This design comes from an exercise in tuning for small area and a short achievable clock period on the open sky130 flow, not from production work. The series may have gaps, and a smaller design here may also do less where the tests do not look. No run shown here included a check of the RTL's function; only the layout flow was run. Power is estimated from default activity; no workload was simulated.

`design.v`:
```
module Convolution(
    input clk,
    input rst_n,
    input in_valid,
    input weight_valid,
    input [7:0] In_IFM_1,
    input [7:0] In_IFM_2,
    input [7:0] In_IFM_3,
    input [7:0] In_IFM_4,
    input [7:0] In_IFM_5,
    input [7:0] In_IFM_6,
    input [7:0] In_IFM_7,
    input [7:0] In_IFM_8,
    input [7:0] In_IFM_9,
    input [7:0] In_Weight_1,
    input [7:0] In_Weight_2,
    input [7:0] In_Weight_3,
    input [7:0] In_Weight_4,
    input [7:0] In_Weight_5,
    input [7:0] In_Weight_6,
    input [7:0] In_Weight_7,
    input [7:0] In_Weight_8,
    input [7:0] In_Weight_9,
    output reg out_valid,
    output reg [20:0] Out_OFM
);
reg [7:0] xn1, wn1;
reg [7:0] xn2, wn2;
reg [7:0] xn3, wn3;
reg [7:0] xn4, wn4;
reg [7:0] xn5, wn5;
reg [7:0] xn6, wn6;
reg [7:0] xn7, wn7;
reg [7:0] xn8, wn8;
reg [7:0] xn9, wn9;
always @(posedge clk) begin
    xn1 <= ~In_IFM_1;
    xn2 <= ~In_IFM_2;
    xn3 <= ~In_IFM_3;
    xn4 <= ~In_IFM_4;
    xn5 <= ~In_IFM_5;
    xn6 <= ~In_IFM_6;
    xn7 <= ~In_IFM_7;
    xn8 <= ~In_IFM_8;
    xn9 <= ~In_IFM_9;
    if (weight_valid) begin
        wn1 <= ~In_Weight_1;
        wn2 <= ~In_Weight_2;
        wn3 <= ~In_Weight_3;
        wn4 <= ~In_Weight_4;
        wn5 <= ~In_Weight_5;
        wn6 <= ~In_Weight_6;
        wn7 <= ~In_Weight_7;
        wn8 <= ~In_Weight_8;
        wn9 <= ~In_Weight_9;
    end
end
reg [3:0] vpipe;
always @(posedge clk or negedge rst_n) begin
    if (!rst_n) begin
        vpipe <= 0;
        out_valid <= 1'b0;
    end else begin
        vpipe <= {vpipe[2:0], in_valid};
        out_valid <= vpipe[3];
    end
end
reg r0_0;
reg r0_1;
reg r0_2;
reg r0_3;
reg r0_4;
reg r0_5;
reg r0_6;
reg r0_7;
reg r0_8;
reg r0_9;
reg r0_10;
reg r0_11;
reg r0_12;
reg r0_13;
reg r0_14;
reg r0_15;
reg r0_16;
reg r0_17;
reg r0_18;
reg r0_19;
reg r0_20;
reg r0_21;
reg r0_22;
reg r0_23;
reg r0_24;
reg r0_25;
reg r0_26;
reg r0_27;
reg r0_28;
reg r0_29;
reg r0_30;
reg r0_31;
reg r0_32;
reg r0_33;
reg r0_34;
reg r0_35;
reg r0_36;
reg r0_37;
reg r0_38;
reg r0_39;
reg r0_40;
reg r0_41;
reg r0_42;
reg r0_43;
reg r0_44;
reg r0_45;
reg r0_46;
reg r0_47;
reg r0_48;
reg r0_49;
reg r0_50;
reg r0_51;
reg r0_52;
reg r0_53;
reg r0_54;
reg r0_55;
reg r0_56;
reg r0_57;
reg r0_58;
reg r0_59;
reg r0_60;
reg r0_61;
reg r0_62;
reg r0_63;
reg r0_64;
reg r0_65;
reg r0_66;
reg r0_67;
reg r0_68;
reg r0_69;
reg r0_70;
reg r0_71;
reg r0_72;
reg r0_73;
reg r0_74;
reg r0_75;
reg r0_76;
reg r0_77;
reg r0_78;
reg r0_79;
reg r0_80;
reg r0_81;
reg r0_82;
reg r0_83;
reg r0_84;
reg r0_85;
reg r0_86;
reg r0_87;
reg r0_88;
reg r0_89;
reg r0_90;
reg r0_91;
reg r0_92;
reg r0_93;
reg r0_94;
reg r0_95;
reg r0_96;
reg r0_97;
reg r0_98;
reg r0_99;
reg r0_100;
reg r0_101;
reg r0_102;
reg r0_103;
reg r0_104;
reg r0_105;
reg r0_106;
reg r0_107;
reg r0_108;
reg r0_109;
reg r0_110;
reg r0_111;
reg r0_112;
reg r0_113;
reg r0_114;
reg r0_115;
reg r0_116;
reg r0_117;
reg r0_118;
reg r0_119;
reg r0_120;
reg r0_121;
reg r0_122;
reg r0_123;
reg r0_124;
reg r0_125;
reg r0_126;
reg r0_127;
reg r0_128;
reg r0_129;
reg r0_130;
reg r0_131;
reg r0_132;
reg r0_133;
reg r0_134;
reg r0_135;
reg r0_136;
reg r0_137;
reg r0_138;
reg r0_139;
reg r0_140;
reg r0_141;
reg r0_142;
reg r0_143;
reg r0_144;
reg r0_145;
reg r0_146;
reg r0_147;
reg r0_148;
reg r0_149;
reg r0_150;
reg r0_151;
reg r0_152;
reg r0_153;
reg r0_154;
reg r0_155;
reg r0_156;
reg r0_157;
reg r0_158;
reg r0_159;
reg r0_160;
reg r0_161;
reg r0_162;
reg r0_163;
reg r0_164;
reg r0_165;
reg r0_166;
reg r0_167;
reg r0_168;
reg r0_169;
reg r0_170;
reg r0_171;
reg r0_172;
reg r0_173;
reg r0_174;
reg r0_175;
reg r1_0;
reg r1_1;
reg r1_2;
reg r1_3;
reg r1_4;
reg r1_5;
reg r1_6;
reg r1_7;
reg r1_8;
reg r1_9;
reg r1_10;
reg r1_11;
reg r1_12;
reg r1_13;
reg r1_14;
reg r1_15;
reg r1_16;
reg r1_17;
reg r1_18;
reg r1_19;
reg r1_20;
reg r1_21;
reg r1_22;
reg r1_23;
reg r1_24;
reg r1_25;
reg r1_26;
reg r1_27;
reg r1_28;
reg r1_29;
reg r1_30;
reg r1_31;
reg r1_32;
reg r1_33;
reg r1_34;
reg r1_35;
reg r1_36;
reg r1_37;
reg r1_38;
reg r1_39;
reg r1_40;
reg r1_41;
reg r1_42;
reg r1_43;
reg r1_44;
reg r1_45;
reg r1_46;
reg r1_47;
reg r1_48;
reg r1_49;
reg r1_50;
reg r1_51;
reg r1_52;
reg r1_53;
reg r1_54;
reg r1_55;
reg r1_56;
reg r1_57;
reg r1_58;
reg r1_59;
reg r1_60;
reg r1_61;
reg r1_62;
reg r2_0;
reg r2_1;
reg r2_2;
reg r2_3;
reg r2_4;
reg r2_5;
reg r2_6;
reg r2_7;
reg r2_8;
reg r2_9;
reg r2_10;
reg r2_11;
reg r2_12;
reg r2_13;
reg r2_14;
reg r2_15;
reg r2_16;
reg r2_17;
reg r2_18;
reg r2_19;
reg r2_20;
reg r2_21;
reg r2_22;
reg r2_23;
reg r2_24;
reg r2_25;
reg r2_26;
reg r2_27;
reg r2_28;
reg r2_29;
reg r2_30;
wire n1, n2, n3, n4, n5, n6, n7, n8, n9, n10, n11, n12, n13, n14, n15, n16, n17, n18, n19, n20, n21, n22, n23, n24, n25, n26, n27, n28, n29, n30, n31, n32, n33, n34, n35, n36, n37, n38, n39, n40, n41, n42, n43, n44, n45, n46, n47, n48, n49, n50, n51, n52, n53, n54, n55, n56, n57, n58, n59, n60, n61, n62, n63, n64, n65, n66, n67, n68, n69, n70, n71, n72, n73, n74, n75, n76, n77, n78, n79, n80, n81, n82, n83, n84, n85, n86, n87, n88, n89, n90, n91, n92, n93, n94, n95, n96, n97, n98, n99, n100, n101, n102, n103, n104, n105, n106, n107, n108, n109, n110, n111, n112, n113, n114, n115, n116, n117, n118, n119, n120, n121, n122, n123, n124, n125, n126, n127, n128, n129, n130, n131, n132, n133, n134, n135, n136, n137, n138, n139, n140, n141, n142, n143, n144, n145, n146, n147, n148, n149, n150, n151, n152, n153, n154, n155, n156, n157, n158, n159, n160, n161, n162, n163, n164, n165, n166, n167, n168, n169, n170, n171, n172, n173, n174, n175, n176, n177, n178, n179, n180, n181, n182, n183, n184, n185, n186, n187, n188, n189, n190, n191, n192, n193, n194, n195, n196, n197, n198, n199, n200, n201, n202, n203, n204, n205, n206, n207, n208, n209, n210, n211, n212, n213, n214, n215, n216, n217, n218, n219, n220, n221, n222, n223, n224, n225, n226, n227, n228, n229, n230, n231, n232, n233, n234, n235, n236, n237, n238, n239, n240, n241, n242, n243, n244, n245, n246, n247, n248, n249, n250, n251, n252, n253, n254, n255, n256, n257, n258, n259, n260, n261, n262, n263, n264, n265, n266, n267, n268, n269, n270, n271, n272, n273, n274, n275, n276, n277, n278, n279, n280, n281, n282, n283, n284, n285, n286, n287, n288, n289, n290, n291, n292, n293, n294, n295, n296, n297, n298, n299, n300, n301, n302, n303, n304, n305, n306, n307, n308, n309, n310, n311, n312, n313, n314, n315, n316, n317, n318, n319, n320, n321, n322, n323, n324, n325, n326, n327, n328, n329, n330, n331, n332, n333, n334, n335, n336, n337, n338, n339, n340, n341, n342, n343, n344, n345, n346, n347, n348, n349, n350, n351, n352, n353, n354, n355, n356, n357, n358, n359, n360, n361, n362, n363, n364, n365, n366, n367, n368, n369, n370, n371, n372, n373, n374, n375, n376, n377, n378, n379, n380, n381, n382, n383, n384, n385, n386, n387, n388, n389, n390, n391, n392, n393, n394, n395, n396, n397, n398, n399, n400, n401, n402, n403, n404, n405, n406, n407, n408, n409, n410, n411, n412, n413, n414, n415, n416, n417, n418, n419, n420, n421, n422, n423, n424, n425, n426, n427, n428, n429, n430, n431, n432, n433, n434, n435, n436, n437, n438, n439, n440, n441, n442, n443, n444, n445, n446, n447, n448, n449, n450, n451, n452, n453, n454, n455, n456, n457, n458, n459, n460, n461, n462, n463, n464, n465, n466, n467, n468, n469, n470, n471, n472, n473, n474, n475, n476, n477, n478, n479, n480, n481, n482, n483, n484, n485, n486, n487, n488, n489, n490, n491, n492, n493, n494, n495, n496, n497, n498, n499, n500, n501, n502, n503, n504, n505, n506, n507, n508, n509, n510, n511, n512, n513, n514, n515, n516, n517, n518, n519, n520, n521, n522, n523, n524, n525, n526, n527, n528, n529, n530, n531, n532, n533, n534, n535, n536, n537, n538, n539, n540, n541, n542, n543, n544, n545, n546, n547, n548, n549, n550, n551, n552, n553, n554, n555, n556, n557, n558, n559, n560, n561, n562, n563, n564, n565, n566, n567, n568, n569, n570, n571, n572, n573, n574, n575, n576, n577, n578, n579, n580, n581, n582, n583, n584, n585, n586, n587, n588, n589, n590, n591, n592, n593, n594, n595, n596, n597, n598, n599, n600, n601, n602, n603, n604, n605, n606, n607, n608, n609, n610, n611, n612, n613, n614, n615, n616, n617, n618, n619, n620, n621, n622, n623, n624, n625, n626, n627, n628, n629, n630, n631, n632, n633, n634, n635, n636, n637, n638, n639, n640, n641, n642, n643, n644, n645, n646, n647, n648, n649, n650, n651, n652, n653, n654, n655, n656, n657, n658, n659, n660, n661, n662, n663, n664, n665, n666, n667, n668, n669, n670, n671, n672, n673, n674, n675, n676, n677, n678, n679, n680, n681, n682, n683, n684, n685, n686, n687, n688, n689, n690, n691, n692, n693, n694, n695, n696, n697, n698, n699, n700, n701, n702, n703, n704, n705, n706, n707, n708, n709, n710, n711, n712, n713, n714, n715, n716, n717, n718, n719, n720, n721, n722, n723, n724, n725, n726, n727, n728, n729, n730, n731, n732, n733, n734, n735, n736, n737, n738, n739, n740, n741, n742, n743, n744, n745, n746, n747, n748, n749, n750, n751, n752, n753, n754, n755, n756, n757, n758, n759, n760, n761, n762, n763, n764, n765, n766, n767, n768, n769, n770, n771, n772, n773, n774, n775, n776, n777, n778, n779, n780, n781, n782, n783, n784, n785, n786, n787, n788, n789, n790, n791, n792, n793, n794, n795, n796, n797, n798, n799, n800, n801, n802, n803, n804, n805, n806, n807, n808, n809, n810, n811, n812, n813, n814, n815, n816, n817, n818, n819, n820, n821, n822, n823, n824, n825, n826, n827, n828, n829, n830, n831, n832, n833, n834, n835, n836, n837, n838, n839, n840, n841, n842, n843, n844, n845, n846, n847, n848, n849, n850, n851, n852, n853, n854, n855, n856, n857, n858, n859, n860, n861, n862, n863, n864, n865, n866, n867, n868, n869, n870, n871, n872, n873, n874, n875, n876, n877, n878, n879, n880, n881, n882, n883, n884, n885, n886, n887, n888, n889, n890, n891, n892, n893, n894, n895, n896, n897, n898, n899, n900, n901, n902, n903, n904, n905, n906, n907, n908, n909, n910, n911, n912, n913, n914, n915, n916, n917, n918, n919, n920, n921, n922, n923, n924, n925, n926, n927, n928, n929, n930, n931, n932, n933, n934, n935, n936, n937, n938, n939, n940, n941, n942, n943, n944, n945, n946, n947, n948, n949, n950, n951, n952, n953, n954, n955, n956, n957, n958, n959, n960, n961, n962, n963, n964, n965, n966, n967, n968, n969, n970, n971, n972, n973, n974, n975, n976, n977, n978, n979, n980, n981, n982, n983, n984, n985, n986, n987, n988, n989, n990, n991, n992, n993, n994, n995, n996, n997, n998, n999, n1000, n1001, n1002, n1003, n1004, n1005, n1006, n1007, n1008, n1009, n1010, n1011, n1012, n1013, n1014, n1015, n1016, n1017, n1018, n1019, n1020, n1021, n1022, n1023, n1024, n1025, n1026, n1027, n1028, n1029, n1030, n1031, n1032, n1033, n1034, n1035, n1036, n1037, n1038, n1039, n1040, n1041, n1042, n1043, n1044, n1045, n1046, n1047, n1048, n1049, n1050, n1051, n1052, n1053, n1054, n1055, n1056, n1057, n1058, n1059, n1060, n1061, n1062, n1063, n1064, n1065, n1066, n1067, n1068, n1069, n1070, n1071, n1072, n1073, n1074, n1075, n1076, n1077, n1078, n1079, n1080, n1081, n1082, n1083, n1084, n1085, n1086, n1087, n1088, n1089, n1090, n1091, n1092, n1093, n1094, n1095, n1096, n1097, n1098, n1099, n1100, n1101, n1102, n1103, n1104, n1105, n1106, n1107, n1108, n1109, n1110, n1111, n1112, n1113, n1114, n1115, n1116, n1117, n1118, n1119, n1120, n1121, n1122, n1123, n1124, n1125, n1126, n1127, n1128, n1129, n1130, n1131, n1132, n1133, n1134, n1135, n1136, n1137, n1138, n1139, n1140, n1141, n1142, n1143, n1144, n1145, n1146, n1147, n1148, n1149, n1150, n1151, n1152, n1153, n1154, n1155, n1156, n1157, n1158, n1159, n1160, n1161, n1162, n1163, n1164, n1165, n1166, n1167, n1168, n1169, n1170, n1171, n1172, n1173, n1174, n1175, n1176, n1177, n1178, n1179, n1180, n1181, n1182, n1183, n1184, n1185, n1186, n1187, n1188, n1189, n1190, n1191, n1192, n1193, n1194, n1195, n1196, n1197, n1198, n1199, n1200, n1201, n1202, n1203, n1204, n1205, n1206, n1207, n1208, n1209, n1210, n1211, n1212, n1213, n1214, n1215, n1216, n1217, n1218, n1219, n1220, n1221, n1222, n1223, n1224, n1225, n1226, n1227, n1228, n1229, n1230, n1231, n1232, n1233, n1234, n1235, n1236, n1237, n1238, n1239, n1240, n1241, n1242, n1243, n1244, n1245, n1246, n1247, n1248, n1249, n1250, n1251, n1252, n1253, n1254, n1255, n1256, n1257, n1258, n1259, n1260, n1261, n1262, n1263, n1264, n1265, n1266, n1267, n1268, n1269, n1270, n1271, n1272, n1273, n1274, n1275, n1276, n1277, n1278, n1279, n1280, n1281, n1282, n1283, n1284, n1285, n1286, n1287, n1288, n1289, n1290, n1291, n1292, n1293, n1294, n1295, n1296, n1297, n1298, n1299, n1300, n1301, n1302, n1303, n1304, n1305, n1306, n1307, n1308, n1309, n1310, n1311, n1312, n1313, n1314, n1315, n1316, n1317, n1318, n1319, n1320, n1321, n1322, n1323, n1324, n1325, n1326, n1327, n1328, n1329, n1330, n1331, n1332, n1333, n1334, n1335, n1336, n1337, n1338, n1339, n1340, n1341, n1342, n1343, n1344, n1345, n1346, n1347, n1348, n1349, n1350, n1351, n1352, n1353, n1354, n1355, n1356, n1357, n1358, n1359, n1360, n1361, n1362, n1363, n1364, n1365, n1366, n1367, n1368, n1369, n1370, n1371, n1372, n1373, n1374, n1375, n1376, n1377, n1378, n1379, n1380, n1381, n1382, n1383, n1384, n1385, n1386, n1387, n1388, n1389, n1390, n1391, n1392, n1393, n1394, n1395, n1396, n1397, n1398, n1399, n1400, n1401, n1402, n1403, n1404, n1405, n1406, n1407, n1408, n1409, n1410, n1411, n1412, n1413, n1414, n1415, n1416, n1417, n1418, n1419, n1420, n1421, n1422, n1423, n1424, n1425, n1426, n1427, n1428, n1429, n1430, n1431, n1432, n1433, n1434, n1435, n1436, n1437, n1438, n1439, n1440, n1441, n1442, n1443, n1444, n1445, n1446, n1447, n1448, n1449, n1450, n1451, n1452, n1453, n1454, n1455, n1456, n1457, n1458, n1459, n1460, n1461, n1462, n1463, n1464, n1465, n1466, n1467, n1468, n1469, n1470, n1471, n1472, n1473, n1474, n1475, n1476, n1477, n1478, n1479, n1480, n1481, n1482, n1483, n1484, n1485, n1486, n1487, n1488, n1489, n1490, n1491, n1492, n1493, n1494, n1495, n1496, n1497, n1498, n1499, n1500, n1501, n1502, n1503, n1504, n1505, n1506, n1507, n1508, n1509, n1510, n1511, n1512, n1513, n1514, n1515, n1516, n1517, n1518, n1519, n1520, n1521, n1522, n1523, n1524, n1525, n1526, n1527, n1528, n1529, n1530, n1531, n1532, n1533, n1534, n1535, n1536, n1537, n1538, n1539, n1540, n1541, n1542, n1543, n1544, n1545, n1546, n1547, n1548, n1549, n1550, n1551, n1552, n1553, n1554, n1555, n1556, n1557, n1558, n1559, n1560, n1561, n1562, n1563, n1564, n1565, n1566, n1567, n1568, n1569, n1570, n1571, n1572, n1573, n1574, n1575, n1576, n1577, n1578, n1579, n1580, n1581, n1582, n1583, n1584, n1585, n1586, n1587, n1588, n1589, n1590, n1591, n1592, n1593, n1594, n1595, n1596, n1597, n1598, n1599, n1600, n1601, n1602, n1603, n1604, n1605, n1606, n1607, n1608, n1609, n1610, n1611, n1612, n1613, n1614, n1615, n1616, n1617, n1618, n1619, n1620, n1621, n1622, n1623, n1624, n1625, n1626, n1627, n1628, n1629, n1630, n1631, n1632, n1633, n1634, n1635, n1636, n1637, n1638, n1639, n1640, n1641, n1642, n1643, n1644, n1645, n1646, n1647, n1648, n1649, n1650, n1651, n1652, n1653, n1654, n1655, n1656, n1657, n1658, n1659, n1660, n1661, n1662, n1663, n1664, n1665, n1666, n1667, n1668, n1669, n1670, n1671, n1672, n1673, n1674;
assign n1 = ~(xn1[0] | wn1[0]);
assign n2 = ~(xn1[0] | wn1[1]);
assign n3 = ~(xn1[0] | wn1[2]);
assign n4 = ~(xn1[0] | wn1[3]);
assign n5 = ~(xn1[0] | wn1[4]);
assign n6 = ~(xn1[0] | wn1[5]);
assign n7 = ~(xn1[0] | wn1[6]);
assign n8 = ~(xn1[0] | wn1[7]);
assign n9 = ~(xn1[1] | wn1[0]);
assign n10 = ~(xn1[1] | wn1[1]);
assign n11 = ~(xn1[1] | wn1[2]);
assign n12 = ~(xn1[1] | wn1[3]);
assign n13 = ~(xn1[1] | wn1[4]);
assign n14 = ~(xn1[1] | wn1[5]);
assign n15 = ~(xn1[1] | wn1[6]);
assign n16 = ~(xn1[1] | wn1[7]);
assign n17 = ~(xn1[2] | wn1[0]);
assign n18 = ~(xn1[2] | wn1[1]);
assign n19 = ~(xn1[2] | wn1[2]);
assign n20 = ~(xn1[2] | wn1[3]);
assign n21 = ~(xn1[2] | wn1[4]);
assign n22 = ~(xn1[2] | wn1[5]);
assign n23 = ~(xn1[2] | wn1[6]);
assign n24 = ~(xn1[2] | wn1[7]);
assign n25 = ~(xn1[3] | wn1[0]);
assign n26 = ~(xn1[3] | wn1[1]);
assign n27 = ~(xn1[3] | wn1[2]);
assign n28 = ~(xn1[3] | wn1[3]);
assign n29 = ~(xn1[3] | wn1[4]);
assign n30 = ~(xn1[3] | wn1[5]);
assign n31 = ~(xn1[3] | wn1[6]);
assign n32 = ~(xn1[3] | wn1[7]);
assign n33 = ~(xn1[4] | wn1[0]);
assign n34 = ~(xn1[4] | wn1[1]);
assign n35 = ~(xn1[4] | wn1[2]);
assign n36 = ~(xn1[4] | wn1[3]);
assign n37 = ~(xn1[4] | wn1[4]);
assign n38 = ~(xn1[4] | wn1[5]);
assign n39 = ~(xn1[4] | wn1[6]);
assign n40 = ~(xn1[4] | wn1[7]);
assign n41 = ~(xn1[5] | wn1[0]);
assign n42 = ~(xn1[5] | wn1[1]);
assign n43 = ~(xn1[5] | wn1[2]);
assign n44 = ~(xn1[5] | wn1[3]);
assign n45 = ~(xn1[5] | wn1[4]);
assign n46 = ~(xn1[5] | wn1[5]);
assign n47 = ~(xn1[5] | wn1[6]);
assign n48 = ~(xn1[5] | wn1[7]);
assign n49 = ~(xn1[6] | wn1[0]);
assign n50 = ~(xn1[6] | wn1[1]);
assign n51 = ~(xn1[6] | wn1[2]);
assign n52 = ~(xn1[6] | wn1[3]);
assign n53 = ~(xn1[6] | wn1[4]);
assign n54 = ~(xn1[6] | wn1[5]);
assign n55 = ~(xn1[6] | wn1[6]);
assign n56 = ~(xn1[6] | wn1[7]);
assign n57 = ~(xn1[7] | wn1[0]);
assign n58 = ~(xn1[7] | wn1[1]);
assign n59 = ~(xn1[7] | wn1[2]);
assign n60 = ~(xn1[7] | wn1[3]);
assign n61 = ~(xn1[7] | wn1[4]);
assign n62 = ~(xn1[7] | wn1[5]);
assign n63 = ~(xn1[7] | wn1[6]);
assign n64 = ~(xn1[7] | wn1[7]);
assign n65 = ~(xn2[0] | wn2[0]);
assign n66 = ~(xn2[0] | wn2[1]);
assign n67 = ~(xn2[0] | wn2[2]);
assign n68 = ~(xn2[0] | wn2[3]);
assign n69 = ~(xn2[0] | wn2[4]);
assign n70 = ~(xn2[0] | wn2[5]);
assign n71 = ~(xn2[0] | wn2[6]);
assign n72 = ~(xn2[0] | wn2[7]);
assign n73 = ~(xn2[1] | wn2[0]);
assign n74 = ~(xn2[1] | wn2[1]);
assign n75 = ~(xn2[1] | wn2[2]);
assign n76 = ~(xn2[1] | wn2[3]);
assign n77 = ~(xn2[1] | wn2[4]);
assign n78 = ~(xn2[1] | wn2[5]);
assign n79 = ~(xn2[1] | wn2[6]);
assign n80 = ~(xn2[1] | wn2[7]);
assign n81 = ~(xn2[2] | wn2[0]);
assign n82 = ~(xn2[2] | wn2[1]);
assign n83 = ~(xn2[2] | wn2[2]);
assign n84 = ~(xn2[2] | wn2[3]);
assign n85 = ~(xn2[2] | wn2[4]);
assign n86 = ~(xn2[2] | wn2[5]);
assign n87 = ~(xn2[2] | wn2[6]);
assign n88 = ~(xn2[2] | wn2[7]);
assign n89 = ~(xn2[3] | wn2[0]);
assign n90 = ~(xn2[3] | wn2[1]);
assign n91 = ~(xn2[3] | wn2[2]);
assign n92 = ~(xn2[3] | wn2[3]);
assign n93 = ~(xn2[3] | wn2[4]);
assign n94 = ~(xn2[3] | wn2[5]);
assign n95 = ~(xn2[3] | wn2[6]);
assign n96 = ~(xn2[3] | wn2[7]);
assign n97 = ~(xn2[4] | wn2[0]);
assign n98 = ~(xn2[4] | wn2[1]);
assign n99 = ~(xn2[4] | wn2[2]);
assign n100 = ~(xn2[4] | wn2[3]);
assign n101 = ~(xn2[4] | wn2[4]);
assign n102 = ~(xn2[4] | wn2[5]);
assign n103 = ~(xn2[4] | wn2[6]);
assign n104 = ~(xn2[4] | wn2[7]);
assign n105 = ~(xn2[5] | wn2[0]);
assign n106 = ~(xn2[5] | wn2[1]);
assign n107 = ~(xn2[5] | wn2[2]);
assign n108 = ~(xn2[5] | wn2[3]);
assign n109 = ~(xn2[5] | wn2[4]);
assign n110 = ~(xn2[5] | wn2[5]);
assign n111 = ~(xn2[5] | wn2[6]);
assign n112 = ~(xn2[5] | wn2[7]);
assign n113 = ~(xn2[6] | wn2[0]);
assign n114 = ~(xn2[6] | wn2[1]);
assign n115 = ~(xn2[6] | wn2[2]);
assign n116 = ~(xn2[6] | wn2[3]);
assign n117 = ~(xn2[6] | wn2[4]);
assign n118 = ~(xn2[6] | wn2[5]);
assign n119 = ~(xn2[6] | wn2[6]);
assign n120 = ~(xn2[6] | wn2[7]);
assign n121 = ~(xn2[7] | wn2[0]);
assign n122 = ~(xn2[7] | wn2[1]);
assign n123 = ~(xn2[7] | wn2[2]);
assign n124 = ~(xn2[7] | wn2[3]);
assign n125 = ~(xn2[7] | wn2[4]);
assign n126 = ~(xn2[7] | wn2[5]);
assign n127 = ~(xn2[7] | wn2[6]);
assign n128 = ~(xn2[7] | wn2[7]);
assign n129 = ~(xn3[0] | wn3[0]);
assign n130 = ~(xn3[0] | wn3[1]);
assign n131 = ~(xn3[0] | wn3[2]);
assign n132 = ~(xn3[0] | wn3[3]);
assign n133 = ~(xn3[0] | wn3[4]);
assign n134 = ~(xn3[0] | wn3[5]);
assign n135 = ~(xn3[0] | wn3[6]);
assign n136 = ~(xn3[0] | wn3[7]);
assign n137 = ~(xn3[1] | wn3[0]);
assign n138 = ~(xn3[1] | wn3[1]);
assign n139 = ~(xn3[1] | wn3[2]);
assign n140 = ~(xn3[1] | wn3[3]);
assign n141 = ~(xn3[1] | wn3[4]);
assign n142 = ~(xn3[1] | wn3[5]);
assign n143 = ~(xn3[1] | wn3[6]);
assign n144 = ~(xn3[1] | wn3[7]);
assign n145 = ~(xn3[2] | wn3[0]);
assign n146 = ~(xn3[2] | wn3[1]);
assign n147 = ~(xn3[2] | wn3[2]);
assign n148 = ~(xn3[2] | wn3[3]);
assign n149 = ~(xn3[2] | wn3[4]);
assign n150 = ~(xn3[2] | wn3[5]);
assign n151 = ~(xn3[2] | wn3[6]);
assign n152 = ~(xn3[2] | wn3[7]);
assign n153 = ~(xn3[3] | wn3[0]);
assign n154 = ~(xn3[3] | wn3[1]);
assign n155 = ~(xn3[3] | wn3[2]);
assign n156 = ~(xn3[3] | wn3[3]);
assign n157 = ~(xn3[3] | wn3[4]);
assign n158 = ~(xn3[3] | wn3[5]);
assign n159 = ~(xn3[3] | wn3[6]);
assign n160 = ~(xn3[3] | wn3[7]);
assign n161 = ~(xn3[4] | wn3[0]);
assign n162 = ~(xn3[4] | wn3[1]);
assign n163 = ~(xn3[4] | wn3[2]);
assign n164 = ~(xn3[4] | wn3[3]);
assign n165 = ~(xn3[4] | wn3[4]);
assign n166 = ~(xn3[4] | wn3[5]);
assign n167 = ~(xn3[4] | wn3[6]);
assign n168 = ~(xn3[4] | wn3[7]);
assign n169 = ~(xn3[5] | wn3[0]);
assign n170 = ~(xn3[5] | wn3[1]);
assign n171 = ~(xn3[5] | wn3[2]);
assign n172 = ~(xn3[5] | wn3[3]);
assign n173 = ~(xn3[5] | wn3[4]);
assign n174 = ~(xn3[5] | wn3[5]);
assign n175 = ~(xn3[5] | wn3[6]);
assign n176 = ~(xn3[5] | wn3[7]);
assign n177 = ~(xn3[6] | wn3[0]);
assign n178 = ~(xn3[6] | wn3[1]);
assign n179 = ~(xn3[6] | wn3[2]);
assign n180 = ~(xn3[6] | wn3[3]);
assign n181 = ~(xn3[6] | wn3[4]);
assign n182 = ~(xn3[6] | wn3[5]);
assign n183 = ~(xn3[6] | wn3[6]);
assign n184 = ~(xn3[6] | wn3[7]);
assign n185 = ~(xn3[7] | wn3[0]);
assign n186 = ~(xn3[7] | wn3[1]);
assign n187 = ~(xn3[7] | wn3[2]);
assign n188 = ~(xn3[7] | wn3[3]);
assign n189 = ~(xn3[7] | wn3[4]);
assign n190 = ~(xn3[7] | wn3[5]);
assign n191 = ~(xn3[7] | wn3[6]);
assign n192 = ~(xn3[7] | wn3[7]);
assign n193 = ~(xn4[0] | wn4[0]);
assign n194 = ~(xn4[0] | wn4[1]);
assign n195 = ~(xn4[0] | wn4[2]);
assign n196 = ~(xn4[0] | wn4[3]);
assign n197 = ~(xn4[0] | wn4[4]);
assign n198 = ~(xn4[0] | wn4[5]);
assign n199 = ~(xn4[0] | wn4[6]);
assign n200 = ~(xn4[0] | wn4[7]);
assign n201 = ~(xn4[1] | wn4[0]);
assign n202 = ~(xn4[1] | wn4[1]);
assign n203 = ~(xn4[1] | wn4[2]);
assign n204 = ~(xn4[1] | wn4[3]);
assign n205 = ~(xn4[1] | wn4[4]);
assign n206 = ~(xn4[1] | wn4[5]);
assign n207 = ~(xn4[1] | wn4[6]);
assign n208 = ~(xn4[1] | wn4[7]);
assign n209 = ~(xn4[2] | wn4[0]);
assign n210 = ~(xn4[2] | wn4[1]);
assign n211 = ~(xn4[2] | wn4[2]);
assign n212 = ~(xn4[2] | wn4[3]);
assign n213 = ~(xn4[2] | wn4[4]);
assign n214 = ~(xn4[2] | wn4[5]);
assign n215 = ~(xn4[2] | wn4[6]);
assign n216 = ~(xn4[2] | wn4[7]);
assign n217 = ~(xn4[3] | wn4[0]);
assign n218 = ~(xn4[3] | wn4[1]);
assign n219 = ~(xn4[3] | wn4[2]);
assign n220 = ~(xn4[3] | wn4[3]);
assign n221 = ~(xn4[3] | wn4[4]);
assign n222 = ~(xn4[3] | wn4[5]);
assign n223 = ~(xn4[3] | wn4[6]);
assign n224 = ~(xn4[3] | wn4[7]);
assign n225 = ~(xn4[4] | wn4[0]);
assign n226 = ~(xn4[4] | wn4[1]);
assign n227 = ~(xn4[4] | wn4[2]);
assign n228 = ~(xn4[4] | wn4[3]);
assign n229 = ~(xn4[4] | wn4[4]);
assign n230 = ~(xn4[4] | wn4[5]);
assign n231 = ~(xn4[4] | wn4[6]);
assign n232 = ~(xn4[4] | wn4[7]);
assign n233 = ~(xn4[5] | wn4[0]);
assign n234 = ~(xn4[5] | wn4[1]);
assign n235 = ~(xn4[5] | wn4[2]);
assign n236 = ~(xn4[5] | wn4[3]);
assign n237 = ~(xn4[5] | wn4[4]);
assign n238 = ~(xn4[5] | wn4[5]);
assign n239 = ~(xn4[5] | wn4[6]);
assign n240 = ~(xn4[5] | wn4[7]);
assign n241 = ~(xn4[6] | wn4[0]);
assign n242 = ~(xn4[6] | wn4[1]);
assign n243 = ~(xn4[6] | wn4[2]);
assign n244 = ~(xn4[6] | wn4[3]);
assign n245 = ~(xn4[6] | wn4[4]);
assign n246 = ~(xn4[6] | wn4[5]);
assign n247 = ~(xn4[6] | wn4[6]);
assign n248 = ~(xn4[6] | wn4[7]);
assign n249 = ~(xn4[7] | wn4[0]);
assign n250 = ~(xn4[7] | wn4[1]);
assign n251 = ~(xn4[7] | wn4[2]);
assign n252 = ~(xn4[7] | wn4[3]);
assign n253 = ~(xn4[7] | wn4[4]);
assign n254 = ~(xn4[7] | wn4[5]);
assign n255 = ~(xn4[7] | wn4[6]);
assign n256 = ~(xn4[7] | wn4[7]);
assign n257 = ~(xn5[0] | wn5[0]);
assign n258 = ~(xn5[0] | wn5[1]);
assign n259 = ~(xn5[0] | wn5[2]);
assign n260 = ~(xn5[0] | wn5[3]);
assign n261 = ~(xn5[0] | wn5[4]);
assign n262 = ~(xn5[0] | wn5[5]);
assign n263 = ~(xn5[0] | wn5[6]);
assign n264 = ~(xn5[0] | wn5[7]);
assign n265 = ~(xn5[1] | wn5[0]);
assign n266 = ~(xn5[1] | wn5[1]);
assign n267 = ~(xn5[1] | wn5[2]);
assign n268 = ~(xn5[1] | wn5[3]);
assign n269 = ~(xn5[1] | wn5[4]);
assign n270 = ~(xn5[1] | wn5[5]);
assign n271 = ~(xn5[1] | wn5[6]);
assign n272 = ~(xn5[1] | wn5[7]);
assign n273 = ~(xn5[2] | wn5[0]);
assign n274 = ~(xn5[2] | wn5[1]);
assign n275 = ~(xn5[2] | wn5[2]);
assign n276 = ~(xn5[2] | wn5[3]);
assign n277 = ~(xn5[2] | wn5[4]);
assign n278 = ~(xn5[2] | wn5[5]);
assign n279 = ~(xn5[2] | wn5[6]);
assign n280 = ~(xn5[2] | wn5[7]);
assign n281 = ~(xn5[3] | wn5[0]);
assign n282 = ~(xn5[3] | wn5[1]);
assign n283 = ~(xn5[3] | wn5[2]);
assign n284 = ~(xn5[3] | wn5[3]);
assign n285 = ~(xn5[3] | wn5[4]);
assign n286 = ~(xn5[3] | wn5[5]);
assign n287 = ~(xn5[3] | wn5[6]);
assign n288 = ~(xn5[3] | wn5[7]);
assign n289 = ~(xn5[4] | wn5[0]);
assign n290 = ~(xn5[4] | wn5[1]);
assign n291 = ~(xn5[4] | wn5[2]);
assign n292 = ~(xn5[4] | wn5[3]);
assign n293 = ~(xn5[4] | wn5[4]);
assign n294 = ~(xn5[4] | wn5[5]);
assign n295 = ~(xn5[4] | wn5[6]);
assign n296 = ~(xn5[4] | wn5[7]);
assign n297 = ~(xn5[5] | wn5[0]);
assign n298 = ~(xn5[5] | wn5[1]);
assign n299 = ~(xn5[5] | wn5[2]);
assign n300 = ~(xn5[5] | wn5[3]);
assign n301 = ~(xn5[5] | wn5[4]);
assign n302 = ~(xn5[5] | wn5[5]);
assign n303 = ~(xn5[5] | wn5[6]);
assign n304 = ~(xn5[5] | wn5[7]);
assign n305 = ~(xn5[6] | wn5[0]);
assign n306 = ~(xn5[6] | wn5[1]);
assign n307 = ~(xn5[6] | wn5[2]);
assign n308 = ~(xn5[6] | wn5[3]);
assign n309 = ~(xn5[6] | wn5[4]);
assign n310 = ~(xn5[6] | wn5[5]);
assign n311 = ~(xn5[6] | wn5[6]);
assign n312 = ~(xn5[6] | wn5[7]);
assign n313 = ~(xn5[7] | wn5[0]);
assign n314 = ~(xn5[7] | wn5[1]);
assign n315 = ~(xn5[7] | wn5[2]);
assign n316 = ~(xn5[7] | wn5[3]);
assign n317 = ~(xn5[7] | wn5[4]);
assign n318 = ~(xn5[7] | wn5[5]);
assign n319 = ~(xn5[7] | wn5[6]);
assign n320 = ~(xn5[7] | wn5[7]);
assign n321 = ~(xn6[0] | wn6[0]);
assign n322 = ~(xn6[0] | wn6[1]);
assign n323 = ~(xn6[0] | wn6[2]);
assign n324 = ~(xn6[0] | wn6[3]);
assign n325 = ~(xn6[0] | wn6[4]);
assign n326 = ~(xn6[0] | wn6[5]);
assign n327 = ~(xn6[0] | wn6[6]);
assign n328 = ~(xn6[0] | wn6[7]);
assign n329 = ~(xn6[1] | wn6[0]);
assign n330 = ~(xn6[1] | wn6[1]);
assign n331 = ~(xn6[1] | wn6[2]);
assign n332 = ~(xn6[1] | wn6[3]);
assign n333 = ~(xn6[1] | wn6[4]);
assign n334 = ~(xn6[1] | wn6[5]);
assign n335 = ~(xn6[1] | wn6[6]);
assign n336 = ~(xn6[1] | wn6[7]);
assign n337 = ~(xn6[2] | wn6[0]);
assign n338 = ~(xn6[2] | wn6[1]);
assign n339 = ~(xn6[2] | wn6[2]);
assign n340 = ~(xn6[2] | wn6[3]);
assign n341 = ~(xn6[2] | wn6[4]);
assign n342 = ~(xn6[2] | wn6[5]);
assign n343 = ~(xn6[2] | wn6[6]);
assign n344 = ~(xn6[2] | wn6[7]);
assign n345 = ~(xn6[3] | wn6[0]);
assign n346 = ~(xn6[3] | wn6[1]);
assign n347 = ~(xn6[3] | wn6[2]);
assign n348 = ~(xn6[3] | wn6[3]);
assign n349 = ~(xn6[3] | wn6[4]);
assign n350 = ~(xn6[3] | wn6[5]);
assign n351 = ~(xn6[3] | wn6[6]);
assign n352 = ~(xn6[3] | wn6[7]);
assign n353 = ~(xn6[4] | wn6[0]);
assign n354 = ~(xn6[4] | wn6[1]);
assign n355 = ~(xn6[4] | wn6[2]);
assign n356 = ~(xn6[4] | wn6[3]);
assign n357 = ~(xn6[4] | wn6[4]);
assign n358 = ~(xn6[4] | wn6[5]);
assign n359 = ~(xn6[4] | wn6[6]);
assign n360 = ~(xn6[4] | wn6[7]);
assign n361 = ~(xn6[5] | wn6[0]);
assign n362 = ~(xn6[5] | wn6[1]);
assign n363 = ~(xn6[5] | wn6[2]);
assign n364 = ~(xn6[5] | wn6[3]);
assign n365 = ~(xn6[5] | wn6[4]);
assign n366 = ~(xn6[5] | wn6[5]);
assign n367 = ~(xn6[5] | wn6[6]);
assign n368 = ~(xn6[5] | wn6[7]);
assign n369 = ~(xn6[6] | wn6[0]);
assign n370 = ~(xn6[6] | wn6[1]);
assign n371 = ~(xn6[6] | wn6[2]);
assign n372 = ~(xn6[6] | wn6[3]);
assign n373 = ~(xn6[6] | wn6[4]);
assign n374 = ~(xn6[6] | wn6[5]);
assign n375 = ~(xn6[6] | wn6[6]);
assign n376 = ~(xn6[6] | wn6[7]);
assign n377 = ~(xn6[7] | wn6[0]);
assign n378 = ~(xn6[7] | wn6[1]);
assign n379 = ~(xn6[7] | wn6[2]);
assign n380 = ~(xn6[7] | wn6[3]);
assign n381 = ~(xn6[7] | wn6[4]);
assign n382 = ~(xn6[7] | wn6[5]);
assign n383 = ~(xn6[7] | wn6[6]);
assign n384 = ~(xn6[7] | wn6[7]);
assign n385 = ~(xn7[0] | wn7[0]);
assign n386 = ~(xn7[0] | wn7[1]);
assign n387 = ~(xn7[0] | wn7[2]);
assign n388 = ~(xn7[0] | wn7[3]);
assign n389 = ~(xn7[0] | wn7[4]);
assign n390 = ~(xn7[0] | wn7[5]);
assign n391 = ~(xn7[0] | wn7[6]);
assign n392 = ~(xn7[0] | wn7[7]);
assign n393 = ~(xn7[1] | wn7[0]);
assign n394 = ~(xn7[1] | wn7[1]);
assign n395 = ~(xn7[1] | wn7[2]);
assign n396 = ~(xn7[1] | wn7[3]);
assign n397 = ~(xn7[1] | wn7[4]);
assign n398 = ~(xn7[1] | wn7[5]);
assign n399 = ~(xn7[1] | wn7[6]);
assign n400 = ~(xn7[1] | wn7[7]);
assign n401 = ~(xn7[2] | wn7[0]);
assign n402 = ~(xn7[2] | wn7[1]);
assign n403 = ~(xn7[2] | wn7[2]);
assign n404 = ~(xn7[2] | wn7[3]);
assign n405 = ~(xn7[2] | wn7[4]);
assign n406 = ~(xn7[2] | wn7[5]);
assign n407 = ~(xn7[2] | wn7[6]);
assign n408 = ~(xn7[2] | wn7[7]);
assign n409 = ~(xn7[3] | wn7[0]);
assign n410 = ~(xn7[3] | wn7[1]);
assign n411 = ~(xn7[3] | wn7[2]);
assign n412 = ~(xn7[3] | wn7[3]);
assign n413 = ~(xn7[3] | wn7[4]);
assign n414 = ~(xn7[3] | wn7[5]);
assign n415 = ~(xn7[3] | wn7[6]);
assign n416 = ~(xn7[3] | wn7[7]);
assign n417 = ~(xn7[4] | wn7[0]);
assign n418 = ~(xn7[4] | wn7[1]);
assign n419 = ~(xn7[4] | wn7[2]);
assign n420 = ~(xn7[4] | wn7[3]);
assign n421 = ~(xn7[4] | wn7[4]);
assign n422 = ~(xn7[4] | wn7[5]);
assign n423 = ~(xn7[4] | wn7[6]);
assign n424 = ~(xn7[4] | wn7[7]);
assign n425 = ~(xn7[5] | wn7[0]);
assign n426 = ~(xn7[5] | wn7[1]);
assign n427 = ~(xn7[5] | wn7[2]);
assign n428 = ~(xn7[5] | wn7[3]);
assign n429 = ~(xn7[5] | wn7[4]);
assign n430 = ~(xn7[5] | wn7[5]);
assign n431 = ~(xn7[5] | wn7[6]);
assign n432 = ~(xn7[5] | wn7[7]);
assign n433 = ~(xn7[6] | wn7[0]);
assign n434 = ~(xn7[6] | wn7[1]);
assign n435 = ~(xn7[6] | wn7[2]);
assign n436 = ~(xn7[6] | wn7[3]);
assign n437 = ~(xn7[6] | wn7[4]);
assign n438 = ~(xn7[6] | wn7[5]);
assign n439 = ~(xn7[6] | wn7[6]);
assign n440 = ~(xn7[6] | wn7[7]);
assign n441 = ~(xn7[7] | wn7[0]);
assign n442 = ~(xn7[7] | wn7[1]);
assign n443 = ~(xn7[7] | wn7[2]);
assign n444 = ~(xn7[7] | wn7[3]);
assign n445 = ~(xn7[7] | wn7[4]);
assign n446 = ~(xn7[7] | wn7[5]);
assign n447 = ~(xn7[7] | wn7[6]);
assign n448 = ~(xn7[7] | wn7[7]);
assign n449 = ~(xn8[0] | wn8[0]);
assign n450 = ~(xn8[0] | wn8[1]);
assign n451 = ~(xn8[0] | wn8[2]);
assign n452 = ~(xn8[0] | wn8[3]);
assign n453 = ~(xn8[0] | wn8[4]);
assign n454 = ~(xn8[0] | wn8[5]);
assign n455 = ~(xn8[0] | wn8[6]);
assign n456 = ~(xn8[0] | wn8[7]);
assign n457 = ~(xn8[1] | wn8[0]);
assign n458 = ~(xn8[1] | wn8[1]);
assign n459 = ~(xn8[1] | wn8[2]);
assign n460 = ~(xn8[1] | wn8[3]);
assign n461 = ~(xn8[1] | wn8[4]);
assign n462 = ~(xn8[1] | wn8[5]);
assign n463 = ~(xn8[1] | wn8[6]);
assign n464 = ~(xn8[1] | wn8[7]);
assign n465 = ~(xn8[2] | wn8[0]);
assign n466 = ~(xn8[2] | wn8[1]);
assign n467 = ~(xn8[2] | wn8[2]);
assign n468 = ~(xn8[2] | wn8[3]);
assign n469 = ~(xn8[2] | wn8[4]);
assign n470 = ~(xn8[2] | wn8[5]);
assign n471 = ~(xn8[2] | wn8[6]);
assign n472 = ~(xn8[2] | wn8[7]);
assign n473 = ~(xn8[3] | wn8[0]);
assign n474 = ~(xn8[3] | wn8[1]);
assign n475 = ~(xn8[3] | wn8[2]);
assign n476 = ~(xn8[3] | wn8[3]);
assign n477 = ~(xn8[3] | wn8[4]);
assign n478 = ~(xn8[3] | wn8[5]);
assign n479 = ~(xn8[3] | wn8[6]);
assign n480 = ~(xn8[3] | wn8[7]);
assign n481 = ~(xn8[4] | wn8[0]);
assign n482 = ~(xn8[4] | wn8[1]);
assign n483 = ~(xn8[4] | wn8[2]);
assign n484 = ~(xn8[4] | wn8[3]);
assign n485 = ~(xn8[4] | wn8[4]);
assign n486 = ~(xn8[4] | wn8[5]);
assign n487 = ~(xn8[4] | wn8[6]);
assign n488 = ~(xn8[4] | wn8[7]);
assign n489 = ~(xn8[5] | wn8[0]);
assign n490 = ~(xn8[5] | wn8[1]);
assign n491 = ~(xn8[5] | wn8[2]);
assign n492 = ~(xn8[5] | wn8[3]);
assign n493 = ~(xn8[5] | wn8[4]);
assign n494 = ~(xn8[5] | wn8[5]);
assign n495 = ~(xn8[5] | wn8[6]);
assign n496 = ~(xn8[5] | wn8[7]);
assign n497 = ~(xn8[6] | wn8[0]);
assign n498 = ~(xn8[6] | wn8[1]);
assign n499 = ~(xn8[6] | wn8[2]);
assign n500 = ~(xn8[6] | wn8[3]);
assign n501 = ~(xn8[6] | wn8[4]);
assign n502 = ~(xn8[6] | wn8[5]);
assign n503 = ~(xn8[6] | wn8[6]);
assign n504 = ~(xn8[6] | wn8[7]);
assign n505 = ~(xn8[7] | wn8[0]);
assign n506 = ~(xn8[7] | wn8[1]);
assign n507 = ~(xn8[7] | wn8[2]);
assign n508 = ~(xn8[7] | wn8[3]);
assign n509 = ~(xn8[7] | wn8[4]);
assign n510 = ~(xn8[7] | wn8[5]);
assign n511 = ~(xn8[7] | wn8[6]);
assign n512 = ~(xn8[7] | wn8[7]);
assign n513 = ~(xn9[0] | wn9[0]);
assign n514 = ~(xn9[0] | wn9[1]);
assign n515 = ~(xn9[0] | wn9[2]);
assign n516 = ~(xn9[0] | wn9[3]);
assign n517 = ~(xn9[0] | wn9[4]);
assign n518 = ~(xn9[0] | wn9[5]);
assign n519 = ~(xn9[0] | wn9[6]);
assign n520 = ~(xn9[0] | wn9[7]);
assign n521 = ~(xn9[1] | wn9[0]);
assign n522 = ~(xn9[1] | wn9[1]);
assign n523 = ~(xn9[1] | wn9[2]);
assign n524 = ~(xn9[1] | wn9[3]);
assign n525 = ~(xn9[1] | wn9[4]);
assign n526 = ~(xn9[1] | wn9[5]);
assign n527 = ~(xn9[1] | wn9[6]);
assign n528 = ~(xn9[1] | wn9[7]);
assign n529 = ~(xn9[2] | wn9[0]);
assign n530 = ~(xn9[2] | wn9[1]);
assign n531 = ~(xn9[2] | wn9[2]);
assign n532 = ~(xn9[2] | wn9[3]);
assign n533 = ~(xn9[2] | wn9[4]);
assign n534 = ~(xn9[2] | wn9[5]);
assign n535 = ~(xn9[2] | wn9[6]);
assign n536 = ~(xn9[2] | wn9[7]);
assign n537 = ~(xn9[3] | wn9[0]);
assign n538 = ~(xn9[3] | wn9[1]);
assign n539 = ~(xn9[3] | wn9[2]);
assign n540 = ~(xn9[3] | wn9[3]);
assign n541 = ~(xn9[3] | wn9[4]);
assign n542 = ~(xn9[3] | wn9[5]);
assign n543 = ~(xn9[3] | wn9[6]);
assign n544 = ~(xn9[3] | wn9[7]);
assign n545 = ~(xn9[4] | wn9[0]);
assign n546 = ~(xn9[4] | wn9[1]);
assign n547 = ~(xn9[4] | wn9[2]);
assign n548 = ~(xn9[4] | wn9[3]);
assign n549 = ~(xn9[4] | wn9[4]);
assign n550 = ~(xn9[4] | wn9[5]);
assign n551 = ~(xn9[4] | wn9[6]);
assign n552 = ~(xn9[4] | wn9[7]);
assign n553 = ~(xn9[5] | wn9[0]);
assign n554 = ~(xn9[5] | wn9[1]);
assign n555 = ~(xn9[5] | wn9[2]);
assign n556 = ~(xn9[5] | wn9[3]);
assign n557 = ~(xn9[5] | wn9[4]);
assign n558 = ~(xn9[5] | wn9[5]);
assign n559 = ~(xn9[5] | wn9[6]);
assign n560 = ~(xn9[5] | wn9[7]);
assign n561 = ~(xn9[6] | wn9[0]);
assign n562 = ~(xn9[6] | wn9[1]);
assign n563 = ~(xn9[6] | wn9[2]);
assign n564 = ~(xn9[6] | wn9[3]);
assign n565 = ~(xn9[6] | wn9[4]);
assign n566 = ~(xn9[6] | wn9[5]);
assign n567 = ~(xn9[6] | wn9[6]);
assign n568 = ~(xn9[6] | wn9[7]);
assign n569 = ~(xn9[7] | wn9[0]);
assign n570 = ~(xn9[7] | wn9[1]);
assign n571 = ~(xn9[7] | wn9[2]);
assign n572 = ~(xn9[7] | wn9[3]);
assign n573 = ~(xn9[7] | wn9[4]);
assign n574 = ~(xn9[7] | wn9[5]);
assign n575 = ~(xn9[7] | wn9[6]);
assign n576 = ~(xn9[7] | wn9[7]);
fa un577 (.a(n1), .b(n129), .c(n193), .s(n577), .co(n578));
fa un579 (.a(n257), .b(n321), .c(n385), .s(n579), .co(n580));
fa un581 (.a(n449), .b(n513), .c(n65), .s(n581), .co(n582));
fa un583 (.a(n577), .b(n579), .c(n581), .s(n583), .co(n584));
fa un585 (.a(n130), .b(n137), .c(n194), .s(n585), .co(n586));
fa un587 (.a(n2), .b(n201), .c(n258), .s(n587), .co(n588));
fa un589 (.a(n265), .b(n322), .c(n329), .s(n589), .co(n590));
fa un591 (.a(n386), .b(n393), .c(n450), .s(n591), .co(n592));
fa un593 (.a(n457), .b(n514), .c(n521), .s(n593), .co(n594));
fa un595 (.a(n66), .b(n73), .c(n9), .s(n595), .co(n596));
fa un597 (.a(n578), .b(n580), .c(n582), .s(n597), .co(n598));
fa un599 (.a(n585), .b(n587), .c(n589), .s(n599), .co(n600));
fa un601 (.a(n591), .b(n593), .c(n595), .s(n601), .co(n602));
fa un603 (.a(n584), .b(n597), .c(n599), .s(n603), .co(n604));
fa un605 (.a(n10), .b(n131), .c(n138), .s(n605), .co(n606));
fa un607 (.a(n145), .b(n17), .c(n195), .s(n607), .co(n608));
fa un609 (.a(n202), .b(n209), .c(n259), .s(n609), .co(n610));
fa un611 (.a(n266), .b(n273), .c(n3), .s(n611), .co(n612));
fa un613 (.a(n323), .b(n330), .c(n337), .s(n613), .co(n614));
fa un615 (.a(n387), .b(n394), .c(n401), .s(n615), .co(n616));
fa un617 (.a(n451), .b(n458), .c(n465), .s(n617), .co(n618));
fa un619 (.a(n515), .b(n522), .c(n529), .s(n619), .co(n620));
fa un621 (.a(n67), .b(n74), .c(n81), .s(n621), .co(n622));
fa un623 (.a(n586), .b(n588), .c(n590), .s(n623), .co(n624));
fa un625 (.a(n592), .b(n594), .c(n596), .s(n625), .co(n626));
fa un627 (.a(n605), .b(n607), .c(n609), .s(n627), .co(n628));
fa un629 (.a(n611), .b(n613), .c(n615), .s(n629), .co(n630));
fa un631 (.a(n617), .b(n619), .c(n621), .s(n631), .co(n632));
fa un633 (.a(n598), .b(n600), .c(n602), .s(n633), .co(n634));
fa un635 (.a(n623), .b(n625), .c(n627), .s(n635), .co(n636));
fa un637 (.a(n11), .b(n132), .c(n139), .s(n637), .co(n638));
fa un639 (.a(n146), .b(n153), .c(n18), .s(n639), .co(n640));
fa un641 (.a(n196), .b(n203), .c(n210), .s(n641), .co(n642));
fa un643 (.a(n217), .b(n25), .c(n260), .s(n643), .co(n644));
fa un645 (.a(n267), .b(n274), .c(n281), .s(n645), .co(n646));
fa un647 (.a(n324), .b(n331), .c(n338), .s(n647), .co(n648));
fa un649 (.a(n345), .b(n388), .c(n395), .s(n649), .co(n650));
fa un651 (.a(n4), .b(n402), .c(n409), .s(n651), .co(n652));
fa un653 (.a(n452), .b(n459), .c(n466), .s(n653), .co(n654));
fa un655 (.a(n473), .b(n516), .c(n523), .s(n655), .co(n656));
fa un657 (.a(n530), .b(n537), .c(n68), .s(n657), .co(n658));
fa un659 (.a(n75), .b(n82), .c(n89), .s(n659), .co(n660));
fa un661 (.a(n606), .b(n608), .c(n610), .s(n661), .co(n662));
fa un663 (.a(n612), .b(n614), .c(n616), .s(n663), .co(n664));
fa un665 (.a(n618), .b(n620), .c(n622), .s(n665), .co(n666));
fa un667 (.a(n637), .b(n639), .c(n641), .s(n667), .co(n668));
fa un669 (.a(n643), .b(n645), .c(n647), .s(n669), .co(n670));
fa un671 (.a(n649), .b(n651), .c(n653), .s(n671), .co(n672));
fa un673 (.a(n655), .b(n657), .c(n659), .s(n673), .co(n674));
fa un675 (.a(n624), .b(n626), .c(n628), .s(n675), .co(n676));
fa un677 (.a(n630), .b(n632), .c(n661), .s(n677), .co(n678));
fa un679 (.a(n663), .b(n665), .c(n667), .s(n679), .co(n680));
fa un681 (.a(n669), .b(n671), .c(n673), .s(n681), .co(n682));
fa un683 (.a(n12), .b(n133), .c(n140), .s(n683), .co(n684));
fa un685 (.a(n147), .b(n154), .c(n161), .s(n685), .co(n686));
fa un687 (.a(n19), .b(n197), .c(n204), .s(n687), .co(n688));
fa un689 (.a(n211), .b(n218), .c(n225), .s(n689), .co(n690));
fa un691 (.a(n26), .b(n261), .c(n268), .s(n691), .co(n692));
fa un693 (.a(n275), .b(n282), .c(n289), .s(n693), .co(n694));
fa un695 (.a(n325), .b(n33), .c(n332), .s(n695), .co(n696));
fa un697 (.a(n339), .b(n346), .c(n353), .s(n697), .co(n698));
fa un699 (.a(n389), .b(n396), .c(n403), .s(n699), .co(n700));
fa un701 (.a(n410), .b(n417), .c(n453), .s(n701), .co(n702));
fa un703 (.a(n460), .b(n467), .c(n474), .s(n703), .co(n704));
fa un705 (.a(n481), .b(n5), .c(n517), .s(n705), .co(n706));
fa un707 (.a(n524), .b(n531), .c(n538), .s(n707), .co(n708));
fa un709 (.a(n545), .b(n69), .c(n76), .s(n709), .co(n710));
fa un711 (.a(n83), .b(n90), .c(n97), .s(n711), .co(n712));
fa un713 (.a(n638), .b(n640), .c(n642), .s(n713), .co(n714));
fa un715 (.a(n644), .b(n646), .c(n648), .s(n715), .co(n716));
fa un717 (.a(n650), .b(n652), .c(n654), .s(n717), .co(n718));
fa un719 (.a(n656), .b(n658), .c(n660), .s(n719), .co(n720));
fa un721 (.a(n683), .b(n685), .c(n687), .s(n721), .co(n722));
fa un723 (.a(n689), .b(n691), .c(n693), .s(n723), .co(n724));
fa un725 (.a(n695), .b(n697), .c(n699), .s(n725), .co(n726));
fa un727 (.a(n701), .b(n703), .c(n705), .s(n727), .co(n728));
fa un729 (.a(n707), .b(n709), .c(n711), .s(n729), .co(n730));
fa un731 (.a(n662), .b(n664), .c(n666), .s(n731), .co(n732));
fa un733 (.a(n668), .b(n670), .c(n672), .s(n733), .co(n734));
fa un735 (.a(n674), .b(n713), .c(n715), .s(n735), .co(n736));
fa un737 (.a(n717), .b(n719), .c(n721), .s(n737), .co(n738));
fa un739 (.a(n723), .b(n725), .c(n727), .s(n739), .co(n740));
fa un741 (.a(n105), .b(n13), .c(n134), .s(n741), .co(n742));
fa un743 (.a(n141), .b(n148), .c(n155), .s(n743), .co(n744));
fa un745 (.a(n162), .b(n169), .c(n198), .s(n745), .co(n746));
fa un747 (.a(n20), .b(n205), .c(n212), .s(n747), .co(n748));
fa un749 (.a(n219), .b(n226), .c(n233), .s(n749), .co(n750));
fa un751 (.a(n262), .b(n269), .c(n27), .s(n751), .co(n752));
fa un753 (.a(n276), .b(n283), .c(n290), .s(n753), .co(n754));
fa un755 (.a(n297), .b(n326), .c(n333), .s(n755), .co(n756));
fa un757 (.a(n34), .b(n340), .c(n347), .s(n757), .co(n758));
fa un759 (.a(n354), .b(n361), .c(n390), .s(n759), .co(n760));
fa un761 (.a(n397), .b(n404), .c(n41), .s(n761), .co(n762));
fa un763 (.a(n411), .b(n418), .c(n425), .s(n763), .co(n764));
fa un765 (.a(n454), .b(n461), .c(n468), .s(n765), .co(n766));
fa un767 (.a(n475), .b(n482), .c(n489), .s(n767), .co(n768));
fa un769 (.a(n518), .b(n525), .c(n532), .s(n769), .co(n770));
fa un771 (.a(n539), .b(n546), .c(n553), .s(n771), .co(n772));
fa un773 (.a(n6), .b(n70), .c(n77), .s(n773), .co(n774));
fa un775 (.a(n84), .b(n91), .c(n98), .s(n775), .co(n776));
fa un777 (.a(n684), .b(n686), .c(n688), .s(n777), .co(n778));
fa un779 (.a(n690), .b(n692), .c(n694), .s(n779), .co(n780));
fa un781 (.a(n696), .b(n698), .c(n700), .s(n781), .co(n782));
fa un783 (.a(n702), .b(n704), .c(n706), .s(n783), .co(n784));
fa un785 (.a(n708), .b(n710), .c(n712), .s(n785), .co(n786));
fa un787 (.a(n741), .b(n743), .c(n745), .s(n787), .co(n788));
fa un789 (.a(n747), .b(n749), .c(n751), .s(n789), .co(n790));
fa un791 (.a(n753), .b(n755), .c(n757), .s(n791), .co(n792));
fa un793 (.a(n759), .b(n761), .c(n763), .s(n793), .co(n794));
fa un795 (.a(n765), .b(n767), .c(n769), .s(n795), .co(n796));
fa un797 (.a(n771), .b(n773), .c(n775), .s(n797), .co(n798));
fa un799 (.a(n714), .b(n716), .c(n718), .s(n799), .co(n800));
fa un801 (.a(n720), .b(n722), .c(n724), .s(n801), .co(n802));
fa un803 (.a(n726), .b(n728), .c(n730), .s(n803), .co(n804));
fa un805 (.a(n777), .b(n779), .c(n781), .s(n805), .co(n806));
fa un807 (.a(n783), .b(n785), .c(n787), .s(n807), .co(n808));
fa un809 (.a(n789), .b(n791), .c(n793), .s(n809), .co(n810));
fa un811 (.a(n106), .b(n113), .c(n135), .s(n811), .co(n812));
fa un813 (.a(n14), .b(n142), .c(n149), .s(n813), .co(n814));
fa un815 (.a(n156), .b(n163), .c(n170), .s(n815), .co(n816));
fa un817 (.a(n177), .b(n199), .c(n206), .s(n817), .co(n818));
fa un819 (.a(n21), .b(n213), .c(n220), .s(n819), .co(n820));
fa un821 (.a(n227), .b(n234), .c(n241), .s(n821), .co(n822));
fa un823 (.a(n263), .b(n270), .c(n277), .s(n823), .co(n824));
fa un825 (.a(n28), .b(n284), .c(n291), .s(n825), .co(n826));
fa un827 (.a(n298), .b(n305), .c(n327), .s(n827), .co(n828));
fa un829 (.a(n334), .b(n341), .c(n348), .s(n829), .co(n830));
fa un831 (.a(n35), .b(n355), .c(n362), .s(n831), .co(n832));
fa un833 (.a(n369), .b(n391), .c(n398), .s(n833), .co(n834));
fa un835 (.a(n405), .b(n412), .c(n419), .s(n835), .co(n836));
fa un837 (.a(n42), .b(n426), .c(n433), .s(n837), .co(n838));
fa un839 (.a(n455), .b(n462), .c(n469), .s(n839), .co(n840));
fa un841 (.a(n476), .b(n483), .c(n49), .s(n841), .co(n842));
fa un843 (.a(n490), .b(n497), .c(n519), .s(n843), .co(n844));
fa un845 (.a(n526), .b(n533), .c(n540), .s(n845), .co(n846));
fa un847 (.a(n547), .b(n554), .c(n561), .s(n847), .co(n848));
fa un849 (.a(n7), .b(n71), .c(n78), .s(n849), .co(n850));
fa un851 (.a(n85), .b(n92), .c(n99), .s(n851), .co(n852));
fa un853 (.a(n742), .b(n744), .c(n746), .s(n853), .co(n854));
fa un855 (.a(n748), .b(n750), .c(n752), .s(n855), .co(n856));
fa un857 (.a(n754), .b(n756), .c(n758), .s(n857), .co(n858));
fa un859 (.a(n760), .b(n762), .c(n764), .s(n859), .co(n860));
fa un861 (.a(n766), .b(n768), .c(n770), .s(n861), .co(n862));
fa un863 (.a(n772), .b(n774), .c(n776), .s(n863), .co(n864));
fa un865 (.a(n811), .b(n813), .c(n815), .s(n865), .co(n866));
fa un867 (.a(n817), .b(n819), .c(n821), .s(n867), .co(n868));
fa un869 (.a(n823), .b(n825), .c(n827), .s(n869), .co(n870));
fa un871 (.a(n829), .b(n831), .c(n833), .s(n871), .co(n872));
fa un873 (.a(n835), .b(n837), .c(n839), .s(n873), .co(n874));
fa un875 (.a(n841), .b(n843), .c(n845), .s(n875), .co(n876));
fa un877 (.a(n847), .b(n849), .c(n851), .s(n877), .co(n878));
fa un879 (.a(n778), .b(n780), .c(n782), .s(n879), .co(n880));
fa un881 (.a(n784), .b(n786), .c(n788), .s(n881), .co(n882));
fa un883 (.a(n790), .b(n792), .c(n794), .s(n883), .co(n884));
fa un885 (.a(n796), .b(n798), .c(n853), .s(n885), .co(n886));
fa un887 (.a(n855), .b(n857), .c(n859), .s(n887), .co(n888));
fa un889 (.a(n861), .b(n863), .c(n865), .s(n889), .co(n890));
fa un891 (.a(n867), .b(n869), .c(n871), .s(n891), .co(n892));
fa un893 (.a(n873), .b(n875), .c(n877), .s(n893), .co(n894));
fa un895 (.a(n100), .b(n107), .c(n114), .s(n895), .co(n896));
fa un897 (.a(n121), .b(n136), .c(n143), .s(n897), .co(n898));
fa un899 (.a(n15), .b(n150), .c(n157), .s(n899), .co(n900));
fa un901 (.a(n164), .b(n171), .c(n178), .s(n901), .co(n902));
fa un903 (.a(n185), .b(n200), .c(n207), .s(n903), .co(n904));
fa un905 (.a(n214), .b(n22), .c(n221), .s(n905), .co(n906));
fa un907 (.a(n228), .b(n235), .c(n242), .s(n907), .co(n908));
fa un909 (.a(n249), .b(n264), .c(n271), .s(n909), .co(n910));
fa un911 (.a(n278), .b(n285), .c(n29), .s(n911), .co(n912));
fa un913 (.a(n292), .b(n299), .c(n306), .s(n913), .co(n914));
fa un915 (.a(n313), .b(n328), .c(n335), .s(n915), .co(n916));
fa un917 (.a(n342), .b(n349), .c(n356), .s(n917), .co(n918));
fa un919 (.a(n36), .b(n363), .c(n370), .s(n919), .co(n920));
fa un921 (.a(n377), .b(n392), .c(n399), .s(n921), .co(n922));
fa un923 (.a(n406), .b(n413), .c(n420), .s(n923), .co(n924));
fa un925 (.a(n427), .b(n43), .c(n434), .s(n925), .co(n926));
fa un927 (.a(n441), .b(n456), .c(n463), .s(n927), .co(n928));
fa un929 (.a(n470), .b(n477), .c(n484), .s(n929), .co(n930));
fa un931 (.a(n491), .b(n498), .c(n50), .s(n931), .co(n932));
fa un933 (.a(n505), .b(n520), .c(n527), .s(n933), .co(n934));
fa un935 (.a(n534), .b(n541), .c(n548), .s(n935), .co(n936));
fa un937 (.a(n555), .b(n562), .c(n569), .s(n937), .co(n938));
fa un939 (.a(n57), .b(n72), .c(n79), .s(n939), .co(n940));
fa un941 (.a(n8), .b(n86), .c(n93), .s(n941), .co(n942));
fa un943 (.a(n812), .b(n814), .c(n816), .s(n943), .co(n944));
fa un945 (.a(n818), .b(n820), .c(n822), .s(n945), .co(n946));
fa un947 (.a(n824), .b(n826), .c(n828), .s(n947), .co(n948));
fa un949 (.a(n830), .b(n832), .c(n834), .s(n949), .co(n950));
fa un951 (.a(n836), .b(n838), .c(n840), .s(n951), .co(n952));
fa un953 (.a(n842), .b(n844), .c(n846), .s(n953), .co(n954));
fa un955 (.a(n848), .b(n850), .c(n852), .s(n955), .co(n956));
fa un957 (.a(n895), .b(n897), .c(n899), .s(n957), .co(n958));
fa un959 (.a(n901), .b(n903), .c(n905), .s(n959), .co(n960));
fa un961 (.a(n907), .b(n909), .c(n911), .s(n961), .co(n962));
fa un963 (.a(n913), .b(n915), .c(n917), .s(n963), .co(n964));
fa un965 (.a(n919), .b(n921), .c(n923), .s(n965), .co(n966));
fa un967 (.a(n925), .b(n927), .c(n929), .s(n967), .co(n968));
fa un969 (.a(n931), .b(n933), .c(n935), .s(n969), .co(n970));
fa un971 (.a(n937), .b(n939), .c(n941), .s(n971), .co(n972));
fa un973 (.a(n854), .b(n856), .c(n858), .s(n973), .co(n974));
fa un975 (.a(n860), .b(n862), .c(n864), .s(n975), .co(n976));
fa un977 (.a(n866), .b(n868), .c(n870), .s(n977), .co(n978));
fa un979 (.a(n872), .b(n874), .c(n876), .s(n979), .co(n980));
fa un981 (.a(n878), .b(n943), .c(n945), .s(n981), .co(n982));
fa un983 (.a(n947), .b(n949), .c(n951), .s(n983), .co(n984));
fa un985 (.a(n953), .b(n955), .c(n957), .s(n985), .co(n986));
fa un987 (.a(n959), .b(n961), .c(n963), .s(n987), .co(n988));
fa un989 (.a(n965), .b(n967), .c(n969), .s(n989), .co(n990));
fa un991 (.a(n101), .b(n108), .c(n115), .s(n991), .co(n992));
fa un993 (.a(n122), .b(n144), .c(n151), .s(n993), .co(n994));
fa un995 (.a(n158), .b(n16), .c(n165), .s(n995), .co(n996));
fa un997 (.a(n172), .b(n179), .c(n186), .s(n997), .co(n998));
fa un999 (.a(n208), .b(n215), .c(n222), .s(n999), .co(n1000));
fa un1001 (.a(n229), .b(n23), .c(n236), .s(n1001), .co(n1002));
fa un1003 (.a(n243), .b(n250), .c(n272), .s(n1003), .co(n1004));
fa un1005 (.a(n279), .b(n286), .c(n293), .s(n1005), .co(n1006));
fa un1007 (.a(n30), .b(n300), .c(n307), .s(n1007), .co(n1008));
fa un1009 (.a(n314), .b(n336), .c(n343), .s(n1009), .co(n1010));
fa un1011 (.a(n350), .b(n357), .c(n364), .s(n1011), .co(n1012));
fa un1013 (.a(n37), .b(n371), .c(n378), .s(n1013), .co(n1014));
fa un1015 (.a(n400), .b(n407), .c(n414), .s(n1015), .co(n1016));
fa un1017 (.a(n421), .b(n428), .c(n435), .s(n1017), .co(n1018));
fa un1019 (.a(n44), .b(n442), .c(n464), .s(n1019), .co(n1020));
fa un1021 (.a(n471), .b(n478), .c(n485), .s(n1021), .co(n1022));
fa un1023 (.a(n492), .b(n499), .c(n506), .s(n1023), .co(n1024));
fa un1025 (.a(n51), .b(n528), .c(n535), .s(n1025), .co(n1026));
fa un1027 (.a(n542), .b(n549), .c(n556), .s(n1027), .co(n1028));
fa un1029 (.a(n563), .b(n570), .c(n58), .s(n1029), .co(n1030));
fa un1031 (.a(n80), .b(n87), .c(n94), .s(n1031), .co(n1032));
fa un1033 (.a(n896), .b(n898), .c(n900), .s(n1033), .co(n1034));
fa un1035 (.a(n902), .b(n904), .c(n906), .s(n1035), .co(n1036));
fa un1037 (.a(n908), .b(n910), .c(n912), .s(n1037), .co(n1038));
fa un1039 (.a(n914), .b(n916), .c(n918), .s(n1039), .co(n1040));
fa un1041 (.a(n920), .b(n922), .c(n924), .s(n1041), .co(n1042));
fa un1043 (.a(n926), .b(n928), .c(n930), .s(n1043), .co(n1044));
fa un1045 (.a(n932), .b(n934), .c(n936), .s(n1045), .co(n1046));
fa un1047 (.a(n938), .b(n940), .c(n942), .s(n1047), .co(n1048));
fa un1049 (.a(n1001), .b(n1003), .c(n1005), .s(n1049), .co(n1050));
fa un1051 (.a(n1007), .b(n1009), .c(n1011), .s(n1051), .co(n1052));
fa un1053 (.a(n1013), .b(n1015), .c(n1017), .s(n1053), .co(n1054));
fa un1055 (.a(n1019), .b(n1021), .c(n1023), .s(n1055), .co(n1056));
fa un1057 (.a(n1025), .b(n1027), .c(n1029), .s(n1057), .co(n1058));
fa un1059 (.a(n1031), .b(n991), .c(n993), .s(n1059), .co(n1060));
fa un1061 (.a(n995), .b(n997), .c(n999), .s(n1061), .co(n1062));
fa un1063 (.a(n944), .b(n946), .c(n948), .s(n1063), .co(n1064));
fa un1065 (.a(n950), .b(n952), .c(n954), .s(n1065), .co(n1066));
fa un1067 (.a(n956), .b(n1033), .c(n1035), .s(n1067), .co(n1068));
fa un1069 (.a(n1037), .b(n1039), .c(n1041), .s(n1069), .co(n1070));
fa un1071 (.a(n1043), .b(n1045), .c(n1047), .s(n1071), .co(n1072));
fa un1073 (.a(n958), .b(n960), .c(n962), .s(n1073), .co(n1074));
fa un1075 (.a(n964), .b(n966), .c(n968), .s(n1075), .co(n1076));
fa un1077 (.a(n970), .b(n972), .c(n1049), .s(n1077), .co(n1078));
fa un1079 (.a(n1051), .b(n1053), .c(n1055), .s(n1079), .co(n1080));
fa un1081 (.a(n1057), .b(n1059), .c(n1061), .s(n1081), .co(n1082));
fa un1083 (.a(n102), .b(n109), .c(n116), .s(n1083), .co(n1084));
fa un1085 (.a(n123), .b(n152), .c(n159), .s(n1085), .co(n1086));
fa un1087 (.a(n166), .b(n173), .c(n180), .s(n1087), .co(n1088));
fa un1089 (.a(n187), .b(n216), .c(n223), .s(n1089), .co(n1090));
fa un1091 (.a(n230), .b(n237), .c(n24), .s(n1091), .co(n1092));
fa un1093 (.a(n244), .b(n251), .c(n280), .s(n1093), .co(n1094));
fa un1095 (.a(n287), .b(n294), .c(n301), .s(n1095), .co(n1096));
fa un1097 (.a(n308), .b(n31), .c(n315), .s(n1097), .co(n1098));
fa un1099 (.a(n344), .b(n351), .c(n358), .s(n1099), .co(n1100));
fa un1101 (.a(n365), .b(n372), .c(n379), .s(n1101), .co(n1102));
fa un1103 (.a(n38), .b(n408), .c(n415), .s(n1103), .co(n1104));
fa un1105 (.a(n422), .b(n429), .c(n436), .s(n1105), .co(n1106));
fa un1107 (.a(n443), .b(n45), .c(n472), .s(n1107), .co(n1108));
fa un1109 (.a(n479), .b(n486), .c(n493), .s(n1109), .co(n1110));
fa un1111 (.a(n500), .b(n507), .c(n52), .s(n1111), .co(n1112));
fa un1113 (.a(n536), .b(n543), .c(n550), .s(n1113), .co(n1114));
fa un1115 (.a(n557), .b(n564), .c(n571), .s(n1115), .co(n1116));
fa un1117 (.a(n59), .b(n88), .c(n95), .s(n1117), .co(n1118));
fa un1119 (.a(n1000), .b(n1002), .c(n1004), .s(n1119), .co(n1120));
fa un1121 (.a(n1006), .b(n1008), .c(n1010), .s(n1121), .co(n1122));
fa un1123 (.a(n1012), .b(n1014), .c(n1016), .s(n1123), .co(n1124));
fa un1125 (.a(n1018), .b(n1020), .c(n1022), .s(n1125), .co(n1126));
fa un1127 (.a(n1024), .b(n1026), .c(n1028), .s(n1127), .co(n1128));
fa un1129 (.a(n1030), .b(n1032), .c(n992), .s(n1129), .co(n1130));
fa un1131 (.a(n994), .b(n996), .c(n998), .s(n1131), .co(n1132));
fa un1133 (.a(n1083), .b(n1085), .c(n1087), .s(n1133), .co(n1134));
fa un1135 (.a(n1089), .b(n1091), .c(n1093), .s(n1135), .co(n1136));
fa un1137 (.a(n1095), .b(n1097), .c(n1099), .s(n1137), .co(n1138));
fa un1139 (.a(n1101), .b(n1103), .c(n1105), .s(n1139), .co(n1140));
fa un1141 (.a(n1107), .b(n1109), .c(n1111), .s(n1141), .co(n1142));
fa un1143 (.a(n1113), .b(n1115), .c(n1117), .s(n1143), .co(n1144));
fa un1145 (.a(n1034), .b(n1036), .c(n1038), .s(n1145), .co(n1146));
fa un1147 (.a(n1040), .b(n1042), .c(n1044), .s(n1147), .co(n1148));
fa un1149 (.a(n1046), .b(n1048), .c(n1050), .s(n1149), .co(n1150));
fa un1151 (.a(n1052), .b(n1054), .c(n1056), .s(n1151), .co(n1152));
fa un1153 (.a(n1058), .b(n1060), .c(n1062), .s(n1153), .co(n1154));
fa un1155 (.a(n1119), .b(n1121), .c(n1123), .s(n1155), .co(n1156));
fa un1157 (.a(n1125), .b(n1127), .c(n1129), .s(n1157), .co(n1158));
fa un1159 (.a(n1131), .b(n1133), .c(n1135), .s(n1159), .co(n1160));
fa un1161 (.a(n1137), .b(n1139), .c(n1141), .s(n1161), .co(n1162));
fa un1163 (.a(n103), .b(n110), .c(n117), .s(n1163), .co(n1164));
fa un1165 (.a(n124), .b(n160), .c(n167), .s(n1165), .co(n1166));
fa un1167 (.a(n174), .b(n181), .c(n188), .s(n1167), .co(n1168));
fa un1169 (.a(n224), .b(n231), .c(n238), .s(n1169), .co(n1170));
fa un1171 (.a(n245), .b(n252), .c(n288), .s(n1171), .co(n1172));
fa un1173 (.a(n295), .b(n302), .c(n309), .s(n1173), .co(n1174));
fa un1175 (.a(n316), .b(n32), .c(n352), .s(n1175), .co(n1176));
fa un1177 (.a(n359), .b(n366), .c(n373), .s(n1177), .co(n1178));
fa un1179 (.a(n380), .b(n39), .c(n416), .s(n1179), .co(n1180));
fa un1181 (.a(n423), .b(n430), .c(n437), .s(n1181), .co(n1182));
fa un1183 (.a(n444), .b(n46), .c(n480), .s(n1183), .co(n1184));
fa un1185 (.a(n487), .b(n494), .c(n501), .s(n1185), .co(n1186));
fa un1187 (.a(n508), .b(n53), .c(n544), .s(n1187), .co(n1188));
fa un1189 (.a(n551), .b(n558), .c(n565), .s(n1189), .co(n1190));
fa un1191 (.a(n572), .b(n60), .c(n96), .s(n1191), .co(n1192));
fa un1193 (.a(n1084), .b(n1086), .c(n1088), .s(n1193), .co(n1194));
fa un1195 (.a(n1090), .b(n1092), .c(n1094), .s(n1195), .co(n1196));
fa un1197 (.a(n1096), .b(n1098), .c(n1100), .s(n1197), .co(n1198));
fa un1199 (.a(n1102), .b(n1104), .c(n1106), .s(n1199), .co(n1200));
fa un1201 (.a(n1108), .b(n1110), .c(n1112), .s(n1201), .co(n1202));
fa un1203 (.a(n1114), .b(n1116), .c(n1118), .s(n1203), .co(n1204));
fa un1205 (.a(n1163), .b(n1165), .c(n1167), .s(n1205), .co(n1206));
fa un1207 (.a(n1169), .b(n1171), .c(n1173), .s(n1207), .co(n1208));
fa un1209 (.a(n1175), .b(n1177), .c(n1179), .s(n1209), .co(n1210));
fa un1211 (.a(n1181), .b(n1183), .c(n1185), .s(n1211), .co(n1212));
fa un1213 (.a(n1187), .b(n1189), .c(n1191), .s(n1213), .co(n1214));
fa un1215 (.a(n1120), .b(n1122), .c(n1124), .s(n1215), .co(n1216));
fa un1217 (.a(n1126), .b(n1128), .c(n1130), .s(n1217), .co(n1218));
fa un1219 (.a(n1132), .b(n1134), .c(n1136), .s(n1219), .co(n1220));
fa un1221 (.a(n1138), .b(n1140), .c(n1142), .s(n1221), .co(n1222));
fa un1223 (.a(n1144), .b(n1193), .c(n1195), .s(n1223), .co(n1224));
fa un1225 (.a(n1197), .b(n1199), .c(n1201), .s(n1225), .co(n1226));
fa un1227 (.a(n1203), .b(n1205), .c(n1207), .s(n1227), .co(n1228));
fa un1229 (.a(n1209), .b(n1211), .c(n1213), .s(n1229), .co(n1230));
fa un1231 (.a(n104), .b(n111), .c(n118), .s(n1231), .co(n1232));
fa un1233 (.a(n125), .b(n168), .c(n175), .s(n1233), .co(n1234));
fa un1235 (.a(n182), .b(n189), .c(n232), .s(n1235), .co(n1236));
fa un1237 (.a(n239), .b(n246), .c(n253), .s(n1237), .co(n1238));
fa un1239 (.a(n296), .b(n303), .c(n310), .s(n1239), .co(n1240));
fa un1241 (.a(n317), .b(n360), .c(n367), .s(n1241), .co(n1242));
fa un1243 (.a(n374), .b(n381), .c(n40), .s(n1243), .co(n1244));
fa un1245 (.a(n424), .b(n431), .c(n438), .s(n1245), .co(n1246));
fa un1247 (.a(n445), .b(n47), .c(n488), .s(n1247), .co(n1248));
fa un1249 (.a(n495), .b(n502), .c(n509), .s(n1249), .co(n1250));
fa un1251 (.a(n54), .b(n552), .c(n559), .s(n1251), .co(n1252));
fa un1253 (.a(n566), .b(n573), .c(n61), .s(n1253), .co(n1254));
fa un1255 (.a(n1164), .b(n1166), .c(n1168), .s(n1255), .co(n1256));
fa un1257 (.a(n1170), .b(n1172), .c(n1174), .s(n1257), .co(n1258));
fa un1259 (.a(n1176), .b(n1178), .c(n1180), .s(n1259), .co(n1260));
fa un1261 (.a(n1182), .b(n1184), .c(n1186), .s(n1261), .co(n1262));
fa un1263 (.a(n1188), .b(n1190), .c(n1192), .s(n1263), .co(n1264));
fa un1265 (.a(n1231), .b(n1233), .c(n1235), .s(n1265), .co(n1266));
fa un1267 (.a(n1237), .b(n1239), .c(n1241), .s(n1267), .co(n1268));
fa un1269 (.a(n1243), .b(n1245), .c(n1247), .s(n1269), .co(n1270));
fa un1271 (.a(n1249), .b(n1251), .c(n1253), .s(n1271), .co(n1272));
fa un1273 (.a(n1194), .b(n1196), .c(n1198), .s(n1273), .co(n1274));
fa un1275 (.a(n1200), .b(n1202), .c(n1204), .s(n1275), .co(n1276));
fa un1277 (.a(n1206), .b(n1208), .c(n1210), .s(n1277), .co(n1278));
fa un1279 (.a(n1212), .b(n1214), .c(n1255), .s(n1279), .co(n1280));
fa un1281 (.a(n1257), .b(n1259), .c(n1261), .s(n1281), .co(n1282));
fa un1283 (.a(n1263), .b(n1265), .c(n1267), .s(n1283), .co(n1284));
fa un1285 (.a(n112), .b(n119), .c(n126), .s(n1285), .co(n1286));
fa un1287 (.a(n176), .b(n183), .c(n190), .s(n1287), .co(n1288));
fa un1289 (.a(n240), .b(n247), .c(n254), .s(n1289), .co(n1290));
fa un1291 (.a(n304), .b(n311), .c(n318), .s(n1291), .co(n1292));
fa un1293 (.a(n368), .b(n375), .c(n382), .s(n1293), .co(n1294));
fa un1295 (.a(n432), .b(n439), .c(n446), .s(n1295), .co(n1296));
fa un1297 (.a(n48), .b(n496), .c(n503), .s(n1297), .co(n1298));
fa un1299 (.a(n510), .b(n55), .c(n560), .s(n1299), .co(n1300));
fa un1301 (.a(n567), .b(n574), .c(n62), .s(n1301), .co(n1302));
fa un1303 (.a(n1232), .b(n1234), .c(n1236), .s(n1303), .co(n1304));
fa un1305 (.a(n1238), .b(n1240), .c(n1242), .s(n1305), .co(n1306));
fa un1307 (.a(n1244), .b(n1246), .c(n1248), .s(n1307), .co(n1308));
fa un1309 (.a(n1250), .b(n1252), .c(n1254), .s(n1309), .co(n1310));
fa un1311 (.a(n1285), .b(n1287), .c(n1289), .s(n1311), .co(n1312));
fa un1313 (.a(n1291), .b(n1293), .c(n1295), .s(n1313), .co(n1314));
fa un1315 (.a(n1297), .b(n1299), .c(n1301), .s(n1315), .co(n1316));
fa un1317 (.a(n1256), .b(n1258), .c(n1260), .s(n1317), .co(n1318));
fa un1319 (.a(n1262), .b(n1264), .c(n1266), .s(n1319), .co(n1320));
fa un1321 (.a(n1268), .b(n1270), .c(n1272), .s(n1321), .co(n1322));
fa un1323 (.a(n1303), .b(n1305), .c(n1307), .s(n1323), .co(n1324));
fa un1325 (.a(n1309), .b(n1311), .c(n1313), .s(n1325), .co(n1326));
fa un1327 (.a(n120), .b(n127), .c(n184), .s(n1327), .co(n1328));
fa un1329 (.a(n191), .b(n248), .c(n255), .s(n1329), .co(n1330));
fa un1331 (.a(n312), .b(n319), .c(n376), .s(n1331), .co(n1332));
fa un1333 (.a(n383), .b(n440), .c(n447), .s(n1333), .co(n1334));
fa un1335 (.a(n504), .b(n511), .c(n56), .s(n1335), .co(n1336));
fa un1337 (.a(n568), .b(n575), .c(n63), .s(n1337), .co(n1338));
fa un1339 (.a(n1286), .b(n1288), .c(n1290), .s(n1339), .co(n1340));
fa un1341 (.a(n1292), .b(n1294), .c(n1296), .s(n1341), .co(n1342));
fa un1343 (.a(n1298), .b(n1300), .c(n1302), .s(n1343), .co(n1344));
fa un1345 (.a(n1327), .b(n1329), .c(n1331), .s(n1345), .co(n1346));
fa un1347 (.a(n1333), .b(n1335), .c(n1337), .s(n1347), .co(n1348));
fa un1349 (.a(n1304), .b(n1306), .c(n1308), .s(n1349), .co(n1350));
fa un1351 (.a(n1310), .b(n1312), .c(n1314), .s(n1351), .co(n1352));
fa un1353 (.a(n1316), .b(n1339), .c(n1341), .s(n1353), .co(n1354));
fa un1355 (.a(n1343), .b(n1345), .c(n1347), .s(n1355), .co(n1356));
fa un1357 (.a(n128), .b(n192), .c(n256), .s(n1357), .co(n1358));
fa un1359 (.a(n320), .b(n384), .c(n448), .s(n1359), .co(n1360));
fa un1361 (.a(n512), .b(n576), .c(n64), .s(n1361), .co(n1362));
fa un1363 (.a(n1328), .b(n1330), .c(n1332), .s(n1363), .co(n1364));
fa un1365 (.a(n1334), .b(n1336), .c(n1338), .s(n1365), .co(n1366));
fa un1367 (.a(n1357), .b(n1359), .c(n1361), .s(n1367), .co(n1368));
fa un1369 (.a(n1340), .b(n1342), .c(n1344), .s(n1369), .co(n1370));
fa un1371 (.a(n1346), .b(n1348), .c(n1363), .s(n1371), .co(n1372));
fa un1373 (.a(n1358), .b(n1360), .c(n1362), .s(n1373), .co(n1374));
fa un1375 (.a(n1364), .b(n1366), .c(n1368), .s(n1375), .co(n1376));
fa un1377 (.a(r0_3), .b(r0_4), .c(r0_5), .s(n1377), .co(n1378));
fa un1379 (.a(r0_6), .b(r0_7), .c(n1377), .s(n1379), .co(n1380));
fa un1381 (.a(r0_10), .b(r0_11), .c(r0_12), .s(n1381), .co(n1382));
fa un1383 (.a(r0_13), .b(r0_8), .c(r0_9), .s(n1383), .co(n1384));
fa un1385 (.a(n1378), .b(n1381), .c(n1383), .s(n1385), .co(n1386));
fa un1387 (.a(r0_14), .b(r0_15), .c(r0_16), .s(n1387), .co(n1388));
fa un1389 (.a(r0_17), .b(r0_18), .c(r0_19), .s(n1389), .co(n1390));
fa un1391 (.a(r0_20), .b(r0_21), .c(r0_22), .s(n1391), .co(n1392));
fa un1393 (.a(r0_23), .b(n1382), .c(n1384), .s(n1393), .co(n1394));
fa un1395 (.a(n1387), .b(n1389), .c(n1391), .s(n1395), .co(n1396));
fa un1397 (.a(n1386), .b(n1393), .c(n1395), .s(n1397), .co(n1398));
fa un1399 (.a(r0_24), .b(r0_25), .c(r0_26), .s(n1399), .co(n1400));
fa un1401 (.a(r0_27), .b(r0_28), .c(r0_29), .s(n1401), .co(n1402));
fa un1403 (.a(r0_30), .b(r0_31), .c(r0_32), .s(n1403), .co(n1404));
fa un1405 (.a(r0_33), .b(r0_34), .c(r0_35), .s(n1405), .co(n1406));
fa un1407 (.a(r0_36), .b(n1388), .c(n1390), .s(n1407), .co(n1408));
fa un1409 (.a(n1392), .b(n1399), .c(n1401), .s(n1409), .co(n1410));
fa un1411 (.a(n1403), .b(n1405), .c(n1394), .s(n1411), .co(n1412));
fa un1413 (.a(n1396), .b(n1407), .c(n1409), .s(n1413), .co(n1414));
fa un1415 (.a(r0_37), .b(r0_38), .c(r0_39), .s(n1415), .co(n1416));
fa un1417 (.a(r0_40), .b(r0_41), .c(r0_42), .s(n1417), .co(n1418));
fa un1419 (.a(r0_43), .b(r0_44), .c(r0_45), .s(n1419), .co(n1420));
fa un1421 (.a(r0_46), .b(r0_47), .c(r0_48), .s(n1421), .co(n1422));
fa un1423 (.a(r0_49), .b(r0_50), .c(n1400), .s(n1423), .co(n1424));
fa un1425 (.a(n1402), .b(n1404), .c(n1406), .s(n1425), .co(n1426));
fa un1427 (.a(n1415), .b(n1417), .c(n1419), .s(n1427), .co(n1428));
fa un1429 (.a(n1421), .b(n1408), .c(n1410), .s(n1429), .co(n1430));
fa un1431 (.a(n1423), .b(n1425), .c(n1427), .s(n1431), .co(n1432));
fa un1433 (.a(r0_51), .b(r0_52), .c(r0_53), .s(n1433), .co(n1434));
fa un1435 (.a(r0_54), .b(r0_55), .c(r0_56), .s(n1435), .co(n1436));
fa un1437 (.a(r0_57), .b(r0_58), .c(r0_59), .s(n1437), .co(n1438));
fa un1439 (.a(r0_60), .b(r0_61), .c(r0_62), .s(n1439), .co(n1440));
fa un1441 (.a(r0_63), .b(r0_64), .c(r0_65), .s(n1441), .co(n1442));
fa un1443 (.a(r0_66), .b(r0_67), .c(r0_68), .s(n1443), .co(n1444));
fa un1445 (.a(n1416), .b(n1418), .c(n1420), .s(n1445), .co(n1446));
fa un1447 (.a(n1422), .b(n1433), .c(n1435), .s(n1447), .co(n1448));
fa un1449 (.a(n1437), .b(n1439), .c(n1441), .s(n1449), .co(n1450));
fa un1451 (.a(n1443), .b(n1424), .c(n1426), .s(n1451), .co(n1452));
fa un1453 (.a(n1428), .b(n1445), .c(n1447), .s(n1453), .co(n1454));
fa un1455 (.a(r0_69), .b(r0_70), .c(r0_71), .s(n1455), .co(n1456));
fa un1457 (.a(r0_72), .b(r0_73), .c(r0_74), .s(n1457), .co(n1458));
fa un1459 (.a(r0_75), .b(r0_76), .c(r0_77), .s(n1459), .co(n1460));
fa un1461 (.a(r0_78), .b(r0_79), .c(r0_80), .s(n1461), .co(n1462));
fa un1463 (.a(r0_81), .b(r0_82), .c(r0_83), .s(n1463), .co(n1464));
fa un1465 (.a(r0_84), .b(r0_85), .c(r0_86), .s(n1465), .co(n1466));
fa un1467 (.a(r0_87), .b(n1434), .c(n1436), .s(n1467), .co(n1468));
fa un1469 (.a(n1438), .b(n1440), .c(n1442), .s(n1469), .co(n1470));
fa un1471 (.a(n1444), .b(n1455), .c(n1457), .s(n1471), .co(n1472));
fa un1473 (.a(n1459), .b(n1461), .c(n1463), .s(n1473), .co(n1474));
fa un1475 (.a(n1465), .b(n1446), .c(n1448), .s(n1475), .co(n1476));
fa un1477 (.a(n1450), .b(n1467), .c(n1469), .s(n1477), .co(n1478));
fa un1479 (.a(n1471), .b(n1473), .c(n1452), .s(n1479), .co(n1480));
fa un1481 (.a(r0_100), .b(r0_101), .c(r0_102), .s(n1481), .co(n1482));
fa un1483 (.a(r0_103), .b(r0_104), .c(r0_105), .s(n1483), .co(n1484));
fa un1485 (.a(r0_106), .b(r0_107), .c(r0_88), .s(n1485), .co(n1486));
fa un1487 (.a(r0_89), .b(r0_90), .c(r0_91), .s(n1487), .co(n1488));
fa un1489 (.a(r0_92), .b(r0_93), .c(r0_94), .s(n1489), .co(n1490));
fa un1491 (.a(r0_95), .b(r0_96), .c(r0_97), .s(n1491), .co(n1492));
fa un1493 (.a(r0_98), .b(r0_99), .c(n1456), .s(n1493), .co(n1494));
fa un1495 (.a(n1458), .b(n1460), .c(n1462), .s(n1495), .co(n1496));
fa un1497 (.a(n1464), .b(n1466), .c(n1481), .s(n1497), .co(n1498));
fa un1499 (.a(n1483), .b(n1485), .c(n1487), .s(n1499), .co(n1500));
fa un1501 (.a(n1489), .b(n1491), .c(n1468), .s(n1501), .co(n1502));
fa un1503 (.a(n1470), .b(n1472), .c(n1474), .s(n1503), .co(n1504));
fa un1505 (.a(n1493), .b(n1495), .c(n1497), .s(n1505), .co(n1506));
fa un1507 (.a(r0_108), .b(r0_109), .c(r0_110), .s(n1507), .co(n1508));
fa un1509 (.a(r0_111), .b(r0_112), .c(r0_113), .s(n1509), .co(n1510));
fa un1511 (.a(r0_114), .b(r0_115), .c(r0_116), .s(n1511), .co(n1512));
fa un1513 (.a(r0_117), .b(r0_118), .c(r0_119), .s(n1513), .co(n1514));
fa un1515 (.a(r0_120), .b(r0_121), .c(r0_122), .s(n1515), .co(n1516));
fa un1517 (.a(r0_123), .b(r0_124), .c(n1482), .s(n1517), .co(n1518));
fa un1519 (.a(n1484), .b(n1486), .c(n1488), .s(n1519), .co(n1520));
fa un1521 (.a(n1490), .b(n1492), .c(n1507), .s(n1521), .co(n1522));
fa un1523 (.a(n1509), .b(n1511), .c(n1513), .s(n1523), .co(n1524));
fa un1525 (.a(n1515), .b(n1494), .c(n1496), .s(n1525), .co(n1526));
fa un1527 (.a(n1498), .b(n1500), .c(n1517), .s(n1527), .co(n1528));
fa un1529 (.a(n1519), .b(n1521), .c(n1523), .s(n1529), .co(n1530));
fa un1531 (.a(r0_125), .b(r0_126), .c(r0_127), .s(n1531), .co(n1532));
fa un1533 (.a(r0_128), .b(r0_129), .c(r0_130), .s(n1533), .co(n1534));
fa un1535 (.a(r0_131), .b(r0_132), .c(r0_133), .s(n1535), .co(n1536));
fa un1537 (.a(r0_134), .b(r0_135), .c(r0_136), .s(n1537), .co(n1538));
fa un1539 (.a(r0_137), .b(r0_138), .c(r0_139), .s(n1539), .co(n1540));
fa un1541 (.a(r0_140), .b(n1508), .c(n1510), .s(n1541), .co(n1542));
fa un1543 (.a(n1512), .b(n1514), .c(n1516), .s(n1543), .co(n1544));
fa un1545 (.a(n1531), .b(n1533), .c(n1535), .s(n1545), .co(n1546));
fa un1547 (.a(n1537), .b(n1539), .c(n1518), .s(n1547), .co(n1548));
fa un1549 (.a(n1520), .b(n1522), .c(n1524), .s(n1549), .co(n1550));
fa un1551 (.a(n1541), .b(n1543), .c(n1545), .s(n1551), .co(n1552));
fa un1553 (.a(r0_141), .b(r0_142), .c(r0_143), .s(n1553), .co(n1554));
fa un1555 (.a(r0_144), .b(r0_145), .c(r0_146), .s(n1555), .co(n1556));
fa un1557 (.a(r0_147), .b(r0_148), .c(r0_149), .s(n1557), .co(n1558));
fa un1559 (.a(r0_150), .b(r0_151), .c(r0_152), .s(n1559), .co(n1560));
fa un1561 (.a(n1532), .b(n1534), .c(n1536), .s(n1561), .co(n1562));
fa un1563 (.a(n1538), .b(n1540), .c(n1553), .s(n1563), .co(n1564));
fa un1565 (.a(n1555), .b(n1557), .c(n1559), .s(n1565), .co(n1566));
fa un1567 (.a(n1542), .b(n1544), .c(n1546), .s(n1567), .co(n1568));
fa un1569 (.a(n1561), .b(n1563), .c(n1565), .s(n1569), .co(n1570));
fa un1571 (.a(r0_153), .b(r0_154), .c(r0_155), .s(n1571), .co(n1572));
fa un1573 (.a(r0_156), .b(r0_157), .c(r0_158), .s(n1573), .co(n1574));
fa un1575 (.a(r0_159), .b(r0_160), .c(r0_161), .s(n1575), .co(n1576));
fa un1577 (.a(n1554), .b(n1556), .c(n1558), .s(n1577), .co(n1578));
fa un1579 (.a(n1560), .b(n1571), .c(n1573), .s(n1579), .co(n1580));
fa un1581 (.a(n1575), .b(n1562), .c(n1564), .s(n1581), .co(n1582));
fa un1583 (.a(n1566), .b(n1577), .c(n1579), .s(n1583), .co(n1584));
fa un1585 (.a(r0_162), .b(r0_163), .c(r0_164), .s(n1585), .co(n1586));
fa un1587 (.a(r0_165), .b(r0_166), .c(r0_167), .s(n1587), .co(n1588));
fa un1589 (.a(r0_168), .b(r0_169), .c(n1572), .s(n1589), .co(n1590));
fa un1591 (.a(n1574), .b(n1576), .c(n1585), .s(n1591), .co(n1592));
fa un1593 (.a(n1587), .b(n1578), .c(n1580), .s(n1593), .co(n1594));
fa un1595 (.a(r0_170), .b(r0_171), .c(r0_172), .s(n1595), .co(n1596));
fa un1597 (.a(r0_173), .b(n1586), .c(n1588), .s(n1597), .co(n1598));
fa un1599 (.a(n1595), .b(n1590), .c(n1592), .s(n1599), .co(n1600));
fa un1601 (.a(r0_174), .b(r0_175), .c(n1596), .s(n1601), .co(n1602));
fa un1603 (.a(r1_7), .b(r1_8), .c(r1_9), .s(n1603), .co(n1604));
fa un1605 (.a(r1_10), .b(r1_11), .c(r1_12), .s(n1605), .co(n1606));
fa un1607 (.a(r1_13), .b(n1604), .c(n1605), .s(n1607), .co(n1608));
fa un1609 (.a(r1_14), .b(r1_15), .c(r1_16), .s(n1609), .co(n1610));
fa un1611 (.a(r1_17), .b(r1_18), .c(n1606), .s(n1611), .co(n1612));
fa un1613 (.a(n1609), .b(n1608), .c(n1611), .s(n1613), .co(n1614));
fa un1615 (.a(r1_19), .b(r1_20), .c(r1_21), .s(n1615), .co(n1616));
fa un1617 (.a(r1_22), .b(n1610), .c(n1615), .s(n1617), .co(n1618));
fa un1619 (.a(r1_23), .b(r1_24), .c(r1_25), .s(n1619), .co(n1620));
fa un1621 (.a(r1_26), .b(r1_27), .c(r1_28), .s(n1621), .co(n1622));
fa un1623 (.a(r1_29), .b(n1616), .c(n1619), .s(n1623), .co(n1624));
fa un1625 (.a(n1621), .b(n1618), .c(n1623), .s(n1625), .co(n1626));
fa un1627 (.a(r1_30), .b(r1_31), .c(r1_32), .s(n1627), .co(n1628));
fa un1629 (.a(r1_33), .b(r1_34), .c(r1_35), .s(n1629), .co(n1630));
fa un1631 (.a(n1620), .b(n1622), .c(n1627), .s(n1631), .co(n1632));
fa un1633 (.a(n1629), .b(n1624), .c(n1631), .s(n1633), .co(n1634));
fa un1635 (.a(r1_36), .b(r1_37), .c(r1_38), .s(n1635), .co(n1636));
fa un1637 (.a(r1_39), .b(r1_40), .c(r1_41), .s(n1637), .co(n1638));
fa un1639 (.a(n1628), .b(n1630), .c(n1635), .s(n1639), .co(n1640));
fa un1641 (.a(n1637), .b(n1632), .c(n1639), .s(n1641), .co(n1642));
fa un1643 (.a(r1_42), .b(r1_43), .c(r1_44), .s(n1643), .co(n1644));
fa un1645 (.a(r1_45), .b(r1_46), .c(n1636), .s(n1645), .co(n1646));
fa un1647 (.a(n1638), .b(n1643), .c(n1640), .s(n1647), .co(n1648));
fa un1649 (.a(r1_47), .b(r1_48), .c(r1_49), .s(n1649), .co(n1650));
fa un1651 (.a(r1_50), .b(n1644), .c(n1649), .s(n1651), .co(n1652));
fa un1653 (.a(r1_51), .b(r1_52), .c(r1_53), .s(n1653), .co(n1654));
fa un1655 (.a(r1_54), .b(r1_55), .c(n1650), .s(n1655), .co(n1656));
fa un1657 (.a(n1653), .b(n1652), .c(n1655), .s(n1657), .co(n1658));
fa un1659 (.a(r1_56), .b(r1_57), .c(r1_58), .s(n1659), .co(n1660));
fa un1661 (.a(n1654), .b(n1659), .c(n1656), .s(n1661), .co(n1662));
fa un1663 (.a(r1_59), .b(r1_60), .c(r1_61), .s(n1663), .co(n1664));
fa un1665 (.a(n1660), .b(n1663), .c(n1662), .s(n1665), .co(n1666));
fa un1667 (.a(r2_10), .b(r2_11), .c(r2_12), .s(n1667), .co(n1668));
fa un1669 (.a(r2_18), .b(r2_19), .c(r2_20), .s(n1669), .co(n1670));
fa un1671 (.a(r2_21), .b(r2_22), .c(r2_23), .s(n1671), .co(n1672));
fa un1673 (.a(r2_28), .b(r2_29), .c(r2_30), .s(n1673), .co(n1674));
always @(posedge clk) begin
    r0_0 <= n583;
    r0_1 <= n601;
    r0_2 <= n603;
    r0_3 <= n629;
    r0_4 <= n631;
    r0_5 <= n604;
    r0_6 <= n633;
    r0_7 <= n635;
    r0_8 <= n634;
    r0_9 <= n636;
    r0_10 <= n675;
    r0_11 <= n677;
    r0_12 <= n679;
    r0_13 <= n681;
    r0_14 <= n729;
    r0_15 <= n676;
    r0_16 <= n678;
    r0_17 <= n731;
    r0_18 <= n680;
    r0_19 <= n682;
    r0_20 <= n733;
    r0_21 <= n735;
    r0_22 <= n737;
    r0_23 <= n739;
    r0_24 <= n795;
    r0_25 <= n797;
    r0_26 <= n732;
    r0_27 <= n734;
    r0_28 <= n736;
    r0_29 <= n799;
    r0_30 <= n738;
    r0_31 <= n740;
    r0_32 <= n801;
    r0_33 <= n803;
    r0_34 <= n805;
    r0_35 <= n807;
    r0_36 <= n809;
    r0_37 <= n800;
    r0_38 <= n802;
    r0_39 <= n804;
    r0_40 <= n806;
    r0_41 <= n879;
    r0_42 <= n808;
    r0_43 <= n810;
    r0_44 <= n881;
    r0_45 <= n883;
    r0_46 <= n885;
    r0_47 <= n887;
    r0_48 <= n889;
    r0_49 <= n891;
    r0_50 <= n893;
    r0_51 <= n971;
    r0_52 <= n880;
    r0_53 <= n882;
    r0_54 <= n884;
    r0_55 <= n886;
    r0_56 <= n888;
    r0_57 <= n973;
    r0_58 <= n975;
    r0_59 <= n890;
    r0_60 <= n892;
    r0_61 <= n894;
    r0_62 <= n977;
    r0_63 <= n979;
    r0_64 <= n981;
    r0_65 <= n983;
    r0_66 <= n985;
    r0_67 <= n987;
    r0_68 <= n989;
    r0_69 <= n974;
    r0_70 <= n976;
    r0_71 <= n1063;
    r0_72 <= n1065;
    r0_73 <= n978;
    r0_74 <= n980;
    r0_75 <= n982;
    r0_76 <= n984;
    r0_77 <= n1067;
    r0_78 <= n1069;
    r0_79 <= n1071;
    r0_80 <= n1073;
    r0_81 <= n1075;
    r0_82 <= n986;
    r0_83 <= n988;
    r0_84 <= n990;
    r0_85 <= n1077;
    r0_86 <= n1079;
    r0_87 <= n1081;
    r0_88 <= n1143;
    r0_89 <= n1064;
    r0_90 <= n1066;
    r0_91 <= n1068;
    r0_92 <= n1070;
    r0_93 <= n1072;
    r0_94 <= n1074;
    r0_95 <= n1076;
    r0_96 <= n1145;
    r0_97 <= n1147;
    r0_98 <= n1078;
    r0_99 <= n1080;
    r0_100 <= n1082;
    r0_101 <= n1149;
    r0_102 <= n1151;
    r0_103 <= n1153;
    r0_104 <= n1155;
    r0_105 <= n1157;
    r0_106 <= n1159;
    r0_107 <= n1161;
    r0_108 <= n1146;
    r0_109 <= n1148;
    r0_110 <= n1150;
    r0_111 <= n1152;
    r0_112 <= n1154;
    r0_113 <= n1156;
    r0_114 <= n1158;
    r0_115 <= n1215;
    r0_116 <= n1217;
    r0_117 <= n1160;
    r0_118 <= n1162;
    r0_119 <= n1219;
    r0_120 <= n1221;
    r0_121 <= n1223;
    r0_122 <= n1225;
    r0_123 <= n1227;
    r0_124 <= n1229;
    r0_125 <= n1269;
    r0_126 <= n1271;
    r0_127 <= n1216;
    r0_128 <= n1218;
    r0_129 <= n1220;
    r0_130 <= n1222;
    r0_131 <= n1224;
    r0_132 <= n1226;
    r0_133 <= n1273;
    r0_134 <= n1275;
    r0_135 <= n1228;
    r0_136 <= n1230;
    r0_137 <= n1277;
    r0_138 <= n1279;
    r0_139 <= n1281;
    r0_140 <= n1283;
    r0_141 <= n1315;
    r0_142 <= n1274;
    r0_143 <= n1276;
    r0_144 <= n1278;
    r0_145 <= n1280;
    r0_146 <= n1282;
    r0_147 <= n1317;
    r0_148 <= n1284;
    r0_149 <= n1319;
    r0_150 <= n1321;
    r0_151 <= n1323;
    r0_152 <= n1325;
    r0_153 <= n1318;
    r0_154 <= n1320;
    r0_155 <= n1322;
    r0_156 <= n1324;
    r0_157 <= n1349;
    r0_158 <= n1326;
    r0_159 <= n1351;
    r0_160 <= n1353;
    r0_161 <= n1355;
    r0_162 <= n1365;
    r0_163 <= n1367;
    r0_164 <= n1350;
    r0_165 <= n1352;
    r0_166 <= n1354;
    r0_167 <= n1369;
    r0_168 <= n1356;
    r0_169 <= n1371;
    r0_170 <= n1373;
    r0_171 <= n1370;
    r0_172 <= n1372;
    r0_173 <= n1375;
    r0_174 <= n1374;
    r0_175 <= n1376;
    r1_0 <= r0_0;
    r1_1 <= r0_1;
    r1_2 <= r0_2;
    r1_3 <= n1379;
    r1_4 <= n1380;
    r1_5 <= n1385;
    r1_6 <= n1397;
    r1_7 <= n1411;
    r1_8 <= n1398;
    r1_9 <= n1413;
    r1_10 <= n1412;
    r1_11 <= n1414;
    r1_12 <= n1429;
    r1_13 <= n1431;
    r1_14 <= n1449;
    r1_15 <= n1430;
    r1_16 <= n1451;
    r1_17 <= n1432;
    r1_18 <= n1453;
    r1_19 <= n1454;
    r1_20 <= n1475;
    r1_21 <= n1477;
    r1_22 <= n1479;
    r1_23 <= n1499;
    r1_24 <= n1476;
    r1_25 <= n1478;
    r1_26 <= n1501;
    r1_27 <= n1503;
    r1_28 <= n1505;
    r1_29 <= n1480;
    r1_30 <= n1502;
    r1_31 <= n1504;
    r1_32 <= n1525;
    r1_33 <= n1506;
    r1_34 <= n1527;
    r1_35 <= n1529;
    r1_36 <= n1526;
    r1_37 <= n1528;
    r1_38 <= n1547;
    r1_39 <= n1530;
    r1_40 <= n1549;
    r1_41 <= n1551;
    r1_42 <= n1548;
    r1_43 <= n1550;
    r1_44 <= n1552;
    r1_45 <= n1567;
    r1_46 <= n1569;
    r1_47 <= n1568;
    r1_48 <= n1570;
    r1_49 <= n1581;
    r1_50 <= n1583;
    r1_51 <= n1589;
    r1_52 <= n1591;
    r1_53 <= n1582;
    r1_54 <= n1584;
    r1_55 <= n1593;
    r1_56 <= n1597;
    r1_57 <= n1594;
    r1_58 <= n1599;
    r1_59 <= n1598;
    r1_60 <= n1601;
    r1_61 <= n1600;
    r1_62 <= n1602;
    r2_0 <= r1_0;
    r2_1 <= r1_1;
    r2_2 <= r1_2;
    r2_3 <= r1_3;
    r2_4 <= r1_4;
    r2_5 <= r1_5;
    r2_6 <= r1_6;
    r2_7 <= n1603;
    r2_8 <= n1607;
    r2_9 <= n1613;
    r2_10 <= n1612;
    r2_11 <= n1617;
    r2_12 <= n1614;
    r2_13 <= n1625;
    r2_14 <= n1626;
    r2_15 <= n1633;
    r2_16 <= n1634;
    r2_17 <= n1641;
    r2_18 <= n1645;
    r2_19 <= n1642;
    r2_20 <= n1647;
    r2_21 <= n1646;
    r2_22 <= n1651;
    r2_23 <= n1648;
    r2_24 <= n1657;
    r2_25 <= n1658;
    r2_26 <= n1661;
    r2_27 <= n1665;
    r2_28 <= r1_62;
    r2_29 <= n1664;
    r2_30 <= n1666;
end
wire [20:0] row_a = {1'b0, 1'b0, n1674, n1673, r2_27, r2_25, r2_24, n1670, n1669, r2_16, r2_14, r2_13, n1667, r2_9, r2_8, r2_7, r2_6, r2_4, r2_3, r2_1, r2_0};
wire [20:0] row_b = {1'b0, 1'b0, 1'b0, 1'b0, 1'b0, r2_26, n1672, n1671, 1'b0, r2_17, r2_15, n1668, 1'b0, 1'b0, 1'b0, 1'b0, 1'b0, r2_5, 1'b0, r2_2, 1'b0};
always @(posedge clk) Out_OFM <= row_a + row_b;
endmodule
module fa(input a, input b, input c, output s, output co);
assign s = a ^ b ^ c;
assign co = (a & b) | (a & c) | (b & c);
endmodule
```
`run.sh`:
```
#!/bin/bash
# synth_recipe.tcl (not shown) runs the flow's synth.tcl, then flattens the netlist and writes it again
# the make line also repeats each setting of config.mk as NAME=value (left out here)
make -C /OpenROAD-flow-scripts/flow DESIGN_CONFIG=/design/flow/config.mk WORK_HOME=/design/flow/orfs CLKGATE_MAP_FILE= SYNTH_SCRIPT=/design/flow/synth_recipe.tcl finish
```
`config.mk`:
```
export PLATFORM = sky130hd
export DESIGN_NAME = Convolution
export DESIGN_NICKNAME = Convolution
export VERILOG_FILES = /design/flow/design.v
export SDC_FILE = /design/flow/constraint.sdc
export NUM_CORES = 4
export LEC_CHECK = 0
export CAP_MARGIN = 20
export CORE_MARGIN = 2
export CORE_UTILIZATION = 40
export SETUP_SLACK_MARGIN = 3.05
export SLEW_MARGIN = 20
export SYNTH_HIERARCHICAL = 1
export SYNTH_MINIMUM_KEEP_SIZE = 0
```
`constraint.sdc`:
```
create_clock -name core_clock -period 5.5 [get_ports {clk}]
set_input_delay 1.1000 -clock core_clock [delete_from_list [all_inputs] [get_ports {clk}]]
set_output_delay 1.1000 -clock core_clock [all_outputs]
set_load 0.01 [all_outputs]
```
Figure 1. Clock wiring as the flow saved it (run 1).
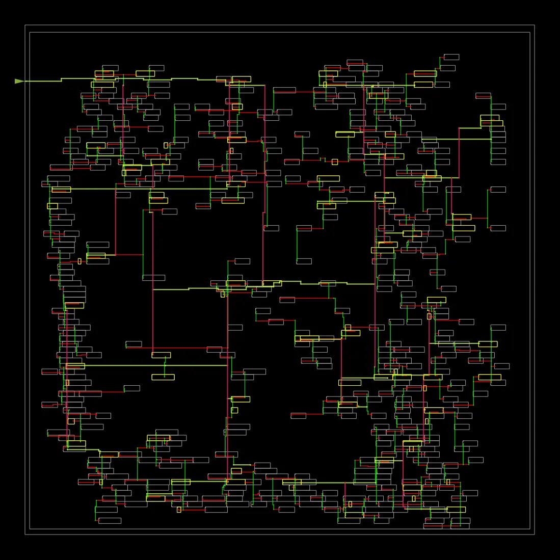
clock sinks: 439
Worst Skew: 25.54 ps

Figure 2. The metal 1 layer (run 1).
Supply wires on this layer in gray.
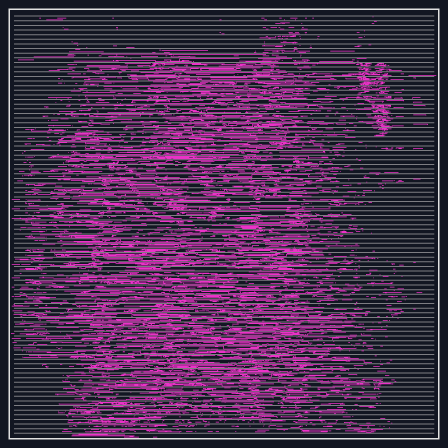
- longest straight run: 66.2 microns
- nets with wire on the layer: 2475
grt met1 use: 32.08%
detailed-route via count: 14863

Figure 3. Port wiring (run 1).
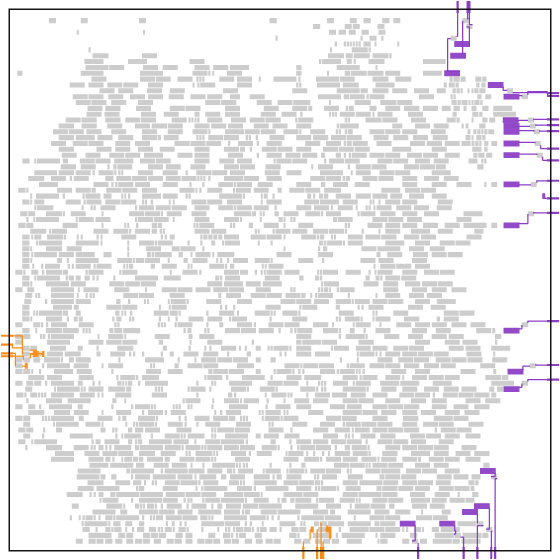
- orange: `In_IFM_2` (bits 8; direction input; end cells 8; wire 93.0 microns)
- purple: `Out_OFM` (bits 21; direction output; end cells 21; wire 341 microns)

==> impl_metrics.json, run 1 <==
{
  "outcome": "timing/DRC/antenna clean",
  "maxUsedRoutingLayer": "met4",
  "ys_top_cells_by_count": "583 x nor2_1, 549 x fa_1, 362 x dfxtp_1",
  "powerDensity_mw_per_mm2": 524.6,
  "fin_crit_sh_pct": 45.36,
  "hold_class": "reg -> reg",
  "grt_pass1_wl_microns": 111800,
  "flops_and_latches": 439,
  "path_class": "reg -> reg",
  "r2r_start": "wn5[0]",
  "tightest_slew_ps": 807.6,
  "pg_clk_mw": 3.58,
  "crit_path_frequent_cell": "fa_1",
  "placed_area_sq_mm": 0.02654,
  "yosys.area_share.simple_pct": 9.651,
  "clock_buffer_count": 63,
  "final_cell_mix": "530 x fa_1, 512 x nor2_1, 304 x dfxtp_1",
  "antenna_cells": 1,
  "design_area_sq_mm": 0.02963,
  "hp-start": "r1_5",
  "clock_area_share_pct": 6.005,
  "cp.arrival_ps": 2950,
  "drv_cap": 0,
  "grt_use_met3_pct": 6.192,
  "place.gp.congestion": 0.9763,
  "cp.required_ps": 5960,
  "critPathBufInv": 0,
  "yosys.area.top_type": "fa_1",
  "h-tree-depth": 2,
  "async_flop_share_pct": 1.139,
  "drt_iter0_drc": 1365,
  "die_w_microns": 251.1,
  "cts_setup_buffers": 71,
  "ys_ff_latch": 439,
  "inv_count": 148,
  "grt_pass1_vias": 16947,
  "synthesis.nets": 2652,
  "buf_share_pct": 9.007,
  "hold_path_end": "r2_5",
  "fin_crit_ps": 2495,
  "numCtsBuffers": 49,
  "internal-power_mw": 9.772,
  "track_usage_pct": 24.96,
  "synth_top_family_by_area": "adder cells",
  "layout.comb_gates.multi_input": 1214,
  "die_h_microns": 251.1,
  "yosysMostFrequentCell": "nor2_1",
  "crit_chain": "nor2_2, fa_1, fa_1, fa_1",
  "multiInputGateArea_sq_mm": 0.01404,
  "cts_max_path_buffers": 3,
  "dieArea_sq_mm": 0.06305,
  "setup_tns_ps": 0,
  "cts.repair.resized": 85,
  "ant_nets": 0,
  "seq_power_mw": 5.25,
  "drc": 0,
  "synthXorXnorAreaFrac_pct": 0.4662,
  "top_register": "Out_OFM",
  "taps": 782,
  "clock.fmax_mhz": 400.8,
  "synth_compound_area_share_pct": 0.8555,
  "wire_per_inst_microns": 25.77,
  "grt_max_degree": 38,
  "finalHoldViolations": 0,
  "start_util_pct": 40.47,
  "min_path_cells": 0,
  "num-nets-final": 2819,
  "io_buffers": 168,
  "synthCells": 1946,
  "multi_input_area_share_pct": 47.38,
  "clk_latency_ps": 610,
  "num_rows": 90,
  "cp_max_fo": 8,
  "top_usage_layer": "met2",
  "core_sq_mm": 0.06036,
  "comb-power_mw": 6.71,
  "hpwl_microns": 61620,
  "layout.cells.non_filler": 2935,
  "synth_cell_types": 40,
  "p_comb_share_pct": 43.2,
  "netSwitchingPower_mw": 5.773,
  "largest_reg_flops": 20,
  "ios": 170,
  "r2r_setup_slack_ps": 3010,
  "post-route-util_pct": 49.09,
  "rsz0062_at_grt": "true",
  "buffers": 261,
  "total_power_mw": 15.54,
  "antenna_found_initial": 3,
  "power-top-group": "combinational logic",
  "relSlewSlack_pct": 46.16,
  "synthAdderAreaFrac_pct": 45.46,
  "ctsHoldBuffers": 0,
  "fillCellCount": 5272,
  "routed_wl_microns": 75620,
  "area_growth_pct": 21.31,
  "grt_overflow_total": 0,
  "pre_cts_ws_ps": 2753,
  "holdWs_ps": 322.8,
  "critPathCaptureType": "flip-flop",
  "synth.area.top_cells": "fa_1 45%, dfxtp_1 30%, nor2_1 9.0%",
  "critPathLaunch": "wn5[0]",
  "path_clk_slew_ps": 60,
  "dominant-cell-class": "multi-input combinational cells",
  "synthMuxAreaShare_pct": 0,
  "ys_warn_count": 7,
  "synthFlopType": "dfxtp_1",
  "vdd_ir_drop_max_uv": 319.8,
  "slowest_delay_ps": 630
}
Figure 4. Cell sizes after repair (run 1).
Scale bar: 100 microns.
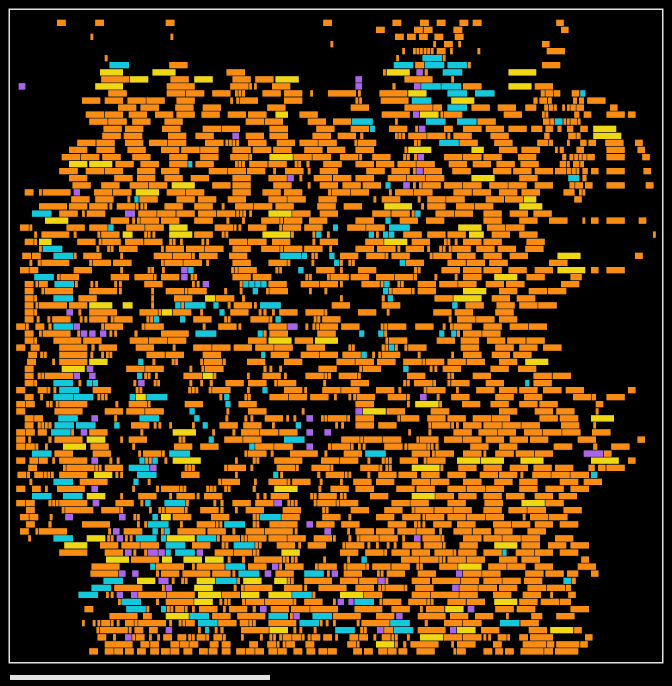

--- run 2 (diff from run 1) ---
--- a/design.v
+++ b/design.v
@@ -55,14 +55,14 @@
         wn9 <= ~In_Weight_9;
     end
 end
-reg [3:0] vpipe;
+reg [4:0] vpipe;
 always @(posedge clk or negedge rst_n) begin
     if (!rst_n) begin
         vpipe <= 0;
         out_valid <= 1'b0;
     end else begin
-        vpipe <= {vpipe[2:0], in_valid};
-        out_valid <= vpipe[3];
+        vpipe <= {vpipe[3:0], in_valid};
+        out_valid <= vpipe[4];
     end
 end
 reg r0_0;
@@ -304,6 +304,7 @@
 reg r1_60;
 reg r1_61;
 reg r1_62;
+reg r1_63;
 reg r2_0;
 reg r2_1;
 reg r2_2;
@@ -335,6 +336,34 @@
 reg r2_28;
 reg r2_29;
 reg r2_30;
+reg r2_31;
+reg r3_0;
+reg r3_1;
+reg r3_2;
+reg r3_3;
+reg r3_4;
+reg r3_5;
+reg r3_6;
+reg r3_7;
+reg r3_8;
+reg r3_9;
+reg r3_10;
+reg r3_11;
+reg r3_12;
+reg r3_13;
+reg r3_14;
+reg r3_15;
+reg r3_16;
+reg r3_17;
+reg r3_18;
+reg r3_19;
+reg r3_20;
+reg r3_21;
+reg r3_22;
+reg r3_23;
+reg r3_24;
+reg r3_25;
+reg r3_26;
 wire n1, n2, n3, n4, n5, n6, n7, n8, n9, n10, n11, n12, n13, n14, n15, n16, n17, n18, n19, n20, n21, n22, n23, n24, n25, n26, n27, n28, n29, n30, n31, n32, n33, n34, n35, n36, n37, n38, n39, n40, n41, n42, n43, n44, n45, n46, n47, n48, n49, n50, n51, n52, n53, n54, n55, n56, n57, n58, n59, n60, n61, n62, n63, n64, n65, n66, n67, n68, n69, n70, n71, n72, n73, n74, n75, n76, n77, n78, n79, n80, n81, n82, n83, n84, n85, n86, n87, n88, n89, n90, n91, n92, n93, n94, n95, n96, n97, n98, n99, n100, n101, n102, n103, n104, n105, n106, n107, n108, n109, n110, n111, n112, n113, n114, n115, n116, n117, n118, n119, n120, n121, n122, n123, n124, n125, n126, n127, n128, n129, n130, n131, n132, n133, n134, n135, n136, n137, n138, n139, n140, n141, n142, n143, n144, n145, n146, n147, n148, n149, n150, n151, n152, n153, n154, n155, n156, n157, n158, n159, n160, n161, n162, n163, n164, n165, n166, n167, n168, n169, n170, n171, n172, n173, n174, n175, n176, n177, n178, n179, n180, n181, n182, n183, n184, n185, n186, n187, n188, n189, n190, n191, n192, n193, n194, n195, n196, n197, n198, n199, n200, n201, n202, n203, n204, n205, n206, n207, n208, n209, n210, n211, n212, n213, n214, n215, n216, n217, n218, n219, n220, n221, n222, n223, n224, n225, n226, n227, n228, n229, n230, n231, n232, n233, n234, n235, n236, n237, n238, n239, n240, n241, n242, n243, n244, n245, n246, n247, n248, n249, n250, n251, n252, n253, n254, n255, n256, n257, n258, n259, n260, n261, n262, n263, n264, n265, n266, n267, n268, n269, n270, n271, n272, n273, n274, n275, n276, n277, n278, n279, n280, n281, n282, n283, n284, n285, n286, n287, n288, n289, n290, n291, n292, n293, n294, n295, n296, n297, n298, n299, n300, n301, n302, n303, n304, n305, n306, n307, n308, n309, n310, n311, n312, n313, n314, n315, n316, n317, n318, n319, n320, n321, n322, n323, n324, n325, n326, n327, n328, n329, n330, n331, n332, n333, n334, n335, n336, n337, n338, n339, n340, n341, n342, n343, n344, n345, n346, n347, n348, n349, n350, n351, n352, n353, n354, n355, n356, n357, n358, n359, n360, n361, n362, n363, n364, n365, n366, n367, n368, n369, n370, n371, n372, n373, n374, n375, n376, n377, n378, n379, n380, n381, n382, n383, n384, n385, n386, n387, n388, n389, n390, n391, n392, n393, n394, n395, n396, n397, n398, n399, n400, n401, n402, n403, n404, n405, n406, n407, n408, n409, n410, n411, n412, n413, n414, n415, n416, n417, n418, n419, n420, n421, n422, n423, n424, n425, n426, n427, n428, n429, n430, n431, n432, n433, n434, n435, n436, n437, n438, n439, n440, n441, n442, n443, n444, n445, n446, n447, n448, n449, n450, n451, n452, n453, n454, n455, n456, n457, n458, n459, n460, n461, n462, n463, n464, n465, n466, n467, n468, n469, n470, n471, n472, n473, n474, n475, n476, n477, n478, n479, n480, n481, n482, n483, n484, n485, n486, n487, n488, n489, n490, n491, n492, n493, n494, n495, n496, n497, n498, n499, n500, n501, n502, n503, n504, n505, n506, n507, n508, n509, n510, n511, n512, n513, n514, n515, n516, n517, n518, n519, n520, n521, n522, n523, n524, n525, n526, n527, n528, n529, n530, n531, n532, n533, n534, n535, n536, n537, n538, n539, n540, n541, n542, n543, n544, n545, n546, n547, n548, n549, n550, n551, n552, n553, n554, n555, n556, n557, n558, n559, n560, n561, n562, n563, n564, n565, n566, n567, n568, n569, n570, n571, n572, n573, n574, n575, n576, n577, n578, n579, n580, n581, n582, n583, n584, n585, n586, n587, n588, n589, n590, n591, n592, n593, n594, n595, n596, n597, n598, n599, n600, n601, n602, n603, n604, n605, n606, n607, n608, n609, n610, n611, n612, n613, n614, n615, n616, n617, n618, n619, n620, n621, n622, n623, n624, n625, n626, n627, n628, n629, n630, n631, n632, n633, n634, n635, n636, n637, n638, n639, n640, n641, n642, n643, n644, n645, n646, n647, n648, n649, n650, n651, n652, n653, n654, n655, n656, n657, n658, n659, n660, n661, n662, n663, n664, n665, n666, n667, n668, n669, n670, n671, n672, n673, n674, n675, n676, n677, n678, n679, n680, n681, n682, n683, n684, n685, n686, n687, n688, n689, n690, n691, n692, n693, n694, n695, n696, n697, n698, n699, n700, n701, n702, n703, n704, n705, n706, n707, n708, n709, n710, n711, n712, n713, n714, n715, n716, n717, n718, n719, n720, n721, n722, n723, n724, n725, n726, n727, n728, n729, n730, n731, n732, n733, n734, n735, n736, n737, n738, n739, n740, n741, n742, n743, n744, n745, n746, n747, n748, n749, n750, n751, n752, n753, n754, n755, n756, n757, n758, n759, n760, n761, n762, n763, n764, n765, n766, n767, n768, n769, n770, n771, n772, n773, n774, n775, n776, n777, n778, n779, n780, n781, n782, n783, n784, n785, n786, n787, n788, n789, n790, n791, n792, n793, n794, n795, n796, n797, n798, n799, n800, n801, n802, n803, n804, n805, n806, n807, n808, n809, n810, n811, n812, n813, n814, n815, n816, n817, n818, n819, n820, n821, n822, n823, n824, n825, n826, n827, n828, n829, n830, n831, n832, n833, n834, n835, n836, n837, n838, n839, n840, n841, n842, n843, n844, n845, n846, n847, n848, n849, n850, n851, n852, n853, n854, n855, n856, n857, n858, n859, n860, n861, n862, n863, n864, n865, n866, n867, n868, n869, n870, n871, n872, n873, n874, n875, n876, n877, n878, n879, n880, n881, n882, n883, n884, n885, n886, n887, n888, n889, n890, n891, n892, n893, n894, n895, n896, n897, n898, n899, n900, n901, n902, n903, n904, n905, n906, n907, n908, n909, n910, n911, n912, n913, n914, n915, n916, n917, n918, n919, n920, n921, n922, n923, n924, n925, n926, n927, n928, n929, n930, n931, n932, n933, n934, n935, n936, n937, n938, n939, n940, n941, n942, n943, n944, n945, n946, n947, n948, n949, n950, n951, n952, n953, n954, n955, n956, n957, n958, n959, n960, n961, n962, n963, n964, n965, n966, n967, n968, n969, n970, n971, n972, n973, n974, n975, n976, n977, n978, n979, n980, n981, n982, n983, n984, n985, n986, n987, n988, n989, n990, n991, n992, n993, n994, n995, n996, n997, n998, n999, n1000, n1001, n1002, n1003, n1004, n1005, n1006, n1007, n1008, n1009, n1010, n1011, n1012, n1013, n1014, n1015, n1016, n1017, n1018, n1019, n1020, n1021, n1022, n1023, n1024, n1025, n1026, n1027, n1028, n1029, n1030, n1031, n1032, n1033, n1034, n1035, n1036, n1037, n1038, n1039, n1040, n1041, n1042, n1043, n1044, n1045, n1046, n1047, n1048, n1049, n1050, n1051, n1052, n1053, n1054, n1055, n1056, n1057, n1058, n1059, n1060, n1061, n1062, n1063, n1064, n1065, n1066, n1067, n1068, n1069, n1070, n1071, n1072, n1073, n1074, n1075, n1076, n1077, n1078, n1079, n1080, n1081, n1082, n1083, n1084, n1085, n1086, n1087, n1088, n1089, n1090, n1091, n1092, n1093, n1094, n1095, n1096, n1097, n1098, n1099, n1100, n1101, n1102, n1103, n1104, n1105, n1106, n1107, n1108, n1109, n1110, n1111, n1112, n1113, n1114, n1115, n1116, n1117, n1118, n1119, n1120, n1121, n1122, n1123, n1124, n1125, n1126, n1127, n1128, n1129, n1130, n1131, n1132, n1133, n1134, n1135, n1136, n1137, n1138, n1139, n1140, n1141, n1142, n1143, n1144, n1145, n1146, n1147, n1148, n1149, n1150, n1151, n1152, n1153, n1154, n1155, n1156, n1157, n1158, n1159, n1160, n1161, n1162, n1163, n1164, n1165, n1166, n1167, n1168, n1169, n1170, n1171, n1172, n1173, n1174, n1175, n1176, n1177, n1178, n1179, n1180, n1181, n1182, n1183, n1184, n1185, n1186, n1187, n1188, n1189, n1190, n1191, n1192, n1193, n1194, n1195, n1196, n1197, n1198, n1199, n1200, n1201, n1202, n1203, n1204, n1205, n1206, n1207, n1208, n1209, n1210, n1211, n1212, n1213, n1214, n1215, n1216, n1217, n1218, n1219, n1220, n1221, n1222, n1223, n1224, n1225, n1226, n1227, n1228, n1229, n1230, n1231, n1232, n1233, n1234, n1235, n1236, n1237, n1238, n1239, n1240, n1241, n1242, n1243, n1244, n1245, n1246, n1247, n1248, n1249, n1250, n1251, n1252, n1253, n1254, n1255, n1256, n1257, n1258, n1259, n1260, n1261, n1262, n1263, n1264, n1265, n1266, n1267, n1268, n1269, n1270, n1271, n1272, n1273, n1274, n1275, n1276, n1277, n1278, n1279, n1280, n1281, n1282, n1283, n1284, n1285, n1286, n1287, n1288, n1289, n1290, n1291, n1292, n1293, n1294, n1295, n1296, n1297, n1298, n1299, n1300, n1301, n1302, n1303, n1304, n1305, n1306, n1307, n1308, n1309, n1310, n1311, n1312, n1313, n1314, n1315, n1316, n1317, n1318, n1319, n1320, n1321, n1322, n1323, n1324, n1325, n1326, n1327, n1328, n1329, n1330, n1331, n1332, n1333, n1334, n1335, n1336, n1337, n1338, n1339, n1340, n1341, n1342, n1343, n1344, n1345, n1346, n1347, n1348, n1349, n1350, n1351, n1352, n1353, n1354, n1355, n1356, n1357, n1358, n1359, n1360, n1361, n1362, n1363, n1364, n1365, n1366, n1367, n1368, n1369, n1370, n1371, n1372, n1373, n1374, n1375, n1376, n1377, n1378, n1379, n1380, n1381, n1382, n1383, n1384, n1385, n1386, n1387, n1388, n1389, n1390, n1391, n1392, n1393, n1394, n1395, n1396, n1397, n1398, n1399, n1400, n1401, n1402, n1403, n1404, n1405, n1406, n1407, n1408, n1409, n1410, n1411, n1412, n1413, n1414, n1415, n1416, n1417, n1418, n1419, n1420, n1421, n1422, n1423, n1424, n1425, n1426, n1427, n1428, n1429, n1430, n1431, n1432, n1433, n1434, n1435, n1436, n1437, n1438, n1439, n1440, n1441, n1442, n1443, n1444, n1445, n1446, n1447, n1448, n1449, n1450, n1451, n1452, n1453, n1454, n1455, n1456, n1457, n1458, n1459, n1460, n1461, n1462, n1463, n1464, n1465, n1466, n1467, n1468, n1469, n1470, n1471, n1472, n1473, n1474, n1475, n1476, n1477, n1478, n1479, n1480, n1481, n1482, n1483, n1484, n1485, n1486, n1487, n1488, n1489, n1490, n1491, n1492, n1493, n1494, n1495, n1496, n1497, n1498, n1499, n1500, n1501, n1502, n1503, n1504, n1505, n1506, n1507, n1508, n1509, n1510, n1511, n1512, n1513, n1514, n1515, n1516, n1517, n1518, n1519, n1520, n1521, n1522, n1523, n1524, n1525, n1526, n1527, n1528, n1529, n1530, n1531, n1532, n1533, n1534, n1535, n1536, n1537, n1538, n1539, n1540, n1541, n1542, n1543, n1544, n1545, n1546, n1547, n1548, n1549, n1550, n1551, n1552, n1553, n1554, n1555, n1556, n1557, n1558, n1559, n1560, n1561, n1562, n1563, n1564, n1565, n1566, n1567, n1568, n1569, n1570, n1571, n1572, n1573, n1574, n1575, n1576, n1577, n1578, n1579, n1580, n1581, n1582, n1583, n1584, n1585, n1586, n1587, n1588, n1589, n1590, n1591, n1592, n1593, n1594, n1595, n1596, n1597, n1598, n1599, n1600, n1601, n1602, n1603, n1604, n1605, n1606, n1607, n1608, n1609, n1610, n1611, n1612, n1613, n1614, n1615, n1616, n1617, n1618, n1619, n1620, n1621, n1622, n1623, n1624, n1625, n1626, n1627, n1628, n1629, n1630, n1631, n1632, n1633, n1634, n1635, n1636, n1637, n1638, n1639, n1640, n1641, n1642, n1643, n1644, n1645, n1646, n1647, n1648, n1649, n1650, n1651, n1652, n1653, n1654, n1655, n1656, n1657, n1658, n1659, n1660, n1661, n1662, n1663, n1664, n1665, n1666, n1667, n1668, n1669, n1670, n1671, n1672, n1673, n1674;
 assign n1 = ~(xn1[0] | wn1[0]);
 assign n2 = ~(xn1[0] | wn1[1]);
@@ -1363,104 +1392,104 @@
 fa un1473 (.a(n1459), .b(n1461), .c(n1463), .s(n1473), .co(n1474));
 fa un1475 (.a(n1465), .b(n1446), .c(n1448), .s(n1475), .co(n1476));
 fa un1477 (.a(n1450), .b(n1467), .c(n1469), .s(n1477), .co(n1478));
-fa un1479 (.a(n1471), .b(n1473), .c(n1452), .s(n1479), .co(n1480));
-fa un1481 (.a(r0_100), .b(r0_101), .c(r0_102), .s(n1481), .co(n1482));
-fa un1483 (.a(r0_103), .b(r0_104), .c(r0_105), .s(n1483), .co(n1484));
-fa un1485 (.a(r0_106), .b(r0_107), .c(r0_88), .s(n1485), .co(n1486));
-fa un1487 (.a(r0_89), .b(r0_90), .c(r0_91), .s(n1487), .co(n1488));
-fa un1489 (.a(r0_92), .b(r0_93), .c(r0_94), .s(n1489), .co(n1490));
-fa un1491 (.a(r0_95), .b(r0_96), .c(r0_97), .s(n1491), .co(n1492));
-fa un1493 (.a(r0_98), .b(r0_99), .c(n1456), .s(n1493), .co(n1494));
-fa un1495 (.a(n1458), .b(n1460), .c(n1462), .s(n1495), .co(n1496));
-fa un1497 (.a(n1464), .b(n1466), .c(n1481), .s(n1497), .co(n1498));
-fa un1499 (.a(n1483), .b(n1485), .c(n1487), .s(n1499), .co(n1500));
-fa un1501 (.a(n1489), .b(n1491), .c(n1468), .s(n1501), .co(n1502));
-fa un1503 (.a(n1470), .b(n1472), .c(n1474), .s(n1503), .co(n1504));
-fa un1505 (.a(n1493), .b(n1495), .c(n1497), .s(n1505), .co(n1506));
-fa un1507 (.a(r0_108), .b(r0_109), .c(r0_110), .s(n1507), .co(n1508));
-fa un1509 (.a(r0_111), .b(r0_112), .c(r0_113), .s(n1509), .co(n1510));
-fa un1511 (.a(r0_114), .b(r0_115), .c(r0_116), .s(n1511), .co(n1512));
-fa un1513 (.a(r0_117), .b(r0_118), .c(r0_119), .s(n1513), .co(n1514));
-fa un1515 (.a(r0_120), .b(r0_121), .c(r0_122), .s(n1515), .co(n1516));
-fa un1517 (.a(r0_123), .b(r0_124), .c(n1482), .s(n1517), .co(n1518));
-fa un1519 (.a(n1484), .b(n1486), .c(n1488), .s(n1519), .co(n1520));
-fa un1521 (.a(n1490), .b(n1492), .c(n1507), .s(n1521), .co(n1522));
-fa un1523 (.a(n1509), .b(n1511), .c(n1513), .s(n1523), .co(n1524));
-fa un1525 (.a(n1515), .b(n1494), .c(n1496), .s(n1525), .co(n1526));
-fa un1527 (.a(n1498), .b(n1500), .c(n1517), .s(n1527), .co(n1528));
-fa un1529 (.a(n1519), .b(n1521), .c(n1523), .s(n1529), .co(n1530));
-fa un1531 (.a(r0_125), .b(r0_126), .c(r0_127), .s(n1531), .co(n1532));
-fa un1533 (.a(r0_128), .b(r0_129), .c(r0_130), .s(n1533), .co(n1534));
-fa un1535 (.a(r0_131), .b(r0_132), .c(r0_133), .s(n1535), .co(n1536));
-fa un1537 (.a(r0_134), .b(r0_135), .c(r0_136), .s(n1537), .co(n1538));
-fa un1539 (.a(r0_137), .b(r0_138), .c(r0_139), .s(n1539), .co(n1540));
-fa un1541 (.a(r0_140), .b(n1508), .c(n1510), .s(n1541), .co(n1542));
-fa un1543 (.a(n1512), .b(n1514), .c(n1516), .s(n1543), .co(n1544));
-fa un1545 (.a(n1531), .b(n1533), .c(n1535), .s(n1545), .co(n1546));
-fa un1547 (.a(n1537), .b(n1539), .c(n1518), .s(n1547), .co(n1548));
-fa un1549 (.a(n1520), .b(n1522), .c(n1524), .s(n1549), .co(n1550));
-fa un1551 (.a(n1541), .b(n1543), .c(n1545), .s(n1551), .co(n1552));
-fa un1553 (.a(r0_141), .b(r0_142), .c(r0_143), .s(n1553), .co(n1554));
-fa un1555 (.a(r0_144), .b(r0_145), .c(r0_146), .s(n1555), .co(n1556));
-fa un1557 (.a(r0_147), .b(r0_148), .c(r0_149), .s(n1557), .co(n1558));
-fa un1559 (.a(r0_150), .b(r0_151), .c(r0_152), .s(n1559), .co(n1560));
-fa un1561 (.a(n1532), .b(n1534), .c(n1536), .s(n1561), .co(n1562));
-fa un1563 (.a(n1538), .b(n1540), .c(n1553), .s(n1563), .co(n1564));
-fa un1565 (.a(n1555), .b(n1557), .c(n1559), .s(n1565), .co(n1566));
-fa un1567 (.a(n1542), .b(n1544), .c(n1546), .s(n1567), .co(n1568));
-fa un1569 (.a(n1561), .b(n1563), .c(n1565), .s(n1569), .co(n1570));
-fa un1571 (.a(r0_153), .b(r0_154), .c(r0_155), .s(n1571), .co(n1572));
-fa un1573 (.a(r0_156), .b(r0_157), .c(r0_158), .s(n1573), .co(n1574));
-fa un1575 (.a(r0_159), .b(r0_160), .c(r0_161), .s(n1575), .co(n1576));
-fa un1577 (.a(n1554), .b(n1556), .c(n1558), .s(n1577), .co(n1578));
-fa un1579 (.a(n1560), .b(n1571), .c(n1573), .s(n1579), .co(n1580));
-fa un1581 (.a(n1575), .b(n1562), .c(n1564), .s(n1581), .co(n1582));
-fa un1583 (.a(n1566), .b(n1577), .c(n1579), .s(n1583), .co(n1584));
-fa un1585 (.a(r0_162), .b(r0_163), .c(r0_164), .s(n1585), .co(n1586));
-fa un1587 (.a(r0_165), .b(r0_166), .c(r0_167), .s(n1587), .co(n1588));
-fa un1589 (.a(r0_168), .b(r0_169), .c(n1572), .s(n1589), .co(n1590));
-fa un1591 (.a(n1574), .b(n1576), .c(n1585), .s(n1591), .co(n1592));
-fa un1593 (.a(n1587), .b(n1578), .c(n1580), .s(n1593), .co(n1594));
-fa un1595 (.a(r0_170), .b(r0_171), .c(r0_172), .s(n1595), .co(n1596));
-fa un1597 (.a(r0_173), .b(n1586), .c(n1588), .s(n1597), .co(n1598));
-fa un1599 (.a(n1595), .b(n1590), .c(n1592), .s(n1599), .co(n1600));
-fa un1601 (.a(r0_174), .b(r0_175), .c(n1596), .s(n1601), .co(n1602));
-fa un1603 (.a(r1_7), .b(r1_8), .c(r1_9), .s(n1603), .co(n1604));
-fa un1605 (.a(r1_10), .b(r1_11), .c(r1_12), .s(n1605), .co(n1606));
-fa un1607 (.a(r1_13), .b(n1604), .c(n1605), .s(n1607), .co(n1608));
-fa un1609 (.a(r1_14), .b(r1_15), .c(r1_16), .s(n1609), .co(n1610));
-fa un1611 (.a(r1_17), .b(r1_18), .c(n1606), .s(n1611), .co(n1612));
-fa un1613 (.a(n1609), .b(n1608), .c(n1611), .s(n1613), .co(n1614));
-fa un1615 (.a(r1_19), .b(r1_20), .c(r1_21), .s(n1615), .co(n1616));
-fa un1617 (.a(r1_22), .b(n1610), .c(n1615), .s(n1617), .co(n1618));
-fa un1619 (.a(r1_23), .b(r1_24), .c(r1_25), .s(n1619), .co(n1620));
-fa un1621 (.a(r1_26), .b(r1_27), .c(r1_28), .s(n1621), .co(n1622));
-fa un1623 (.a(r1_29), .b(n1616), .c(n1619), .s(n1623), .co(n1624));
+fa un1479 (.a(r0_100), .b(r0_101), .c(r0_102), .s(n1479), .co(n1480));
+fa un1481 (.a(r0_103), .b(r0_104), .c(r0_105), .s(n1481), .co(n1482));
+fa un1483 (.a(r0_106), .b(r0_107), .c(r0_88), .s(n1483), .co(n1484));
+fa un1485 (.a(r0_89), .b(r0_90), .c(r0_91), .s(n1485), .co(n1486));
+fa un1487 (.a(r0_92), .b(r0_93), .c(r0_94), .s(n1487), .co(n1488));
+fa un1489 (.a(r0_95), .b(r0_96), .c(r0_97), .s(n1489), .co(n1490));
+fa un1491 (.a(r0_98), .b(r0_99), .c(n1456), .s(n1491), .co(n1492));
+fa un1493 (.a(n1458), .b(n1460), .c(n1462), .s(n1493), .co(n1494));
+fa un1495 (.a(n1464), .b(n1466), .c(n1479), .s(n1495), .co(n1496));
+fa un1497 (.a(n1481), .b(n1483), .c(n1485), .s(n1497), .co(n1498));
+fa un1499 (.a(n1487), .b(n1489), .c(n1468), .s(n1499), .co(n1500));
+fa un1501 (.a(n1470), .b(n1472), .c(n1474), .s(n1501), .co(n1502));
+fa un1503 (.a(n1491), .b(n1493), .c(n1495), .s(n1503), .co(n1504));
+fa un1505 (.a(r0_108), .b(r0_109), .c(r0_110), .s(n1505), .co(n1506));
+fa un1507 (.a(r0_111), .b(r0_112), .c(r0_113), .s(n1507), .co(n1508));
+fa un1509 (.a(r0_114), .b(r0_115), .c(r0_116), .s(n1509), .co(n1510));
+fa un1511 (.a(r0_117), .b(r0_118), .c(r0_119), .s(n1511), .co(n1512));
+fa un1513 (.a(r0_120), .b(r0_121), .c(r0_122), .s(n1513), .co(n1514));
+fa un1515 (.a(r0_123), .b(r0_124), .c(n1480), .s(n1515), .co(n1516));
+fa un1517 (.a(n1482), .b(n1484), .c(n1486), .s(n1517), .co(n1518));
+fa un1519 (.a(n1488), .b(n1490), .c(n1505), .s(n1519), .co(n1520));
+fa un1521 (.a(n1507), .b(n1509), .c(n1511), .s(n1521), .co(n1522));
+fa un1523 (.a(n1513), .b(n1492), .c(n1494), .s(n1523), .co(n1524));
+fa un1525 (.a(n1496), .b(n1498), .c(n1515), .s(n1525), .co(n1526));
+fa un1527 (.a(n1517), .b(n1519), .c(n1521), .s(n1527), .co(n1528));
+fa un1529 (.a(r0_125), .b(r0_126), .c(r0_127), .s(n1529), .co(n1530));
+fa un1531 (.a(r0_128), .b(r0_129), .c(r0_130), .s(n1531), .co(n1532));
+fa un1533 (.a(r0_131), .b(r0_132), .c(r0_133), .s(n1533), .co(n1534));
+fa un1535 (.a(r0_134), .b(r0_135), .c(r0_136), .s(n1535), .co(n1536));
+fa un1537 (.a(r0_137), .b(r0_138), .c(r0_139), .s(n1537), .co(n1538));
+fa un1539 (.a(r0_140), .b(n1506), .c(n1508), .s(n1539), .co(n1540));
+fa un1541 (.a(n1510), .b(n1512), .c(n1514), .s(n1541), .co(n1542));
+fa un1543 (.a(n1529), .b(n1531), .c(n1533), .s(n1543), .co(n1544));
+fa un1545 (.a(n1535), .b(n1537), .c(n1516), .s(n1545), .co(n1546));
+fa un1547 (.a(n1518), .b(n1520), .c(n1522), .s(n1547), .co(n1548));
+fa un1549 (.a(n1539), .b(n1541), .c(n1543), .s(n1549), .co(n1550));
+fa un1551 (.a(r0_141), .b(r0_142), .c(r0_143), .s(n1551), .co(n1552));
+fa un1553 (.a(r0_144), .b(r0_145), .c(r0_146), .s(n1553), .co(n1554));
+fa un1555 (.a(r0_147), .b(r0_148), .c(r0_149), .s(n1555), .co(n1556));
+fa un1557 (.a(r0_150), .b(r0_151), .c(r0_152), .s(n1557), .co(n1558));
+fa un1559 (.a(n1530), .b(n1532), .c(n1534), .s(n1559), .co(n1560));
+fa un1561 (.a(n1536), .b(n1538), .c(n1551), .s(n1561), .co(n1562));
+fa un1563 (.a(n1553), .b(n1555), .c(n1557), .s(n1563), .co(n1564));
+fa un1565 (.a(n1540), .b(n1542), .c(n1544), .s(n1565), .co(n1566));
+fa un1567 (.a(n1559), .b(n1561), .c(n1563), .s(n1567), .co(n1568));
+fa un1569 (.a(r0_153), .b(r0_154), .c(r0_155), .s(n1569), .co(n1570));
+fa un1571 (.a(r0_156), .b(r0_157), .c(r0_158), .s(n1571), .co(n1572));
+fa un1573 (.a(r0_159), .b(r0_160), .c(r0_161), .s(n1573), .co(n1574));
+fa un1575 (.a(n1552), .b(n1554), .c(n1556), .s(n1575), .co(n1576));
+fa un1577 (.a(n1558), .b(n1569), .c(n1571), .s(n1577), .co(n1578));
+fa un1579 (.a(n1573), .b(n1560), .c(n1562), .s(n1579), .co(n1580));
+fa un1581 (.a(n1564), .b(n1575), .c(n1577), .s(n1581), .co(n1582));
+fa un1583 (.a(r0_162), .b(r0_163), .c(r0_164), .s(n1583), .co(n1584));
+fa un1585 (.a(r0_165), .b(r0_166), .c(r0_167), .s(n1585), .co(n1586));
+fa un1587 (.a(r0_168), .b(r0_169), .c(n1570), .s(n1587), .co(n1588));
+fa un1589 (.a(n1572), .b(n1574), .c(n1583), .s(n1589), .co(n1590));
+fa un1591 (.a(n1585), .b(n1576), .c(n1578), .s(n1591), .co(n1592));
+fa un1593 (.a(r0_170), .b(r0_171), .c(r0_172), .s(n1593), .co(n1594));
+fa un1595 (.a(r0_173), .b(n1584), .c(n1586), .s(n1595), .co(n1596));
+fa un1597 (.a(n1593), .b(n1588), .c(n1590), .s(n1597), .co(n1598));
+fa un1599 (.a(r0_174), .b(r0_175), .c(n1594), .s(n1599), .co(n1600));
+fa un1601 (.a(r1_7), .b(r1_8), .c(r1_9), .s(n1601), .co(n1602));
+fa un1603 (.a(r1_10), .b(r1_11), .c(r1_12), .s(n1603), .co(n1604));
+fa un1605 (.a(r1_13), .b(n1602), .c(n1603), .s(n1605), .co(n1606));
+fa un1607 (.a(r1_14), .b(r1_15), .c(r1_16), .s(n1607), .co(n1608));
+fa un1609 (.a(r1_17), .b(r1_18), .c(n1604), .s(n1609), .co(n1610));
+fa un1611 (.a(n1607), .b(n1606), .c(n1609), .s(n1611), .co(n1612));
+fa un1613 (.a(r1_19), .b(r1_20), .c(r1_21), .s(n1613), .co(n1614));
+fa un1615 (.a(r1_22), .b(r1_23), .c(r1_24), .s(n1615), .co(n1616));
+fa un1617 (.a(n1608), .b(n1613), .c(n1615), .s(n1617), .co(n1618));
+fa un1619 (.a(r1_25), .b(r1_26), .c(r1_27), .s(n1619), .co(n1620));
+fa un1621 (.a(r1_28), .b(r1_29), .c(r1_30), .s(n1621), .co(n1622));
+fa un1623 (.a(n1614), .b(n1616), .c(n1619), .s(n1623), .co(n1624));
 fa un1625 (.a(n1621), .b(n1618), .c(n1623), .s(n1625), .co(n1626));
-fa un1627 (.a(r1_30), .b(r1_31), .c(r1_32), .s(n1627), .co(n1628));
-fa un1629 (.a(r1_33), .b(r1_34), .c(r1_35), .s(n1629), .co(n1630));
+fa un1627 (.a(r1_31), .b(r1_32), .c(r1_33), .s(n1627), .co(n1628));
+fa un1629 (.a(r1_34), .b(r1_35), .c(r1_36), .s(n1629), .co(n1630));
 fa un1631 (.a(n1620), .b(n1622), .c(n1627), .s(n1631), .co(n1632));
 fa un1633 (.a(n1629), .b(n1624), .c(n1631), .s(n1633), .co(n1634));
-fa un1635 (.a(r1_36), .b(r1_37), .c(r1_38), .s(n1635), .co(n1636));
-fa un1637 (.a(r1_39), .b(r1_40), .c(r1_41), .s(n1637), .co(n1638));
+fa un1635 (.a(r1_37), .b(r1_38), .c(r1_39), .s(n1635), .co(n1636));
+fa un1637 (.a(r1_40), .b(r1_41), .c(r1_42), .s(n1637), .co(n1638));
 fa un1639 (.a(n1628), .b(n1630), .c(n1635), .s(n1639), .co(n1640));
 fa un1641 (.a(n1637), .b(n1632), .c(n1639), .s(n1641), .co(n1642));
-fa un1643 (.a(r1_42), .b(r1_43), .c(r1_44), .s(n1643), .co(n1644));
-fa un1645 (.a(r1_45), .b(r1_46), .c(n1636), .s(n1645), .co(n1646));
+fa un1643 (.a(r1_43), .b(r1_44), .c(r1_45), .s(n1643), .co(n1644));
+fa un1645 (.a(r1_46), .b(r1_47), .c(n1636), .s(n1645), .co(n1646));
 fa un1647 (.a(n1638), .b(n1643), .c(n1640), .s(n1647), .co(n1648));
-fa un1649 (.a(r1_47), .b(r1_48), .c(r1_49), .s(n1649), .co(n1650));
-fa un1651 (.a(r1_50), .b(n1644), .c(n1649), .s(n1651), .co(n1652));
-fa un1653 (.a(r1_51), .b(r1_52), .c(r1_53), .s(n1653), .co(n1654));
-fa un1655 (.a(r1_54), .b(r1_55), .c(n1650), .s(n1655), .co(n1656));
+fa un1649 (.a(r1_48), .b(r1_49), .c(r1_50), .s(n1649), .co(n1650));
+fa un1651 (.a(r1_51), .b(n1644), .c(n1649), .s(n1651), .co(n1652));
+fa un1653 (.a(r1_52), .b(r1_53), .c(r1_54), .s(n1653), .co(n1654));
+fa un1655 (.a(r1_55), .b(r1_56), .c(n1650), .s(n1655), .co(n1656));
 fa un1657 (.a(n1653), .b(n1652), .c(n1655), .s(n1657), .co(n1658));
-fa un1659 (.a(r1_56), .b(r1_57), .c(r1_58), .s(n1659), .co(n1660));
+fa un1659 (.a(r1_57), .b(r1_58), .c(r1_59), .s(n1659), .co(n1660));
 fa un1661 (.a(n1654), .b(n1659), .c(n1656), .s(n1661), .co(n1662));
-fa un1663 (.a(r1_59), .b(r1_60), .c(r1_61), .s(n1663), .co(n1664));
-fa un1665 (.a(n1660), .b(n1663), .c(n1662), .s(n1665), .co(n1666));
-fa un1667 (.a(r2_10), .b(r2_11), .c(r2_12), .s(n1667), .co(n1668));
-fa un1669 (.a(r2_18), .b(r2_19), .c(r2_20), .s(n1669), .co(n1670));
-fa un1671 (.a(r2_21), .b(r2_22), .c(r2_23), .s(n1671), .co(n1672));
-fa un1673 (.a(r2_28), .b(r2_29), .c(r2_30), .s(n1673), .co(n1674));
+fa un1663 (.a(r1_60), .b(r1_61), .c(r1_62), .s(n1663), .co(n1664));
+fa un1665 (.a(r2_10), .b(r2_11), .c(r2_12), .s(n1665), .co(n1666));
+fa un1667 (.a(r2_18), .b(r2_19), .c(r2_20), .s(n1667), .co(n1668));
+fa un1669 (.a(r2_21), .b(r2_22), .c(r2_23), .s(n1669), .co(n1670));
+fa un1671 (.a(r2_27), .b(r2_28), .c(r2_29), .s(n1671), .co(n1672));
+fa un1673 (.a(r2_30), .b(r2_31), .c(n1672), .s(n1673), .co(n1674));
 always @(posedge clk) begin
     r0_0 <= n583;
     r0_1 <= n601;
@@ -1657,50 +1686,51 @@
     r1_16 <= n1451;
     r1_17 <= n1432;
     r1_18 <= n1453;
-    r1_19 <= n1454;
-    r1_20 <= n1475;
-    r1_21 <= n1477;
-    r1_22 <= n1479;
-    r1_23 <= n1499;
-    r1_24 <= n1476;
-    r1_25 <= n1478;
-    r1_26 <= n1501;
-    r1_27 <= n1503;
-    r1_28 <= n1505;
-    r1_29 <= n1480;
-    r1_30 <= n1502;
-    r1_31 <= n1504;
-    r1_32 <= n1525;
-    r1_33 <= n1506;
-    r1_34 <= n1527;
-    r1_35 <= n1529;
-    r1_36 <= n1526;
-    r1_37 <= n1528;
-    r1_38 <= n1547;
-    r1_39 <= n1530;
-    r1_40 <= n1549;
-    r1_41 <= n1551;
-    r1_42 <= n1548;
-    r1_43 <= n1550;
-    r1_44 <= n1552;
-    r1_45 <= n1567;
-    r1_46 <= n1569;
-    r1_47 <= n1568;
-    r1_48 <= n1570;
-    r1_49 <= n1581;
-    r1_50 <= n1583;
-    r1_51 <= n1589;
-    r1_52 <= n1591;
-    r1_53 <= n1582;
-    r1_54 <= n1584;
-    r1_55 <= n1593;
-    r1_56 <= n1597;
-    r1_57 <= n1594;
-    r1_58 <= n1599;
-    r1_59 <= n1598;
-    r1_60 <= n1601;
-    r1_61 <= n1600;
-    r1_62 <= n1602;
+    r1_19 <= n1471;
+    r1_20 <= n1473;
+    r1_21 <= n1452;
+    r1_22 <= n1454;
+    r1_23 <= n1475;
+    r1_24 <= n1477;
+    r1_25 <= n1497;
+    r1_26 <= n1476;
+    r1_27 <= n1478;
+    r1_28 <= n1499;
+    r1_29 <= n1501;
+    r1_30 <= n1503;
+    r1_31 <= n1500;
+    r1_32 <= n1502;
+    r1_33 <= n1523;
+    r1_34 <= n1504;
+    r1_35 <= n1525;
+    r1_36 <= n1527;
+    r1_37 <= n1524;
+    r1_38 <= n1526;
+    r1_39 <= n1545;
+    r1_40 <= n1528;
+    r1_41 <= n1547;
+    r1_42 <= n1549;
+    r1_43 <= n1546;
+    r1_44 <= n1548;
+    r1_45 <= n1550;
+    r1_46 <= n1565;
+    r1_47 <= n1567;
+    r1_48 <= n1566;
+    r1_49 <= n1568;
+    r1_50 <= n1579;
+    r1_51 <= n1581;
+    r1_52 <= n1587;
+    r1_53 <= n1589;
+    r1_54 <= n1580;
+    r1_55 <= n1582;
+    r1_56 <= n1591;
+    r1_57 <= n1595;
+    r1_58 <= n1592;
+    r1_59 <= n1597;
+    r1_60 <= n1596;
+    r1_61 <= n1599;
+    r1_62 <= n1598;
+    r1_63 <= n1600;
     r2_0 <= r1_0;
     r2_1 <= r1_1;
     r2_2 <= r1_2;
@@ -1708,12 +1738,12 @@
     r2_4 <= r1_4;
     r2_5 <= r1_5;
     r2_6 <= r1_6;
-    r2_7 <= n1603;
-    r2_8 <= n1607;
-    r2_9 <= n1613;
-    r2_10 <= n1612;
+    r2_7 <= n1601;
+    r2_8 <= n1605;
+    r2_9 <= n1611;
+    r2_10 <= n1610;
     r2_11 <= n1617;
-    r2_12 <= n1614;
+    r2_12 <= n1612;
     r2_13 <= n1625;
     r2_14 <= n1626;
     r2_15 <= n1633;
@@ -1728,13 +1758,41 @@
     r2_24 <= n1657;
     r2_25 <= n1658;
     r2_26 <= n1661;
-    r2_27 <= n1665;
-    r2_28 <= r1_62;
-    r2_29 <= n1664;
-    r2_30 <= n1666;
+    r2_27 <= n1660;
+    r2_28 <= n1663;
+    r2_29 <= n1662;
+    r2_30 <= r1_63;
+    r2_31 <= n1664;
+    r3_0 <= r2_0;
+    r3_1 <= r2_1;
+    r3_2 <= r2_2;
+    r3_3 <= r2_3;
+    r3_4 <= r2_4;
+    r3_5 <= r2_5;
+    r3_6 <= r2_6;
+    r3_7 <= r2_7;
+    r3_8 <= r2_8;
+    r3_9 <= r2_9;
+    r3_10 <= n1665;
+    r3_11 <= r2_13;
+    r3_12 <= n1666;
+    r3_13 <= r2_14;
+    r3_14 <= r2_15;
+    r3_15 <= r2_16;
+    r3_16 <= r2_17;
+    r3_17 <= n1667;
+    r3_18 <= n1668;
+    r3_19 <= n1669;
+    r3_20 <= r2_24;
+    r3_21 <= n1670;
+    r3_22 <= r2_25;
+    r3_23 <= r2_26;
+    r3_24 <= n1671;
+    r3_25 <= n1673;
+    r3_26 <= n1674;
 end
-wire [20:0] row_a = {1'b0, 1'b0, n1674, n1673, r2_27, r2_25, r2_24, n1670, n1669, r2_16, r2_14, r2_13, n1667, r2_9, r2_8, r2_7, r2_6, r2_4, r2_3, r2_1, r2_0};
-wire [20:0] row_b = {1'b0, 1'b0, 1'b0, 1'b0, 1'b0, r2_26, n1672, n1671, 1'b0, r2_17, r2_15, n1668, 1'b0, 1'b0, 1'b0, 1'b0, 1'b0, r2_5, 1'b0, r2_2, 1'b0};
+wire [20:0] row_a = {1'b0, 1'b0, r3_26, r3_25, r3_24, r3_22, r3_20, r3_18, r3_17, r3_15, r3_13, r3_11, r3_10, r3_9, r3_8, r3_7, r3_6, r3_4, r3_3, r3_1, r3_0};
+wire [20:0] row_b = {1'b0, 1'b0, 1'b0, 1'b0, 1'b0, r3_23, r3_21, r3_19, 1'b0, r3_16, r3_14, r3_12, 1'b0, 1'b0, 1'b0, 1'b0, 1'b0, r3_5, 1'b0, r3_2, 1'b0};
 always @(posedge clk) Out_OFM <= row_a + row_b;
 endmodule
 module fa(input a, input b, input c, output s, output co);
--- a/config.mk
+++ b/config.mk
@@ -8,7 +8,7 @@
 export CAP_MARGIN = 20
 export CORE_MARGIN = 2
 export CORE_UTILIZATION = 40
-export SETUP_SLACK_MARGIN = 3.05
+export SETUP_SLACK_MARGIN = 3.3
 export SLEW_MARGIN = 20
 export SYNTH_HIERARCHICAL = 1
 export SYNTH_MINIMUM_KEEP_SIZE = 0
Figure 5. Cell sizes after repair (run 2).
Scale bar: 100 microns.
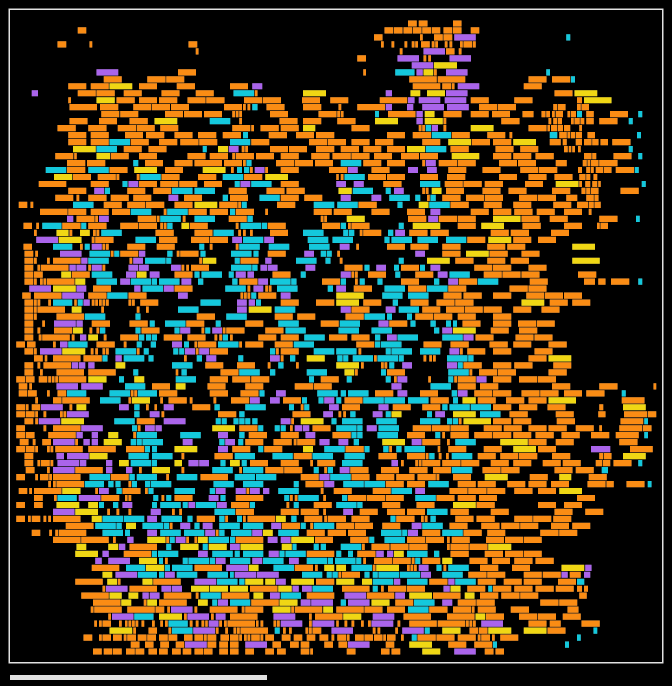
- orange: x1 and smaller (cells 1330)
- purple: x3 and x4 (cells 259)
- yellow: x6 and larger (cells 156)
- cyan: x2 (cells 478)
Design Area, Final: 0.03295 sq mm
Non-clk bufs: 300
worst setup margin: 3053 ps
Area Overhead vs Synth: 31.68%

==> impl_metrics.json, run 2 <==
{
  "r2r_setup_slack_ps": 3050,
  "internal-power_mw": 10.31,
  "ys_top_cells_by_count": "583 x nor2_1, 549 x fa_1, 391 x dfxtp_1",
  "top_register": "Out_OFM",
  "synthFlopType": "dfxtp_1",
  "r2r_start": "wn1[4]",
  "comb-power_mw": 6.75,
  "crit_chain": "buf_6, buf_12, nor2_4, fa_2, fa_2, fa_2",
  "ys_warn_count": 7,
  "hold_class": "reg -> reg",
  "cts.repair.resized": 634,
  "cts_max_path_buffers": 3,
  "cp.required_ps": 5990,
  "inv_count": 147,
  "maxUsedRoutingLayer": "met4",
  "dieArea_sq_mm": 0.06458,
  "routed_wl_microns": 78760,
  "clock_sinks": 469,
  "drc": 0,
  "cts_setup_buffers": 116,
  "crit_path_frequent_cell": "fa_2",
  "placed_area_sq_mm": 0.02723,
  "final_cell_mix": "343 x fa_1, 319 x dfxtp_1, 226 x nor2_2",
  "track_usage_pct": 25.47,
  "post-route-util_pct": 53.30,
  "multi_input_area_share_pct": 48.42,
  "grt_pass1_vias": 17264,
  "ios": 170,
  "use_met1_pct": 34.50,
  "synthesis.nets": 2681,
  "core_sq_mm": 0.06183,
  "relSlewSlack_pct": 50.76,
  "synthAdderAreaFrac_pct": 44.37,
  "path_clk_slew_ps": 70,
  "outcome": "timing/DRC/antenna clean",
  "place.gp.congestion": 0.9936,
  "clk_latency_ps": 610,
  "antenna_cells": 0,
  "hpwl_microns": 62350,
  "path_class": "reg -> reg",
  "synth_top_family_by_area": "adder cells"
}
Figure 6. Gate families picked out (run 2).
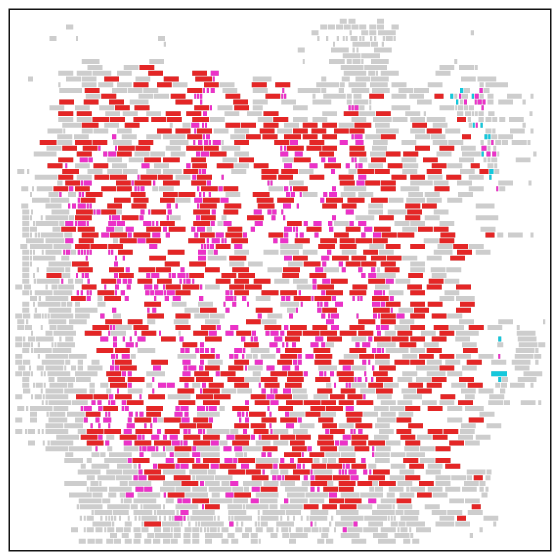
- magenta: nor cells (cells 591; most used nor2_2)
- cyan: nand cells (cells 14; most used nand2_1)
- red: fa/ha/maj cells (cells 558; most used fa_1)

Figure 7. The metal 1 layer (run 2).
Supply wires on this layer in gray.
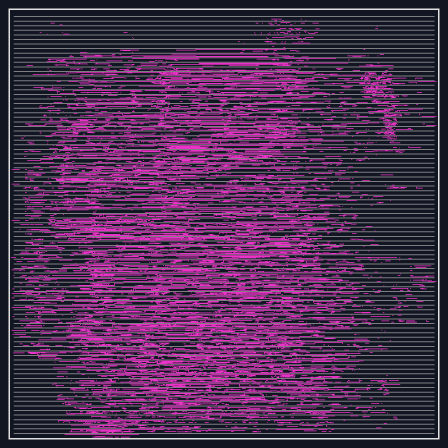

--- run 3: outline of the changes from run 2 ---
design.v: 1801 -> 1820 lines; modules unchanged: 1
  Convolution: edited, 1797 -> 1813 lines
  wsel: new, 3 lines
==> module wsel as of run 3 <==
module wsel(input sel, input [7:0] a, input [7:0] b, output [7:0] y);
assign y = sel ? a : b;
endmodule
==> flow/run.sh (new file) <==
#!/bin/bash
# Standard ORFS layout, with plain buf_1 cells as the port buffers (the resizer
# may upsize them) instead of the delay-buffer cells buffer_ports picks itself.
set -euo pipefail
bash standard.sh finish "BUFFER_PORTS_ARGS=-buffer_cell sky130_fd_sc_hd__buf_1" > orfs_flow.log 2>&1
==> standard.sh (new file) <==
#!/bin/bash
# synth_recipe.tcl (not shown) runs the flow's synth.tcl, then flattens the netlist and writes it again
# the make line also repeats each setting of config.mk as NAME=value (left out here)
make -C /OpenROAD-flow-scripts/flow DESIGN_CONFIG=/design/flow/config.mk WORK_HOME=/design/flow/orfs CLKGATE_MAP_FILE= SYNTH_SCRIPT=/design/flow/synth_recipe.tcl "${@:-finish}"
--- a/config.mk
+++ b/config.mk
@@ -9,4 +9,6 @@
 export CORE_MARGIN = 2
 export CORE_UTILIZATION = 40
+export CTS_CLUSTER_DIAMETER = 60
+export CTS_CLUSTER_SIZE = 22
 export SETUP_SLACK_MARGIN = 3.3
 export SLEW_MARGIN = 20
removed: run.sh
Figure 8. The metal 1 layer (run 3).
Supply wires on this layer in gray.
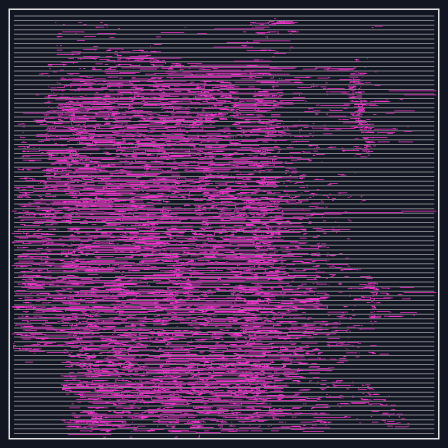
- longest straight run: 94.8 microns
- main direction: horizontal
- nets with wire on the layer: 2396

==> impl_metrics.json, run 3 <==
{
  "outcome": "timing/DRC/antenna clean",
  "comb-power_mw": 6.70,
  "slowest_delay_ps": 530,
  "path_class": "reg -> reg",
  "layout_setup_ws_ps": 3185,
  "track_usage_pct": 24.52,
  "synthesis.nets": 2619,
  "clock_sinks": 469,
  "maxUsedRoutingLayer": "met5",
  "dieArea_sq_mm": 0.06441,
  "synth_top_family_by_area": "adder cells",
  "hold_class": "reg -> reg",
  "drv_cap": 0,
  "dominant-cell-class": "multi-input combinational cells",
  "routed_wl_microns": 76660,
  "met3_length_microns": 7651,
  "clock_area_share_pct": 5.372,
  "post-route-util_pct": 47.78,
  "dr.pass1.iters": 5,
  "synth.avg_cell_area_sq_um": 13.05,
  "path_clk_slew_ps": 80,
  "grt_pass1_vias": 16664,
  "vdd_ir_drop_max_uv": 299.1,
  "hpwl_microns": 59880,
  "seq_power_mw": 5.72,
  "cp.required_ps": 5960,
  "place.gp.congestion": 0.9837,
  "r2r_start": "wn6[0]",
  "crit_path_frequent_cell": "fa_1",
  "power-top-group": "combinational logic",
  "p_sw_share_pct": 38.47,
  "area_growth_pct": 18.14,
  "cp_max_fo": 5,
  "placed_area_sq_mm": 0.02600,
  "cts_max_path_buffers": 3,
  "setup_tns_ps": 0,
  "h-tree-depth": 2,
  "synthFlopType": "dfxtp_1",
  "ys_top_cells_by_count": "578 x nand2_1, 549 x fa_1, 463 x dfxtp_1",
  "relSlewSlack_pct": 60.50,
  "clk_latency_ps": 600,
  "antenna_cells": 0,
  "multi_input_area_share_pct": 51.46,
  "top_register": "Out_OFM",
  "drc": 0,
  "critPathBufInv": 2,
  "ys_warn_count": 7,
  "final_cell_mix": "558 x nand2_1, 439 x fa_1, 319 x dfxtp_1",
  "route.met2.wl_microns": 36170,
  "use_met1_pct": 31.78,
  "internal-power_mw": 9.685,
  "tightest_slew_ps": 592.5,
  "cts.repair.resized": 354,
  "r2r_setup_slack_ps": 3190,
  "synthAdderAreaFrac_pct": 44.49,
  "crit_chain": "buf_12, buf_4, nand2_1, fa_1, fa_1, fa_1",
  "die_h_microns": 253.8,
  "synthCells": 1913,
  "core_sq_mm": 0.06171,
  "design_area_sq_mm": 0.02949,
  "synth_edf_count": 0,
  "buffers": 259,
  "ios": 170,
  "grtUsageMet2_pct": 40.05,
  "cts_setup_buffers": 54,
  "synth_compound_area_share_pct": 0.6517,
  "synth.area.top_cells": "fa_1 44%, dfxtp_1 37%, nand2_1 8.7%",
  "inv_count": 19,
  "clock_buffer_count": 46
}
Figure 9. Gate families picked out (run 3).
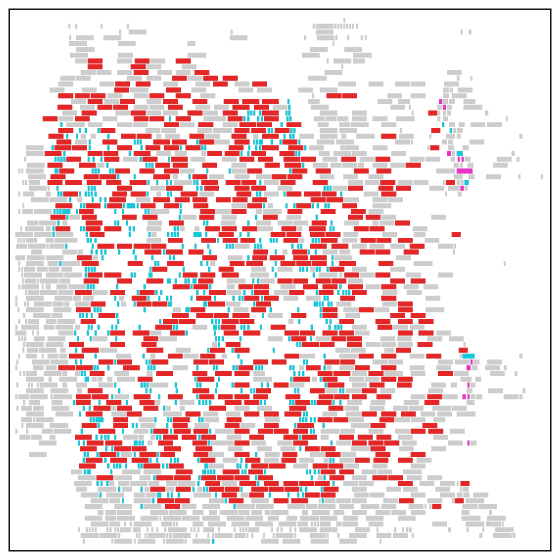
- magenta: nor cells (cells 13; most used nor2_1)
- cyan: nand cells (cells 581; most used nand2_1)
- red: fa/ha/maj cells (cells 558; most used fa_1)

Figure 10. Port wiring (run 3).
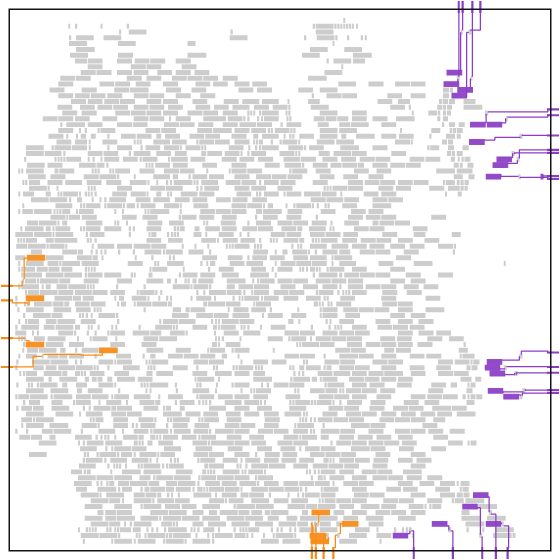

--- run 4 (diff from run 3) ---
--- a/design.v
+++ b/design.v
@@ -71,14 +71,14 @@
 wsel uw8 (.sel(weight_valid), .a(In_Weight_8), .b(wn8), .y(wn8_next));
 wire [7:0] wn9_next;
 wsel uw9 (.sel(weight_valid), .a(In_Weight_9), .b(wn9), .y(wn9_next));
-reg [4:0] vpipe;
+reg [3:0] vpipe;
 always @(posedge clk or negedge rst_n) begin
     if (!rst_n) begin
         vpipe <= 0;
         out_valid <= 1'b0;
     end else begin
-        vpipe <= {vpipe[3:0], in_valid};
-        out_valid <= vpipe[4];
+        vpipe <= {vpipe[2:0], in_valid};
+        out_valid <= vpipe[3];
     end
 end
 reg r0_0;
@@ -353,33 +353,6 @@
 reg r2_29;
 reg r2_30;
 reg r2_31;
-reg r3_0;
-reg r3_1;
-reg r3_2;
-reg r3_3;
-reg r3_4;
-reg r3_5;
-reg r3_6;
-reg r3_7;
-reg r3_8;
-reg r3_9;
-reg r3_10;
-reg r3_11;
-reg r3_12;
-reg r3_13;
-reg r3_14;
-reg r3_15;
-reg r3_16;
-reg r3_17;
-reg r3_18;
-reg r3_19;
-reg r3_20;
-reg r3_21;
-reg r3_22;
-reg r3_23;
-reg r3_24;
-reg r3_25;
-reg r3_26;
 wire n1, n2, n3, n4, n5, n6, n7, n8, n9, n10, n11, n12, n13, n14, n15, n16, n17, n18, n19, n20, n21, n22, n23, n24, n25, n26, n27, n28, n29, n30, n31, n32, n33, n34, n35, n36, n37, n38, n39, n40, n41, n42, n43, n44, n45, n46, n47, n48, n49, n50, n51, n52, n53, n54, n55, n56, n57, n58, n59, n60, n61, n62, n63, n64, n65, n66, n67, n68, n69, n70, n71, n72, n73, n74, n75, n76, n77, n78, n79, n80, n81, n82, n83, n84, n85, n86, n87, n88, n89, n90, n91, n92, n93, n94, n95, n96, n97, n98, n99, n100, n101, n102, n103, n104, n105, n106, n107, n108, n109, n110, n111, n112, n113, n114, n115, n116, n117, n118, n119, n120, n121, n122, n123, n124, n125, n126, n127, n128, n129, n130, n131, n132, n133, n134, n135, n136, n137, n138, n139, n140, n141, n142, n143, n144, n145, n146, n147, n148, n149, n150, n151, n152, n153, n154, n155, n156, n157, n158, n159, n160, n161, n162, n163, n164, n165, n166, n167, n168, n169, n170, n171, n172, n173, n174, n175, n176, n177, n178, n179, n180, n181, n182, n183, n184, n185, n186, n187, n188, n189, n190, n191, n192, n193, n194, n195, n196, n197, n198, n199, n200, n201, n202, n203, n204, n205, n206, n207, n208, n209, n210, n211, n212, n213, n214, n215, n216, n217, n218, n219, n220, n221, n222, n223, n224, n225, n226, n227, n228, n229, n230, n231, n232, n233, n234, n235, n236, n237, n238, n239, n240, n241, n242, n243, n244, n245, n246, n247, n248, n249, n250, n251, n252, n253, n254, n255, n256, n257, n258, n259, n260, n261, n262, n263, n264, n265, n266, n267, n268, n269, n270, n271, n272, n273, n274, n275, n276, n277, n278, n279, n280, n281, n282, n283, n284, n285, n286, n287, n288, n289, n290, n291, n292, n293, n294, n295, n296, n297, n298, n299, n300, n301, n302, n303, n304, n305, n306, n307, n308, n309, n310, n311, n312, n313, n314, n315, n316, n317, n318, n319, n320, n321, n322, n323, n324, n325, n326, n327, n328, n329, n330, n331, n332, n333, n334, n335, n336, n337, n338, n339, n340, n341, n342, n343, n344, n345, n346, n347, n348, n349, n350, n351, n352, n353, n354, n355, n356, n357, n358, n359, n360, n361, n362, n363, n364, n365, n366, n367, n368, n369, n370, n371, n372, n373, n374, n375, n376, n377, n378, n379, n380, n381, n382, n383, n384, n385, n386, n387, n388, n389, n390, n391, n392, n393, n394, n395, n396, n397, n398, n399, n400, n401, n402, n403, n404, n405, n406, n407, n408, n409, n410, n411, n412, n413, n414, n415, n416, n417, n418, n419, n420, n421, n422, n423, n424, n425, n426, n427, n428, n429, n430, n431, n432, n433, n434, n435, n436, n437, n438, n439, n440, n441, n442, n443, n444, n445, n446, n447, n448, n449, n450, n451, n452, n453, n454, n455, n456, n457, n458, n459, n460, n461, n462, n463, n464, n465, n466, n467, n468, n469, n470, n471, n472, n473, n474, n475, n476, n477, n478, n479, n480, n481, n482, n483, n484, n485, n486, n487, n488, n489, n490, n491, n492, n493, n494, n495, n496, n497, n498, n499, n500, n501, n502, n503, n504, n505, n506, n507, n508, n509, n510, n511, n512, n513, n514, n515, n516, n517, n518, n519, n520, n521, n522, n523, n524, n525, n526, n527, n528, n529, n530, n531, n532, n533, n534, n535, n536, n537, n538, n539, n540, n541, n542, n543, n544, n545, n546, n547, n548, n549, n550, n551, n552, n553, n554, n555, n556, n557, n558, n559, n560, n561, n562, n563, n564, n565, n566, n567, n568, n569, n570, n571, n572, n573, n574, n575, n576, n577, n578, n579, n580, n581, n582, n583, n584, n585, n586, n587, n588, n589, n590, n591, n592, n593, n594, n595, n596, n597, n598, n599, n600, n601, n602, n603, n604, n605, n606, n607, n608, n609, n610, n611, n612, n613, n614, n615, n616, n617, n618, n619, n620, n621, n622, n623, n624, n625, n626, n627, n628, n629, n630, n631, n632, n633, n634, n635, n636, n637, n638, n639, n640, n641, n642, n643, n644, n645, n646, n647, n648, n649, n650, n651, n652, n653, n654, n655, n656, n657, n658, n659, n660, n661, n662, n663, n664, n665, n666, n667, n668, n669, n670, n671, n672, n673, n674, n675, n676, n677, n678, n679, n680, n681, n682, n683, n684, n685, n686, n687, n688, n689, n690, n691, n692, n693, n694, n695, n696, n697, n698, n699, n700, n701, n702, n703, n704, n705, n706, n707, n708, n709, n710, n711, n712, n713, n714, n715, n716, n717, n718, n719, n720, n721, n722, n723, n724, n725, n726, n727, n728, n729, n730, n731, n732, n733, n734, n735, n736, n737, n738, n739, n740, n741, n742, n743, n744, n745, n746, n747, n748, n749, n750, n751, n752, n753, n754, n755, n756, n757, n758, n759, n760, n761, n762, n763, n764, n765, n766, n767, n768, n769, n770, n771, n772, n773, n774, n775, n776, n777, n778, n779, n780, n781, n782, n783, n784, n785, n786, n787, n788, n789, n790, n791, n792, n793, n794, n795, n796, n797, n798, n799, n800, n801, n802, n803, n804, n805, n806, n807, n808, n809, n810, n811, n812, n813, n814, n815, n816, n817, n818, n819, n820, n821, n822, n823, n824, n825, n826, n827, n828, n829, n830, n831, n832, n833, n834, n835, n836, n837, n838, n839, n840, n841, n842, n843, n844, n845, n846, n847, n848, n849, n850, n851, n852, n853, n854, n855, n856, n857, n858, n859, n860, n861, n862, n863, n864, n865, n866, n867, n868, n869, n870, n871, n872, n873, n874, n875, n876, n877, n878, n879, n880, n881, n882, n883, n884, n885, n886, n887, n888, n889, n890, n891, n892, n893, n894, n895, n896, n897, n898, n899, n900, n901, n902, n903, n904, n905, n906, n907, n908, n909, n910, n911, n912, n913, n914, n915, n916, n917, n918, n919, n920, n921, n922, n923, n924, n925, n926, n927, n928, n929, n930, n931, n932, n933, n934, n935, n936, n937, n938, n939, n940, n941, n942, n943, n944, n945, n946, n947, n948, n949, n950, n951, n952, n953, n954, n955, n956, n957, n958, n959, n960, n961, n962, n963, n964, n965, n966, n967, n968, n969, n970, n971, n972, n973, n974, n975, n976, n977, n978, n979, n980, n981, n982, n983, n984, n985, n986, n987, n988, n989, n990, n991, n992, n993, n994, n995, n996, n997, n998, n999, n1000, n1001, n1002, n1003, n1004, n1005, n1006, n1007, n1008, n1009, n1010, n1011, n1012, n1013, n1014, n1015, n1016, n1017, n1018, n1019, n1020, n1021, n1022, n1023, n1024, n1025, n1026, n1027, n1028, n1029, n1030, n1031, n1032, n1033, n1034, n1035, n1036, n1037, n1038, n1039, n1040, n1041, n1042, n1043, n1044, n1045, n1046, n1047, n1048, n1049, n1050, n1051, n1052, n1053, n1054, n1055, n1056, n1057, n1058, n1059, n1060, n1061, n1062, n1063, n1064, n1065, n1066, n1067, n1068, n1069, n1070, n1071, n1072, n1073, n1074, n1075, n1076, n1077, n1078, n1079, n1080, n1081, n1082, n1083, n1084, n1085, n1086, n1087, n1088, n1089, n1090, n1091, n1092, n1093, n1094, n1095, n1096, n1097, n1098, n1099, n1100, n1101, n1102, n1103, n1104, n1105, n1106, n1107, n1108, n1109, n1110, n1111, n1112, n1113, n1114, n1115, n1116, n1117, n1118, n1119, n1120, n1121, n1122, n1123, n1124, n1125, n1126, n1127, n1128, n1129, n1130, n1131, n1132, n1133, n1134, n1135, n1136, n1137, n1138, n1139, n1140, n1141, n1142, n1143, n1144, n1145, n1146, n1147, n1148, n1149, n1150, n1151, n1152, n1153, n1154, n1155, n1156, n1157, n1158, n1159, n1160, n1161, n1162, n1163, n1164, n1165, n1166, n1167, n1168, n1169, n1170, n1171, n1172, n1173, n1174, n1175, n1176, n1177, n1178, n1179, n1180, n1181, n1182, n1183, n1184, n1185, n1186, n1187, n1188, n1189, n1190, n1191, n1192, n1193, n1194, n1195, n1196, n1197, n1198, n1199, n1200, n1201, n1202, n1203, n1204, n1205, n1206, n1207, n1208, n1209, n1210, n1211, n1212, n1213, n1214, n1215, n1216, n1217, n1218, n1219, n1220, n1221, n1222, n1223, n1224, n1225, n1226, n1227, n1228, n1229, n1230, n1231, n1232, n1233, n1234, n1235, n1236, n1237, n1238, n1239, n1240, n1241, n1242, n1243, n1244, n1245, n1246, n1247, n1248, n1249, n1250, n1251, n1252, n1253, n1254, n1255, n1256, n1257, n1258, n1259, n1260, n1261, n1262, n1263, n1264, n1265, n1266, n1267, n1268, n1269, n1270, n1271, n1272, n1273, n1274, n1275, n1276, n1277, n1278, n1279, n1280, n1281, n1282, n1283, n1284, n1285, n1286, n1287, n1288, n1289, n1290, n1291, n1292, n1293, n1294, n1295, n1296, n1297, n1298, n1299, n1300, n1301, n1302, n1303, n1304, n1305, n1306, n1307, n1308, n1309, n1310, n1311, n1312, n1313, n1314, n1315, n1316, n1317, n1318, n1319, n1320, n1321, n1322, n1323, n1324, n1325, n1326, n1327, n1328, n1329, n1330, n1331, n1332, n1333, n1334, n1335, n1336, n1337, n1338, n1339, n1340, n1341, n1342, n1343, n1344, n1345, n1346, n1347, n1348, n1349, n1350, n1351, n1352, n1353, n1354, n1355, n1356, n1357, n1358, n1359, n1360, n1361, n1362, n1363, n1364, n1365, n1366, n1367, n1368, n1369, n1370, n1371, n1372, n1373, n1374, n1375, n1376, n1377, n1378, n1379, n1380, n1381, n1382, n1383, n1384, n1385, n1386, n1387, n1388, n1389, n1390, n1391, n1392, n1393, n1394, n1395, n1396, n1397, n1398, n1399, n1400, n1401, n1402, n1403, n1404, n1405, n1406, n1407, n1408, n1409, n1410, n1411, n1412, n1413, n1414, n1415, n1416, n1417, n1418, n1419, n1420, n1421, n1422, n1423, n1424, n1425, n1426, n1427, n1428, n1429, n1430, n1431, n1432, n1433, n1434, n1435, n1436, n1437, n1438, n1439, n1440, n1441, n1442, n1443, n1444, n1445, n1446, n1447, n1448, n1449, n1450, n1451, n1452, n1453, n1454, n1455, n1456, n1457, n1458, n1459, n1460, n1461, n1462, n1463, n1464, n1465, n1466, n1467, n1468, n1469, n1470, n1471, n1472, n1473, n1474, n1475, n1476, n1477, n1478, n1479, n1480, n1481, n1482, n1483, n1484, n1485, n1486, n1487, n1488, n1489, n1490, n1491, n1492, n1493, n1494, n1495, n1496, n1497, n1498, n1499, n1500, n1501, n1502, n1503, n1504, n1505, n1506, n1507, n1508, n1509, n1510, n1511, n1512, n1513, n1514, n1515, n1516, n1517, n1518, n1519, n1520, n1521, n1522, n1523, n1524, n1525, n1526, n1527, n1528, n1529, n1530, n1531, n1532, n1533, n1534, n1535, n1536, n1537, n1538, n1539, n1540, n1541, n1542, n1543, n1544, n1545, n1546, n1547, n1548, n1549, n1550, n1551, n1552, n1553, n1554, n1555, n1556, n1557, n1558, n1559, n1560, n1561, n1562, n1563, n1564, n1565, n1566, n1567, n1568, n1569, n1570, n1571, n1572, n1573, n1574, n1575, n1576, n1577, n1578, n1579, n1580, n1581, n1582, n1583, n1584, n1585, n1586, n1587, n1588, n1589, n1590, n1591, n1592, n1593, n1594, n1595, n1596, n1597, n1598, n1599, n1600, n1601, n1602, n1603, n1604, n1605, n1606, n1607, n1608, n1609, n1610, n1611, n1612, n1613, n1614, n1615, n1616, n1617, n1618, n1619, n1620, n1621, n1622, n1623, n1624, n1625, n1626, n1627, n1628, n1629, n1630, n1631, n1632, n1633, n1634, n1635, n1636, n1637, n1638, n1639, n1640, n1641, n1642, n1643, n1644, n1645, n1646, n1647, n1648, n1649, n1650, n1651, n1652, n1653, n1654, n1655, n1656, n1657, n1658, n1659, n1660, n1661, n1662, n1663, n1664, n1665, n1666, n1667, n1668, n1669, n1670, n1671, n1672, n1673, n1674;
 assign n1 = ~(xn1[0] & wn1[0]);
 assign n2 = ~(xn1[0] & wn1[1]);
@@ -1505,7 +1478,8 @@
 fa un1667 (.a(r2_18), .b(r2_19), .c(r2_20), .s(n1667), .co(n1668));
 fa un1669 (.a(r2_21), .b(r2_22), .c(r2_23), .s(n1669), .co(n1670));
 fa un1671 (.a(r2_27), .b(r2_28), .c(r2_29), .s(n1671), .co(n1672));
-fa un1673 (.a(r2_30), .b(r2_31), .c(n1672), .s(n1673), .co(n1674));
+assign n1673 = ~(r2_30 ^ r2_31);
+assign n1674 = r2_30 | r2_31;
 always @(posedge clk) begin
     r0_0 <= n583;
     r0_1 <= n601;
@@ -1779,36 +1753,9 @@
     r2_29 <= n1662;
     r2_30 <= r1_63;
     r2_31 <= n1664;
-    r3_0 <= r2_0;
-    r3_1 <= r2_1;
-    r3_2 <= r2_2;
-    r3_3 <= r2_3;
-    r3_4 <= r2_4;
-    r3_5 <= r2_5;
-    r3_6 <= r2_6;
-    r3_7 <= r2_7;
-    r3_8 <= r2_8;
-    r3_9 <= r2_9;
-    r3_10 <= n1665;
-    r3_11 <= r2_13;
-    r3_12 <= n1666;
-    r3_13 <= r2_14;
-    r3_14 <= r2_15;
-    r3_15 <= r2_16;
-    r3_16 <= r2_17;
-    r3_17 <= n1667;
-    r3_18 <= n1668;
-    r3_19 <= n1669;
-    r3_20 <= r2_24;
-    r3_21 <= n1670;
-    r3_22 <= r2_25;
-    r3_23 <= r2_26;
-    r3_24 <= n1671;
-    r3_25 <= n1673;
-    r3_26 <= n1674;
 end
-wire [20:0] row_a = {1'b1, 1'b1, r3_26, r3_25, r3_24, r3_22, r3_20, r3_18, r3_17, r3_15, r3_13, r3_11, r3_10, r3_9, r3_8, r3_7, r3_6, r3_4, r3_3, r3_1, r3_0};
-wire [20:0] row_b = {1'b1, 1'b1, 1'b1, 1'b1, 1'b1, r3_23, r3_21, r3_19, 1'b1, r3_16, r3_14, r3_12, 1'b1, 1'b1, 1'b1, 1'b1, 1'b1, r3_5, 1'b1, r3_2, 1'b1};
+wire [20:0] row_a = {1'b1, 1'b1, n1674, n1672, n1671, r2_25, n1670, n1668, n1667, r2_16, r2_14, n1666, n1665, r2_9, r2_8, r2_7, r2_6, r2_4, r2_3, r2_1, r2_0};
+wire [20:0] row_b = {1'b1, 1'b1, 1'b1, n1673, 1'b1, r2_26, r2_24, n1669, 1'b1, r2_17, r2_15, r2_13, 1'b1, 1'b1, 1'b1, 1'b1, 1'b1, r2_5, 1'b1, r2_2, 1'b1};
 always @(posedge clk) Out_OFM <= ~row_a + ~row_b;
 endmodule
 module fa(input a, input b, input c, output s, output co);
--- a/config.mk
+++ b/config.mk
@@ -5,11 +5,13 @@
 export SDC_FILE = /design/flow/constraint.sdc
 export NUM_CORES = 4
 export LEC_CHECK = 0
+export ABC_CLOCK_PERIOD_IN_PS = 1500
 export CAP_MARGIN = 20
 export CORE_MARGIN = 2
-export CORE_UTILIZATION = 40
+export CORE_UTILIZATION = 60
 export CTS_CLUSTER_DIAMETER = 60
 export CTS_CLUSTER_SIZE = 22
+export PLACE_DENSITY = 0.7
 export SETUP_SLACK_MARGIN = 3.3
 export SLEW_MARGIN = 20
 export SYNTH_HIERARCHICAL = 1
Figure 11. Port wiring (run 4).
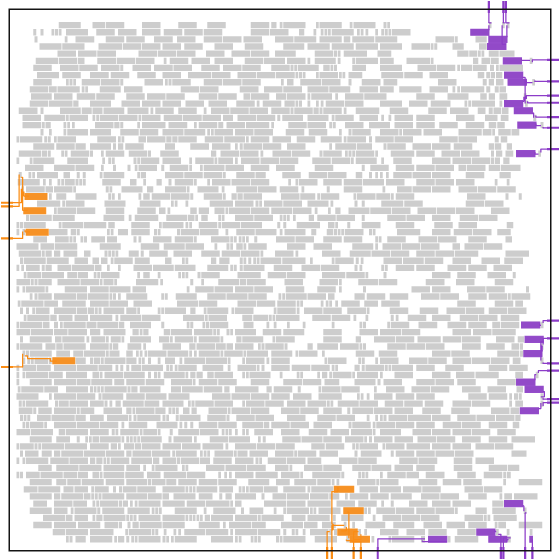
- purple: `Out_OFM` (bits 21; direction output; end cells 21; wire 210 microns)
- orange: `In_IFM_2` (bits 8; direction input; end cells 8; wire 152 microns)
I/O pin count: 170
port bufs: 168

==> impl_metrics.json, run 4 <==
{
  "r2r_setup_slack_ps": 3170,
  "cp.arrival_ps": 2840,
  "synth_edf_count": 0,
  "synthCells": 1889,
  "internal-power_mw": 9.352,
  "p_sw_share_pct": 39.49,
  "slowest_delay_ps": 580,
  "cp_max_fo": 8,
  "cts_setup_buffers": 92,
  "synth.avg_cell_area_sq_um": 12.92,
  "use_met1_pct": 47.84,
  "core_sq_mm": 0.03991,
  "inv_count": 21,
  "r2r_start": "wn5[5]",
  "numCtsBuffers": 36,
  "synthFlopType": "dfxtp_1",
  "synthAdderAreaFrac_pct": 45.52,
  "synthXorXnorAreaFrac_pct": 0.5384,
  "multiInputGateArea_sq_mm": 0.01552,
  "cts_max_path_buffers": 3,
  "cts.repair.resized": 411,
  "holdWs_ps": 330.5,
  "seq_area_sq_mm": 0.009378,
  "grt_pass1_wl_microns": 108200,
  "path_class": "reg -> reg",
  "drc": 0,
  "powerDensity_mw_per_mm2": 528.8,
  "grtUsageMet2_pct": 57.12,
  "critPathSlowestCell": "fa_2",
  "hpwl_microns": 55210,
  "hold_class": "reg -> reg",
  "crit_chain": "buf_12, nand2_1, fa_2, fa_2, fa_2",
  "placed_area_sq_mm": 0.02506,
  "ys_top_cells_by_count": "581 x nand2_1, 548 x fa_1, 436 x dfxtp_1",
  "antenna_cells": 0,
  "synthesis.nets": 2596,
  "drv_cap": 0,
  "grt_pass1_vias": 16849,
  "clk_latency_ps": 590,
  "start_util_pct": 61.14,
  "met3_length_microns": 8801,
  "post-route-util_pct": 73.22,
  "synth_top_family_by_area": "adder cells",
  "ant_nets": 0,
  "cp.required_ps": 6010,
  "die_h_microns": 205.7,
  "num_rows": 73,
  "multi_input_area_share_pct": 53.11,
  "layout_setup_ws_ps": 3175,
  "top_register": "Out_OFM",
  "route.met2.wl_microns": 34440,
  "setup_tns_ps": 0,
  "relSlewSlack_pct": 62.87,
  "synthMuxAreaShare_pct": 4.430,
  "track_usage_pct": 36.87,
  "seq_power_mw": 5.33,
  "synth_compound_area_share_pct": 0.7127,
  "layout.comb_gates.multi_input": 1273,
  "path_clk_slew_ps": 80,
  "yosysMostFrequentCell": "nand2_1",
  "routed_wl_microns": 75640,
  "taps": 525,
  "tightest_slew_ps": 557.0,
  "dr.pass1.iters": 7,
  "power-top-group": "combinational logic",
  "final_cell_mix": "522 x nand2_1, 399 x fa_1, 291 x dfxtp_1",
  "clock_buffer_count": 39,
  "vdd_ir_drop_max_uv": 310.3,
  "placed_cells": 2430,
  "comb-power_mw": 7.35,
  "area_growth_pct": 19.76,
  "dieArea_sq_mm": 0.04230,
  "buffers": 311,
  "dominant-cell-class": "multi-input combinational cells",
  "synth.area.top_cells": "fa_1 45%, dfxtp_1 36%, nand2_1 8.9%",
  "critPathBufInv": 1,
  "maxUsedRoutingLayer": "met4",
  "h-tree-depth": 2,
  "finalHoldViolations": 0,
  "design_area_sq_mm": 0.02922,
  "place.gp.congestion": 0.9837,
  "outcome": "timing/DRC/antenna clean",
  "crit_path_frequent_cell": "fa_2",
  "clock_area_share_pct": 4.298,
  "ys_warn_count": 7,
  "clock_sinks": 441,
  "die_w_microns": 205.7
}
Figure 12. Gate families picked out (run 4).
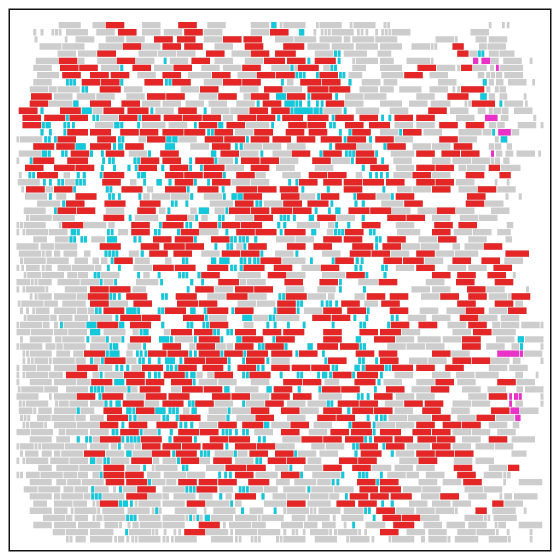
- magenta: nor cells (cells 14; most used nor2_1)
- red: fa/ha/maj cells (cells 559; most used fa_1; where spread over the die)
- cyan: nand cells (cells 585; most used nand2_1)

Figure 13. The metal 1 layer (run 4).
Supply wires on this layer in gray.
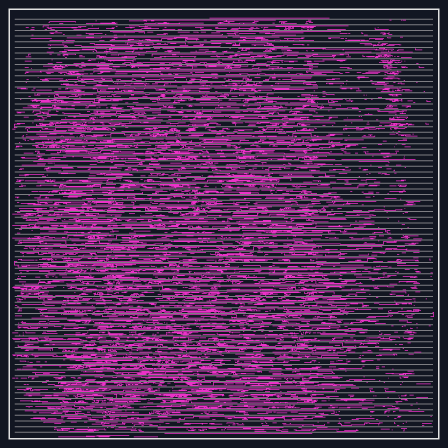

--- run 5: outline of the changes from run 4 ---
design.v: 1767 -> 1525 lines; modules unchanged: 1
  Convolution: edited, 1760 -> 1518 lines
  sel3: new, 3 lines
  removed: wsel
==> module sel3 as of run 5 <==
module sel3(input a1, input a2, input b1, input b2, input c1, input c2, output y);
assign y = ~((a1 & a2) | (b1 & b2) | (c1 & c2));
endmodule
==> flow/run.sh (replaced) <==
#!/bin/bash
# Standard ORFS layout, with plain buf_1 cells as the port buffers (the resizer
# may upsize them) instead of the delay-buffer cells buffer_ports picks itself,
# and clock tree synthesis without dummy loads.
set -euo pipefail
bash standard.sh finish \
  "BUFFER_PORTS_ARGS=-buffer_cell sky130_fd_sc_hd__buf_1" \
  "CTS_ARGS=-sink_clustering_enable -repair_clock_nets -sink_clustering_size 22 -sink_clustering_max_diameter 60 -dont_use_dummy_load" \
  > orfs_flow.log 2>&1
--- a/config.mk
+++ b/config.mk
@@ -6,5 +6,4 @@
 export NUM_CORES = 4
 export LEC_CHECK = 0
-export ABC_CLOCK_PERIOD_IN_PS = 1500
 export CAP_MARGIN = 20
 export CORE_MARGIN = 2
@@ -13,5 +12,5 @@
 export CTS_CLUSTER_SIZE = 22
 export PLACE_DENSITY = 0.7
-export SETUP_SLACK_MARGIN = 3.3
+export SETUP_SLACK_MARGIN = 3.25
 export SLEW_MARGIN = 20
 export SYNTH_HIERARCHICAL = 1
Figure 14. The metal 1 layer (run 5).
Supply wires on this layer in gray.
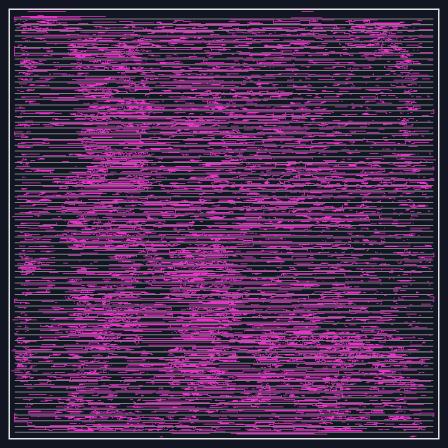
- longest straight run: 67.6 microns
- wire length on this layer: 27.2 mm
- main direction: horizontal
detailed-route via count: 15791
routed wire length: 72270 microns

==> impl_metrics.json, run 5 <==
{
  "layout.comb_gates.multi_input": 978,
  "synthFlopType": "dfxtp_1",
  "io_buffers": 168,
  "critPathSlowestCell": "a222oi_1",
  "setup_tns_ps": 0,
  "track_usage_pct": 35.68,
  "relSlewSlack_pct": 21.43,
  "cp_max_fo": 5,
  "inv_count": 18,
  "synthAdderAreaFrac_pct": 30.01,
  "synthesis.nets": 2073,
  "ios": 170,
  "layout_setup_ws_ps": 2994,
  "synthMuxAreaShare_pct": 0,
  "design_area_sq_mm": 0.02652,
  "synth_compound_area_share_pct": 12.50,
  "buf_share_pct": 3.538,
  "synth.area.top_cells": "dfxtp_1 36%, fa_1 28%, edfxtp_1 14%",
  "tightest_slew_ps": 1179,
  "placed_area_sq_mm": 0.02503,
  "cts.repair.resized": 67,
  "cts_tree": "built",
  "cts_max_path_buffers": 3,
  "synth.avg_cell_area_sq_um": 15.24,
  "seq_power_mw": 6.22,
  "antenna_cells": 0,
  "cp.required_ps": 5960,
  "internal-power_mw": 8.813,
  "holdWs_ps": 330.3,
  "drc": 0,
  "buffers": 199,
  "clock_skew_ps": 77.84,
  "ys_top_cells_by_count": "423 x dfxtp_1, 331 x fa_1, 256 x a222oi_1",
  "dominant-cell-class": "multi-input combinational cells",
  "pwr-share-clk_pct": 17.9,
  "num_rows": 72,
  "post-route-util_pct": 68.30,
  "grt_pass1_wl_microns": 104900,
  "hold_class": "reg -> reg",
  "synth_top_family_by_area": "adder cells",
  "ys_warn_count": 7,
  "taps": 518,
  "die_w_microns": 202.8,
  "grtUsageMet2_pct": 54.37,
  "start_util_pct": 61.05,
  "synth_edf_count": 108,
  "synthXorXnorAreaFrac_pct": 1.182,
  "synthCells": 1555,
  "met3_length_microns": 8427,
  "r2r_setup_slack_ps": 2990,
  "maxUsedRoutingLayer": "met4",
  "clk_latency_ps": 590,
  "crit_chain": "buf_6, a222oi_1, fa_2, fa_1",
  "place.gp.congestion": 1.013,
  "critPathBufInv": 1,
  "powerDensity_mw_per_mm2": 515.8,
  "dr.pass1.iters": 17,
  "crit_path_start_kind": "flip-flop",
  "seq_area_sq_mm": 0.01187,
  "h-tree-depth": 2,
  "path_clk_slew_ps": 80,
  "vdd_ir_drop_max_uv": 294.7,
  "ant_nets": 0,
  "ys_ff_latch": 537,
  "top_register": "Out_OFM",
  "placed_cells": 2221,
  "core_sq_mm": 0.03883,
  "worstSetupEndpoint": "r0_68",
  "route.met2.wl_microns": 32170,
  "hpwl_microns": 54890,
  "numCtsBuffers": 37,
  "use_met1_pct": 48.98,
  "critPathLaunch": "wn5[0]",
  "clock_buffer_count": 37,
  "synth_area_sq_mm": 0.02371,
  "ctsHoldBuffers": 0,
  "yosysMostFrequentCell": "dfxtp_1",
  "multiInputGateArea_sq_mm": 0.01207,
  "die_h_microns": 202.8,
  "path_class": "reg -> reg",
  "p_sw_share_pct": 35.57,
  "hp-start": "r1_5",
  "clock_area_share_pct": 3.491,
  "r2r_start": "wn5[0]",
  "drv_cap": 0,
  "dieArea_sq_mm": 0.04112,
  "seqPwrFrac_pct": 45.5,
  "final_cell_mix": "419 x dfxtp_1, 322 x fa_1, 256 x a222oi_1",
  "cts_setup_buffers": 13,
  "finalHoldViolations": 0,
  "grt_pass1_vias": 15996,
  "outcome": "timing/DRC/antenna clean",
  "cp_top_family": "compound AO/OA/AOI/OAI gates",
  "slowest_delay_ps": 930,
  "comb-power_mw": 5.01,
  "area_growth_pct": 11.88,
  "largest_reg_flops": 20,
  "cp.arrival_ps": 2970,
  "power-top-group": "sequential cells"
}
Figure 15. Cell sizes after repair (run 5).
Scale bar: 50 microns.
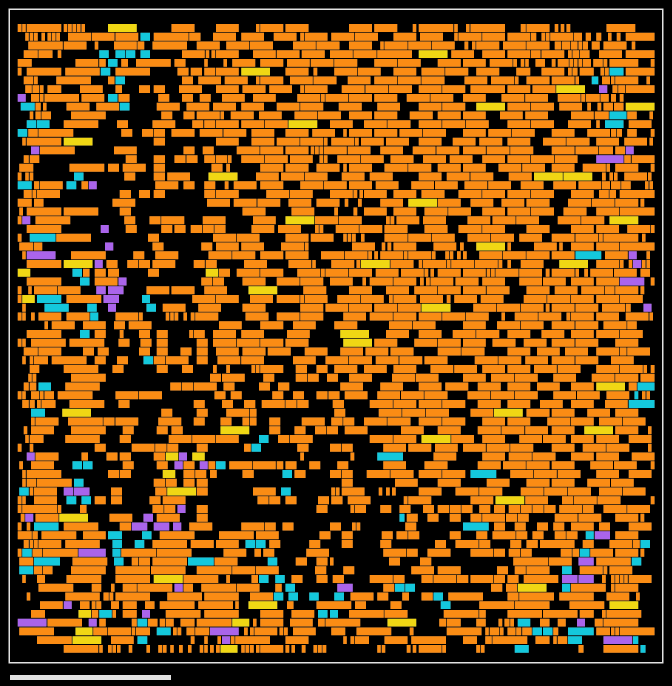
- cyan: x2 (cells 98)
- yellow: x6 and larger (cells 47)
- purple: x3 and x4 (cells 47)
- orange: x1 and smaller (cells 1577)

Figure 16. Gate families picked out (run 5).
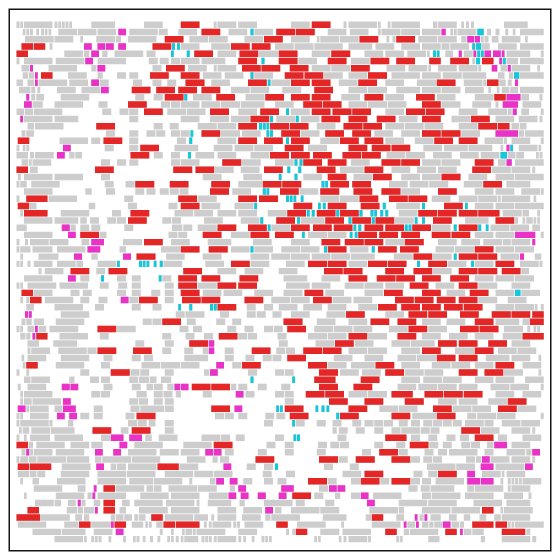

--- run 6 (diff from run 5) ---
==> config.mk (replaced) <==
export PLATFORM = sky130hd
export DESIGN_NAME = Convolution
export DESIGN_NICKNAME = Convolution
export VERILOG_FILES = /design/flow/design.v
export SDC_FILE = /design/flow/constraint.sdc
export NUM_CORES = 4
export LEC_CHECK = 0
export ABC_CLOCK_PERIOD_IN_PS = 1500
export CAP_MARGIN = 20
export CORE_MARGIN = 2
export CORE_UTILIZATION = 45
export PLACE_DENSITY = 0.6
export SETUP_SLACK_MARGIN = 3.25
export SLEW_MARGIN = 20
export SYNTH_HIERARCHICAL = 1
export SYNTH_MINIMUM_KEEP_SIZE = 0
Figure 17. Gate families picked out (run 6).
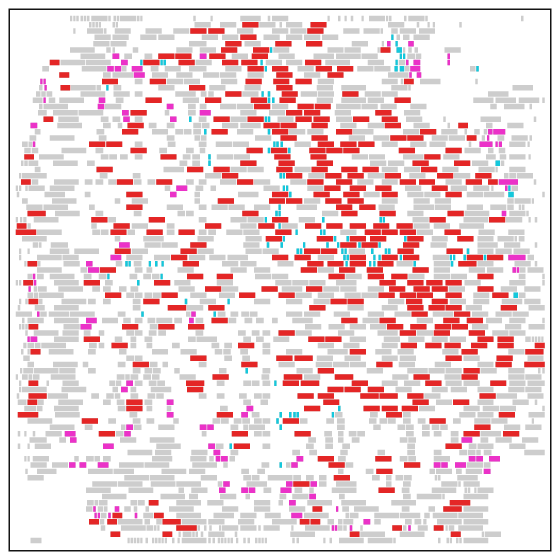
- cyan: nand cells (cells 109; most used nand2_1)
- magenta: nor cells (cells 109; most used nor2b_2; where spread over the die)
- red: fa/ha/maj cells (cells 370; most used fa_1; where spread over the die)
Non-Filler Instances: 2476
most common cell after layout, fill and taps aside: dfxtp_1
multi-input gate share of the layout cell area: 44.95%

Figure 18. Cell sizes after repair (run 6).
Scale bar: 50 microns.
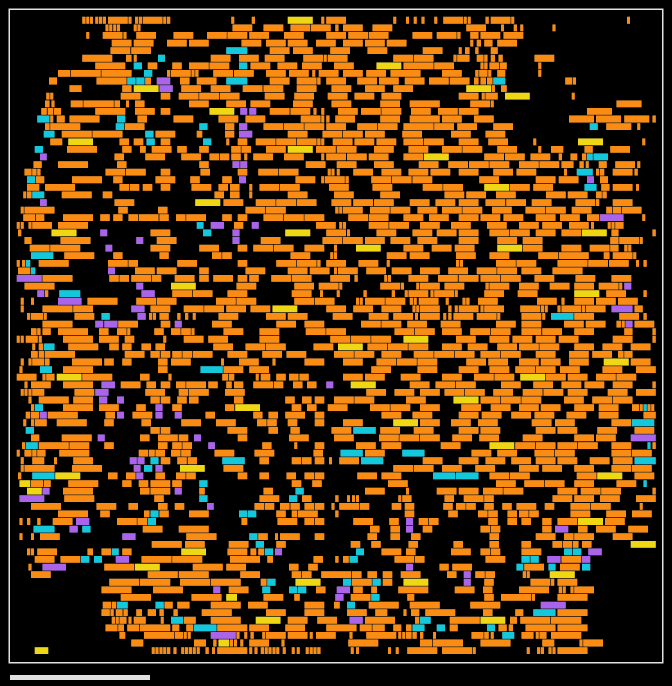
- yellow: x6 and larger (cells 47)
- cyan: x2 (cells 97)
- purple: x3 and x4 (cells 78)
- orange: x1 and smaller (cells 1566)

==> impl_metrics.json, run 6 <==
{
  "setup_tns_ps": 0,
  "track_usage_pct": 27.58,
  "synthFlopType": "dfxtp_1",
  "largest_reg_flops": 20,
  "tightest_slew_ps": 1179,
  "relSlewSlack_pct": 21.41,
  "ys_ff_latch": 537,
  "dieArea_sq_mm": 0.05453,
  "synthMuxAreaShare_pct": 0,
  "num_vias": 15424,
  "routed_wl_microns": 74330,
  "ios": 170,
  "cts_setup_buffers": 13,
  "clock_skew_ps": 103.5,
  "num_rows": 84,
  "ctsHoldBuffers": 0,
  "comb-power_mw": 4.82,
  "cp.arrival_ps": 2920,
  "path_clk_slew_ps": 80,
  "dr.pass1.iters": 17,
  "cp_max_fo": 2,
  "hp-start": "r1_0",
  "internal-power_mw": 8.885,
  "numCtsBuffers": 42,
  "cts_max_path_buffers": 3,
  "cts_tree": "built",
  "clk_latency_ps": 620,
  "route.met2.wl_microns": 33980,
  "layout.comb_gates.multi_input": 978,
  "crit_chain": "a222oi_1, fa_2, fa_1",
  "placed_area_sq_mm": 0.02525,
  "r2r_start": "wn3[1]",
  "drv_cap": 0,
  "crit_path_start_kind": "flip-flop",
  "clock_buffer_count": 42,
  "finalHoldViolations": 0,
  "area_growth_pct": 13.93,
  "use_met1_pct": 37.09,
  "critPathBufInv": 0,
  "pwr-share-clk_pct": 19.3,
  "top_register": "Out_OFM",
  "synth_top_family_by_area": "adder cells",
  "clock_area_share_pct": 3.891,
  "io_buffers": 168,
  "place.gp.congestion": 0.9979,
  "inv_count": 18,
  "buffers": 213,
  "outcome": "timing/DRC/antenna clean",
  "synthAdderAreaFrac_pct": 30.01,
  "maxUsedRoutingLayer": "met4",
  "vdd_ir_drop_max_uv": 251.8,
  "hold_class": "reg -> reg",
  "worstSetupEndpoint": "r0_13",
  "dominant-cell-class": "multi-input combinational cells",
  "critPathLaunch": "wn3[1]",
  "placed_cells": 2392,
  "r2r_setup_slack_ps": 3070,
  "path_class": "reg -> reg",
  "synthXorXnorAreaFrac_pct": 1.182,
  "antenna_cells": 0,
  "layout_setup_ws_ps": 3069,
  "drc": 0,
  "hpwl_microns": 57640,
  "holdWs_ps": 319.1,
  "synth_area_sq_mm": 0.02371,
  "synthesis.nets": 2073,
  "seq_power_mw": 6.21,
  "ys_warn_count": 7,
  "synth.avg_cell_area_sq_um": 15.24,
  "grt_pass1_wl_microns": 107000
}
Figure 19. The metal 1 layer (run 6).
Supply wires on this layer in gray.
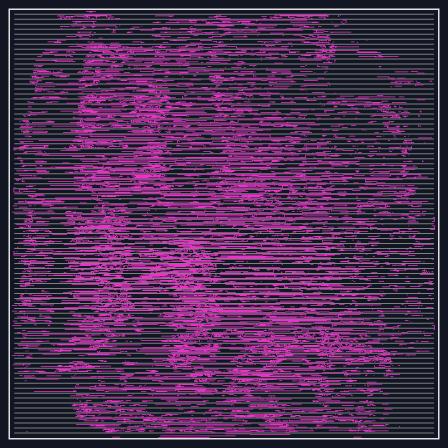

--- run 7: outline of the changes from run 6 ---
design.v: 1525 -> 1611 lines; modules unchanged: 2
  Convolution: edited, 1518 -> 1604 lines
--- a/config.mk
+++ b/config.mk
@@ -9,8 +9,8 @@
 export CAP_MARGIN = 20
 export CORE_MARGIN = 2
-export CORE_UTILIZATION = 45
-export PLACE_DENSITY = 0.6
+export CORE_UTILIZATION = 50
+export PLACE_DENSITY = 0.65
 export SETUP_SLACK_MARGIN = 3.25
-export SLEW_MARGIN = 20
+export SLEW_MARGIN = 60
 export SYNTH_HIERARCHICAL = 1
 export SYNTH_MINIMUM_KEEP_SIZE = 0
Figure 20. The metal 1 layer (run 7).
Supply wires on this layer in gray.
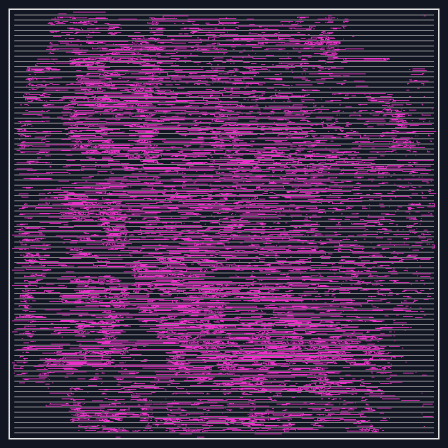
- wire length on this layer: 28.4 mm
- share of all routed wire: 38%
- longest straight run: 72.2 microns
- main direction: horizontal
- nets with wire on the layer: 2186

==> impl_metrics.json, run 7 <==
{
  "drive_gt1_share_pct": 9.003,
  "dominant-cell-class": "registers",
  "relSlewSlack_pct": 58.32,
  "antenna_found_initial": 5,
  "track_usage_pct": 29.66,
  "hp-start": "r1_2",
  "holdWs_ps": 323.8,
  "total_power_mw": 13.99,
  "placed_area_sq_mm": 0.02649,
  "num_vias": 15797,
  "synth.avg_cell_area_sq_um": 15.37,
  "synthFlopType": "dfxtp_1",
  "fillCellCount": 3912,
  "grt_pass1_wl_microns": 108200,
  "seq_area_share_pct": 45.79,
  "die_w_microns": 225.7,
  "largest_reg_flops": 20,
  "r2r_setup_slack_ps": 3320,
  "clock_area_share_pct": 3.693,
  "place.gp.congestion": 0.9809,
  "vdd_ir_drop_max_uv": 254.4,
  "r2r_start": "r3_1",
  "cp_num_cells": 8,
  "placed_cells": 2474,
  "drv_slew": 0,
  "setup_tns_ps": 0,
  "synth_edf_count": 108,
  "antenna_cells": 3,
  "area_growth_pct": 13.10,
  "cp.arrival_ps": 2520,
  "numCtsBuffers": 41,
  "crit_path_start_kind": "primary input",
  "met3_length_microns": 7541,
  "layout.cells.non_filler": 2533,
  "internal-power_mw": 9.150,
  "synthesis.nets": 2116,
  "comb-power_mw": 4.78,
  "dr.pass1.iters": 17,
  "tightest_slew_ps": 625.2,
  "maxUsedRoutingLayer": "met5",
  "route.met2.wl_microns": 34910,
  "buffers": 249,
  "taps": 664,
  "drc": 0,
  "critPathLaunch": "In_Weight_5[0]",
  "layout.comb_gates.multi_input": 978,
  "drv_cap": 0,
  "seq_area_sq_mm": 0.01272,
  "die_h_microns": 225.7,
  "synth_top_family_by_area": "adder cells",
  "mostFrequentLayoutCell": "dfxtp_1",
  "inv_count": 18,
  "multi_input_area_share_pct": 43.10,
  "crit_chain": "buf_8, ha_4, fa_2, a21o_1, a21oi_2, nor2b_1, o31ai_1, a21oi_1",
  "viasPerCell": 6.236,
  "critPathBufInv": 1,
  "synth_cell_types": 42,
  "synthMuxAreaShare_pct": 0,
  "ys_warn_count": 7,
  "dieArea_sq_mm": 0.05092,
  "path_class": "in -> reg",
  "pwr-share-clk_pct": 19.2,
  "grt_pass1_vias": 16537,
  "synthAdderAreaFrac_pct": 28.96,
  "cts_setup_buffers": 1,
  "yosys.area_share.simple_pct": 5.409,
  "ios": 170,
  "top_usage_layer": "met2",
  "ctsHoldBuffers": 0,
  "seq_power_mw": 6.53,
  "finalHoldViolations": 0,
  "worstSetupEndpoint": "sn3[8]",
  "top_register": "Out_OFM",
  "num_rows": 81,
  "path_clk_slew_ps": 70,
  "cts_tree": "built",
  "layout_setup_ws_ps": 3280,
  "hpwl_microns": 57640,
  "io_buffers": 168,
  "ys_ff_latch": 580,
  "routed_wl_microns": 73710,
  "cts_max_path_buffers": 3,
  "outcome": "timing/DRC/antenna clean",
  "cp_max_fo": 2,
  "slowest_delay_ps": 340,
  "synthXorXnorAreaFrac_pct": 1.141,
  "h-tree-depth": 2,
  "hold_class": "reg -> reg",
  "use_met1_pct": 39.03,
  "synth_area_sq_mm": 0.02457
}
Figure 21. Clock wiring as the flow saved it (run 7).
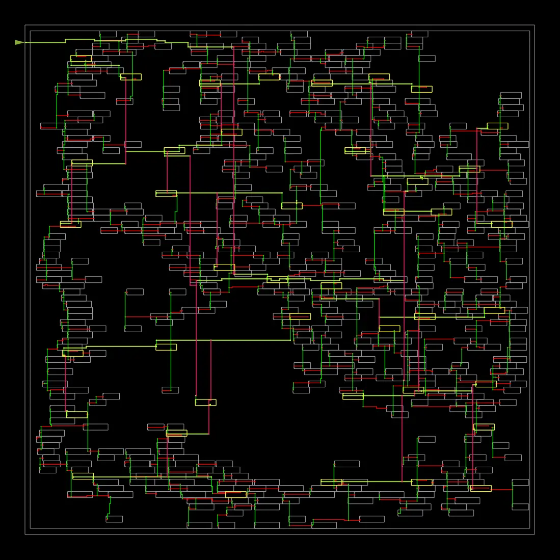
clkbuf count: 41
worst skew pair latency: 600 ps
Power Clock: 2.68 mW
Worst Skew: 66.32 ps
clock sinks: 580

Figure 22. Cell sizes after repair (run 7).
Scale bar: 50 microns.
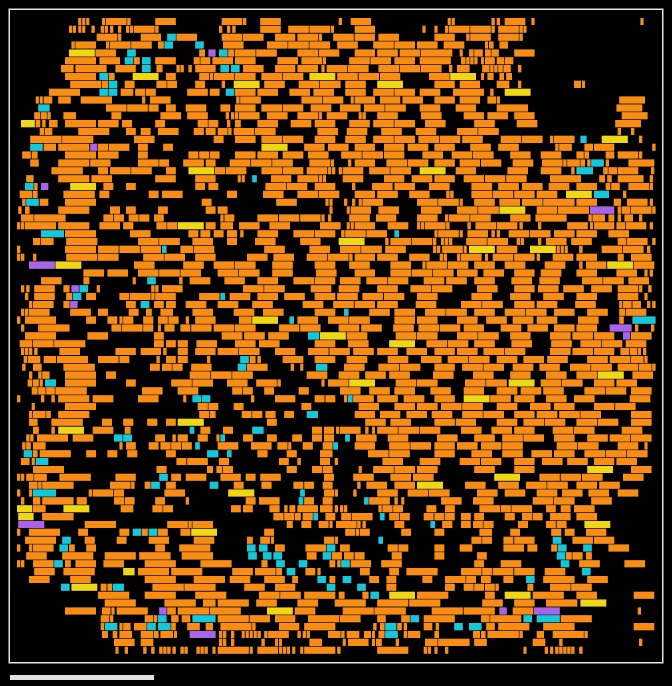

--- run 8 (diff from run 7) ---
--- a/design.v
+++ b/design.v
@@ -34,9 +34,17 @@
 reg [7:0] xn8, wn8;
 reg [7:0] xn9, wn9;
 reg [8:0] sn1;   
+wire [8:0] ssum1;
+kadd8 us1 (.a(In_Weight_1), .b(In_Weight_2), .s(ssum1));
 reg [8:0] sn2;   
+wire [8:0] ssum2;
+kadd8 us2 (.a(In_Weight_3), .b(In_Weight_4), .s(ssum2));
 reg [8:0] sn3;   
+wire [8:0] ssum3;
+kadd8 us3 (.a(In_Weight_5), .b(In_Weight_6), .s(ssum3));
 reg [8:0] sn4;   
+wire [8:0] ssum4;
+kadd8 us4 (.a(In_Weight_7), .b(In_Weight_8), .s(ssum4));
 always @(posedge clk) begin
     xn1 <= In_IFM_1;
     xn2 <= In_IFM_2;
@@ -57,10 +65,10 @@
         wn7 <= In_Weight_7;
         wn8 <= In_Weight_8;
         wn9 <= In_Weight_9;
-        sn1 <= {1'b0, In_Weight_1} + {1'b0, In_Weight_2};
-        sn2 <= {1'b0, In_Weight_3} + {1'b0, In_Weight_4};
-        sn3 <= {1'b0, In_Weight_5} + {1'b0, In_Weight_6};
-        sn4 <= {1'b0, In_Weight_7} + {1'b0, In_Weight_8};
+        sn1 <= ssum1;
+        sn2 <= ssum2;
+        sn3 <= ssum3;
+        sn4 <= ssum4;
     end
 end
 reg [4:0] vpipe;
@@ -1609,3 +1617,60 @@
 module sel3(input a1, input a2, input b1, input b2, input c1, input c2, output y);
 assign y = ~((a1 & a2) | (b1 & b2) | (c1 & c2));
 endmodule
+module kadd8(input [7:0] a, input [7:0] b, output [8:0] s);
+wire [7:0] g0, p0;
+wire [7:0] g1, p1;
+wire [7:0] g2, p2;
+wire [7:0] g3, p3;
+assign g0 = a & b;
+assign p0 = a ^ b;
+assign g1[0] = g0[0];
+assign p1[0] = p0[0];
+assign g1[1] = g0[1] | (p0[1] & g0[0]);
+assign p1[1] = p0[1] & p0[0];
+assign g1[2] = g0[2] | (p0[2] & g0[1]);
+assign p1[2] = p0[2] & p0[1];
+assign g1[3] = g0[3] | (p0[3] & g0[2]);
+assign p1[3] = p0[3] & p0[2];
+assign g1[4] = g0[4] | (p0[4] & g0[3]);
+assign p1[4] = p0[4] & p0[3];
+assign g1[5] = g0[5] | (p0[5] & g0[4]);
+assign p1[5] = p0[5] & p0[4];
+assign g1[6] = g0[6] | (p0[6] & g0[5]);
+assign p1[6] = p0[6] & p0[5];
+assign g1[7] = g0[7] | (p0[7] & g0[6]);
+assign p1[7] = p0[7] & p0[6];
+assign g2[0] = g1[0];
+assign p2[0] = p1[0];
+assign g2[1] = g1[1];
+assign p2[1] = p1[1];
+assign g2[2] = g1[2] | (p1[2] & g1[0]);
+assign p2[2] = p1[2] & p1[0];
+assign g2[3] = g1[3] | (p1[3] & g1[1]);
+assign p2[3] = p1[3] & p1[1];
+assign g2[4] = g1[4] | (p1[4] & g1[2]);
+assign p2[4] = p1[4] & p1[2];
+assign g2[5] = g1[5] | (p1[5] & g1[3]);
+assign p2[5] = p1[5] & p1[3];
+assign g2[6] = g1[6] | (p1[6] & g1[4]);
+assign p2[6] = p1[6] & p1[4];
+assign g2[7] = g1[7] | (p1[7] & g1[5]);
+assign p2[7] = p1[7] & p1[5];
+assign g3[0] = g2[0];
+assign p3[0] = p2[0];
+assign g3[1] = g2[1];
+assign p3[1] = p2[1];
+assign g3[2] = g2[2];
+assign p3[2] = p2[2];
+assign g3[3] = g2[3];
+assign p3[3] = p2[3];
+assign g3[4] = g2[4] | (p2[4] & g2[0]);
+assign p3[4] = p2[4] & p2[0];
+assign g3[5] = g2[5] | (p2[5] & g2[1]);
+assign p3[5] = p2[5] & p2[1];
+assign g3[6] = g2[6] | (p2[6] & g2[2]);
+assign p3[6] = p2[6] & p2[2];
+assign g3[7] = g2[7] | (p2[7] & g2[3]);
+assign p3[7] = p2[7] & p2[3];
+assign s = {g3[7], p0 ^ {g3[6:0], 1'b0}};
+endmodule
==> flow/run.sh (replaced) <==
#!/bin/bash
# Standard ORFS layout, with plain buf_1 cells as the port buffers (the resizer
# may upsize them) instead of the delay-buffer cells buffer_ports picks itself,
# and clock tree synthesis without dummy loads, on clkbuf_8 cells in
# smaller sink clusters.
set -euo pipefail
bash standard.sh finish \
  "BUFFER_PORTS_ARGS=-buffer_cell sky130_fd_sc_hd__buf_1" \
  "CTS_ARGS=-sink_clustering_enable -repair_clock_nets -sink_clustering_size 16 -sink_clustering_max_diameter 50 -dont_use_dummy_load -buf_list sky130_fd_sc_hd__clkbuf_8" \
  > orfs_flow.log 2>&1
--- a/config.mk
+++ b/config.mk
@@ -8,9 +8,9 @@
 export ABC_CLOCK_PERIOD_IN_PS = 1500
 export CAP_MARGIN = 20
 export CORE_MARGIN = 2
-export CORE_UTILIZATION = 50
-export PLACE_DENSITY = 0.65
-export SETUP_SLACK_MARGIN = 3.25
+export CORE_UTILIZATION = 45
+export PLACE_DENSITY = 0.6
+export SETUP_SLACK_MARGIN = 3.35
 export SLEW_MARGIN = 60
 export SYNTH_HIERARCHICAL = 1
 export SYNTH_MINIMUM_KEEP_SIZE = 0
Figure 23. Cell sizes after repair (run 8).
Scale bar: 50 microns.
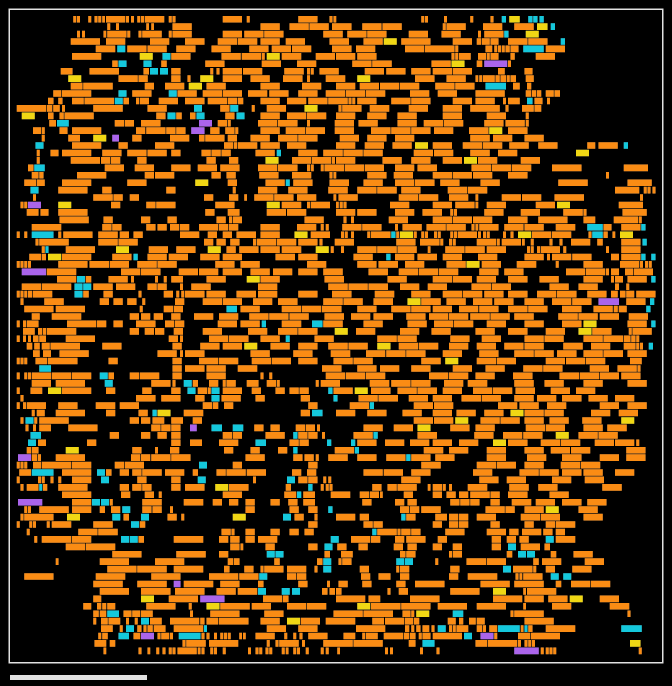
- cyan: x2 (cells 133)
- yellow: x6 and larger (cells 62)
- purple: x3 and x4 (cells 15)
- orange: x1 and smaller (cells 1690)
Area Overhead vs Synth: 11.99%
Design Area, Final: 0.02775 sq mm
worst setup margin: 3227 ps
Non-clk bufs: 240

==> impl_metrics.json, run 8 <==
{
  "seq_power_mw": 6.53,
  "crit_chain": "buf_1",
  "num_vias": 15808,
  "cp_max_fo": 1,
  "io_buffers": 168,
  "cts_tree": "built",
  "crit_path_start_kind": "flip-flop",
  "hpwl_microns": 59150,
  "ys_ff_latch": 580,
  "synthAdderAreaFrac_pct": 28.71,
  "setup_tns_ps": 0,
  "dieArea_sq_mm": 0.05695,
  "worstSetupEndpoint": "out_valid",
  "layout.cells.non_filler": 2607,
  "synthesis.nets": 2141,
  "placed_area_sq_mm": 0.02669,
  "vdd_ir_drop_max_uv": 210.5,
  "layout.comb_gates.multi_input": 979,
  "antenna_found_initial": 5,
  "mostFrequentLayoutCell": "dfxtp_1",
  "clock_area_share_pct": 2.877,
  "grt_pass1_vias": 16620,
  "clock_skew_ps": 85.53,
  "pwr-share-clk_pct": 16.9,
  "synth_area_sq_mm": 0.02478,
  "synth_top_family_by_area": "adder cells",
  "cp_num_cells": 1,
  "num_rows": 86,
  "dominant-cell-class": "registers",
  "comb-power_mw": 4.73,
  "met3_length_microns": 6467,
  "largest_reg_flops": 20,
  "clk_latency_ps": 710,
  "multi_input_area_share_pct": 43.35,
  "synth.avg_cell_area_sq_um": 15.27,
  "outcome": "timing/DRC/antenna clean",
  "holdWs_ps": 254.9,
  "finalHoldViolations": 0,
  "path_class": "reg -> out",
  "dr.pass1.iters": 15,
  "ios": 170,
  "pg_clk_mw": 2.29,
  "synthXorXnorAreaFrac_pct": 1.379,
  "die_w_microns": 238.7,
  "synth_cell_types": 44,
  "seq_area_sq_mm": 0.01273,
  "inv_count": 43,
  "taps": 704,
  "place.gp.congestion": 0.9577
}
Figure 24. Gate families picked out (run 8).
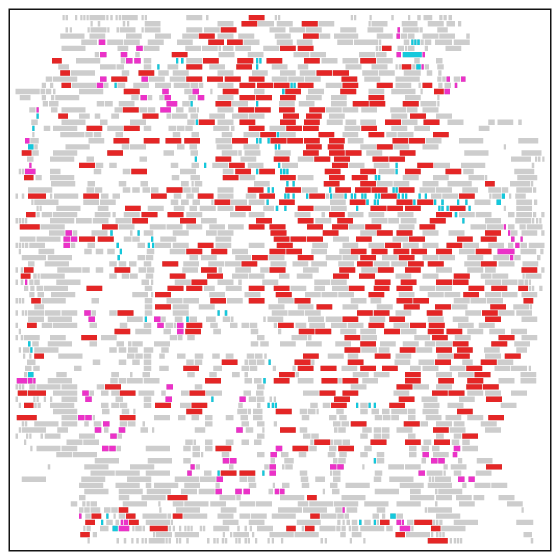
- red: fa/ha/maj cells (cells 370; most used fa_1; where spread over the die)
- magenta: nor cells (cells 96; most used nor2b_2; where spread over the die)
- cyan: nand cells (cells 115; most used nand2_1)

[afterwards: timing with drivers on the ports]
How much do the figures lean on ideal ports? The routed layouts below were timed once more, with nothing changed but the port constraints.
Step 1 (the two cells are an assumption about what drives the block):
set clk [get_ports {clk}]
set_driving_cell -lib_cell sky130_fd_sc_hd__clkbuf_16 $clk
set_driving_cell -lib_cell sky130_fd_sc_hd__buf_2 [delete_from_list [all_inputs] $clk]
Step 2, shift: input delay + t, output delay - t, t = (earliest + latest rising clock arrival at the registers) / 2. This alone moves slack from input paths to output paths.
Three values: no drivers, after step 1, after step 2; two values: the first two.
| run | t, ns | setup WS [ns] | hold slack, ns | latest minus earliest clock arrival (ns) | cell pins on the clock port's net |
|---|---|---|---|---|---|
| run 1 | 0.657 | 3.005 / 3.005 / 3.000 | 0.323 / 0.323 / 0.323 | 0.027 / 0.026 | 1 |
| run 2 | 0.660 | 3.053 / 3.053 / 2.932 | 0.322 / 0.322 / 0.322 | 0.034 / 0.034 | 1 |
| run 3 | 0.649 | 3.185 / 3.185 / 2.846 | 0.320 / 0.320 / 0.320 | 0.036 / 0.037 | 1 |
| run 4 | 0.633 | 3.175 / 3.175 / 2.832 | 0.330 / 0.310 / 0.330 | 0.025 / 0.025 | 1 |
| run 5 | 0.605 | 2.994 / 2.994 / 2.654 | 0.330 / 0.325 / 0.330 | 0.079 / 0.078 | 1 |
| run 6 | 0.629 | 3.069 / 3.069 / 2.700 | 0.319 / 0.319 / 0.319 | 0.104 / 0.103 | 1 |
| run 7 | 0.631 | 3.280 / 3.299 / 2.668 | 0.324 / 0.324 / 0.324 | 0.068 / 0.068 | 1 |
| run 8 | 0.718 | 3.227 / 3.171 / 2.806 | 0.255 / 0.224 / 0.330 | 0.096 / 0.097 | 1 |
After both steps every run listed still meets setup and hold. The setup slack of run 7, which loses most, moves by +0.019 ns with the drivers and by -0.612 ns with both steps.
